Background: an optimization exercise with open tools, aiming at small area and a short achievable clock period. Do not read the settings as production practice. The RTL was checked by simulation tests, not by an equivalence proof against the original design. The series may have gaps, and a smaller design here may also do less where the tests do not look.

==> flow/design.v <==
`timescale 1ns / 1ps 
module csr_file #(parameter HART_ID = 0, XLEN = 32 )
(
    input               clk_i,
    input               rst_i,
    input               stall_i,
    input [11: 0]       csr_raddr_i,
    output [XLEN-1 : 0] csr_data_o,
    input               csr_we_i,
    input  [11: 0]      csr_waddr_i,
    input  [XLEN-1 : 0] csr_wdata_i,
    input               fetch_valid_i,
    input               ext_irq_i,  
    input               tmr_irq_i,  
    input               sft_irq_i,  
    output              irq_taken_o,
    output [XLEN-1 : 0] pc_handler_o,
    input  [XLEN-1 : 0] nxt_unwb_PC_i,
    input  [XLEN-1 : 0] pc_i,       
    input               sys_jump_i,
    input  [ 1 : 0]     sys_jump_csr_addr_i,
    output              sys_jump_o,
    output [XLEN-1 : 0] sys_jump_csr_data_o,
    output [ 1 : 0]     privilege_level_o,
    input               xcpt_valid_i,
    input  [ 3 : 0]     xcpt_cause_i,
    input  [XLEN-1 : 0] xcpt_tval_i
);
reg  [XLEN-1 : 0] mstatus_r;
reg  [XLEN-1 : 0] mie_r;
reg  [XLEN-1 : 0] mip_r;
reg  [XLEN-1 : 0] mtvec_r;
reg  [XLEN-1 : 0] mscratch_r;
reg  [XLEN-1 : 0] mepc_r;
reg  [XLEN-1 : 0] mcause_r, mcause_d;
reg  [XLEN-1 : 0] mtval_r;   
reg  [XLEN-1 : 0] medeleg_r;   
reg  [XLEN-1 : 0] mideleg_r;   
reg  [63           : 0] mcycle_r;
reg  [63 : 0] minstret_r;
wire [XLEN-1 : 0] mvendorid = 0;   
wire [XLEN-1 : 0] marchid   = 0;
wire [XLEN-1 : 0] mimpid    = 0;
wire [XLEN-1 : 0] mhartid   = HART_ID;
wire [XLEN-1 : 0] sstatus;
wire [XLEN-1 : 0] sip;
wire [XLEN-1 : 0] sie;
reg  [XLEN-1 : 0] satp_r;
reg  [XLEN-1 : 0] stvec_r;
reg  [XLEN-1 : 0] sscratch_r;
reg  [XLEN-1 : 0] sepc_r;
reg  [XLEN-1 : 0] scause_r, scause_d;
reg  [XLEN-1 : 0] stval_r;   
reg  [63           : 0] cycle_r;
reg  [1            : 0] privilege_level_r;
wire [XLEN-1 : 0] mtvec_base;
wire [XLEN-1 : 0] stvec_base;
wire is_mret = (sys_jump_csr_addr_i == 2'b11);
wire is_sret = (sys_jump_csr_addr_i == 2'b01);
wire is_uret = (sys_jump_csr_addr_i == 2'b00);  
reg  [XLEN-1 : 0] csr_data;
reg          trap_to_M;
reg  [ 3: 0] interrupt_cause;
reg          irq_taken;
reg  [31: 0] pc_handler;
always @(posedge clk_i)
begin
    if (rst_i)
    begin
        mstatus_r <= {19'b0, 2'b11, 7'b0, 1'b1, 3'b0}; 
    end
    else if (irq_taken)
        if(trap_to_M)
        begin
            mstatus_r <= {mstatus_r[31:13], privilege_level_r, mstatus_r[10:8], mstatus_r[3], mstatus_r[6:4], 1'b0, mstatus_r[2:0]}; 
        end
        else
        begin
            mstatus_r <= {mstatus_r[31:9], privilege_level_r, mstatus_r[7:6], mstatus_r[1], mstatus_r[4:2], 1'b0, mstatus_r[0]}; 
        end
    else if (sys_jump_i)
    begin
        if(is_mret)
        begin
            mstatus_r <= {mstatus_r[31:8], 1'b1, mstatus_r[6:4], mstatus_r[7], mstatus_r[2:0]}; 
        end
        else if(is_sret)
        begin
            mstatus_r <= {mstatus_r[31:6], 1'b1,mstatus_r[4:2], mstatus_r[5],mstatus_r[0]}; 
        end
    end
    else if (csr_we_i)
    begin
        if(csr_waddr_i == 12'h300)
        begin
            mstatus_r <= csr_wdata_i;
        end
        else if(csr_waddr_i == 12'h100)
        begin
            mstatus_r <= {csr_wdata_i[31], mstatus_r[30:20], csr_wdata_i[19:18], mstatus_r[17], csr_wdata_i[16:13], mstatus_r[12:9], csr_wdata_i[8], mstatus_r[7:6], csr_wdata_i[5:4], mstatus_r[3:2], csr_wdata_i[1:0]};
        end
    end
end
always @(posedge clk_i)
begin
    if (rst_i)
    begin
        mie_r <= 32'b0;
    end
    else if (csr_we_i && csr_waddr_i == 12'h304)
    begin
        mie_r <= csr_wdata_i;
    end
end
always @(posedge clk_i)
begin
    if (rst_i)
    begin
        mip_r <= 32'b0;
    end
    else if (csr_we_i && csr_waddr_i == 12'h304)
    begin
        mip_r <= {22'b0, csr_wdata_i[9:8], 2'b0, csr_wdata_i[5:4], 2'b0, csr_wdata_i[1:0]};
    end
    else
    begin
        mip_r <= {20'b0, ext_irq_i, 3'b0, tmr_irq_i, 3'b0, sft_irq_i, 3'b0} & mie_r;
    end
end
assign mtvec_base = {mtvec_r[XLEN-1 : 2], 2'b00};
always @(posedge clk_i)
begin
    if (rst_i)
    begin
        mtvec_r <= 32'h0;  
    end
    else if (csr_we_i && csr_waddr_i == 12'h305)
    begin
        mtvec_r <= csr_wdata_i;
    end
end
always @(posedge clk_i)
begin
    if (rst_i)
    begin
        mscratch_r <= 32'b0;
    end
    else if (csr_we_i && csr_waddr_i == 12'h340)
    begin
        mscratch_r <= csr_wdata_i;
    end
end
always @(posedge clk_i)
begin
    if (rst_i)
    begin
        mepc_r <= 32'b0;
    end
    else if (irq_taken && trap_to_M)
    begin
        mepc_r <= nxt_unwb_PC_i;
    end
    else if (csr_we_i && csr_waddr_i == 12'h341)
    begin
        mepc_r <= csr_wdata_i;
    end
end
always @(posedge clk_i)
begin
    if (rst_i)
    begin
        mcause_r <= 32'b0;
    end
    else if (irq_taken)
    begin
        mcause_r <= mcause_d;
    end
    else if (csr_we_i && csr_waddr_i == 12'h342)
    begin
        mcause_r <= csr_wdata_i;
    end
end
always @(*)
begin
    mcause_d = mcause_r;
    if(irq_taken && trap_to_M)
    begin
        if(!xcpt_valid_i) mcause_d = {1'b1, 27'b0, interrupt_cause};
        else           mcause_d = {1'b0, 27'b0, xcpt_cause_i};     
    end
end
always @(posedge clk_i)
begin
    if (rst_i)
    begin
        mtval_r <= 32'b0;
    end
    else if(xcpt_valid_i && trap_to_M)
    begin
        if( (xcpt_cause_i >= 'd0  && xcpt_cause_i <= 'd1)  ||
            (xcpt_cause_i >= 'd4  && xcpt_cause_i <= 'd7)  ||
            (xcpt_cause_i >= 'd12 && xcpt_cause_i <= 'd13) ||
            (xcpt_cause_i == 'd15))
        begin
            mtval_r <= xcpt_tval_i;
        end
    end
    else if (csr_we_i && csr_waddr_i == 12'h343)
    begin
        mtval_r <= csr_wdata_i;
    end
end
always @(posedge clk_i)
begin
    if (rst_i)
    begin
        medeleg_r <= 32'b0;
    end
    else if (csr_we_i && csr_waddr_i == 12'h302)
    begin
        medeleg_r <= csr_wdata_i;
    end
end
always @(posedge clk_i)
begin
    if (rst_i)
    begin
        mideleg_r <= 32'b0;
    end
    else if (csr_we_i && csr_waddr_i == 12'h302)
    begin
        mideleg_r <= csr_wdata_i;
    end
end
always @(posedge clk_i)
begin
    if (rst_i)
    begin
        mcycle_r    <= 64'b0;
    end
    else if (csr_we_i &&
                (csr_waddr_i == 12'hB00 ||
                 csr_waddr_i == 12'hC00 ||
                 csr_waddr_i == 12'hC00 ||
                 csr_waddr_i == 12'hB80))
    begin
        case (csr_waddr_i)
            12'hB00 :
                mcycle_r[31 : 0] <= csr_wdata_i;
            12'hB80 :
                mcycle_r[63: 32] <= csr_wdata_i;
            12'hC00 :
                mcycle_r[31 : 0] <= csr_wdata_i;
            12'hC00 :
                mcycle_r[63: 32] <= csr_wdata_i;
        endcase
    end
    else
    begin
        mcycle_r <= mcycle_r + 1;
    end
end
always @(posedge clk_i)
begin
    if (rst_i) begin
        minstret_r <= 64'b0;
    end else if (csr_we_i &&
            (csr_waddr_i == 12'hC02 ||
             csr_waddr_i == 12'hC02 ||
             csr_waddr_i == 12'hB02 ||
             csr_waddr_i == 12'hB82)) begin
        case(csr_waddr_i)
            12'hC02:
                minstret_r <= {minstret_r[63:32], csr_wdata_i};
            12'hB02:
                minstret_r <= {minstret_r[63:32], csr_wdata_i};
            12'hB82:
                minstret_r <= {csr_waddr_i, minstret_r[31:0]};
            12'hC02:
                minstret_r <= {csr_waddr_i, minstret_r[31:0]};
        endcase
    end else if (stall_i) begin
        minstret_r <= minstret_r;
    end else begin
        minstret_r <= minstret_r + fetch_valid_i;
    end
end
assign sstatus = {mstatus_r[31], 11'b0, mstatus_r[19:18], 1'b0, mstatus_r[16:13], 4'b0, mstatus_r[ 8], 2'b0, mstatus_r[ 5: 4], 2'b0, mstatus_r[ 1: 0]};
assign sip = {20'b0, mip_r[9:8], 2'b0, mip_r[5:4], 2'b0, mip_r[1:0]};
assign sie = {20'b0, mie_r[9:8], 2'b0, mie_r[5:4], 2'b0, mie_r[1:0]};
always @(posedge clk_i)
begin
    if (rst_i)
    begin
        satp_r <= 32'b0;
    end
    else if (csr_we_i && csr_waddr_i == 12'h180)
    begin
        satp_r <= csr_wdata_i;
    end
end
assign stvec_base = {stvec_r[XLEN-1 : 2], 2'b00};
always @(posedge clk_i)
begin
    if (rst_i)
    begin
        stvec_r <= 32'h0;  
    end
    else if (csr_we_i && csr_waddr_i == 12'h105)
    begin
        stvec_r <= csr_wdata_i;
    end
end
always @(posedge clk_i)
begin
    if (rst_i)
    begin
        sscratch_r <= 32'b0;
    end
    else if (csr_we_i && csr_waddr_i == 12'h140)
    begin
        sscratch_r <= csr_wdata_i;
    end
end
always @(posedge clk_i)
begin
    if (rst_i)
    begin
        sepc_r <= 32'b0;
    end
    else if (irq_taken && !trap_to_M)
    begin
        sepc_r <= nxt_unwb_PC_i;
    end
    else if (csr_we_i && csr_waddr_i == 12'h141)
    begin
        sepc_r <= csr_wdata_i;
    end
end
always @(posedge clk_i)
begin
    if (rst_i)
    begin
        scause_r <= 32'b0;
    end
    else if (irq_taken)
    begin
        scause_r <= scause_d;
    end
    else if (csr_we_i && csr_waddr_i == 12'h142)
    begin
        scause_r <= csr_wdata_i;
    end
end
always @(*)
begin
    scause_d = scause_r;
    if(irq_taken && !trap_to_M)
    begin
        scause_d = {1'b0, 27'b0, xcpt_cause_i};
    end
end
always @(posedge clk_i)
begin
    if (rst_i)
    begin
        stval_r <= 32'b0;
    end
    else if(xcpt_valid_i && !trap_to_M)
    begin
        if( (xcpt_cause_i >= 'd0  && xcpt_cause_i <= 'd1)  ||
            (xcpt_cause_i >= 'd4  && xcpt_cause_i <= 'd7)  ||
            (xcpt_cause_i >= 'd12 && xcpt_cause_i <= 'd13) ||
            (xcpt_cause_i == 'd15))
        begin
            stval_r <= xcpt_tval_i;
        end
    end
    else if (csr_we_i && csr_waddr_i == 12'h143)
    begin
        stval_r <= csr_wdata_i;
    end
end
always @(posedge clk_i)
begin
    if (rst_i)
    begin
        cycle_r <= 64'b0;
    end
    else
    begin
        cycle_r <= cycle_r + 1;
    end
end
always @( * )
begin
    case (csr_raddr_i)
        12'h300:
            csr_data = mstatus_r;
        12'h304:
            csr_data = mie_r;
        12'h344:
            csr_data = mip_r;
        12'h305:
            csr_data = mtvec_r;
        12'h340:
            csr_data = mscratch_r;
        12'h341:
            csr_data = mepc_r;
        12'h342:
            csr_data = mcause_r;
        12'h343:       
            csr_data = mtval_r;
        12'hB00:
            csr_data = mcycle_r[31 : 0];
        12'hB80:
            csr_data = mcycle_r[63: 32];
        12'hB02:  csr_data = minstret_r[XLEN-1 :0];
        12'hB82: csr_data = minstret_r[63:32];
        12'hC02:  csr_data = minstret_r[XLEN-1 :0];
        12'hC02: csr_data = minstret_r[63:32];
        12'hF11:
            csr_data = mvendorid;
        12'hF12:
            csr_data = marchid;
        12'hF13:
            csr_data = mimpid;
        12'hF14:
            csr_data = mhartid;
        12'h302:
            csr_data = medeleg_r;
        12'h303:
            csr_data = mideleg_r;
        12'h100:
            csr_data = sstatus;
        12'h304:
            csr_data = sie;
        12'h144:
            csr_data = sip;
        12'h180:
            csr_data = satp_r;
        12'h105:
            csr_data = stvec_r;
        12'h140:
            csr_data = sscratch_r;
        12'h141:
            csr_data = sepc_r;
        12'h142:
            csr_data = scause_r;
        12'h143:
            csr_data = stval_r;
        12'hC00:                        
            csr_data = mcycle_r[31 : 0];   
        12'hC00:                       
            csr_data = mcycle_r[63: 32];   
        default :
            csr_data = 0;
    endcase
end
always@(*) begin
    irq_taken         = 0;
    interrupt_cause   = 0; 
    trap_to_M         = 1;
    if(!xcpt_valid_i)
    begin
        case(privilege_level_r)
            2'b11: if(mstatus_r[3])
                    begin
                        if(ext_irq_i & mie_r[11])     
                        begin
                            irq_taken       = 1;
                            trap_to_M       = 1;
                            interrupt_cause = 'd11;
                        end
                        else if(tmr_irq_i & mie_r[7])
                        begin
                            irq_taken      = 1;
                            trap_to_M      = 1;
                            interrupt_cause = 'd7;
                        end
                        else if(sft_irq_i & mie_r[3])
                        begin
                            irq_taken       = 1;
                            trap_to_M       = 1;
                            interrupt_cause = 'd3;
                        end
                        else
                        begin
                            irq_taken = 0;
                            trap_to_M = 1;
                        end
                    end
            2'b01: irq_taken = 0;
            2'b00: irq_taken = 0;
            default: irq_taken = 0;
        endcase
    end
    else
    begin
        irq_taken = 1;
        trap_to_M = (privilege_level_r == 2'b11)?1:~medeleg_r[xcpt_cause_i];
    end
end
wire        vec_mode = (mtvec_r[1: 0] != 2'b00);
wire [25 : 0] m_hi_inc = mtvec_r[31: 6] + 26'd1;
wire [25 : 0] s_hi_inc = stvec_r[31: 6] + 26'd1;
wire [ 6 : 0] m_ext_lo = {1'b0, mtvec_r[5: 2], 2'b00} + 7'd44;
wire [ 6 : 0] m_tmr_lo = {1'b0, mtvec_r[5: 2], 2'b00} + 7'd28;
wire [ 6 : 0] m_sft_lo = {1'b0, mtvec_r[5: 2], 2'b00} + 7'd12;
wire [ 6 : 0] s_x_lo   = {1'b0, stvec_r[5: 2], 2'b00} + {1'b0, xcpt_cause_i, 2'b00};
wire [XLEN-1 : 0] m_ext_tgt  = {m_ext_lo[6] ? m_hi_inc : mtvec_r[31: 6], m_ext_lo[5: 0]};
wire [XLEN-1 : 0] m_tmr_tgt  = {m_tmr_lo[6] ? m_hi_inc : mtvec_r[31: 6], m_tmr_lo[5: 0]};
wire [XLEN-1 : 0] m_sft_tgt  = {m_sft_lo[6] ? m_hi_inc : mtvec_r[31: 6], m_sft_lo[5: 0]};
wire [XLEN-1 : 0] s_xcpt_tgt = {s_x_lo[6] ? s_hi_inc : stvec_r[31: 6], s_x_lo[5: 0]};
always@(*)
begin
    if (xcpt_valid_i)
    begin
        if (trap_to_M)
            pc_handler = mtvec_base;
        else if (vec_mode)
            pc_handler = s_xcpt_tgt;
        else
            pc_handler = stvec_base;
    end
    else if (vec_mode)
    begin
        if (ext_irq_i & mie_r[11])
            pc_handler = m_ext_tgt;
        else if (tmr_irq_i & mie_r[7])
            pc_handler = m_tmr_tgt;
        else
            pc_handler = m_sft_tgt;
    end
    else
        pc_handler = mtvec_base;
end
always @(posedge clk_i)
begin
    if (rst_i)
    begin 
        privilege_level_r <= 2'b11; 
    end
    else
    begin
        if(is_mret)
        begin
            privilege_level_r <= mstatus_r[12:11];  
        end
        else if(is_sret)
        begin
            privilege_level_r <= {1'b0, mstatus_r[8]};  
        end
        else if(irq_taken)
        begin
            privilege_level_r <= (trap_to_M)?2'b11:2'b01;
        end
    end
end
assign csr_data_o = csr_data;
assign sys_jump_o = sys_jump_i;
assign sys_jump_csr_data_o = is_mret ? mepc_r :
                             is_sret ? sepc_r :
                             32'b0;
assign irq_taken_o  = irq_taken;
assign pc_handler_o = pc_handler;
assign privilege_level_o       = privilege_level_r;
endmodule
`timescale 1ns / 1ps
module alu #(parameter XLEN = 32)
(
    input  [XLEN-1 : 0] a_i,
    input  [XLEN-1 : 0] b_i,              
    input               sub_i,            
    input  [ 2 : 0]     operation_sel_i,
    input               shift_sel_i,      
    output [XLEN-1 : 0] alu_result_o
);
wire operation_add  = (operation_sel_i == 3'b000);
wire operation_sll  = (operation_sel_i == 3'b001);
wire operation_slt  = (operation_sel_i == 3'b010);
wire operation_sltu = (operation_sel_i == 3'b011);
wire operation_xor  = (operation_sel_i == 3'b100);
wire operation_sr   = (operation_sel_i == 3'b101);
wire operation_or   = (operation_sel_i == 3'b110);
wire operation_and  = (operation_sel_i == 3'b111);
wire              sub_mode = sub_i | operation_slt | operation_sltu;
wire [XLEN : 0]   sum = {1'b0, a_i} + {1'b0, b_i ^ {XLEN{sub_mode}}} + sub_mode;
wire              ltu = ~sum[XLEN];
wire              lt  = (a_i[XLEN-1] ^ b_i[XLEN-1]) ? a_i[XLEN-1] : ltu;
wire [XLEN-1 : 0] result_add = sum[XLEN-1 : 0];
wire [XLEN-1 : 0] result_sll = a_i << b_i[4:0];
wire [XLEN-1 : 0] result_sr  = shift_sel_i? ($signed(a_i) >>> b_i[4:0]) : ($signed(a_i) >> b_i[4:0]);
assign alu_result_o =
       (    {XLEN{operation_add }} & result_add  )
       | (  {XLEN{operation_sll }} & result_sll  )
       | (  {{(XLEN-1){1'b0}}, operation_slt  & lt } )
       | (  {{(XLEN-1){1'b0}}, operation_sltu & ltu} )
       | (  {XLEN{operation_xor }} & (a_i ^ b_i) )
       | (  {XLEN{operation_sr  }} & result_sr   )
       | (  {XLEN{operation_or  }} & (a_i | b_i) )
       | (  {XLEN{operation_and }} & (a_i & b_i) );
endmodule  
`timescale 1ns / 1ps
module bcu#(parameter XLEN = 32)
(
    input  [XLEN-1 : 0] a_i,
    input  [XLEN-1 : 0] b_i,
    input  [ 2 : 0]     operation_sel_i,
    output              compare_result_o
);
wire [XLEN : 0] diff = {1'b0, a_i} - {1'b0, b_i};
wire eq  = (a_i == b_i);
wire ltu = diff[XLEN];
wire lt  = (a_i[XLEN-1] ^ b_i[XLEN-1]) ? a_i[XLEN-1] : ltu;
reg r;
always @(*)
begin
    case (operation_sel_i)
        3'b000:  r = eq;
        3'b001:  r = ~eq;
        3'b100:  r = lt;
        3'b101:  r = ~lt;
        3'b110:  r = ltu;
        3'b111:  r = ~ltu;
        default: r = 1'b0;
    endcase
end
assign compare_result_o = r;
endmodule  
`timescale 1ns / 1ps
module bpu #( parameter ENTRY_NUM = 32, parameter XLEN = 32 )
(
    input               clk_i,
    input               rst_i,
    input               stall_i,
    input  [XLEN-1 : 0] pc_i,
    input  [XLEN-1 : 0] fet_pc_i,
    input               fet_stall_i,
    input               dec_flush_i,
    input               is_jal_i,
    input               is_cond_branch_i,
    input  [XLEN-1 : 0] dec_pc_i,
    input               dec_imm_sign_i,
    input               branch_taken_i,
    input               branch_misprediction_i,
    input  [XLEN-1 : 0] branch_target_addr_i,
    output              branch_hit_o,
    output              branch_decision_o,
    output [XLEN-1 : 0] branch_target_addr_o
);
localparam TBL_WIDTH = $clog2(ENTRY_NUM);
reg  [XLEN-1 : 0]      tag[ENTRY_NUM-1 : 0];
reg  [ENTRY_NUM-1 : 0] valid;
reg  [21 : 0]          target[ENTRY_NUM-1 : 0];
reg  [1 : 0]           likelihood[ENTRY_NUM-1 : 0];
reg  [TBL_WIDTH-1 : 0] write_addr;
reg  [ENTRY_NUM-1 : 0] fet_hit;    
reg  [ENTRY_NUM-1 : 0] dec_hit;    
wire pc_zero     = ~|pc_i;
wire fet_pc_zero = ~|fet_pc_i;
wire dec_eq_pc   = (dec_pc_i == pc_i);
wire dec_eq_fet  = (dec_pc_i == fet_pc_i);
wire we = ~stall_i & (is_cond_branch_i | is_jal_i) & ~(|dec_hit);
wire [ENTRY_NUM-1 : 0] pc_hit;      
wire [ENTRY_NUM-1 : 0] pc_vhit;     
wire [ENTRY_NUM-1 : 0] wsel;
genvar i;
generate
    for (i = 0; i < ENTRY_NUM; i = i + 1)
    begin : g_entry
        wire eq = (tag[i] == pc_i);
        assign pc_vhit[i] = valid[i] & eq;
        assign pc_hit[i]  = valid[i] ? eq : pc_zero;
        assign wsel[i]    = we & (write_addr == i);
    end
endgenerate
wire [ENTRY_NUM-1 : 0] fet_hit_held = (fet_hit & ~wsel) | (wsel & {ENTRY_NUM{dec_eq_fet}});
wire [ENTRY_NUM-1 : 0] fet_hit_new  = (pc_hit  & ~wsel) | (wsel & {ENTRY_NUM{dec_eq_pc}});
always @(posedge clk_i)
begin
    if (rst_i)
        fet_hit <= {ENTRY_NUM{1'b1}};
    else if (fet_stall_i)
        fet_hit <= fet_hit_held;
    else
        fet_hit <= fet_hit_new;
end
always @(posedge clk_i)
begin
    if (rst_i)
        dec_hit <= {ENTRY_NUM{~dec_flush_i | fet_pc_zero}};
    else if (dec_flush_i && !stall_i)
        dec_hit <= fet_hit_held;
    else if (stall_i)
        dec_hit <= dec_hit;
    else
        dec_hit <= fet_hit_held;
end
always @(posedge clk_i)
begin
    if (rst_i)
        write_addr <= 0;
    else if (we)
        write_addr <= write_addr + 1;
end
wire [21 : 0] target_entry = {dec_imm_sign_i,
                              branch_target_addr_i[21] ^ dec_pc_i[21] ^ dec_imm_sign_i,
                              branch_target_addr_i[20 : 1]};
wire no_dec_hit = ~|dec_hit;
wire upd = ~stall_i & ~we & branch_misprediction_i;
integer idx;
always @(posedge clk_i)
begin
    if (rst_i)
        valid <= 0;
    else
        valid <= valid | wsel;
end
always @(posedge clk_i)
begin
    for (idx = 0; idx < ENTRY_NUM; idx = idx + 1)
        if (wsel[idx])
        begin
            tag[idx] <= dec_pc_i;
            target[idx] <= target_entry;
        end
end
always @(posedge clk_i)
begin
    for (idx = 0; idx < ENTRY_NUM; idx = idx + 1)
    begin
        if (rst_i)
            likelihood[idx] <= 2'b0;
        else if (wsel[idx])
            likelihood[idx] <= {branch_taken_i, branch_taken_i};
        else if (upd & (dec_hit[idx] | ((idx == 0) & no_dec_hit)))
            likelihood[idx] <= branch_taken_i ? {|likelihood[idx], 1'b1}
                                              : {&likelihood[idx], 1'b0};
    end
end
reg [21 : 0] rd_target;
reg          rd_taken;
always @(*)
begin
    rd_target = 0;
    rd_taken = 0;
    for (idx = 0; idx < ENTRY_NUM; idx = idx + 1)
    begin
        rd_target = rd_target | ({22{pc_vhit[idx]}} & target[idx]);
        rd_taken  = rd_taken  | (pc_vhit[idx] & likelihood[idx][1]);
    end
end
wire [10 : 0] pc_hi     = pc_i[31 : 21];
wire [10 : 0] target_hi = (rd_target[20] == rd_target[21]) ? pc_hi :
                          rd_target[20] ? pc_hi + 11'd1 : pc_hi - 11'd1;
assign branch_hit_o = (| pc_vhit) & ~pc_zero;
assign branch_target_addr_o = {target_hi, rd_target[19 : 0], pc_i[0]};
assign branch_decision_o = rd_taken | is_jal_i;
endmodule
`timescale 1ns / 1ps
module distri_ram
#(parameter ENTRY_NUM = 32,
  parameter XLEN = 32,
  parameter AWDTH = $clog2(ENTRY_NUM))
(
    input                clk_i,
    input                we_i,
    input  [AWDTH-1 : 0] read_addr_i,
    input  [AWDTH-1 : 0] write_addr_i,
    input  [XLEN-1 : 0]  data_i,
    output [XLEN-1 : 0]  data_o
);
reg [XLEN-1 : 0] RAM[ENTRY_NUM-1 : 0];
integer i;
assign data_o = RAM[read_addr_i];
always @(posedge clk_i)
begin
    if (we_i)
    begin
        RAM[write_addr_i] <= data_i;
    end
end
endmodule
`timescale 1ns / 1ps
module decode #(parameter XLEN = 32)
(
    input                   clk_i,
    input                   rst_i,
    input                   stall_i,
    input                   flush_i,
    input  [XLEN-1 : 0]     pc_i,
    input  [XLEN-1 : 0]     instruction_i,
    input                   branch_hit_i,
    input                   branch_decision_i,
    input  [XLEN-1 : 0]     csr_data_i,
    input  [ 1 : 0]         privilege_lvl_i,
    input  [XLEN-1 : 0]     rs1_data_i,
    input  [XLEN-1 : 0]     rs2_data_i,
    output [ 4 : 0]         rs1_addr_o,
    output [ 4 : 0]         rs2_addr_o,
    output                  illegal_instr_o,
    output                  xcpt_valid_dec_o,
    output reg [XLEN-1 : 0] imm_o,
    output reg [ 1 : 0]     inputA_sel_o,
    output reg [ 1 : 0]     inputB_sel_o,
    output reg [ 2 : 0]     operation_sel_o,
    output reg              alu_muldiv_sel_o,
    output reg              shift_sel_o,
    output reg              branch_hit_o,
    output reg              branch_decision_o,
    output reg              is_jalr_o,
    output reg              is_fencei_o,
    output reg [XLEN-1 : 0] pc_o,  
    output reg              is_branch_o,
    output reg              is_jal_o,
    output reg              is_csr_instr_o,
    output     [11 : 0]     csr_addr_o,
    output     [ 4 : 0]     csr_imm_o,
    output reg              regfile_we_o,
    output reg [ 2 : 0]     regfile_input_sel_o,
    output reg              we_o,
    output reg              re_o,
    output reg [ 1 : 0]     dsize_sel_o,   
    output reg              signex_sel_o,  
    output reg              is_amo_o,
    output reg [ 4 : 0]     amo_type_o,
    output reg [ 4 : 0]     rd_addr_o,
    output reg [4 : 0]      rs1_addr2fwd_o,
    output reg [4 : 0]      rs2_addr2fwd_o,
    output reg [XLEN-1 : 0] rs1_data2fwd_o,
    output reg [XLEN-1 : 0] rs2_data2fwd_o,
    output reg [11 : 0]     csr_addr2fwd_o,
    output reg [XLEN-1 : 0] csr_data2fwd_o,
    output reg              sys_jump_o,
    output reg [ 1 : 0]     sys_jump_csr_addr_o,
    input                   fetch_valid_i,
    output reg              fetch_valid_o,
    input                   xcpt_valid_i,
    input  [ 3 : 0]         xcpt_cause_i,
    input  [XLEN-1 : 0]     xcpt_tval_i,
    output reg              xcpt_valid_o,
    output reg [ 3 : 0]     xcpt_cause_o,
    output reg [XLEN-1 : 0] xcpt_tval_o
);
wire [XLEN-1 : 0] imm;
wire [ 4 : 0]     rd_addr;
wire              we;
wire              re;
wire              regfile_we;
reg  [ 1 : 0]     inputA_sel;
reg  [ 1 : 0]     inputB_sel;
reg  [ 2 : 0]     regfile_input_sel;
wire [ 2 : 0]     operation_sel;
wire [ 1 : 0]     dsize_sel;
wire              signex_sel;      
wire              alu_muldiv_sel;  
wire              shift_sel;       
wire [ 4 : 0]     csr_imm;
wire [XLEN-1 : 0] rv32_instr = instruction_i;
wire [ 6 : 0]     opcode = rv32_instr[6: 0];
wire [ 4 : 0]     rv32_shamt = rv32_instr[24: 20];
wire [ 2 : 0]     rv32_funct3 = rv32_instr[14: 12];
wire [ 6 : 0]     rv32_funct7 = rv32_instr[XLEN-1 : 25];
wire [ 4 : 0]     amo_type = rv32_instr[XLEN-1 : 27];
wire [XLEN-1 : 0] immI, immS, immB, immU, immJ;
assign immI = { {21{rv32_instr[31]}}, rv32_instr[30: 25],
                 rv32_instr[24: 21], rv32_instr[20] };
assign immS = { {21{rv32_instr[31]}}, rv32_instr[30: 25], rv32_instr[11: 7] };
assign immB = { {20{rv32_instr[31]}}, rv32_instr[7],
                 rv32_instr[30: 25], rv32_instr[11: 8], 1'b0 };
assign immU = { rv32_instr[31: 12], 12'b0 };
assign immJ = { {12{rv32_instr[31]}}, rv32_instr[19: 12],
                rv32_instr[20], rv32_instr[30: 25], rv32_instr[24: 21], 1'b0 };
wire opcode_4_2_000 = (opcode[4: 2] == 3'b000);
wire opcode_4_2_001 = (opcode[4: 2] == 3'b001);
wire opcode_4_2_010 = (opcode[4: 2] == 3'b010);
wire opcode_4_2_011 = (opcode[4: 2] == 3'b011);
wire opcode_4_2_100 = (opcode[4: 2] == 3'b100);
wire opcode_4_2_101 = (opcode[4: 2] == 3'b101);
wire opcode_4_2_110 = (opcode[4: 2] == 3'b110);
wire opcode_4_2_111 = (opcode[4: 2] == 3'b111);
wire opcode_6_5_00 = (opcode[6: 5] == 2'b00);
wire opcode_6_5_01 = (opcode[6: 5] == 2'b01);
wire opcode_6_5_10 = (opcode[6: 5] == 2'b10);
wire opcode_6_5_11 = (opcode[6: 5] == 2'b11);
wire rv32_funct3_000 = (rv32_funct3 == 3'b000);
wire rv32_funct3_001 = (rv32_funct3 == 3'b001);
wire rv32_funct3_010 = (rv32_funct3 == 3'b010);
wire rv32_funct3_011 = (rv32_funct3 == 3'b011);
wire rv32_funct3_100 = (rv32_funct3 == 3'b100);
wire rv32_funct3_101 = (rv32_funct3 == 3'b101);
wire rv32_funct3_110 = (rv32_funct3 == 3'b110);
wire rv32_funct3_111 = (rv32_funct3 == 3'b111);
wire rv32_funct7_0000000 = (rv32_funct7 == 7'b0000000);
wire rv32_funct7_0100000 = (rv32_funct7 == 7'b0100000);
wire rv32_funct7_0000001 = (rv32_funct7 == 7'b0000001);
wire rv32_funct7_0000101 = (rv32_funct7 == 7'b0000101);
wire rv32_funct7_0001001 = (rv32_funct7 == 7'b0001001);
wire rv32_funct7_0001101 = (rv32_funct7 == 7'b0001101);
wire rv32_funct7_0010101 = (rv32_funct7 == 7'b0010101);
wire rv32_funct7_0100001 = (rv32_funct7 == 7'b0100001);
wire rv32_funct7_0010001 = (rv32_funct7 == 7'b0010001);
wire rv32_funct7_0101101 = (rv32_funct7 == 7'b0101101);
wire rv32_funct7_1111111 = (rv32_funct7 == 7'b1111111);
wire rv32_funct7_0000100 = (rv32_funct7 == 7'b0000100);
wire rv32_funct7_0001000 = (rv32_funct7 == 7'b0001000);
wire rv32_funct7_0001100 = (rv32_funct7 == 7'b0001100);
wire rv32_funct7_0101100 = (rv32_funct7 == 7'b0101100);
wire rv32_funct7_0010000 = (rv32_funct7 == 7'b0010000);
wire rv32_funct7_0010100 = (rv32_funct7 == 7'b0010100);
wire rv32_funct7_1100000 = (rv32_funct7 == 7'b1100000);
wire rv32_funct7_1110000 = (rv32_funct7 == 7'b1110000);
wire rv32_funct7_1010000 = (rv32_funct7 == 7'b1010000);
wire rv32_funct7_1101000 = (rv32_funct7 == 7'b1101000);
wire rv32_funct7_1111000 = (rv32_funct7 == 7'b1111000);
wire rv32_funct7_1010001 = (rv32_funct7 == 7'b1010001);
wire rv32_funct7_1110001 = (rv32_funct7 == 7'b1110001);
wire rv32_funct7_1100001 = (rv32_funct7 == 7'b1100001);
wire rv32_funct7_1101001 = (rv32_funct7 == 7'b1101001);
wire rv32_op = opcode_6_5_01 & opcode_4_2_100;       
wire rv32_op_imm = opcode_6_5_00 & opcode_4_2_100;   
wire rv32_jal = opcode_6_5_11 & opcode_4_2_011;      
wire rv32_jalr = opcode_6_5_11 & opcode_4_2_001;     
wire rv32_load = opcode_6_5_00 & opcode_4_2_000;     
wire rv32_store = opcode_6_5_01 & opcode_4_2_000;    
wire rv32_branch = opcode_6_5_11 & opcode_4_2_000;   
wire rv32_lui = opcode_6_5_01 & opcode_4_2_101;      
wire rv32_auipc = opcode_6_5_00 & opcode_4_2_101;    
wire rv32_miscmem = opcode_6_5_00 & opcode_4_2_011;  
wire rv32_system = opcode_6_5_11 & opcode_4_2_100;   
wire rv32_amo = opcode_6_5_01 & opcode_4_2_011;      
wire rv32m = rv32_op & rv32_funct7_0000001;   
wire rv32_imm_seli = rv32_op_imm | rv32_jalr | rv32_load;
wire rv32_imm_sels = rv32_store;
wire rv32_imm_selb = rv32_branch;
wire rv32_imm_selu = rv32_lui | rv32_auipc;
wire rv32_imm_selj = rv32_jal;
wire rv32_sub = rv32_op & rv32_funct3_000 & rv32_funct7_0100000;
wire rv32_beq = rv32_branch & rv32_funct3_000;
wire rv32_bne = rv32_branch & rv32_funct3_001;
wire rv32_blt = rv32_branch & rv32_funct3_100;
wire rv32_bgt = rv32_branch & rv32_funct3_101;
wire rv32_bltu = rv32_branch & rv32_funct3_110;
wire rv32_bgtu = rv32_branch & rv32_funct3_111;
wire rv32_fence  = rv32_miscmem & rv32_funct3_000;
wire rv32_fencei = rv32_miscmem & rv32_funct3_001;
wire rv32_csrrw = rv32_system & rv32_funct3_001;
wire rv32_csrrs = rv32_system & rv32_funct3_010;
wire rv32_csrrc = rv32_system & rv32_funct3_011;
wire rv32_csrrwi = rv32_system & rv32_funct3_101;
wire rv32_csrrsi = rv32_system & rv32_funct3_110;
wire rv32_csrrci = rv32_system & rv32_funct3_111;
wire rv32_csr = rv32_system & (~rv32_funct3_000);
wire rv32_sys_op = rv32_system & rv32_funct3_000;
wire rv32_ecall = rv32_sys_op & (rv32_instr[31: 20] == 12'b0000_0000_0000);
wire rv32_ebreak = rv32_sys_op & (rv32_instr[31: 20] == 12'b0000_0000_0001);
wire rv32_mret = rv32_sys_op & (rv32_instr[31: 20] == 12'b0011_0000_0010);
wire rv32_sret = rv32_sys_op & (rv32_instr[31: 20] == 12'b0001_0000_0010);
wire rv32_lb = rv32_load & rv32_funct3_000;
wire rv32_lh = rv32_load & rv32_funct3_001;
wire rv32_lw = rv32_load & rv32_funct3_010;
wire rv32_lbu = rv32_load & rv32_funct3_100;
wire rv32_lhu = rv32_load & rv32_funct3_101;
wire rv32_sb = rv32_store & rv32_funct3_000;
wire rv32_sh = rv32_store & rv32_funct3_001;
wire rv32_sw = rv32_store & rv32_funct3_010;
wire         xcpt_valid   = rv32_ecall;
assign xcpt_valid_dec_o = xcpt_valid;
wire [ 3: 0] xcpt_cause = (privilege_lvl_i == 2'b11)?'d11:
                         (privilege_lvl_i == 2'b01)?'d9 :'d8;
wire [31: 0] xcpt_tval  = 0;
assign imm =
       ({32{rv32_imm_seli}} & immI)
       | ({32{rv32_imm_sels}} & immS)
       | ({32{rv32_imm_selb}} & immB)
       | ({32{rv32_imm_selu}} & immU)
       | ({32{rv32_imm_selj}} & immJ)
       ;
assign regfile_we = rv32_lui | rv32_auipc | rv32_load | rv32_op_imm |
                    rv32_op | rv32_csr | rv32_amo | rv32_jal | rv32_jalr;
assign re = rv32_load | rv32_amo;  
assign we = rv32_store | rv32_fencei;
assign rd_addr = rv32_instr[11: 7];
assign rs1_addr_o = rv32_instr[19: 15];
assign rs2_addr_o = rv32_instr[24: 20];
assign dsize_sel = rv32_funct3[1: 0];              
assign signex_sel = rv32_funct3[2];                
assign alu_muldiv_sel = rv32m;                     
assign operation_sel = (rv32_lui | rv32_auipc) ?   
       3'b000 : rv32_funct3;                       
assign shift_sel = rv32_funct7_0100000;            
assign csr_addr_o = rv32_instr[31: 20];
assign csr_imm = rv32_instr[19: 15];
assign csr_imm_o = rs1_addr2fwd_o;
always @(*)
begin
    if (rv32_auipc | rv32_jal | rv32_branch)
        inputA_sel = 1;  
    else if (rv32_lui | rv32_store)
        inputA_sel = 0;  
    else
        inputA_sel = 2;  
end
always @(*)
begin
    if (rv32_sub)
        inputB_sel = 2;  
    else if (rv32_store | rv32_op | rv32_amo)
        inputB_sel = 1;  
    else
        inputB_sel = 0;  
end
always @(*)
begin
    if (rv32_lb | rv32_lbu)
        regfile_input_sel = 0;  
    else if (rv32_lh | rv32_lhu)
        regfile_input_sel = 1;  
    else if (rv32_lw | rv32_amo)
        regfile_input_sel = 2;  
    else if (rv32_jal | rv32_jalr)
        regfile_input_sel = 3;  
    else if (rv32_csr)
        regfile_input_sel = 5;  
    else
        regfile_input_sel = 4;  
end
assign illegal_instr_o =      
         rv32_fence
       | rv32_ebreak;
always @(posedge clk_i)
begin
    if (rst_i || (flush_i && !stall_i))  
    begin
        pc_o <= (flush_i)? pc_i : 0;
        fetch_valid_o <= 0;
        rs1_data2fwd_o <= 0;
        rs2_data2fwd_o <= 0;
        imm_o <= 0;
        inputA_sel_o <= 2;
        inputB_sel_o <= 0;
        operation_sel_o <= 0;
        signex_sel_o <= 0;
        dsize_sel_o <= 0;
        alu_muldiv_sel_o <= 0;
        shift_sel_o <= 0;
        is_branch_o <= 0;
        is_jal_o <= 0;
        is_jalr_o <= 0;
        regfile_we_o <= 1;
        regfile_input_sel_o <= 4;
        we_o <= 0;
        re_o <= 0;
        dsize_sel_o <= 0;
        rd_addr_o <= 0;
        rs1_addr2fwd_o <= 0;
        rs2_addr2fwd_o <= 0;
        is_csr_instr_o <= 0;
        branch_hit_o <= 0;
        branch_decision_o <= 0;
        is_fencei_o <= 0;
        amo_type_o <= 0;
        is_amo_o <= 0;
        sys_jump_o <= 0;
        sys_jump_csr_addr_o <= 0;
        xcpt_valid_o <= 0;
        xcpt_cause_o <= 0;
        xcpt_tval_o <= 0;
        csr_data2fwd_o <= 0;
        csr_addr2fwd_o <= 0;
    end
    else if (stall_i)
    begin
        pc_o <= pc_o;
        fetch_valid_o <= fetch_valid_o;
        rs1_data2fwd_o <= rs1_data2fwd_o;
        rs2_data2fwd_o <= rs2_data2fwd_o;
        imm_o <= imm_o;
        inputA_sel_o <= inputA_sel_o;
        inputB_sel_o <= inputB_sel_o;
        operation_sel_o <= operation_sel_o;
        signex_sel_o <= signex_sel_o;
        alu_muldiv_sel_o <= alu_muldiv_sel_o;
        shift_sel_o <= shift_sel_o;
        is_branch_o <= is_branch_o;
        is_jal_o <= is_jal_o;
        is_jalr_o <= is_jalr_o;
        regfile_we_o <= regfile_we_o;
        regfile_input_sel_o <= regfile_input_sel_o;
        we_o <= we_o;
        re_o <= re_o;
        dsize_sel_o <= dsize_sel_o;
        rd_addr_o <= rd_addr_o;
        rs1_addr2fwd_o <= rs1_addr2fwd_o;
        rs2_addr2fwd_o <= rs2_addr2fwd_o;
        is_csr_instr_o <= is_csr_instr_o;
        branch_hit_o <= branch_hit_o;
        branch_decision_o <= branch_decision_o;
        is_fencei_o <= is_fencei_o;
        amo_type_o <= amo_type_o;
        is_amo_o <= is_amo_o;
        sys_jump_o <= sys_jump_o;
        sys_jump_csr_addr_o <= sys_jump_csr_addr_o;
        xcpt_valid_o <= xcpt_valid_o;
        xcpt_cause_o <= xcpt_cause_o;
        xcpt_tval_o <= xcpt_tval_o;
        csr_data2fwd_o <= csr_data2fwd_o;
        csr_addr2fwd_o <= csr_addr2fwd_o;
    end
    else if (xcpt_valid)
    begin
        pc_o <= pc_i;
        fetch_valid_o <= 1;
        rs1_data2fwd_o <= 0;
        rs2_data2fwd_o <= 0;
        imm_o <= 0;
        inputA_sel_o <= 2;
        inputB_sel_o <= 0;
        operation_sel_o <= 0;
        signex_sel_o <= 0;
        dsize_sel_o <= 0;
        alu_muldiv_sel_o <= 0;
        shift_sel_o <= 0;
        is_branch_o <= 0;
        is_jal_o <= 0;
        is_jalr_o <= 0;
        regfile_we_o <= 1;
        regfile_input_sel_o <= 4;
        we_o <= 0;
        re_o <= 0;
        dsize_sel_o <= 0;
        rd_addr_o <= 0;
        rs1_addr2fwd_o <= 0;
        rs2_addr2fwd_o <= 0;
        is_csr_instr_o <= 0;
        branch_hit_o <= 0;
        branch_decision_o <= 0;
        is_fencei_o <= 0;
        amo_type_o <= 0;
        is_amo_o <= 0;
        sys_jump_o <= 0;
        sys_jump_csr_addr_o <= 0;
        xcpt_valid_o <= xcpt_valid;
        xcpt_cause_o <= xcpt_cause;
        xcpt_tval_o <= xcpt_tval;
        csr_data2fwd_o <= 0;
        csr_addr2fwd_o <= 0;
    end
    else
    begin
        pc_o <= pc_i;
        fetch_valid_o <= fetch_valid_i;
        rs1_data2fwd_o <= rs1_data_i;
        rs2_data2fwd_o <= rs2_data_i;
        imm_o <= imm;
        inputA_sel_o <= inputA_sel;
        inputB_sel_o <= inputB_sel;
        operation_sel_o <= operation_sel;
        signex_sel_o <= signex_sel;
        alu_muldiv_sel_o <= alu_muldiv_sel;
        shift_sel_o <= shift_sel;
        is_branch_o <= rv32_branch;
        is_jal_o <= rv32_jal;
        is_jalr_o <= rv32_jalr;
        regfile_we_o <= regfile_we;
        regfile_input_sel_o <= regfile_input_sel;
        we_o <= we;
        re_o <= re;
        dsize_sel_o <= dsize_sel;
        rd_addr_o <= rd_addr;
        rs1_addr2fwd_o <= rs1_addr_o;
        rs2_addr2fwd_o <= rs2_addr_o;
        is_csr_instr_o <= rv32_csr;
        branch_hit_o <= branch_hit_i;
        branch_decision_o <= branch_decision_i;
        is_fencei_o <= rv32_fencei;
        amo_type_o <= amo_type;
        is_amo_o <= rv32_amo;
        sys_jump_o <= rv32_mret | rv32_sret;
        sys_jump_csr_addr_o <= ({2{rv32_mret}} & 2'b11) | ({2{rv32_sret}} & 2'b01);
        xcpt_valid_o <= xcpt_valid_i;
        xcpt_cause_o <= xcpt_cause_i;
        xcpt_tval_o <= xcpt_tval_i;
        csr_data2fwd_o <= csr_data_i;
        csr_addr2fwd_o <= csr_addr_o;
    end
end
endmodule
`timescale 1ns / 1ps
module execute #( parameter XLEN = 32 )
(
    input                   clk_i,
    input                   rst_i,
    input                   stall_i,
    input                   flush_i,
    input  [XLEN-1 : 0]     imm_i,
    input  [ 1 : 0]         inputA_sel_i,
    input  [ 1 : 0]         inputB_sel_i,
    input  [ 2 : 0]         operation_sel_i,
    input                   alu_muldiv_sel_i,
    input                   shift_sel_i,
    input                   is_branch_i,
    input                   is_jal_i,
    input                   is_jalr_i,
    input                   branch_hit_i,
    input                   branch_decision_i,
    input                   regfile_we_i,
    input  [ 2 : 0]         regfile_input_sel_i,
    input                   we_i,
    input                   re_i,
    input  [ 1 : 0]         dsize_sel_i,
    input                   signex_sel_i,
    input  [ 4 : 0]         rd_addr_i,
    input                   is_fencei_i,
    input                   is_amo_i,
    input  [4 : 0]          amo_type_i,
    input  [ 4 : 0]         csr_imm_i,
    input                   csr_we_i,
    input  [11 : 0]         csr_we_addr_i,
    input  [XLEN-1 : 0]     rs1_data_i,
    input  [XLEN-1 : 0]     rs2_data_i,
    input  [XLEN-1 : 0]     csr_data_i,
    output [XLEN-1 : 0]     branch_restore_pc_o,     
    output [XLEN-1 : 0]     branch_target_addr_o,    
    output                  branch_taken_o,
    output                  branch_misprediction_o,
    output                  stall_from_exe_o,
    output reg              we_o,
    output reg              re_o,
    output reg              is_fencei_o,
    output reg              is_amo_o,
    output reg [ 4 : 0]     amo_type_o,
    output reg [XLEN-1 : 0] st_data_o,
    output reg [ 3 : 0]     byte_sel_o,
    output reg              misalign_o,
    output reg [XLEN-1 : 0] addr_o,
    output reg [ 2 : 0]     regfile_input_sel_o,
    output reg              regfile_we_o,
    output reg [ 4 : 0]     rd_addr_o,
    output reg [XLEN-1 : 0] p_data_o,
    output reg              csr_we_o,
    output reg [11 : 0]     csr_we_addr_o,
    output reg [XLEN-1 : 0] csr_we_data_o,
    output reg              signex_sel_o,
    input  [XLEN-1 : 0]     pc_i,
    output reg [XLEN-1 : 0] pc_o,
    input                   sys_jump_i,
    input  [ 1 : 0]         sys_jump_csr_addr_i,
    output reg              sys_jump_o,
    output reg [ 1 : 0]     sys_jump_csr_addr_o,
    input                   fetch_valid_i,
    output reg              fetch_valid_o,
    input                   xcpt_valid_i,
    input  [ 3 : 0]         xcpt_cause_i,
    input  [XLEN-1 : 0]     xcpt_tval_i,
    output reg              xcpt_valid_o,
    output reg [ 3 : 0]     xcpt_cause_o,
    output reg [XLEN-1 : 0] xcpt_tval_o
);
reg  [XLEN-1 : 0] inputA, inputB;
wire [XLEN-1 : 0] alu_result;
wire [XLEN-1 : 0] muldiv_result;
wire              compare_result, stall_from_muldiv, muldiv_ready;
wire [XLEN-1 : 0] result;
wire [XLEN-1 : 0] mem_addr;
always @(*)
begin
    case (inputA_sel_i)
        3'd0: inputA = 0;
        3'd1: inputA = pc_i;
        3'd2: inputA = rs1_data_i;
        default: inputA = 0;
    endcase
end
always @(*)
begin
    case (inputB_sel_i)
        3'd0: inputB = imm_i;
        3'd1: inputB = rs2_data_i;
        3'd2: inputB = rs2_data_i;       
        default: inputB = 0;
    endcase
end
wire [2: 0] alu_operation = (is_branch_i | is_jal_i | is_jalr_i)? 3'b000 : operation_sel_i;
wire [2: 0] muldiv_operation = operation_sel_i;
wire muldiv_req = alu_muldiv_sel_i & !muldiv_ready;
wire [2: 0] branch_operation = operation_sel_i;
alu ALU(
    .a_i(inputA),
    .b_i(inputB),
    .sub_i(inputB_sel_i == 2'd2),
    .operation_sel_i(alu_operation),
    .shift_sel_i(shift_sel_i),
    .alu_result_o(alu_result)
);
muldiv MulDiv(
    .clk_i(clk_i),
    .rst_i(rst_i),
    .stall_i(stall_i),
    .a_i(inputA),
    .b_i(inputB),
    .req_i(muldiv_req),
    .operation_sel_i(muldiv_operation),
    .muldiv_result_o(muldiv_result),
    .ready_o(muldiv_ready)
);
bcu BCU(
    .a_i(rs1_data_i),
    .b_i(rs2_data_i),
    .operation_sel_i(branch_operation),
    .compare_result_o(compare_result)
);
assign mem_addr = rs1_data_i + imm_i;      
wire [XLEN-1 : 0] pc_imm = pc_i + imm_i;
assign branch_target_addr_o = is_jalr_i ? mem_addr : pc_imm;
assign branch_restore_pc_o = pc_i + 'd4;   
assign branch_taken_o = (is_branch_i & compare_result) | is_jal_i | is_jalr_i;
assign branch_misprediction_o = branch_hit_i &
                                    (branch_decision_i ^ branch_taken_o);
assign result = alu_muldiv_sel_i ? muldiv_result : alu_result;
assign stall_from_exe_o = alu_muldiv_sel_i & !muldiv_ready;
wire [XLEN-1 : 0] csr_inputA = csr_data_i;
wire [XLEN-1 : 0] csr_inputB = operation_sel_i[2] ? {27'b0, csr_imm_i} : rs1_data_i;
reg  [XLEN-1 : 0] csr_update_data;
always @(*)
begin
    case (operation_sel_i[1: 0])
        2'b01:
            csr_update_data = csr_inputB;
        2'b10:
            csr_update_data = csr_inputA | csr_inputB;
        2'b11:
            csr_update_data = csr_inputA & ~csr_inputB;
        default:
            csr_update_data = csr_inputA;
    endcase
end
function [36 : 0] store_align;     
    input [1 : 0]  a;
    input [1 : 0]  dsize;
    input [31 : 0] d;
    begin
        case (a)
            2'b00:
                case (dsize)
                    2'b00:   store_align = {1'b0, 4'b0001, 24'b0, d[7: 0]};
                    2'b01:   store_align = {1'b0, 4'b0011, 16'b0, d[15: 0]};
                    2'b10:   store_align = {1'b0, 4'b1111, d};
                    default: store_align = {1'b1, 4'b0000, 32'b0};
                endcase
            2'b01:
                case (dsize)
                    2'b00:   store_align = {1'b0, 4'b0010, 16'b0, d[7: 0], 8'b0};
                    default: store_align = {1'b1, 4'b0000, 32'b0};
                endcase
            2'b10:
                case (dsize)
                    2'b00:   store_align = {1'b0, 4'b0100, 8'b0, d[7: 0], 16'b0};
                    2'b01:   store_align = {1'b0, 4'b1100, d[15: 0], 16'b0};
                    default: store_align = {1'b1, 4'b0000, 32'b0};
                endcase
            default:
                case (dsize)
                    2'b00:   store_align = {1'b0, 4'b1000, d[7: 0], 24'b0};
                    default: store_align = {1'b1, 4'b0000, 32'b0};
                endcase
        endcase
    end
endfunction
always @(posedge clk_i)
begin
    if (rst_i || (flush_i && !stall_i))  
    begin
        we_o <= 0;
        re_o <= 0;
        st_data_o <= 0;
        byte_sel_o <= 4'b0001;
        misalign_o <= 0;
        addr_o <= 0;
        signex_sel_o <= 0;
        regfile_input_sel_o <= 0;
        regfile_we_o <= 0;
        rd_addr_o <= 0;
        is_fencei_o <= 0;
        is_amo_o <= 0;
        amo_type_o <= 0;
        sys_jump_o <= 0;
        sys_jump_csr_addr_o <= 0;
        xcpt_valid_o <= 0;
        xcpt_cause_o <= 0;
        xcpt_tval_o <= 0;
        pc_o <= 0;
        fetch_valid_o <= 0;
        csr_we_o <= 0;
        csr_we_addr_o <= 0;
        csr_we_data_o <= 0;
    end
    else if (stall_i || stall_from_exe_o)
    begin
        we_o <= we_o;
        re_o <= re_o;
        st_data_o <= st_data_o;
        byte_sel_o <= byte_sel_o;
        misalign_o <= misalign_o;
        addr_o <= addr_o;
        signex_sel_o <= signex_sel_o;
        regfile_input_sel_o <= regfile_input_sel_o;
        regfile_we_o <= regfile_we_o;
        rd_addr_o <= rd_addr_o;
        is_fencei_o <= is_fencei_o;
        is_amo_o <= is_amo_o;
        amo_type_o <= amo_type_o;
        sys_jump_o <= sys_jump_o;
        sys_jump_csr_addr_o <= sys_jump_csr_addr_o;
        xcpt_valid_o <= xcpt_valid_o;
        xcpt_cause_o <= xcpt_cause_o;
        xcpt_tval_o <= xcpt_tval_o;
        pc_o <= pc_o;
        fetch_valid_o <= fetch_valid_o;
        csr_we_o <= csr_we_o;
        csr_we_addr_o <= csr_we_addr_o;
        csr_we_data_o <= csr_we_data_o;
    end
    else
    begin
        we_o <= we_i ;
        re_o <= re_i;
        {misalign_o, byte_sel_o, st_data_o} <= store_align(mem_addr[1: 0], dsize_sel_i, rs2_data_i);
        addr_o  <= mem_addr;
        signex_sel_o <= signex_sel_i;
        regfile_input_sel_o <= regfile_input_sel_i;
        regfile_we_o <= regfile_we_i;
        rd_addr_o <= rd_addr_i;
        is_fencei_o <= is_fencei_i;
        is_amo_o <= is_amo_i;
        amo_type_o <= amo_type_i;
        sys_jump_o <= sys_jump_i;
        sys_jump_csr_addr_o <= sys_jump_csr_addr_i;
        xcpt_valid_o <= xcpt_valid_i;
        xcpt_cause_o <= xcpt_cause_i;
        xcpt_tval_o <= xcpt_tval_i;
        pc_o <= pc_i;
        fetch_valid_o <= fetch_valid_i;
        csr_we_o <= csr_we_i;
        csr_we_addr_o <= csr_we_addr_i;
        csr_we_data_o <= csr_update_data;
    end
end
always @(posedge clk_i)
begin
    if (rst_i || (flush_i && !stall_i))  
    begin
        p_data_o <= 0;   
    end
    else if (stall_i || stall_from_exe_o)
    begin
        p_data_o <= p_data_o;
    end
    else
    begin
        case (regfile_input_sel_i)
            3'b011: p_data_o <= branch_restore_pc_o;
            3'b100: p_data_o <= result;
            3'b101: p_data_o <= csr_data_i;
            default: p_data_o <= 0;
        endcase
    end
end
endmodule
`timescale 1ns / 1ps
module fetch #( parameter XLEN = 32 )
(
    input                   clk_i,
    input                   rst_i,
    input                   stall_i,
    input                   flush_i,
    input  [ 4 : 0]         dec_rd_i,
    output                  rs_match_o,     
    input  [XLEN-1 : 0]     instruction_i,
    input  [XLEN-1 : 0]     pc_i,
    input                   branch_hit_i,
    input                   branch_decision_i,
    output reg [XLEN-1 : 0] pc_o,
    output reg [XLEN-1 : 0] instruction_o,
    output reg              branch_hit_o,
    output reg              branch_decision_o,
    output reg              fetch_valid_o,  
    output reg              xcpt_valid_o,   
    output reg [ 3 : 0]     xcpt_cause_o,   
    output reg [XLEN-1 : 0] xcpt_tval_o     
);
reg stall_delay;
reg flush_delay;
reg [31: 0] instruction_delay;
always @(posedge clk_i)
begin
    stall_delay <= stall_i;
    flush_delay <= flush_i;
    instruction_delay <= stall_delay ? instruction_delay : instruction_i;
end
always @(*)
begin
    if (rst_i)
        instruction_o = 32'h00000013;
    else if (~fetch_valid_o)
        instruction_o = 32'h00000013;
    else if (stall_delay)
        instruction_o = instruction_delay;
    else if (flush_delay)
        instruction_o = 32'h00000013;
    else
        instruction_o = instruction_i;
end
wire match_nop   = (dec_rd_i == 5'd0);
wire match_delay = (instruction_delay[19: 15] == dec_rd_i) | (instruction_delay[24: 20] == dec_rd_i);
wire match_code  = (instruction_i[19: 15] == dec_rd_i) | (instruction_i[24: 20] == dec_rd_i);
assign rs_match_o = (rst_i | ~fetch_valid_o) ? match_nop :
                    stall_delay ? match_delay :
                    flush_delay ? match_nop : match_code;
always @(posedge clk_i)
begin
    if (rst_i)
    begin
        pc_o <= 32'h00000000;
        fetch_valid_o <= 0;
        branch_hit_o <= 0;
        branch_decision_o <= 0;
    end
    else if (stall_i)
    begin
        pc_o <= pc_o;
        fetch_valid_o <= fetch_valid_o;
        branch_hit_o <= branch_hit_o;
        branch_decision_o <= branch_decision_o;
    end
    else if (flush_i)
    begin
        pc_o <= pc_i;
        fetch_valid_o <= 0;
        branch_hit_o <= 0;
        branch_decision_o <= 0;
    end
    else
    begin
        pc_o <= pc_i;
        fetch_valid_o <= 1;  
        branch_hit_o <= branch_hit_i;
        branch_decision_o <= branch_decision_i;
    end
end
always @(posedge clk_i)
begin
    xcpt_valid_o <= 0;
    xcpt_cause_o <= 0;
    xcpt_tval_o <= 0;
end
endmodule
`timescale 1ns / 1ps
module forwarding_unit #( parameter XLEN = 32 )
(
    input               clk_i,
    input               rst_i,
    input               dec_stall_i,       
    input               dec_flush_i,
    input               dec_xcpt_i,        
    input  [4: 0]       dec_rs1_nxt_i,     
    input  [4: 0]       dec_rs2_nxt_i,
    input               dec_regfile_we_i,  
    input  [4: 0]       dec_rd_addr_i,
    input               exe_stall_i,       
    input               exe_sfe_i,         
    input               exe_flush_i,
    input               wbk_flush_i,
    input               mem_xcpt_i,        
    input  [4: 0]       rs1_addr_i,
    input  [4: 0]       rs2_addr_i,
    input  [11: 0]      csr_addr_i,
    input  [XLEN-1 : 0] rs1_data_i,
    input  [XLEN-1 : 0] rs2_data_i,
    input  [XLEN-1 : 0] csr_data_i,
    input  [4: 0]       exe_rd_addr_i,
    input               exe_regfile_we_i,
    input  [2: 0]       exe_regfile_input_sel_i,
    input  [XLEN-1 : 0] exe_p_data_i,
    input               exe_csr_we_i,
    input  [11: 0]      exe_csr_addr_i,
    input  [XLEN-1 : 0] exe_csr_data_i,
    input  [4: 0]       wbk_rd_addr_i,
    input               wbk_regfile_we_i,
    input  [XLEN-1 : 0] wbk_rd_data_i,
    input               wbk_csr_we_i,
    input  [11: 0]      wbk_csr_addr_i,
    input  [XLEN-1 : 0] wbk_csr_data_i,
    output [XLEN-1 : 0] rs1_o,
    output [XLEN-1 : 0] rs2_o,
    output [XLEN-1 : 0] csr_data_o
);
wire is_rs1_rd_EXE_MEM_same, is_rs2_rd_EXE_MEM_same, is_csr_addr_EXE_MEM_same;
wire is_rs1_rd_MEM_WB_same, is_rs2_rd_MEM_WB_same, is_csr_addr_MEM_WB_same;
wire is_rd_EXE_MEM_not_zero, is_rd_MEM_WB_not_zero;
wire rs1_EXE_MEM_fwd, rs2_EXE_MEM_fwd;
wire rs1_MEM_WB_fwd, rs2_MEM_WB_fwd;
wire [XLEN-1 : 0] correct_rs1_data, correct_rs2_data, correct_csr_data;
wire [XLEN-1 : 0] correct_fwd_src2, csr_EXE_MEM_fwd;
wire [XLEN-1 : 0] correct_fwd_src1, csr_MEM_WB_fwd;
assign is_rs1_rd_EXE_MEM_same = (rs1_addr_i == exe_rd_addr_i);
assign is_rs2_rd_EXE_MEM_same = (rs2_addr_i == exe_rd_addr_i);
assign is_csr_addr_EXE_MEM_same = (csr_addr_i == exe_csr_addr_i);
assign is_rs1_rd_MEM_WB_same = (rs1_addr_i == wbk_rd_addr_i);
assign is_rs2_rd_MEM_WB_same = (rs2_addr_i == wbk_rd_addr_i);
assign is_csr_addr_MEM_WB_same = (csr_addr_i == wbk_csr_addr_i);
assign is_rd_EXE_MEM_not_zero = ( | exe_rd_addr_i);
assign is_rd_MEM_WB_not_zero = ( | wbk_rd_addr_i);
wire       dec_clr = rst_i | (dec_flush_i & ~dec_stall_i);
wire [4:0] rs1_n = dec_clr ? 5'd0 : dec_stall_i ? rs1_addr_i : dec_xcpt_i ? 5'd0 : dec_rs1_nxt_i;
wire [4:0] rs2_n = dec_clr ? 5'd0 : dec_stall_i ? rs2_addr_i : dec_xcpt_i ? 5'd0 : dec_rs2_nxt_i;
wire       exe_clr = rst_i | (exe_flush_i & ~exe_stall_i);
wire       exe_hold = exe_stall_i | exe_sfe_i;
wire [4:0] exe_rd_n = exe_clr ? 5'd0 : exe_hold ? exe_rd_addr_i : dec_rd_addr_i;
wire       exe_we_n = exe_clr ? 1'b0 : exe_hold ? exe_regfile_we_i : dec_regfile_we_i;
wire       wbk_clr = rst_i | (wbk_flush_i & ~dec_stall_i);
wire [4:0] wbk_rd_n = wbk_clr ? 5'd0 : dec_stall_i ? wbk_rd_addr_i : mem_xcpt_i ? 5'd0 : exe_rd_addr_i;
wire       wbk_we_n = wbk_clr ? 1'b0 : dec_stall_i ? wbk_regfile_we_i : mem_xcpt_i ? 1'b0 : exe_regfile_we_i;
reg rs1_EXE_MEM_fwd_r, rs2_EXE_MEM_fwd_r, rs1_MEM_WB_fwd_r, rs2_MEM_WB_fwd_r;
always @(posedge clk_i)
begin
    rs1_EXE_MEM_fwd_r <= exe_we_n & (rs1_n == exe_rd_n) & (|exe_rd_n);
    rs2_EXE_MEM_fwd_r <= exe_we_n & (rs2_n == exe_rd_n) & (|exe_rd_n);
    rs1_MEM_WB_fwd_r  <= wbk_we_n & (rs1_n == wbk_rd_n) & (|wbk_rd_n);
    rs2_MEM_WB_fwd_r  <= wbk_we_n & (rs2_n == wbk_rd_n) & (|wbk_rd_n);
end
assign rs1_EXE_MEM_fwd = rs1_EXE_MEM_fwd_r;
assign rs2_EXE_MEM_fwd = rs2_EXE_MEM_fwd_r;
assign rs1_MEM_WB_fwd  = rs1_MEM_WB_fwd_r;
assign rs2_MEM_WB_fwd  = rs2_MEM_WB_fwd_r;
assign csr_EXE_MEM_fwd = exe_csr_we_i & is_csr_addr_EXE_MEM_same;
assign csr_MEM_WB_fwd = wbk_csr_we_i & is_csr_addr_MEM_WB_same;
assign correct_fwd_src2 = wbk_rd_data_i;
assign correct_fwd_src1 = exe_p_data_i;     
assign correct_rs1_data =
       rs1_EXE_MEM_fwd ? correct_fwd_src1
       : rs1_MEM_WB_fwd ? correct_fwd_src2
       : rs1_data_i;
assign correct_rs2_data =
       rs2_EXE_MEM_fwd ? correct_fwd_src1
       : rs2_MEM_WB_fwd ? correct_fwd_src2
       : rs2_data_i;
assign correct_csr_data =
       csr_EXE_MEM_fwd ? exe_csr_data_i
       : csr_MEM_WB_fwd ? wbk_csr_data_i
       : csr_data_i;
assign rs1_o = correct_rs1_data;
assign rs2_o = correct_rs2_data;
assign csr_data_o = correct_csr_data;
endmodule    
`timescale 1ns / 1ps
module memory #( parameter XLEN = 32 )
(
    input  [XLEN-1 : 0]     mem_addr_i,
    input  [XLEN-1 : 0]     st_data_i,
    input  [ 3 : 0]         byte_sel_i,
    input                   misalign_i,
    input                   we_i,
    input                   re_i,
    output [XLEN-1 : 0]     data_o,            
    output [ 3 : 0]         byte_sel_o,
    output                  mem_align_exception_o,
    input  [XLEN-1 : 0]     pc_i,
    output [XLEN-1 : 0]     pc_o,
    input                   sys_jump_i,
    input  [ 1 : 0]         sys_jump_csr_addr_i,
    output                  sys_jump_o,
    output [ 1 : 0]         sys_jump_csr_addr_o,
    input                   fetch_valid_i,
    output                  fetch_valid_o,
    input                   xcpt_valid_i,
    input  [ 3 : 0]         xcpt_cause_i,
    input  [XLEN-1 : 0]     xcpt_tval_i,
    output reg              xcpt_valid_o,
    output reg [ 3 : 0]     xcpt_cause_o,
    output reg [XLEN-1 : 0] xcpt_tval_o
);
assign sys_jump_o = sys_jump_i;
assign sys_jump_csr_addr_o = sys_jump_csr_addr_i;
assign pc_o = pc_i;
assign fetch_valid_o = fetch_valid_i;
assign data_o = st_data_i;
assign byte_sel_o = byte_sel_i;
assign mem_align_exception_o = misalign_i;
always@(*)
begin
    if (mem_align_exception_o && (we_i || re_i))
    begin
        xcpt_valid_o   = 1'b1;
        xcpt_cause_o = (we_i)?'d6:'d4;
        xcpt_tval_o  = mem_addr_i;
    end
    else
    begin
        xcpt_valid_o   = xcpt_valid_i;
        xcpt_cause_o = xcpt_cause_i;
        xcpt_tval_o  = xcpt_tval_i;
    end
end
endmodule
`timescale 1ns / 1ps
module muldiv#(parameter XLEN = 32)
(
    input                   clk_i,
    input                   rst_i,
    input                   stall_i,
    input  [XLEN-1 : 0]     a_i,
    input  [XLEN-1 : 0]     b_i,
    input                   req_i,
    input  [ 2 : 0]         operation_sel_i,
    output [XLEN-1 : 0]     muldiv_result_o,
    output reg              ready_o
);
wire operation_mul    = (operation_sel_i == 3'b000);
wire operation_mulh   = (operation_sel_i == 3'b001);
wire operation_mulhsu = (operation_sel_i == 3'b010);
wire operation_div    = (operation_sel_i == 3'b100);
wire operation_rem    = (operation_sel_i == 3'b110);
wire is_divider = operation_sel_i[2];
wire is_a_zero  = (a_i == 32'b0);
wire is_b_zero  = (b_i == 32'b0);
wire is_a_neg   = a_i[31] & (operation_mulh | operation_mulhsu | operation_div | operation_rem);
wire is_b_neg   = b_i[31] & (operation_mulh | operation_div | operation_rem);
wire signed_adjust = is_a_neg ^ is_b_neg;
wire [XLEN-1 : 0] op_a = is_a_neg ? -a_i : a_i;
wire [XLEN-1 : 0] op_b = is_b_neg ? -b_i : b_i;
reg  [XLEN-1 : 0] reg32;
reg  [XLEN*2 : 0] result;        
reg  [ 5 : 0]     cnt;
reg  [ 1 : 0]     fast_mul_counter;
reg               neg_r;         
reg  [XLEN-1 : 0] mul_hc;        
reg               mul_ci;        
reg  [ 2 : 0]     op_r;          
wire is_calc_done = is_divider ? ~|cnt : &fast_mul_counter;
localparam S_IDLE        = 3'b000,
           S_CALC        = 3'b001,
           S_SIGN_ADJUST = 3'b010,
           S_DONE        = 3'b011,
           S_STALL       = 3'b100;
reg [2 : 0] S, S_nxt;
always @(posedge clk_i)
begin
    if (rst_i)
        S <= S_IDLE;
    else
        S <= S_nxt;
end
always @(*)
begin
    case (S)
        S_IDLE:
            S_nxt = (req_i)? (is_a_zero | is_b_zero)? S_DONE : S_CALC : S_IDLE;
        S_CALC:
            S_nxt = (is_calc_done)? S_SIGN_ADJUST : S_CALC;
        S_SIGN_ADJUST:
            S_nxt = S_DONE;
        S_DONE:
            S_nxt = (stall_i)? S_STALL : S_IDLE;
        S_STALL:
            S_nxt = (stall_i)? S_STALL : S_IDLE;
        default:
            S_nxt = S_IDLE;
    endcase
end
wire start = (S == S_IDLE) & req_i;
always @(posedge clk_i)
begin
    if (rst_i || start)
        fast_mul_counter <= 2'b0;
    else
        fast_mul_counter <= (& fast_mul_counter)? fast_mul_counter : fast_mul_counter + 1;
end
wire [32 : 0] div_diff = {1'b0, result[63: 32]} - {1'b0, reg32};
wire          div_sub  = ~div_diff[32];
function [79 : 0] csa;     
    input [39 : 0] x, y, z;
    begin
        csa[39 : 0]  = x ^ y ^ z;
        csa[79 : 40] = {(x[38 : 0] & y[38 : 0]) | (x[38 : 0] & z[38 : 0]) | (y[38 : 0] & z[38 : 0]), 1'b0};
    end
endfunction
wire [39 : 0] pp [0 : 7];
genvar gi;
generate
    for (gi = 0; gi < 8; gi = gi + 1)
    begin : g_pp
        assign pp[gi] = {8'b0, reg32 & {XLEN{result[gi]}}} << gi;
    end
endgenerate
wire [79 : 0] l1a = csa(pp[0], pp[1], pp[2]);
wire [79 : 0] l1b = csa(pp[3], pp[4], pp[5]);
wire [79 : 0] l1c = csa(pp[6], pp[7], {8'b0, result[63: 32]});
wire [79 : 0] l2a = csa(l1a[39:0], l1a[79:40], l1b[39:0]);
wire [79 : 0] l2b = csa(l1b[79:40], l1c[39:0], l1c[79:40]);
wire [79 : 0] l3a = csa(l2a[39:0], l2a[79:40], l2b[39:0]);
wire [79 : 0] l4a = csa(l3a[39:0], {l3a[79:41], mul_ci}, l2b[79:40]);
wire [79 : 0] l5a = csa(l4a[39:0], l4a[79:40], {8'b0, mul_hc});
wire [39 : 0] ms  = l5a[39:0];
wire [39 : 0] mc  = l5a[79:40];
wire [ 8 : 0] mlo = {1'b0, ms[7:0]} + {1'b0, mc[7:0]};
wire mul_load = (S == S_CALC) & ~is_divider & (fast_mul_counter == 2'b01);
wire mul_step = ~is_divider & (((S == S_CALC) & fast_mul_counter[1]) |
                               (S == S_SIGN_ADJUST) | (S == S_DONE));
always @(posedge clk_i)
begin
    if (start)
    begin
        cnt <= 'd32;
        reg32 <= op_b;
        neg_r <= 1'b0;
        mul_hc <= 0;
        mul_ci <= 1'b0;
        if (is_b_zero)
            result <= is_divider ? {a_i, 1'b0, {32{1'b1}}} : 65'b0;
        else
            result <= {33'b0, op_a};
    end
    else if (mul_load)
    begin
        reg32 <= op_b;
        mul_hc <= 0;
        mul_ci <= 1'b0;
        result <= {33'b0, op_a};
    end
    else if (mul_step)
    begin
        result[63: 0] <= {ms[39: 8], mlo[7: 0], result[31: 8]};
        mul_hc <= mc[39: 8];
        mul_ci <= mlo[8];
        if (S == S_SIGN_ADJUST)
            neg_r <= (operation_mulhsu) ? is_a_neg : signed_adjust & ~operation_mul;
    end
    else if (S == S_CALC)
    begin
        cnt <= cnt - 'd1;
        result <= (div_sub)? {div_diff[31 : 0], result[31 : 0], 1'b1} : {result[63 : 0], 1'b0};
    end
    else if (S == S_SIGN_ADJUST)
    begin
        neg_r <= (operation_rem | operation_sel_i == 3'b111) ? is_a_neg : signed_adjust;
    end
end
always @(posedge clk_i)
begin
    if (S == S_DONE || S == S_STALL)
        ready_o <= 1;
    else
        ready_o <= 0;
end
always @(posedge clk_i)
begin
    if (S == S_DONE)
        op_r <= operation_sel_i;
end
wire [XLEN-1 : 0] prod_hi = result[63: 32] + mul_hc + mul_ci;
wire [XLEN-1 : 0] sel_result =
       (op_r[2:1] == 2'b11) ? result[64: 33] :
       (op_r[2] | (op_r[1:0] == 2'b00)) ? result[31: 0] : prod_hi;
wire neg_cin = neg_r & (op_r[2] | (result[31: 0] == 32'b0));
assign muldiv_result_o = (sel_result ^ {XLEN{neg_r}}) + neg_cin;
endmodule
`timescale 1ns / 1ps
module pipeline_control(
    input [4: 0] rs1_addr_i,
    input [4: 0] rs2_addr_i,
    input        rs_match_i,    
    input [4: 0] rd_addr_i,
    input        illegal_instr_i,
    input        is_load_instr_i,
    input        branch_hit_i,
    input        branch_taken_i,
    input        branch_misprediction_i,
    input        is_fencei_i,
    input        sys_jump_i,
    output       flush2fet_o,
    output       flush2dec_o,
    output       flush2exe_o,
    output       flush2wbk_o,
    output       stall_from_hazard_o
);
wire is_rs1_rd_same;
wire is_rs2_rd_same;
wire is_load_use;
wire branch_flush;
assign is_rs1_rd_same = (rs1_addr_i == rd_addr_i);
assign is_rs2_rd_same = (rs2_addr_i == rd_addr_i);
assign is_load_use = rs_match_i & is_load_instr_i;
    assign branch_flush = (branch_taken_i & !branch_hit_i) |
                           branch_misprediction_i;
assign flush2fet_o = branch_flush | sys_jump_i | is_fencei_i;
assign flush2dec_o = branch_flush | is_load_use | illegal_instr_i | is_fencei_i;
assign flush2exe_o = is_fencei_i | sys_jump_i;
assign flush2wbk_o = sys_jump_i;
assign stall_from_hazard_o = is_load_use;
endmodule
`timescale 1ns / 1ps 
module program_counter #( parameter XLEN = 32 )
(
    input               clk_i,
    input               rst_i,
    input  [XLEN-1 : 0] init_pc_addr_i,
    input               irq_taken_i,
    input  [XLEN-1 : 0] PC_handler_i,
    input               stall_i,
    input               bpu_branch_hit_i,
    input               bpu_branch_decision_i,
    input  [XLEN-1 : 0] bpu_branch_target_addr_i,
    input               sys_jump_i,
    input  [XLEN-1 : 0] sys_jump_data_i,
    input               dec_branch_hit_i,
    input               dec_branch_decision_i,
    input  [XLEN-1 : 0] dec_pc_i,
    input               exe_branch_misprediction_i,
    input               exe_branch_taken_i,
    input  [XLEN-1 : 0] exe_branch_target_addr_i,
    input  [XLEN-1 : 0] exe_branch_restore_addr_i,   
    input               is_fencei_i,
    output [XLEN-1 : 0] pc_o
);
reg  [XLEN-1 : 0] pc_r;
wire              rv32 = 1;
wire [ 2 : 0]     pc_offset = rv32 ? 4 : 2;
wire [XLEN-1 : 0] pc_increment;
assign pc_increment = pc_r + pc_offset;
always @(posedge clk_i)
begin
    if (rst_i)
        pc_r <= init_pc_addr_i;
    else if (irq_taken_i)
        pc_r <= PC_handler_i;
    else if (stall_i)
        pc_r <= pc_r;
    else
    if (is_fencei_i)
        pc_r <= dec_pc_i;
    else
    if (exe_branch_taken_i & !dec_branch_hit_i)
        pc_r <= exe_branch_target_addr_i;
    else if (exe_branch_misprediction_i)
        pc_r <= dec_branch_decision_i ? exe_branch_restore_addr_i : exe_branch_target_addr_i;
    else if (sys_jump_i)
        pc_r <= sys_jump_data_i;
    else if (bpu_branch_hit_i & bpu_branch_decision_i)
        pc_r <= bpu_branch_target_addr_i;
    else
        pc_r <= pc_increment;
end
assign pc_o = pc_r;
endmodule    
`timescale 1ns / 1ps
module reg_file #(
    parameter NUM_REGS = 32,
    parameter XLEN = 32,
    parameter NRLEN = $clog2(NUM_REGS) )
(
    input                clk_i,
    input                rst_i,
    input  [NRLEN-1 : 0] rs1_addr_i,
    input  [NRLEN-1 : 0] rs2_addr_i,
    input                regfile_we_i,
    input  [NRLEN-1 : 0] rd_addr_i,
    input  [XLEN-1 : 0]  rd_data_i,
    output [XLEN-1 : 0]  rs1_data_o,
    output [XLEN-1 : 0]  rs2_data_o
);
wire we = regfile_we_i & ( | rd_addr_i);  
reg [XLEN-1 : 0]     rf [1 : NUM_REGS-1];
reg [NUM_REGS-1 : 1] valid;
integer i;
always @(posedge clk_i)
begin
    if (rst_i)
        valid <= 0;
    else if (we)
        valid[rd_addr_i] <= 1'b1;
end
always @(posedge clk_i)
begin
    if (we)
        rf[rd_addr_i] <= rd_data_i;
end
reg [XLEN-1 : 0] rs1_rf, rs2_rf;
always @(*)
begin
    rs1_rf = 0;
    rs2_rf = 0;
    for (i = 1; i < NUM_REGS; i = i + 1)
    begin
        rs1_rf = rs1_rf | ({XLEN{valid[i] & (rs1_addr_i == i)}} & rf[i]);
        rs2_rf = rs2_rf | ({XLEN{valid[i] & (rs2_addr_i == i)}} & rf[i]);
    end
end
assign rs1_data_o = (we & (rs1_addr_i == rd_addr_i)) ? rd_data_i : rs1_rf;
assign rs2_data_o = (we & (rs2_addr_i == rd_addr_i)) ? rd_data_i : rs2_rf;
endmodule
`timescale 1ns / 1ps
module writeback #( parameter XLEN = 32 )
(
    input               clk_i,
    input               rst_i,
    input               stall_i,
    input               flush_i,
    input               regfile_we_i,
    input  [ 4 : 0]     rd_addr_i,
    input  [ 2 : 0]     regfile_input_sel_i,
    input               signex_sel_i,
    input  [ 1 : 0]     addr_alignment_i,
    input  [XLEN-1 : 0] p_data_i,
    input               csr_we_i,
    input  [11: 0]      csr_we_addr_i,
    input  [XLEN-1 : 0] csr_we_data_i,
    input  [XLEN-1 : 0] m_data_i,
    output              rd_we_o,
    output [ 4 : 0]     rd_addr_o,
    output [XLEN-1 : 0] rd_data_o,
    input  [XLEN-1 : 0] pc_i,
    output [XLEN-1 : 0] pc_o,
    input               sys_jump_i,
    input  [ 1 : 0]     sys_jump_csr_addr_i,
    output              sys_jump_o,
    output [ 1 : 0]     sys_jump_csr_addr_o,
    input               fetch_valid_i,
    output              fetch_valid_o,
    output              csr_we_o,
    output [11 : 0]     csr_we_addr_o,
    output [XLEN-1 : 0] csr_we_data_o,
    input               xcpt_valid_i,
    input  [ 3 : 0]     xcpt_cause_i,
    input  [XLEN-1 : 0] xcpt_tval_i,
    output              xcpt_valid_o,
    output [ 3 : 0]     xcpt_cause_o,
    output [XLEN-1 : 0] xcpt_tval_o
);
reg                     regfile_we_r;
reg [ 4 : 0]            rd_addr_r;
reg [XLEN-1 : 0]        rd_data_r;
reg [XLEN-1 : 0]        aligned_data, rd_data;
reg                     xcpt_valid_r;
reg [ 3 : 0]            xcpt_cause_r;
reg [XLEN-1 : 0]        xcpt_tval_r;
reg                     sys_jump_r;
reg [ 1 : 0]            sys_jump_csr_addr_r;
reg [XLEN-1 : 0]        pc_r;
reg                     fetch_valid_r;
reg                     csr_we_r;
reg [11 : 0]            csr_we_addr_r;
reg [XLEN-1 : 0]        csr_we_data_r;
always @(*)
begin
    case (addr_alignment_i)
        2'b00: aligned_data = m_data_i;
        2'b01: aligned_data = {m_data_i[ 7: 0], m_data_i[31: 8]};
        2'b10: aligned_data = {m_data_i[15: 0], m_data_i[31: 16]};
        2'b11: aligned_data = {m_data_i[23: 0], m_data_i[31: 24]};
        default: aligned_data = m_data_i;
    endcase
end
always @(*)
begin
    case (regfile_input_sel_i)
        3'b000: rd_data = signex_sel_i ?
                          {24'b0, aligned_data[7 : 0]} :
                          {{24{aligned_data[7]}}, aligned_data[7 : 0]};    
        3'b001: rd_data = signex_sel_i ?
                          {16'b0, aligned_data[15 : 0]} :
                          {{16{aligned_data[15]}}, aligned_data[15 : 0]};  
        3'b010: rd_data = aligned_data;                                    
        default: rd_data = p_data_i;                                       
    endcase
end
always @(posedge clk_i)
begin
    if (rst_i || (flush_i && !stall_i))  
    begin
        regfile_we_r <= 0;
        rd_addr_r <= 0;
        rd_data_r <= 0;
        csr_we_r <= 0;
        csr_we_addr_r <= 0;
        csr_we_data_r <= 0;
        sys_jump_r <= 0;
        sys_jump_csr_addr_r <= 0;
        xcpt_valid_r <= 0;
        xcpt_cause_r <= 0;
        xcpt_tval_r <= 0;
        pc_r <= 0;
        fetch_valid_r <= 0;
    end
    else if (stall_i)
    begin
        regfile_we_r <= regfile_we_r;
        rd_addr_r <= rd_addr_r;
        rd_data_r <= rd_data_r;
        csr_we_r <= csr_we_r;
        csr_we_addr_r <= csr_we_addr_r;
        csr_we_data_r <= csr_we_data_r;
        sys_jump_r <= sys_jump_r;
        sys_jump_csr_addr_r <= sys_jump_csr_addr_r;
        xcpt_valid_r <= xcpt_valid_r;
        xcpt_cause_r <= xcpt_cause_r;
        xcpt_tval_r <= xcpt_tval_r;
        pc_r <= pc_r;
        fetch_valid_r <= fetch_valid_r;
    end
    else if (xcpt_valid_i)
    begin
        regfile_we_r <= 0;
        rd_addr_r <= 0;
        rd_data_r <= 0;
        csr_we_r <= 0;
        csr_we_addr_r <= 0;
        csr_we_data_r <= 0;
        sys_jump_r <= 0;
        sys_jump_csr_addr_r <= 0;
        xcpt_valid_r <= xcpt_valid_i;
        xcpt_cause_r <= xcpt_cause_i;
        xcpt_tval_r <= xcpt_tval_i;
        pc_r <= pc_i;
        fetch_valid_r <= 1;
    end
    else
    begin
        regfile_we_r <= regfile_we_i;
        rd_addr_r <= rd_addr_i;
        rd_data_r <= rd_data;
        csr_we_r <= csr_we_i;
        csr_we_addr_r <= csr_we_addr_i;
        csr_we_data_r <= csr_we_data_i;
        sys_jump_r <= sys_jump_i;
        sys_jump_csr_addr_r <= sys_jump_csr_addr_i;
        xcpt_valid_r <= xcpt_valid_i;
        xcpt_cause_r <= xcpt_cause_i;
        xcpt_tval_r <= xcpt_tval_i;
        pc_r <= pc_i;
        fetch_valid_r <= fetch_valid_i;
    end
end
assign rd_we_o = regfile_we_r;
assign rd_addr_o = rd_addr_r;
assign rd_data_o = rd_data_r;
assign sys_jump_o = sys_jump_r;
assign sys_jump_csr_addr_o = sys_jump_csr_addr_r;
assign csr_we_o = csr_we_r;
assign csr_we_addr_o = csr_we_addr_r;
assign csr_we_data_o = csr_we_data_r;
assign xcpt_valid_o = xcpt_valid_r;
assign xcpt_cause_o = xcpt_cause_r;
assign xcpt_tval_o = xcpt_tval_r;
assign pc_o = pc_r;
assign fetch_valid_o = fetch_valid_r;
endmodule
`timescale 1ns / 1ps
module core_top #(
    parameter HART_ID       = 0,
    parameter XLEN          = 32,
    parameter BPU_ENTRY_NUM = 32
)
(
    input                 clk_i,
    input                 rst_i,
    input                 stall_i,
    input  [XLEN-1 : 0]   init_pc_addr_i,
    input  [XLEN-1 : 0]   code_i,
    input                 code_ready_i,
    output [XLEN-1 : 0]   code_addr_o,
    output                code_req_o,
    input  [XLEN-1 : 0]   data_i,
    input                 data_ready_i,
    output [XLEN-1 : 0]   data_o,
    output [XLEN-1 : 0]   data_addr_o,
    output                data_rw_o,       
    output [XLEN/8-1 : 0] data_byte_enable_o,
    output                data_req_o,
    output                data_is_amo_o,
    output [ 4: 0]        data_amo_type_o,
    output                cache_flush_o,
    input                 ext_irq_i,
    input                 tmr_irq_i,
    input                 sft_irq_i
);
wire [XLEN-1 : 0] fet_instr2dec, fet_pc2dec;
wire              fet_branch_hit, fet_branch_decision;
wire              fet_valid2dec;
wire              fet_rs_match;
wire              fet_xcpt_valid2dec;
wire [ 3 : 0]     fet_xcpt_cause2dec;
wire [XLEN-1 : 0] fet_xcpt_tval2dec;
wire [XLEN-1 : 0] dec_pc;
wire [ 4 : 0]     dec_rs1_addr, dec_rs2_addr, dec_rd_addr, dec_csr_imm;
wire              dec_we, dec_re;
wire              dec_is_branch, dec_is_jal, dec_is_jalr;
wire              dec_branch_hit, dec_branch_decision;
wire              dec_illegal_instr;
wire              dec_xcpt_valid;
wire [ 4 : 0]     dec_rs1_addr2fwd, dec_rs2_addr2fwd;
wire [XLEN-1 : 0] dec_rs1_data2fwd, dec_rs2_data2fwd;
wire [11: 0]      dec_csr_addr2fwd;
wire [XLEN-1 : 0] dec_csr_data2fwd;
wire [11 : 0]     dec_csr_addr2csr;
wire              dec_is_csr_instr;
wire [XLEN-1 : 0] dec_imm2exe;
wire [ 1 : 0]     dec_inA_sel2exe, dec_inB_sel2exe, dec_dsize_sel2exe;
wire [ 2 : 0]     dec_regfile_sel2exe, dec_operation_sel2exe;
wire              dec_regfile_we2exe, dec_signex_sel2exe;
wire              dec_alu_muldiv_sel2exe, dec_shift_sel2exe;
wire              dec_is_fencei2exe;
wire              dec_is_amo2exe;
wire [ 4 : 0]     dec_amo_type2exe;
wire              dec_fetch_valid2exe;
wire              dec_sys_jump2exe;
wire [ 1 : 0]     dec_sys_jump_csr_addr2exe;
wire              dec_xcpt_valid2exe;
wire [ 3 : 0]     dec_xcpt_cause2exe;
wire [XLEN-1 : 0] dec_xcpt_tval2exe;
wire              exe_branch_taken;
wire [XLEN-1 : 0] exe_branch_restore_pc, exe_branch_target_addr;
wire              exe_we, exe_re;
wire              exe_regfile_we2wbk;
wire [ 3 : 0]     exe_byte_sel2mem;
wire              exe_misalign2mem;
wire              exe_signex_sel2wbk;
wire [XLEN-1 : 0] exe_st_data2mem, exe_addr2mem, exe_p_data;
wire [ 4 : 0]     exe_rd_addr2wbk;
wire [ 2 : 0]     exe_regfile_input_sel2wbk;
wire              exe_branch_misprediction;
wire              exe_is_fencei;
wire              exe_is_amo2mem;
wire [ 4 : 0]     exe_amo_type2mem;
wire              exe_csr_we;
wire [11 : 0]     exe_csr_addr;
wire [31 : 0]     exe_csr_data;
wire              exe_fetch_valid2mem;
wire              exe_sys_jump2mem;
wire [ 1 : 0]     exe_sys_jump_csr_addr2mem;
wire              exe_xcpt_valid2mem;
wire [ 3 : 0]     exe_xcpt_cause2mem;
wire [XLEN-1 : 0] exe_xcpt_tval2mem;
wire [XLEN-1 : 0] exe_pc2mem;
wire [XLEN-1 : 0] mem_dataout;
wire [ 3 : 0]     mem_byte_sel;
wire              mem_align_exception;
wire              mem_fetch_valid2wbk;
wire              mem_sys_jump2wbk;
wire [ 1 : 0]     mem_sys_jump_csr_addr2wbk;
wire              mem_xcpt_valid2wbk;
wire [ 3 : 0]     mem_xcpt_cause2wbk;
wire [XLEN-1 : 0] mem_xcpt_tval2wbk;
wire [XLEN-1 : 0] mem_pc2wbk;
wire [XLEN-1 : 0] wbk_rd_data;
wire              wbk_rd_we;
wire [ 4 : 0]     wbk_rd_addr;
wire              wbk_csr_we;
wire [11 : 0]     wbk_csr_addr;
wire [XLEN-1 : 0] wbk_csr_data;
wire              wbk_fetch_valid2csr;
wire              wbk_sys_jump2csr;
wire [ 1 : 0]     wbk_sys_jump_csr_addr2csr;
wire              wbk_xcpt_valid2csr;
wire [ 3 : 0]     wbk_xcpt_cause2csr;
wire [XLEN-1 : 0] wbk_xcpt_tval2csr;
wire [XLEN-1 : 0] wbk_pc2csr;
wire plc_flush2fet, plc_flush2dec, plc_flush2exe, plc_flush2wbk;
wire [XLEN-1 : 0] pcu_pc;
wire [XLEN-1 : 0] fwd_rs1, fwd_rs2;
wire [XLEN-1 : 0] fwd_csr_data2exe;
wire [XLEN-1 : 0] rfu_rs1_data2dec, rfu_rs2_data2dec;
wire              csr_irq_taken;
reg               csr_irq_taken_r;
wire [XLEN-1 : 0] csr_pc_handler;
wire [XLEN-1 : 0] csr_data2dec;
wire              csr_sys_jump;
wire [XLEN-1 : 0] csr_sys_jump_data;
wire              bpu_branch_hit, bpu_branch_decision;
wire [XLEN-1 : 0] bpu_branch_target_addr;
wire              irq_taken;
reg  [XLEN-1 : 0] nxt_unwb_PC;
wire [ 1 : 0]     privilege_level;
assign code_addr_o = pcu_pc;
assign data_addr_o = exe_addr2mem;
assign data_rw_o = exe_we;
assign data_o = mem_dataout;
assign data_byte_enable_o = mem_byte_sel;
assign cache_flush_o = exe_is_fencei;
assign data_is_amo_o = exe_is_amo2mem;
assign data_amo_type_o = exe_amo_type2mem;
localparam i_NEXT = 0, i_WAIT = 1;
localparam d_IDLE = 0, d_WAIT = 1, d_STALL = 2;
reg iS, iS_nxt;
reg [1:0] dS, dS_nxt;
wire stall_from_hazard;  
wire stall_from_exe;     
wire stall_for_instr_fetch, stall_for_data_fetch;
wire stall_pipeline;
assign stall_for_instr_fetch = (!code_ready_i);
assign stall_for_data_fetch = (dS_nxt == d_WAIT) && (! exe_is_fencei);
assign stall_pipeline = stall_for_instr_fetch | stall_for_data_fetch | stall_from_exe;
assign irq_taken = csr_irq_taken | csr_irq_taken_r;
always @(posedge clk_i)
begin
    if (rst_i)
        csr_irq_taken_r <= 0;
    else if (stall_for_instr_fetch | stall_for_data_fetch | stall_from_exe)
        csr_irq_taken_r <= csr_irq_taken_r | csr_irq_taken;
    else
        csr_irq_taken_r <= 0;
end
always@(*) begin
    if (!wbk_xcpt_valid2csr) begin
        if (mem_fetch_valid2wbk)
            nxt_unwb_PC = mem_pc2wbk;
        else if (exe_fetch_valid2mem)
            nxt_unwb_PC = exe_pc2mem;
        else if (dec_fetch_valid2exe)
            nxt_unwb_PC = dec_pc;
        else if(fet_valid2dec)
            nxt_unwb_PC = fet_pc2dec;
        else
            nxt_unwb_PC = pcu_pc;
    end else begin
        nxt_unwb_PC = wbk_pc2csr;
    end
end
always @(posedge clk_i)
begin
    if (rst_i)
        iS <= i_NEXT;
    else
        iS <= iS_nxt;
end
always @(*)
begin
    case (iS)
        i_NEXT:  
            if (code_ready_i)
                iS_nxt = i_NEXT;
            else
                iS_nxt = i_WAIT;
        i_WAIT:
            if (code_ready_i)
                iS_nxt = i_NEXT;  
            else
                iS_nxt = i_WAIT;
    endcase
end
always @(posedge clk_i)
begin
    if (rst_i)
        dS <= d_IDLE;
    else
        dS <= dS_nxt;
end
always @(*)
begin
    case (dS)
        d_IDLE:
            if ((exe_re || exe_we) && !mem_align_exception)
                dS_nxt = d_WAIT;
            else
                dS_nxt = d_IDLE;
        d_WAIT:
            if (data_ready_i)
                if (stall_for_instr_fetch || stall_from_exe)
                    dS_nxt = d_STALL;
                else
                    dS_nxt = d_IDLE;
            else
                dS_nxt = d_WAIT;
        d_STALL:
            if (stall_for_instr_fetch || stall_from_exe)
                dS_nxt = d_STALL;
            else
                dS_nxt = d_IDLE;
        default:
            dS_nxt = d_IDLE;
    endcase
end
assign code_req_o = (iS == i_NEXT);
assign data_req_o = (dS == d_IDLE) && (exe_re || exe_we);
reg  [XLEN-1 : 0] data_read_reg;
wire [XLEN-1 : 0] data_read2wbk;
always @(posedge clk_i) begin
    if (rst_i)
        data_read_reg <= 0;
    else if (data_ready_i)
        data_read_reg <= data_i;
end
assign data_read2wbk = (dS == d_STALL) ? data_read_reg : data_i;
pipeline_control Pipeline_Control(
    .rs1_addr_i(dec_rs1_addr),
    .rs2_addr_i(dec_rs2_addr),
    .rs_match_i(fet_rs_match),
    .rd_addr_i(dec_rd_addr),
    .illegal_instr_i(dec_illegal_instr),
    .is_load_instr_i(dec_re),
    .branch_hit_i(dec_branch_hit),
    .branch_taken_i(exe_branch_taken),
    .branch_misprediction_i(exe_branch_misprediction),
    .is_fencei_i(exe_is_fencei),
    .sys_jump_i(csr_sys_jump),
    .flush2fet_o(plc_flush2fet),
    .flush2dec_o(plc_flush2dec),
    .flush2exe_o(plc_flush2exe),
    .flush2wbk_o(plc_flush2wbk),
    .stall_from_hazard_o(stall_from_hazard)
);
forwarding_unit Forwarding_Unit(
    .clk_i(clk_i),
    .rst_i(rst_i),
    .dec_stall_i(stall_pipeline),
    .dec_flush_i(plc_flush2dec || csr_irq_taken),
    .dec_xcpt_i(dec_xcpt_valid),
    .dec_rs1_nxt_i(dec_rs1_addr),
    .dec_rs2_nxt_i(dec_rs2_addr),
    .dec_regfile_we_i(dec_regfile_we2exe),
    .dec_rd_addr_i(dec_rd_addr),
    .exe_stall_i(stall_for_instr_fetch | stall_for_data_fetch),
    .exe_sfe_i(stall_from_exe),
    .exe_flush_i(plc_flush2exe || irq_taken),
    .wbk_flush_i(plc_flush2wbk || irq_taken),
    .mem_xcpt_i(mem_xcpt_valid2wbk),
    .rs1_addr_i(dec_rs1_addr2fwd),
    .rs2_addr_i(dec_rs2_addr2fwd),
    .csr_addr_i(dec_csr_addr2fwd),
    .rs1_data_i(dec_rs1_data2fwd),
    .rs2_data_i(dec_rs2_data2fwd),
    .csr_data_i(dec_csr_data2fwd),
    .exe_regfile_we_i(exe_regfile_we2wbk),
    .exe_rd_addr_i(exe_rd_addr2wbk),
    .exe_regfile_input_sel_i(exe_regfile_input_sel2wbk),
    .exe_p_data_i(exe_p_data),
    .exe_csr_we_i(exe_csr_we),
    .exe_csr_addr_i(exe_csr_addr),
    .exe_csr_data_i(exe_csr_data),
    .wbk_regfile_we_i(wbk_rd_we),
    .wbk_rd_addr_i(wbk_rd_addr),
    .wbk_rd_data_i(wbk_rd_data),
    .wbk_csr_we_i(wbk_csr_we),
    .wbk_csr_addr_i(wbk_csr_addr),
    .wbk_csr_data_i(wbk_csr_data),
    .rs1_o(fwd_rs1),
    .rs2_o(fwd_rs2),
    .csr_data_o(fwd_csr_data2exe)
);
bpu #(.ENTRY_NUM(BPU_ENTRY_NUM), .XLEN(XLEN))
Branch_Prediction_Unit(
    .clk_i(clk_i),
    .rst_i(rst_i),
    .stall_i(stall_pipeline),
    .pc_i(pcu_pc),
    .fet_pc_i(fet_pc2dec),
    .fet_stall_i(stall_pipeline || (stall_from_hazard && !irq_taken)),
    .dec_flush_i(plc_flush2dec || csr_irq_taken),
    .dec_imm_sign_i(dec_imm2exe[XLEN-1]),
    .is_jal_i(dec_is_jal),
    .is_cond_branch_i(dec_is_branch),
    .dec_pc_i(dec_pc),
    .branch_taken_i(exe_branch_taken),
    .branch_misprediction_i(exe_branch_misprediction),
    .branch_target_addr_i(exe_branch_target_addr),
    .branch_hit_o(bpu_branch_hit),
    .branch_decision_o(bpu_branch_decision),
    .branch_target_addr_o(bpu_branch_target_addr)
);
reg_file Register_File(
    .clk_i(clk_i),
    .rst_i(rst_i),
    .rs1_addr_i(dec_rs1_addr),
    .rs2_addr_i(dec_rs2_addr),
    .regfile_we_i(wbk_rd_we),
    .rd_addr_i(wbk_rd_addr),
    .rd_data_i(wbk_rd_data),
    .rs1_data_o(rfu_rs1_data2dec),
    .rs2_data_o(rfu_rs2_data2dec)
);
program_counter Program_Counter(
    .clk_i(clk_i),
    .rst_i(rst_i),
    .init_pc_addr_i(init_pc_addr_i),
    .irq_taken_i(csr_irq_taken),
    .PC_handler_i(csr_pc_handler),
    .stall_i(stall_pipeline || (stall_from_hazard && !irq_taken)),
    .bpu_branch_hit_i(bpu_branch_hit),
    .bpu_branch_decision_i(bpu_branch_decision),
    .bpu_branch_target_addr_i(bpu_branch_target_addr),
    .sys_jump_i(csr_sys_jump),
    .sys_jump_data_i(csr_sys_jump_data),
    .dec_branch_hit_i(dec_branch_hit),
    .dec_branch_decision_i(dec_branch_decision),
    .dec_pc_i(dec_pc),
    .exe_branch_misprediction_i(exe_branch_misprediction),
    .exe_branch_taken_i(exe_branch_taken),
    .exe_branch_target_addr_i(exe_branch_target_addr),
    .exe_branch_restore_addr_i(exe_branch_restore_pc),
    .is_fencei_i(exe_is_fencei),
    .pc_o(pcu_pc)
);
fetch Fetch(
    .clk_i(clk_i),
    .rst_i(rst_i),
    .stall_i(stall_pipeline || (stall_from_hazard && !irq_taken)),
    .flush_i(plc_flush2fet || csr_irq_taken),
    .dec_rd_i(dec_rd_addr),
    .rs_match_o(fet_rs_match),
    .branch_hit_i(bpu_branch_hit),
    .branch_decision_i(bpu_branch_decision),
    .instruction_i(code_i),
    .pc_i(pcu_pc),
    .pc_o(fet_pc2dec),
    .instruction_o(fet_instr2dec),
    .branch_hit_o(fet_branch_hit),
    .branch_decision_o(fet_branch_decision),
    .fetch_valid_o(fet_valid2dec),    
    .xcpt_valid_o(fet_xcpt_valid2dec),  
    .xcpt_cause_o(fet_xcpt_cause2dec),  
    .xcpt_tval_o(fet_xcpt_tval2dec)     
);
decode Decode(
    .clk_i(clk_i),
    .rst_i(rst_i),
    .stall_i(stall_pipeline),
    .flush_i(plc_flush2dec || csr_irq_taken),
    .instruction_i(fet_instr2dec),
    .branch_hit_i(fet_branch_hit),
    .branch_decision_i(fet_branch_decision),
    .csr_data_i(csr_data2dec),
    .privilege_lvl_i(privilege_level),
    .rs1_data_i(rfu_rs1_data2dec),
    .rs2_data_i(rfu_rs2_data2dec),
    .rs1_addr_o(dec_rs1_addr),
    .rs2_addr_o(dec_rs2_addr),
    .illegal_instr_o(dec_illegal_instr),
    .xcpt_valid_dec_o(dec_xcpt_valid),
    .imm_o(dec_imm2exe),
    .inputA_sel_o(dec_inA_sel2exe),
    .inputB_sel_o(dec_inB_sel2exe),
    .operation_sel_o(dec_operation_sel2exe),
    .alu_muldiv_sel_o(dec_alu_muldiv_sel2exe),
    .shift_sel_o(dec_shift_sel2exe),
    .branch_hit_o(dec_branch_hit),  
    .branch_decision_o(dec_branch_decision),
    .is_jalr_o(dec_is_jalr),
    .is_fencei_o(dec_is_fencei2exe),
    .is_branch_o(dec_is_branch),
    .is_jal_o(dec_is_jal),
    .is_csr_instr_o(dec_is_csr_instr),
    .csr_addr_o(dec_csr_addr2csr),
    .csr_imm_o(dec_csr_imm),   
    .regfile_we_o(dec_regfile_we2exe),
    .regfile_input_sel_o(dec_regfile_sel2exe),
    .we_o(dec_we),
    .re_o(dec_re),    
    .dsize_sel_o(dec_dsize_sel2exe),
    .signex_sel_o(dec_signex_sel2exe),
    .is_amo_o(dec_is_amo2exe),
    .amo_type_o(dec_amo_type2exe),
    .rd_addr_o(dec_rd_addr),
    .rs1_addr2fwd_o(dec_rs1_addr2fwd),
    .rs2_addr2fwd_o(dec_rs2_addr2fwd),
    .rs1_data2fwd_o(dec_rs1_data2fwd),
    .rs2_data2fwd_o(dec_rs2_data2fwd),
    .csr_addr2fwd_o(dec_csr_addr2fwd),  
    .csr_data2fwd_o(dec_csr_data2fwd),
    .pc_i(fet_pc2dec),
    .pc_o(dec_pc),
    .sys_jump_o(dec_sys_jump2exe),
    .sys_jump_csr_addr_o(dec_sys_jump_csr_addr2exe),
    .fetch_valid_i(fet_valid2dec),
    .fetch_valid_o(dec_fetch_valid2exe),
    .xcpt_valid_i(fet_xcpt_valid2dec),
    .xcpt_cause_i(fet_xcpt_cause2dec),
    .xcpt_tval_i(fet_xcpt_tval2dec),
    .xcpt_valid_o(dec_xcpt_valid2exe),
    .xcpt_cause_o(dec_xcpt_cause2exe),
    .xcpt_tval_o(dec_xcpt_tval2exe)
);
execute Execute(
    .clk_i(clk_i),
    .rst_i(rst_i),
    .stall_i(stall_for_instr_fetch | stall_for_data_fetch),
    .flush_i(plc_flush2exe || irq_taken),
    .imm_i(dec_imm2exe),
    .inputA_sel_i(dec_inA_sel2exe),
    .inputB_sel_i(dec_inB_sel2exe),
    .operation_sel_i(dec_operation_sel2exe),
    .alu_muldiv_sel_i(dec_alu_muldiv_sel2exe),
    .shift_sel_i(dec_shift_sel2exe),
    .is_branch_i(dec_is_branch),
    .is_jal_i(dec_is_jal),
    .is_jalr_i(dec_is_jalr),
    .is_fencei_i(dec_is_fencei2exe),
    .branch_hit_i(dec_branch_hit),
    .branch_decision_i(dec_branch_decision),
    .regfile_we_i(dec_regfile_we2exe),
    .regfile_input_sel_i(dec_regfile_sel2exe),
    .we_i(dec_we),
    .re_i(dec_re),
    .dsize_sel_i(dec_dsize_sel2exe),
    .signex_sel_i(dec_signex_sel2exe),
    .rd_addr_i(dec_rd_addr),
    .is_amo_i(dec_is_amo2exe),
    .amo_type_i(dec_amo_type2exe),
    .csr_imm_i(dec_csr_imm),
    .csr_we_i(dec_is_csr_instr),
    .csr_we_addr_i(dec_csr_addr2fwd),
    .rs1_data_i(fwd_rs1),
    .rs2_data_i(fwd_rs2),
    .csr_data_i(fwd_csr_data2exe),
    .branch_taken_o(exe_branch_taken),
    .branch_misprediction_o(exe_branch_misprediction),
    .branch_target_addr_o(exe_branch_target_addr),      
    .branch_restore_pc_o(exe_branch_restore_pc),        
    .stall_from_exe_o(stall_from_exe),
    .we_o(exe_we),
    .re_o(exe_re),
    .is_fencei_o(exe_is_fencei),
    .is_amo_o(exe_is_amo2mem),
    .amo_type_o(exe_amo_type2mem),
    .st_data_o(exe_st_data2mem),
    .byte_sel_o(exe_byte_sel2mem),
    .misalign_o(exe_misalign2mem),
    .addr_o(exe_addr2mem),
    .regfile_we_o(exe_regfile_we2wbk),
    .regfile_input_sel_o(exe_regfile_input_sel2wbk),
    .rd_addr_o(exe_rd_addr2wbk),
    .p_data_o(exe_p_data),
    .csr_we_o(exe_csr_we),
    .csr_we_addr_o(exe_csr_addr),
    .csr_we_data_o(exe_csr_data),
    .signex_sel_o(exe_signex_sel2wbk),
    .pc_i(dec_pc),
    .pc_o(exe_pc2mem),
    .sys_jump_i(dec_sys_jump2exe),
    .sys_jump_csr_addr_i(dec_sys_jump_csr_addr2exe),
    .sys_jump_o(exe_sys_jump2mem),
    .sys_jump_csr_addr_o(exe_sys_jump_csr_addr2mem),
    .fetch_valid_i(dec_fetch_valid2exe),
    .fetch_valid_o(exe_fetch_valid2mem),
    .xcpt_valid_i(dec_xcpt_valid2exe),
    .xcpt_cause_i(dec_xcpt_cause2exe),
    .xcpt_tval_i(dec_xcpt_tval2exe),
    .xcpt_valid_o(exe_xcpt_valid2mem),
    .xcpt_cause_o(exe_xcpt_cause2mem),
    .xcpt_tval_o(exe_xcpt_tval2mem)
);
memory Memory(
    .mem_addr_i(exe_addr2mem),
    .st_data_i(exe_st_data2mem),               
    .byte_sel_i(exe_byte_sel2mem),
    .misalign_i(exe_misalign2mem),
    .we_i(exe_we),
    .re_i(exe_re),
    .data_o(mem_dataout),                      
    .byte_sel_o(mem_byte_sel),
    .mem_align_exception_o(mem_align_exception),
    .pc_i(exe_pc2mem),
    .pc_o(mem_pc2wbk),
    .sys_jump_i(exe_sys_jump2mem),
    .sys_jump_csr_addr_i(exe_sys_jump_csr_addr2mem),
    .sys_jump_o(mem_sys_jump2wbk),
    .sys_jump_csr_addr_o(mem_sys_jump_csr_addr2wbk),
    .fetch_valid_i(exe_fetch_valid2mem),
    .fetch_valid_o(mem_fetch_valid2wbk),
    .xcpt_valid_i(exe_xcpt_valid2mem),
    .xcpt_cause_i(exe_xcpt_cause2mem),
    .xcpt_tval_i(exe_xcpt_tval2mem),
    .xcpt_valid_o(mem_xcpt_valid2wbk),
    .xcpt_cause_o(mem_xcpt_cause2wbk),
    .xcpt_tval_o(mem_xcpt_tval2wbk)
);
writeback Writeback(
    .clk_i(clk_i),
    .rst_i(rst_i),
    .stall_i(stall_pipeline),
    .flush_i(plc_flush2wbk || irq_taken),
    .regfile_we_i(exe_regfile_we2wbk),
    .rd_addr_i(exe_rd_addr2wbk),
    .regfile_input_sel_i(exe_regfile_input_sel2wbk),
    .signex_sel_i(exe_signex_sel2wbk),
    .addr_alignment_i(exe_addr2mem[1: 0]),
    .p_data_i(exe_p_data),
    .csr_we_i(exe_csr_we),
    .csr_we_addr_i(exe_csr_addr),
    .csr_we_data_i(exe_csr_data),
    .m_data_i(data_read2wbk),
    .rd_we_o(wbk_rd_we),
    .rd_addr_o(wbk_rd_addr),
    .rd_data_o(wbk_rd_data),
    .pc_i(mem_pc2wbk),
    .pc_o(wbk_pc2csr),
    .sys_jump_i(mem_sys_jump2wbk),
    .sys_jump_csr_addr_i(mem_sys_jump_csr_addr2wbk),
    .sys_jump_o(wbk_sys_jump2csr),
    .sys_jump_csr_addr_o(wbk_sys_jump_csr_addr2csr),
    .fetch_valid_i(mem_fetch_valid2wbk),
    .fetch_valid_o(wbk_fetch_valid2csr),
    .csr_we_o(wbk_csr_we),
    .csr_we_addr_o(wbk_csr_addr),
    .csr_we_data_o(wbk_csr_data),
    .xcpt_valid_i(mem_xcpt_valid2wbk),
    .xcpt_cause_i(mem_xcpt_cause2wbk),
    .xcpt_tval_i(mem_xcpt_tval2wbk),
    .xcpt_valid_o(wbk_xcpt_valid2csr),
    .xcpt_cause_o(wbk_xcpt_cause2csr),
    .xcpt_tval_o(wbk_xcpt_tval2csr)
);
csr_file #( .HART_ID(HART_ID) )
CSR(
    .clk_i(clk_i),
    .rst_i(rst_i),
    .stall_i(stall_pipeline),
    .csr_raddr_i(dec_csr_addr2csr),
    .csr_data_o(csr_data2dec),
    .csr_we_i(wbk_csr_we),
    .csr_waddr_i(wbk_csr_addr),
    .csr_wdata_i(wbk_csr_data),
    .fetch_valid_i(wbk_fetch_valid2csr),
    .ext_irq_i(ext_irq_i),
    .tmr_irq_i(tmr_irq_i),
    .sft_irq_i(sft_irq_i),
    .irq_taken_o(csr_irq_taken),
    .pc_handler_o(csr_pc_handler),
    .nxt_unwb_PC_i(nxt_unwb_PC),
    .pc_i(wbk_pc2csr),
    .sys_jump_i(wbk_sys_jump2csr),
    .sys_jump_csr_addr_i(wbk_sys_jump_csr_addr2csr),
    .sys_jump_csr_data_o(csr_sys_jump_data),
    .sys_jump_o(csr_sys_jump),
    .privilege_level_o(privilege_level),
    .xcpt_valid_i(wbk_xcpt_valid2csr),
    .xcpt_cause_i(wbk_xcpt_cause2csr),
    .xcpt_tval_i(wbk_xcpt_tval2csr)
);
endmodule
==> flow/flow/run.sh <==
#!/bin/bash
# Standard ORFS layout (standard.sh, with the standard synthesis
# unchanged), with repair_timing asked to leave a larger setup margin
# (fixing the worst 5% of endpoints, without gate cloning), larger clock-tree
# sink clusters without dummy loads, denser placement, and buf_4 port buffers.
set -o pipefail
bash standard.sh SETUP_SLACK_MARGIN=10.7 TNS_END_PERCENT=5 SKIP_GATE_CLONING=1 PLACE_DENSITY=0.7 \
    "CTS_ARGS=-sink_clustering_enable -repair_clock_nets -sink_clustering_size 24 -sink_clustering_max_diameter 80 -dont_use_dummy_load" \
    "BUFFER_PORTS_ARGS=-buffer_cell sky130_fd_sc_hd__buf_4" \
    finish > standard_finish.log 2>&1
==> flow/standard.sh <==
#!/bin/bash
# synth_recipe.tcl (not shown) runs the flow's synth.tcl, then flattens the netlist and writes it again
# the make line also repeats each setting of config.mk as NAME=value (left out here)
make -C /OpenROAD-flow-scripts/flow DESIGN_CONFIG=/design/flow/config.mk WORK_HOME=/design/flow/orfs CLKGATE_MAP_FILE= SYNTH_SCRIPT=/design/flow/synth_recipe.tcl "${@:-finish}"
==> flow/config.mk <==
export PLATFORM = sky130hd
export DESIGN_NAME = core_top
export DESIGN_NICKNAME = core_top
export VERILOG_FILES = /design/flow/design.v
export SDC_FILE = /design/flow/constraint.sdc
export NUM_CORES = 8
export LEC_CHECK = 0
export CAP_MARGIN = 20
export CORE_MARGIN = 2
export CORE_UTILIZATION = 40
export SLEW_MARGIN = 20
==> flow/constraint.sdc <==
create_clock -name core_clock -period 16.0 [get_ports {clk_i}]
set_input_delay 3.2000 -clock core_clock [delete_from_list [all_inputs] [get_ports {clk_i}]]
set_output_delay 3.2000 -clock core_clock [all_outputs]
set_load 0.01 [all_outputs]
==> notes.md, run 1 <==
outcome no timing/DRC/antenna violations; CTS clock-pin slew for the worst setup and hold paths 0.10 ns; setup_tns 0 ns; HP Class flop to flop; Mapped Cells 20.74k; H-tree Lvls 4; grt ovf 0; Clk Latency, worst-skew pair 1.09 ns; CORE AREA 548600 µm²; final-report setup violation count 0; Synth-to-Final Area Change 12.56%; Worst-Margin Slew 1.390 ns; DRT Pass-1 Iters 15; post-synthesis mux area share 0.03195; CTS Sinks 4360; asr flop ratio synth 0; R2R setup slack 10.35 ns; flops & latches, synth 4360; initial antenna violation count 117; RSZ-0062 raised after global routing true; Worst Hold Path Cells 2; most common cell after layout, fill and taps aside edfxtp_1; die width 746.1 µm; Post-synth EDFFs 2946; largest net degree at the start of global routing 200; register area share after synthesis 0.5301; I/O Buffers 210; via/cell ratio 6.983; final hold vios 0; crit path launch type input pin; die area 556700 µm²; Root Driver clkbuf_16; Non-Filler Instances 28.09k; first-pass GRT wire length 1449000 µm; min-delay src Branch_Prediction_Unit.likelihood[12][0]; maxcap violations 0; Critical Path RT 16.98 ns; CTS tree done; cells on worst reg2reg path 19
## run 1: worst max-delay path by stage
| stage | startpoint | endpoint | slack [ns] | depth (start not counted) |
|---|---|---|---|---|
| after floorplan | data_ready_i | Branch_Prediction_Unit.dec_hit[0] | 9.63 | 11 |
| after global placement | rst_i | Forwarding_Unit.rs2_EXE_MEM_fwd_r | 7.35 | 12 |
| after detailed placement | rst_i | Forwarding_Unit.rs2_EXE_MEM_fwd_r | 7.37 | 12 |
| after CTS | Forwarding_Unit.rs2_MEM_WB_fwd_r | Execute.p_data_o[26] | 10.52 | 22 |
| after global routing | code_i[20] | Decode.rs2_data2fwd_o[31] | 10.46 | 12 |
| final | rst_i | Decode.rs2_data2fwd_o[13] | 10.33 | 16 |
## run 1: area by class of cell
class                   instances  area, µm²
diodes                         74      185.2
clock buffers                 245       6131
fillers                     50150     300700
inverters                     637       2436
multi-input cells           14130      98720
flip-flops and latches       4360     116800
well taps                    7261       9085
repair buffers               1375      14550
## run 1: Yosys cell counts (all sizes together), types with 537 or more instances
cell type	n	area share
a21oi	1478	0.034
a22oi	938	0.032
clkbuf	1287	0.022
dfxtp	1414	0.13
edfxtp	2946	0.40
inv	631	0.011
mux2i	576	0.026
nand2	2003	0.034
nand4	537	0.015
nor2	1506	0.026
o21ai	633	0.014
xnor2	1264	0.050
## run 1: worst max-delay path: stages
cell,delay [ns]
buf_16,0.15
nand2b_4,0.21
buf_12,0.19
buf_4,0.14
a21oi_4,0.19
nand2_1,0.16
nor2_1,0.32
and3_2,0.43
buf_8,0.44
a22o_1,0.22
a221oi_1,0.05
nand4_1,0.12
nor3_1,0.07
a21oi_2,0.51
a21oi_1,0.08
nor2_1,0.11
## run 1: layer usage
metal	wire (µm)	part of all wire	vias up	GRT usage
met1	366700	0.34	94960	0.4550
met3	180500	0.17	5281	0.1444
li1	-	-	76840	-
met2	431500	0.40	18910	0.5175
met4	108400	0.10	113	0.2669
met5	1296	0.0012	-	0.003258
## run 1: kinds of logic after synthesis
| family | count (synthesis) |
|---|---|
| simple gates | 5936 |
| compound gates | 5316 |
| flops | 4360 |
| buf+inv | 2249 |
| xor+xnor | 1593 |
| mux | 683 |
| fa+ha+maj | 605 |
## run 1: per-stage QoR
step / area, µm² / hold slack [ns]
global route: 247800 / 0.3920
finish: 247900 / 0.3675
floorplan: 220700 / 0.4064
CTS: 243800 / 0.3659
global placement: 230900 / 0.4371
detailed placement: 231100 / 0.4435
## run 1: timing repair
item | in CTS | in global routing
setup endpoints to repair | 2552 | 930
hold endpoints to repair | 0 | 0
pin swaps | 123 | 106
gates cloned | 0 | 0
setup buffers | 273 | 246
resized for setup | 734 | 301
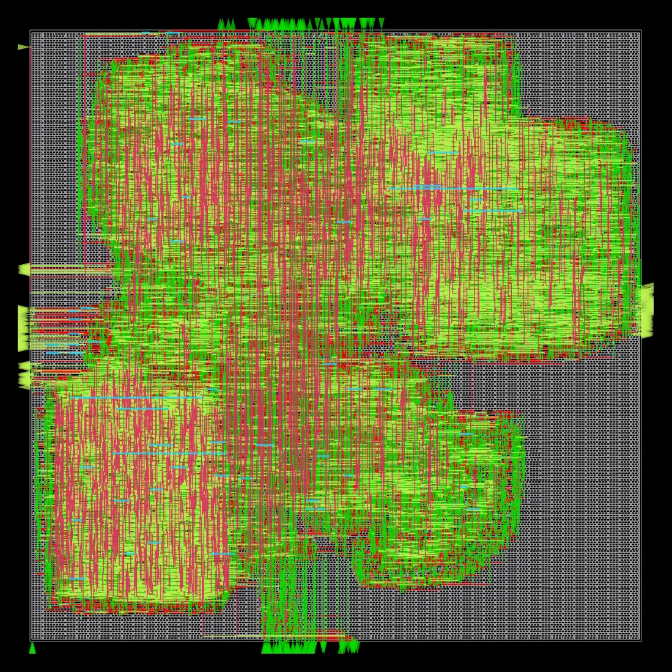
Fig. 1. Wires after detailed routing (run 1).
wirelength, routed: 1088000 µm
met3 wire len: 180500 µm
total global-route track usage: 0.3673
DR WL met2: 431500 µm

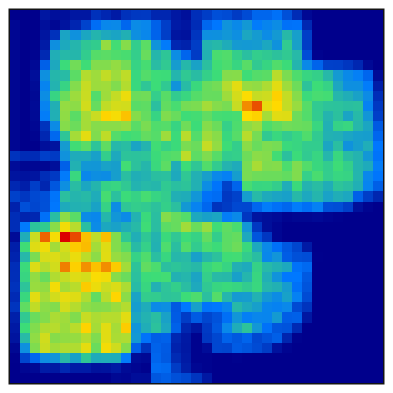
Fig. 2. Signal metal coverage by tile (run 1).
Drawn at 0.5 px/µm. The die is cut into 37 by 37 equal tiles; dark blue is low, red is high, scaled to the fullest tile. Values are wire area over tile area, all layers added.
- tiles over half the peak: 27%
- densest ninth of the die: lower left
- emptiest ninth of the die: lower right
- mean over tiles: 0.37
DR WL/cell: 38.75 µm
via count: 196.1k

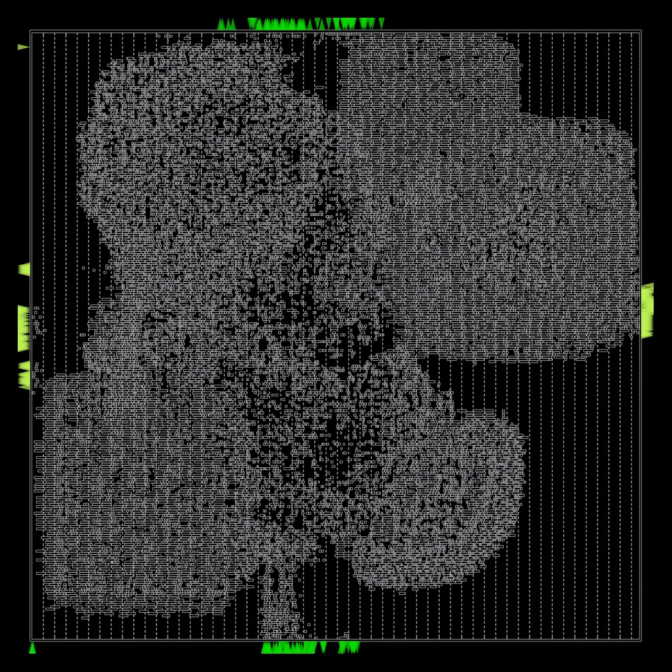
Fig. 3. Cell placement (run 1).
fillers: 50.15k
Seq cells: 4360
Final Util: 0.4520

==> run 1 -> run 2 <==
==> flow/flow/run.sh (replaced) <==
#!/bin/bash
# Standard ORFS layout (standard.sh, with the standard synthesis
# unchanged), with repair_timing asked to leave a larger setup margin
# (fixing the worst 5% of endpoints, without gate cloning), larger clock-tree
# sink clusters without dummy loads, denser placement, and buf_4 port buffers.
set -o pipefail
bash standard.sh SETUP_SLACK_MARGIN=11 TNS_END_PERCENT=5 SKIP_GATE_CLONING=1 PLACE_DENSITY=0.75 \
    "CTS_ARGS=-sink_clustering_enable -repair_clock_nets -sink_clustering_size 24 -sink_clustering_max_diameter 80 -dont_use_dummy_load" \
    "BUFFER_PORTS_ARGS=-buffer_cell sky130_fd_sc_hd__buf_4" \
    finish > standard_finish.log 2>&1
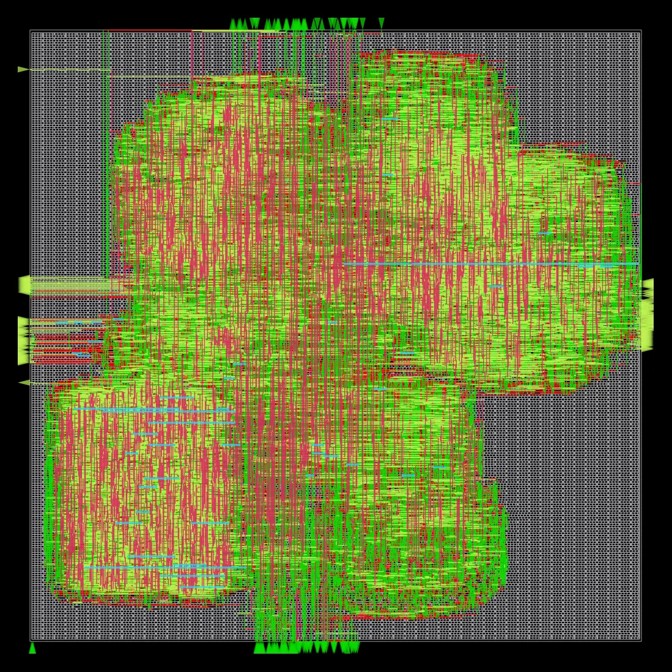
Fig. 4. Wires after detailed routing (run 2).
WL met1: 351600 µm
DR WL/cell: 37.93 µm

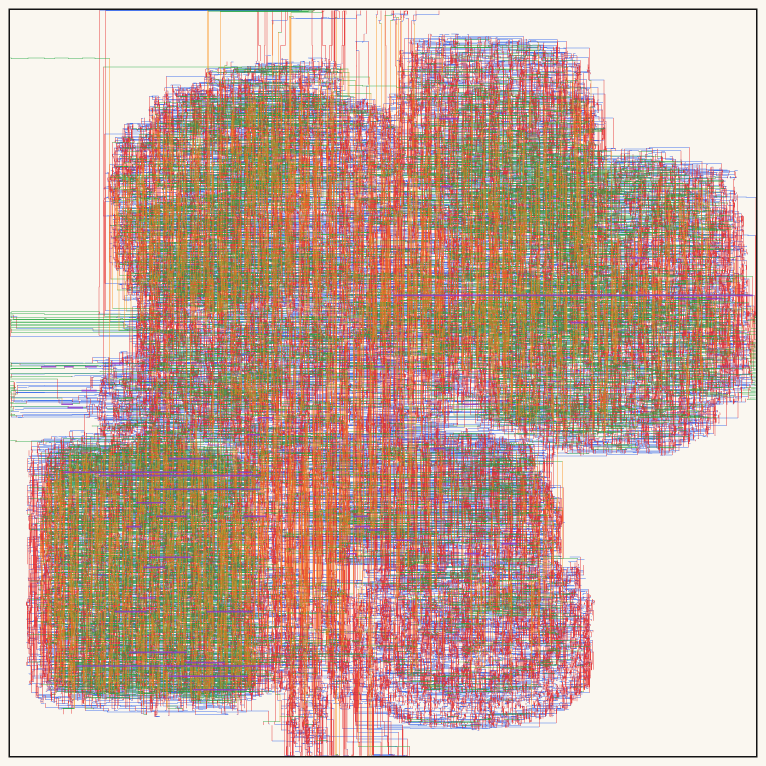
Fig. 5. Wiring by layer (run 2).
Drawn at 1 px/µm.
- orange: metal 4 (wire length 113 mm)
- blue: metal 1 (wire length 352 mm)
- green: metal 3 (wire length 186 mm)
- purple: metal 5 (wire length 1780 µm)
- red: metal 2 (wire length 423 mm)
total global-route track usage: 0.3638
wirelength, routed: 1075000 µm

==> run 2 against run 1 <==
Compared with the run above: still clean; hold slack improved by 0.069 ns; clock skew fell by 0.049 ns; register-to-register slack improved by 0.04 ns; wire length is 1.3% lower; non-clock buffer count grew 216; final cell count increased by 0.89%; maximum frequency decreased by 1.5%; largest cell class unchanged; highest routed layer unchanged.
==> notes.md, run 2 <==
H-tree Lvls 4; final-report setup violation count 0; cells on worst reg2reg path 23; via/cell ratio 7.017; RSZ-0062 raised after global routing true; outcome no timing/DRC/antenna violations; via count 198.8k; Ports 214; Worst Hold Path Cells 2; largest net degree at the start of global routing 201; die area 556700 µm²; register area share after synthesis 0.5301; Critical Path RT 17.06 ns; HP Class flop to flop; Worst-Margin Slew 1.396 ns; post-synth top area cell edfxtp_1; CTS tree done; maxcap violations 0; initial antenna violation count 118; first-pass GRT wire length 1442000 µm; asr flop ratio synth 0; Mapped Cells 20.74k; Commonest cells post-synth edfxtp_1, nand2_1, nor2_1; die width 746.1 µm; Root Driver clkbuf_16; setup_tns 0 ns; Synth top area share 0.4016; crit path launch type input pin; CTS clock-pin slew for the worst setup and hold paths 0.10 ns; most common cell after layout, fill and taps aside edfxtp_1; flops & latches, synth 4360; DRT Pass-1 Iters 11; share of cells above drive strength 1 0.1392; Post-synth EDFFs 2946; final instance area 251800 µm²; Hold WS 0.4361 ns; placed cell area 231000 µm²; top-count cell post-synth edfxtp_1; Clk Latency, worst-skew pair 1.11 ns; grt ovf 0; final hold vios 0; CTS Sinks 4360; CORE AREA 548600 µm²
[run 2: critical path, cell delays in order]
cell      delay, ns
buf_16         0.13
nor2b_4        0.21
buf_12         0.15
buf_4          0.12
o21ai_4        0.12
a21oi_2        0.42
and2_1         0.26
and3_2         0.29
buf_8          0.45
a22o_1         0.22
a221oi_1       0.05
nand4_1        0.15
nor3_1         0.08
a21oi_2        0.53
a21oi_1        0.16
nor2_4         0.13
[run 2: worst paths after layout]
path / from / end / slack [ns]
worst max-delay path: rst_i / Decode.rs2_data2fwd_o[0] / 10.24
worst min-delay path: Execute.csr_we_data_o[6] / Writeback.csr_we_data_r[6] / 0.44
worst max register to register: Program_Counter.pc_r[9] / Program_Counter.pc_r[30] / 10.39
worst min register to register: Execute.csr_we_data_o[6] / Writeback.csr_we_data_r[6] / 0.44
[run 2: cell families after synthesis]
group           count (synthesis)  share of synthesized area
mux                           683                    0.03195
fa+ha+maj                     605                    0.04289
flops                        4360                     0.5301
simple gates                 5936                     0.1260
xor+xnor                     1593                    0.06334
compound gates               5316                     0.1658
buf+inv                      2249                    0.03992
[run 2: per-layer routing]
layer | track usage | vias up | wire [µm]
li1 | - | 77360 | -
met1 | 0.4353 | 95610 | 351600
met2 | 0.5052 | 19790 | 422700
met3 | 0.1634 | 5972 | 186200
met4 | 0.2831 | 90 | 112500
met5 | 0.01646 | - | 1782
[run 2: cell type report]
class / instances / area (µm²)
Fill cell: 49260 / 296800
Multi-Input combinational cell: 14130 / 100000
Inverter: 637 / 2435
Sequential cell: 4360 / 116800
Tap cell: 7261 / 9085
Antenna cell: 114 / 285.3
Clock buffer: 238 / 5956
Timing Repair Buffer: 1591 / 17210
[run 2: metrics by stage]
step                setup WS [ns]  std cells    util
floorplan                   9.634      20740       -
global placement            7.398      27260  0.4209
detailed placement          7.280      27260  0.4210
CTS                         10.57      28000  0.4513
global route                10.37      28240  0.4585
finish                      10.24      28330  0.4590
[run 2: timing repair]
action                                   CTS  global route
gates resized for setup                 1151           435
endpoints found under the setup margin  3241          2206
buffers inserted                         506           219
pin swaps                                234           135
==> run 2 -> run 3 <==
--- a/flow/design.v
+++ b/flow/design.v
@@ -1477,6 +1477,8 @@
     input                   flush_i,
     input  [ 4 : 0]         dec_rd_i,
     output                  rs_match_o,     
+    output [XLEN-1 : 0]     instr_raw_o,
+    output                  nop_o,
     input  [XLEN-1 : 0]     instruction_i,
     input  [XLEN-1 : 0]     pc_i,
     input                   branch_hit_i,
@@ -1512,6 +1514,8 @@
     else
         instruction_o = instruction_i;
 end
+assign instr_raw_o = stall_delay ? instruction_delay : instruction_i;
+assign nop_o = rst_i | ~fetch_valid_o | (~stall_delay & flush_delay);
 wire match_nop   = (dec_rd_i == 5'd0);
 wire match_delay = (instruction_delay[19: 15] == dec_rd_i) | (instruction_delay[24: 20] == dec_rd_i);
 wire match_code  = (instruction_i[19: 15] == dec_rd_i) | (instruction_i[24: 20] == dec_rd_i);
@@ -2189,6 +2193,8 @@
 wire              fet_branch_hit, fet_branch_decision;
 wire              fet_valid2dec;
 wire              fet_rs_match;
+wire [XLEN-1 : 0] fet_instr_raw;    
+wire              fet_nop;
 wire              fet_xcpt_valid2dec;
 wire [ 3 : 0]     fet_xcpt_cause2dec;
 wire [XLEN-1 : 0] fet_xcpt_tval2dec;
@@ -2471,8 +2477,8 @@
 reg_file Register_File(
     .clk_i(clk_i),
     .rst_i(rst_i),
-    .rs1_addr_i(dec_rs1_addr),
-    .rs2_addr_i(dec_rs2_addr),
+    .rs1_addr_i(fet_instr_raw[19: 15]),
+    .rs2_addr_i(fet_instr_raw[24: 20]),
     .regfile_we_i(wbk_rd_we),
     .rd_addr_i(wbk_rd_addr),
     .rd_data_i(wbk_rd_data),
@@ -2508,6 +2514,8 @@
     .flush_i(plc_flush2fet || csr_irq_taken),
     .dec_rd_i(dec_rd_addr),
     .rs_match_o(fet_rs_match),
+    .instr_raw_o(fet_instr_raw),
+    .nop_o(fet_nop),
     .branch_hit_i(bpu_branch_hit),
     .branch_decision_i(bpu_branch_decision),
     .instruction_i(code_i),
@@ -2529,10 +2537,10 @@
     .instruction_i(fet_instr2dec),
     .branch_hit_i(fet_branch_hit),
     .branch_decision_i(fet_branch_decision),
-    .csr_data_i(csr_data2dec),
+    .csr_data_i(fet_nop ? {XLEN{1'b0}} : csr_data2dec),
     .privilege_lvl_i(privilege_level),
-    .rs1_data_i(rfu_rs1_data2dec),
-    .rs2_data_i(rfu_rs2_data2dec),
+    .rs1_data_i(fet_nop ? {XLEN{1'b0}} : rfu_rs1_data2dec),
+    .rs2_data_i(fet_nop ? {XLEN{1'b0}} : rfu_rs2_data2dec),
     .rs1_addr_o(dec_rs1_addr),
     .rs2_addr_o(dec_rs2_addr),
     .illegal_instr_o(dec_illegal_instr),
@@ -2715,7 +2723,7 @@
     .clk_i(clk_i),
     .rst_i(rst_i),
     .stall_i(stall_pipeline),
-    .csr_raddr_i(dec_csr_addr2csr),
+    .csr_raddr_i(fet_instr_raw[31: 20]),
     .csr_data_o(csr_data2dec),
     .csr_we_i(wbk_csr_we),
     .csr_waddr_i(wbk_csr_addr),
==> flow/flow/run.sh (replaced) <==
#!/bin/bash
# Standard ORFS layout (standard.sh, with the standard synthesis
# unchanged), with repair_timing asked to leave a larger setup margin
# (fixing the worst 5% of endpoints, without gate cloning), larger clock-tree
# sink clusters without dummy loads, denser placement, and buf_4 port buffers.
set -o pipefail
bash standard.sh SETUP_SLACK_MARGIN=11 TNS_END_PERCENT=5 SKIP_GATE_CLONING=1 PLACE_DENSITY=0.7 \
    "CTS_ARGS=-sink_clustering_enable -repair_clock_nets -sink_clustering_size 24 -sink_clustering_max_diameter 80 -dont_use_dummy_load" \
    "BUFFER_PORTS_ARGS=-buffer_cell sky130_fd_sc_hd__buf_4" \
    finish > standard_finish.log 2>&1
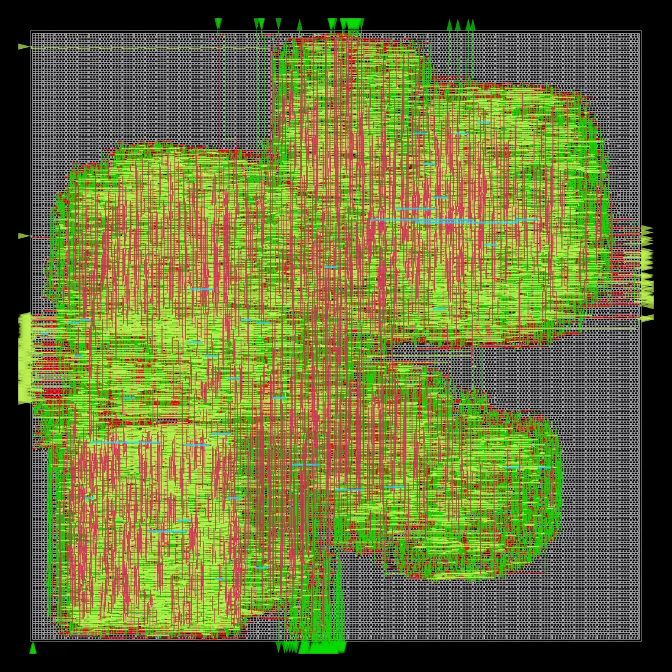
Fig. 6. Wires after detailed routing (run 3).
met3 wire len: 191700 µm
total global-route track usage: 0.3622
via count: 195.6k
highest metal used: met5
DR WL/cell: 38.26 µm

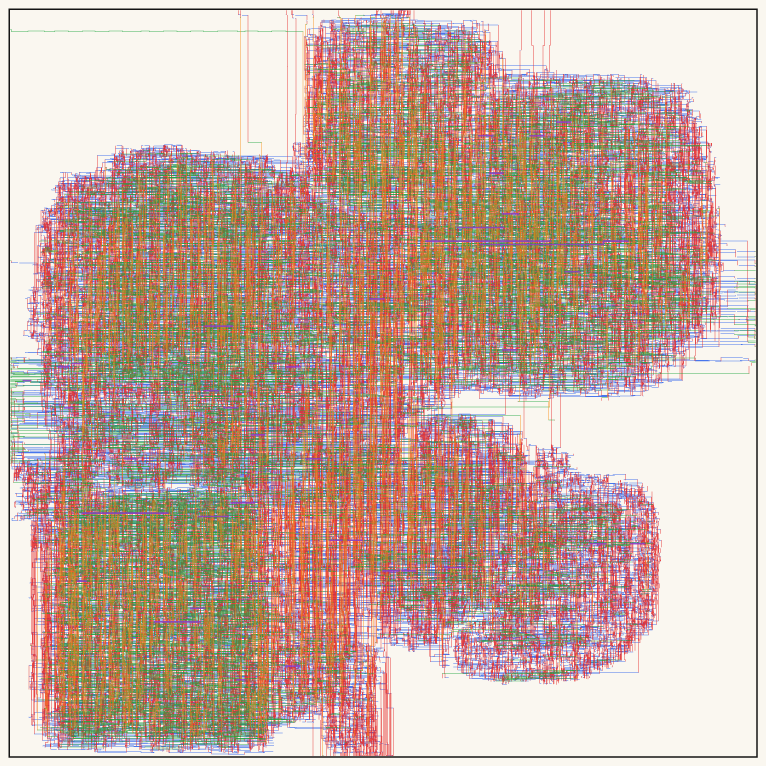
Fig. 7. Wiring by layer (run 3).
Drawn at 1 px/µm.
wirelength, routed: 1075000 µm

==> run 3 against run 2 <==
Compared with the run above: still clean; hold slack improved by 0.0044 ns; clock skew fell by 0.060 ns; final area decreased by 0.40%; wire length is essentially flat; global-route usage decreased by 0.15 points; die area barely moved; synthesized cell count decreased by 0.82%; utilization down 0.18 points; critical path type is now flop to flop; largest cell class unchanged; highest routed layer unchanged.
==> notes.md, run 3 <==
outcome no timing/DRC/antenna violations; crit path launch type flop; DRT Pass-1 Iters 13; share of cells above drive strength 1 0.1336; die area 556800 µm²; Hold WS 0.4405 ns; Root Driver clkbuf_16; Commonest cells post-synth edfxtp_1, nand2_1, nor2_1; I/O Buffers 210; largest cells by area after synthesis edfxtp_1, dfxtp_1, xnor2_1; initial antenna violation count 92; placed cell area 230900 µm²; CTS clock-pin slew for the worst setup and hold paths 0.10 ns; RSZ-0062 raised after global routing true; Mapped Cells 20.57k; grt ovf 0; asr flop ratio synth 0; H-tree Lvls 5; top-count cell post-synth edfxtp_1; most common cell after layout, fill and taps aside edfxtp_1; Worst-Margin Slew 1.357 ns; via/cell ratio 6.965; Clk Latency, worst-skew pair 1.08 ns; Worst Hold Path Cells 2; final hold vios 0; CORE AREA 548600 µm²; Post-synth EDFFs 2929; flops & latches, synth 4360; Synth top area share 0.3992; Ports 214; CTS Sinks 4360; largest net degree at the start of global routing 150; post-synth top area cell edfxtp_1; Critical Path RT 16.82 ns; die width 746.2 µm; register area share after synthesis 0.5292; first-pass GRT wire length 1433000 µm; setup_tns 0 ns; maxcap violations 0; final instance area 250800 µm²; Synth-to-Final Area Change 13.82%
[run 3: worst paths after layout]
path                            slack (ns)                      start                           to
worst max register to register       10.17             Decode.pc_o[5]         Execute.p_data_o[17]
worst max-delay path                 10.17             Decode.pc_o[5]         Execute.p_data_o[17]
worst min register to register        0.44  Execute.csr_we_data_o[29]  Writeback.csr_we_data_r[29]
worst min-delay path                  0.44  Execute.csr_we_data_o[29]  Writeback.csr_we_data_r[29]
[run 3: worst max-delay path, cell delays in order, from the launching register on]
cell and delay (ns):
edfxtp_1 1.08, nand3_1 0.23, nor2_1 0.25, nand2_1 0.12
nor3_1 0.72, nand2_1 0.15, xor2_1 0.84, o221ai_2 0.47
nor4_4 0.55, o211ai_1 0.42, a211oi_1 0.64, a2111oi_0 0.14
[run 3: metal layers]
layer / vias up / part of all wire / GRT usage / routed length, µm
li1: 76810 / - / - / -
met1: 95030 / 0.34 / 0.4611 / 368000
met2: 18940 / 0.39 / 0.4955 / 417600
met3: 4758 / 0.18 / 0.1554 / 191700
met4: 80 / 0.090 / 0.2429 / 96360
met5: - / 0.00086 / 0.001715 / 928
[run 3: final cells by class]
cell class	instances	area, µm²
multi-input combinational	13970	99570
timing repair buffer	1498	16100
tap	7261	9085
sequential	4360	116700
antenna	63	157.7
fill	49920	297800
inverter	672	2631
clock buffer	262	6556
[run 3: through the flow]
step | cells | setup slack [ns] | util
2_1_floorplan | 20570 | 9.989 | -
3_3_place_gp | 27130 | 7.224 | 0.4207
3_5_place_dp | 27130 | 7.281 | 0.4208
4_1_cts | 27710 | 10.42 | 0.4476
5_1_grt | 28030 | 10.28 | 0.4569
6_report | 28090 | 10.17 | 0.4572
[run 3: repair_timing]
item                                    4_1_cts  5_1_grt
cloned                                        0        0
pin swaps                                   119      137
endpoints found under the setup margin     2925     1058
gates resized for setup                     990      479
buffers inserted                            324      303
[run 3: cells by family (layout without fill, tap and decap cells)]
group	after synthesis	in the layout	share of synthesized area
AOI/OAI and AO/OA	5286	5286	0.1685
xor gates and xnor gates	1593	1593	0.06332
adders and majority gates	604	604	0.04284
DFF	4360	4360	0.5292
muxes	705	705	0.03296
and+or+nand+nor	5781	5781	0.1226
buffers and inverters	2243	2432	0.04067
other	0	63	0
==> run 3 -> run 4 <==
==> flow/flow/run.sh (replaced) <==
#!/bin/bash
# Standard ORFS layout (standard.sh, with the standard synthesis
# unchanged), with repair_timing asked to leave a larger setup margin
# (fixing the worst 5% of endpoints, without gate cloning), larger clock-tree
# sink clusters without dummy loads, and buf_4 port buffers.
set -o pipefail
bash standard.sh SETUP_SLACK_MARGIN=11 TNS_END_PERCENT=5 SKIP_GATE_CLONING=1 \
    "CTS_ARGS=-sink_clustering_enable -repair_clock_nets -sink_clustering_size 24 -sink_clustering_max_diameter 80 -dont_use_dummy_load" \
    "BUFFER_PORTS_ARGS=-buffer_cell sky130_fd_sc_hd__buf_4" \
    finish > standard_finish.log 2>&1
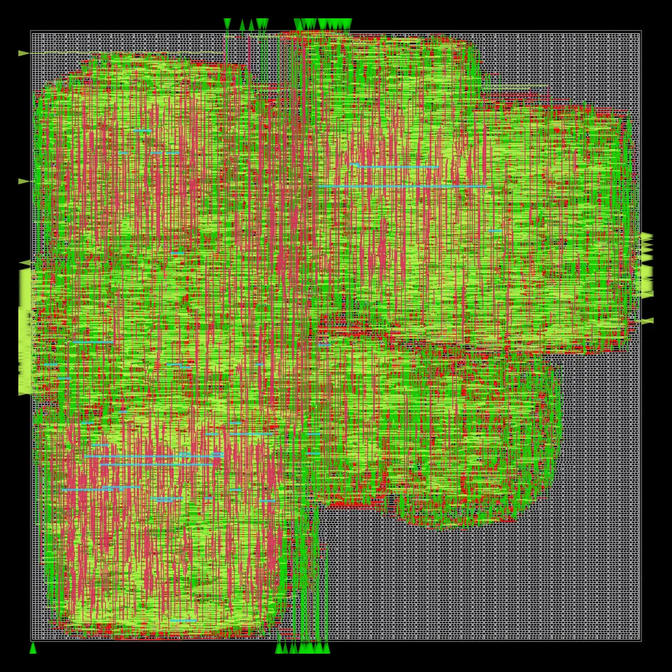
Fig. 8. Wires after detailed routing (run 4).
wirelength, routed: 1121000 µm
total global-route track usage: 0.3779
DR WL/cell: 39.82 µm

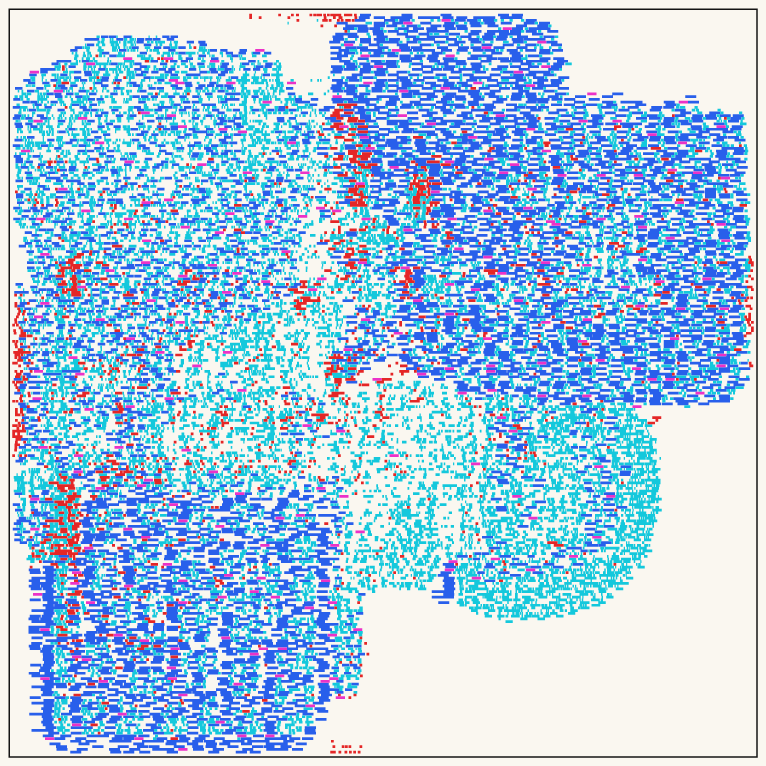
Fig. 9. Placement by cell class (run 4).
Drawn at 1 px/µm.
- magenta: clock drivers (cells 265)
- cyan: combinational and other logic (cells 14641)
- red: remaining buffers and delay cells (cells 1545)
- blue: sequential cells (cells 4360)
Final Util: 0.4602
final instance area: 252500 µm²
FP Rows: 272

==> run 4 against run 3 <==
Compared with the run above: highest routed layer unchanged; largest cell class unchanged; still clean; register-to-register slack better by 0.20 ns; die area stayed put; clock skew is 0.0022 ns lower; non-clock buffer count is 47 higher; setup slack better by 0.12 ns; synthesized area stayed put; synthesized cell count stayed put.
==> notes.md, run 4 <==
flops & latches, synth 4360; Crit path largest cell delay 0.71 ns; outcome no timing/DRC/antenna violations; register area share after synthesis 0.5292; post-synth top area cell edfxtp_1; final-report setup violation count 0; top-count cell post-synth edfxtp_1; Ports 214; Critical Path RT 12.80 ns; CORE AREA 548600 µm²; final hold vios 0; worst-case clock buffer depth 4; via/cell ratio 6.966; share of cells above drive strength 1 0.1378; CTS clock-pin slew for the worst setup and hold paths 0.10 ns; Avg Cell Area, Syn 10.71 µm²; largest cells by area after synthesis edfxtp_1, dfxtp_1, xnor2_1; CP max-delay cell nor3_4; Initial Utilization 0.4016; Synth-to-Final Area Change 14.59%; die area 556800 µm²; setup_tns 0 ns; I/O Buffers 210; Post-synth EDFFs 2929; asr flop ratio synth 0; HP Class flop to flop; HPWL Detailed 659800 µm; via count 196.1k; Non-Filler Instances 28.15k; fillers 50.64k; CTS Sinks 4360; initial antenna violation count 98; Worst-Margin Slew 1.290 ns; ordered list of cells on the worst path nor2_4 > buf_8 > nor3_4 > buf_6; Commonest cells post-synth edfxtp_1, nand2_1, nor2_1; Synth top area share 0.3992; CTS tree done; Buffers & Inverters on Critical Path 2; crit path launch type flop; maxcap violations 0; first-pass GRT wire length 1476000 µm; Root Driver clkbuf_16; Clk Latency, worst-skew pair 1.07 ns; RSZ-0062 raised after global routing true; die width 746.2 µm; vias in the first global route 173.9k; FF+latch area 116700 µm²; most common cell after layout, fill and taps aside edfxtp_1; DRT Pass-1 Iters 11; H-tree Lvls 5
run 4: cell counts after synthesis:
No cell type changed its count.
run 4: tightest hold or removal path: cells and delay by family (launching register included):
kind            cells  cell delay [ns]
compound gates      1             0.05
flops               1             0.33
simple gates        1             0.06
run 4: final timing paths:
kind	start	slack [ns]	depth (start not counted)	to
setup / recovery	Execute.re_o	10.29	4	data_req_o
hold / removal	Execute.pc_o[11]	0.42	2	Writeback.pc_r[11]
setup reg to reg	Program_Counter.pc_r[5]	10.37	26	Program_Counter.pc_r[30]
hold reg to reg	Execute.pc_o[11]	0.42	2	Writeback.pc_r[11]
run 4: area by class of cell:
class / count / share of cell area
sequential: 4360 / 0.4621
inverter: 672 / 0.01045
multi-input combinational: 13970 / 0.3970
clock buffer: 265 / 0.02626
tap: 7261 / 0.03598
timing repair buffer: 1545 / 0.06741
antenna: 75 / 0.0007433
run 4: layer usage:
metal | vias to the layer above | track usage | routed length (µm)
li1 | 76980 | - | -
met1 | 97260 | 0.5045 | 408300
met2 | 17720 | 0.5226 | 441200
met3 | 4042 | 0.1375 | 180500
met4 | 72 | 0.2211 | 89530
met5 | - | 0.007202 | 1219
run 4: repair_timing:
action | CTS | global route
endpoints found under the hold margin | 0 | 0
pin swaps | 158 | 137
endpoints found under the setup margin | 2782 | 1193
gates resized for setup | 900 | 507
hold buffers | 0 | 0
buffers inserted | 426 | 268
gates cloned | 0 | 0
run 4: cell families (layout without fill, tap and decap cells):
group	after synthesis	count (layout)	synth area share
buf+inv	2243	2482	0.04067
xor+xnor	1593	1593	0.06332
flops	4360	4360	0.5292
compound gates	5286	5286	0.1685
fa+ha+maj	604	604	0.04284
mux	705	705	0.03296
other cells	0	75	0
simple gates	5781	5781	0.1226
run 4: per-stage QoR:
step | hold WS (ns) | util | setup WS, ns | area, µm²
floorplan | 0.4064 | - | 9.989 | 220700
global placement | 0.4374 | 0.4212 | 7.894 | 231100
detailed placement | 0.4435 | 0.4215 | 7.891 | 231200
CTS | 0.4245 | 0.4501 | 10.42 | 246900
global route | 0.4370 | 0.4599 | 10.33 | 252300
finish | 0.4190 | 0.4602 | 10.29 | 252500
==> run 4 -> run 5 <==
==> flow/flow/run.sh (replaced) <==
#!/bin/bash
# Standard ORFS layout (standard.sh, with the standard synthesis
# unchanged), with repair_timing asked to leave a larger setup margin
# (fixing the worst 15% of endpoints, without gate cloning), larger clock-tree
# sink clusters without dummy loads, denser placement, and buf_4 port buffers.
set -o pipefail
bash standard.sh SETUP_SLACK_MARGIN=11 TNS_END_PERCENT=15 SKIP_GATE_CLONING=1 PLACE_DENSITY=0.7 \
    "CTS_ARGS=-sink_clustering_enable -repair_clock_nets -sink_clustering_size 24 -sink_clustering_max_diameter 80 -dont_use_dummy_load" \
    "BUFFER_PORTS_ARGS=-buffer_cell sky130_fd_sc_hd__buf_4" \
    finish > standard_finish.log 2>&1
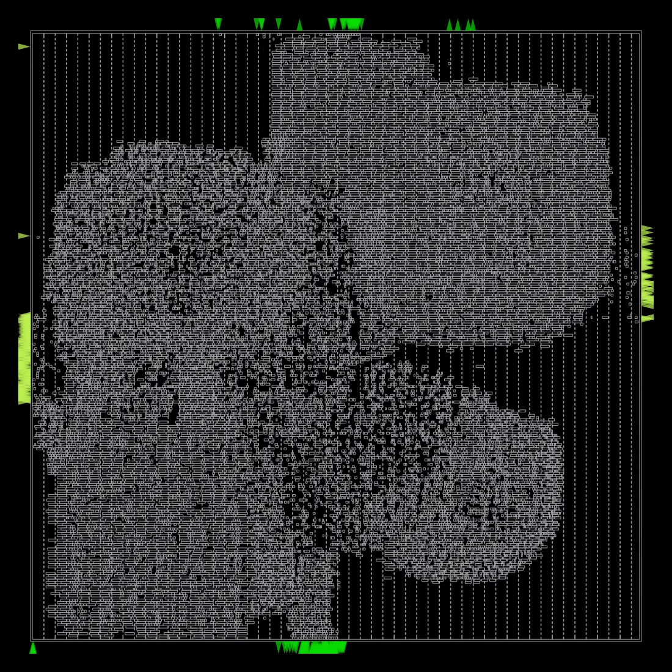
Fig. 10. Cell placement (run 5).
Final Util: 0.4617
CORE AREA: 548600 µm²
Tap Count: 7261
Seq/total area: 0.4608
Non-Filler Instances: 28.21k

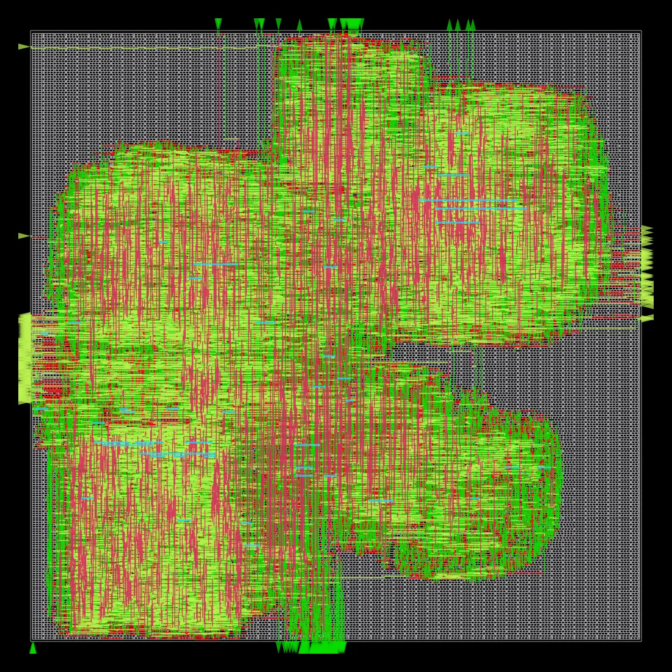
Fig. 11. Wires after detailed routing (run 5).
wirelength, routed: 1088000 µm
total global-route track usage: 0.3677
met3 wire len: 196900 µm

==> run 5 against run 4 <==
Compared with the run above: the layout now fails its checks (capacitance limit, slew limit); maximum frequency increased by 2.2%; global-route usage decreased by 1.0 points; non-clock buffer count increased by 87; final area increased by 0.31%; synthesized area unchanged; synthesized cell count unchanged; setup slack improved by 0.12 ns; flip-flop and latch count unchanged; largest cell class unchanged.
==> notes.md, run 5 <==
outcome complete, but fails checks; SO Faults capacitance limit, slew limit; DP Worst Slack 7.281 ns; hold path endpoint Writeback.csr_we_data_r[29]; area occupied by multi-input gates 100200 µm²; CTS clock-pin slew for the worst setup and hold paths 0.10 ns; most common cell after layout, fill and taps aside edfxtp_1; crit path launch type flop; I/O Buffers 210; Final WS setup 10.41 ns; register area share after synthesis 0.5292; HPWL Detailed 645000 µm; DRT Pass-1 Iters 13; final-report setup violation count 0; grt ovf 0; Avg Cell Area, Syn 10.71 µm²; r2r endpoint Program_Counter.pc_r[31]; Ports 214; vias in the first global route 178.7k; Most Frequent Cell on Critical Path a21oi_2; Crit path largest cell delay 0.45 ns; post-synth top area cell edfxtp_1; CP Launch Point Program_Counter.pc_r[21]; first-pass GRT wire length 1452000 µm; CTS tree done; Hold WS 0.4472 ns; FF+latch area 116700 µm²; maxcap violations 1; share of cells above drive strength 1 0.1440; worst-case clock buffer depth 4; die width 746.2 µm; Critical Path RT 16.73 ns; flops & latches, synth 4360; met2 usage 0.5031; Root Driver clkbuf_16; HP Class flop to flop; Slew Viols, Final 3; Worst-Margin Slew 1.557 ns; largest net degree at the start of global routing 150; final hold vios 0; global routing usage on met1 0.4609; CTS Sinks 4360; met3 Usage GRT 0.1674; min-delay src Execute.csr_we_data_o[29]; H-tree Lvls 5; DR WL/cell 38.57 µm; Synth top area share 0.3992; Buffers & Inverters on Critical Path 6; Synth-to-Final Area Change 14.94%; die area 556800 µm²
## run 5: area by class of cell
class / instances / share of cell area
flip-flops and latches: 4360 / 0.4608
diodes: 58 / 0.0005731
repair buffers: 1632 / 0.07106
well taps: 7261 / 0.03587
clock buffers: 262 / 0.02589
multi-input cells: 13970 / 0.3955
inverters: 672 / 0.01036
## run 5: tightest hold or removal path, stage by stage (launching register included)
cell	delay, ns
dfxtp_1	0.36
a22oi_1	0.08
nor2_1	0.08
## run 5: stage by stage
stage	instances	utilization	instance area, µm²
2_1_floorplan	20570	-	220700
3_3_place_gp	27130	0.4207	230800
3_5_place_dp	27130	0.4208	230900
4_1_cts	27900	0.4543	249200
5_1_grt	28160	0.4614	253100
6_report	28210	0.4617	253300
## run 5: what timing repair did
item                                    in CTS  in global routing
endpoints found under the setup margin    2925                860
resized for setup                         1332                360
setup buffers                              510                252
pin swaps                                  216                173
## run 5: worst max path at each step
stage,endpoint,slack [ns],depth (start not counted)
after floorplan,Decode.rs2_addr2fwd_o[4],9.99,12
after global routing,data_req_o,10.37,4
after detailed placement,Forwarding_Unit.rs1_EXE_MEM_fwd_r,7.28,11
after global placement,Forwarding_Unit.rs1_EXE_MEM_fwd_r,7.22,11
final,Program_Counter.pc_r[31],10.41,26
after CTS,data_req_o,10.42,4
## run 5: layer usage
metal  vias to the layer above  part of all wire
met2                     19450              0.39
met5                         -            0.0010
met1                     95850              0.34
met4                        95             0.091
li1                      77050                 -
met3                      5106              0.18
## run 5: kinds of logic (layout without fill, tap and decap cells)
logic type | Yosys count | after routing | share of synthesized area
XOR/XNOR | 1593 | 1593 | 0.06332
adder cells (fa/ha/maj) | 604 | 604 | 0.04284
flip-flops | 4360 | 4360 | 0.5292
AND/OR/NAND/NOR | 5781 | 5781 | 0.1226
buffers and inverters | 2243 | 2566 | 0.04067
multiplexers | 705 | 705 | 0.03296
other | 0 | 58 | 0
AO/OA/AOI/OAI | 5286 | 5286 | 0.1685

what the ideal ports hide:
Ports are ideal in the flow. The routed layouts listed here were re-timed in OpenROAD. Step 1: set_driving_cell puts a clkbuf_16 on clk_i and a buf_2 on each other input, an assumption about the parent block. Step 2, shift: input delay + t, output delay - t, t = (earliest + latest rising clock arrival at the registers) / 2. This alone moves slack from input paths to output paths. Slacks: no drivers / after step 1 / after step 2; pairs: no drivers / after step 1.
run | t (ns) | setup slack, ns | hold WS [ns] | clock arrival spread, ns | slew at the worst register clock pin (ns)
run 1 | 1.105 | 10.330 / 10.305 / 9.291 | 0.367 / 0.367 / 0.367 | 0.331 / 0.331 | 0.12 / 0.12
run 2 | 1.157 | 10.244 / 10.323 / 9.165 | 0.436 / 0.436 / 0.436 | 0.258 / 0.257 | 0.11 / 0.11
run 3 | 1.127 | 10.166 / 10.166 / 9.336 | 0.440 / 0.440 / 0.440 | 0.170 / 0.170 | 0.11 / 0.11
run 4 | 1.114 | 10.291 / 10.154 / 9.423 | 0.419 / 0.419 / 0.419 | 0.182 / 0.183 | 0.11 / 0.11
run 5 | 1.130 | 10.415 / 10.291 / 9.428 | 0.447 / 0.447 / 0.447 | 0.182 / 0.183 | 0.11 / 0.11
In run 1 the clock reaches the registers at very different times; t lies between them, and the last value is a rough guide only. The setup slack of run 2, which loses most, moves by +0.079 ns with the drivers and by -1.079 ns with both steps.
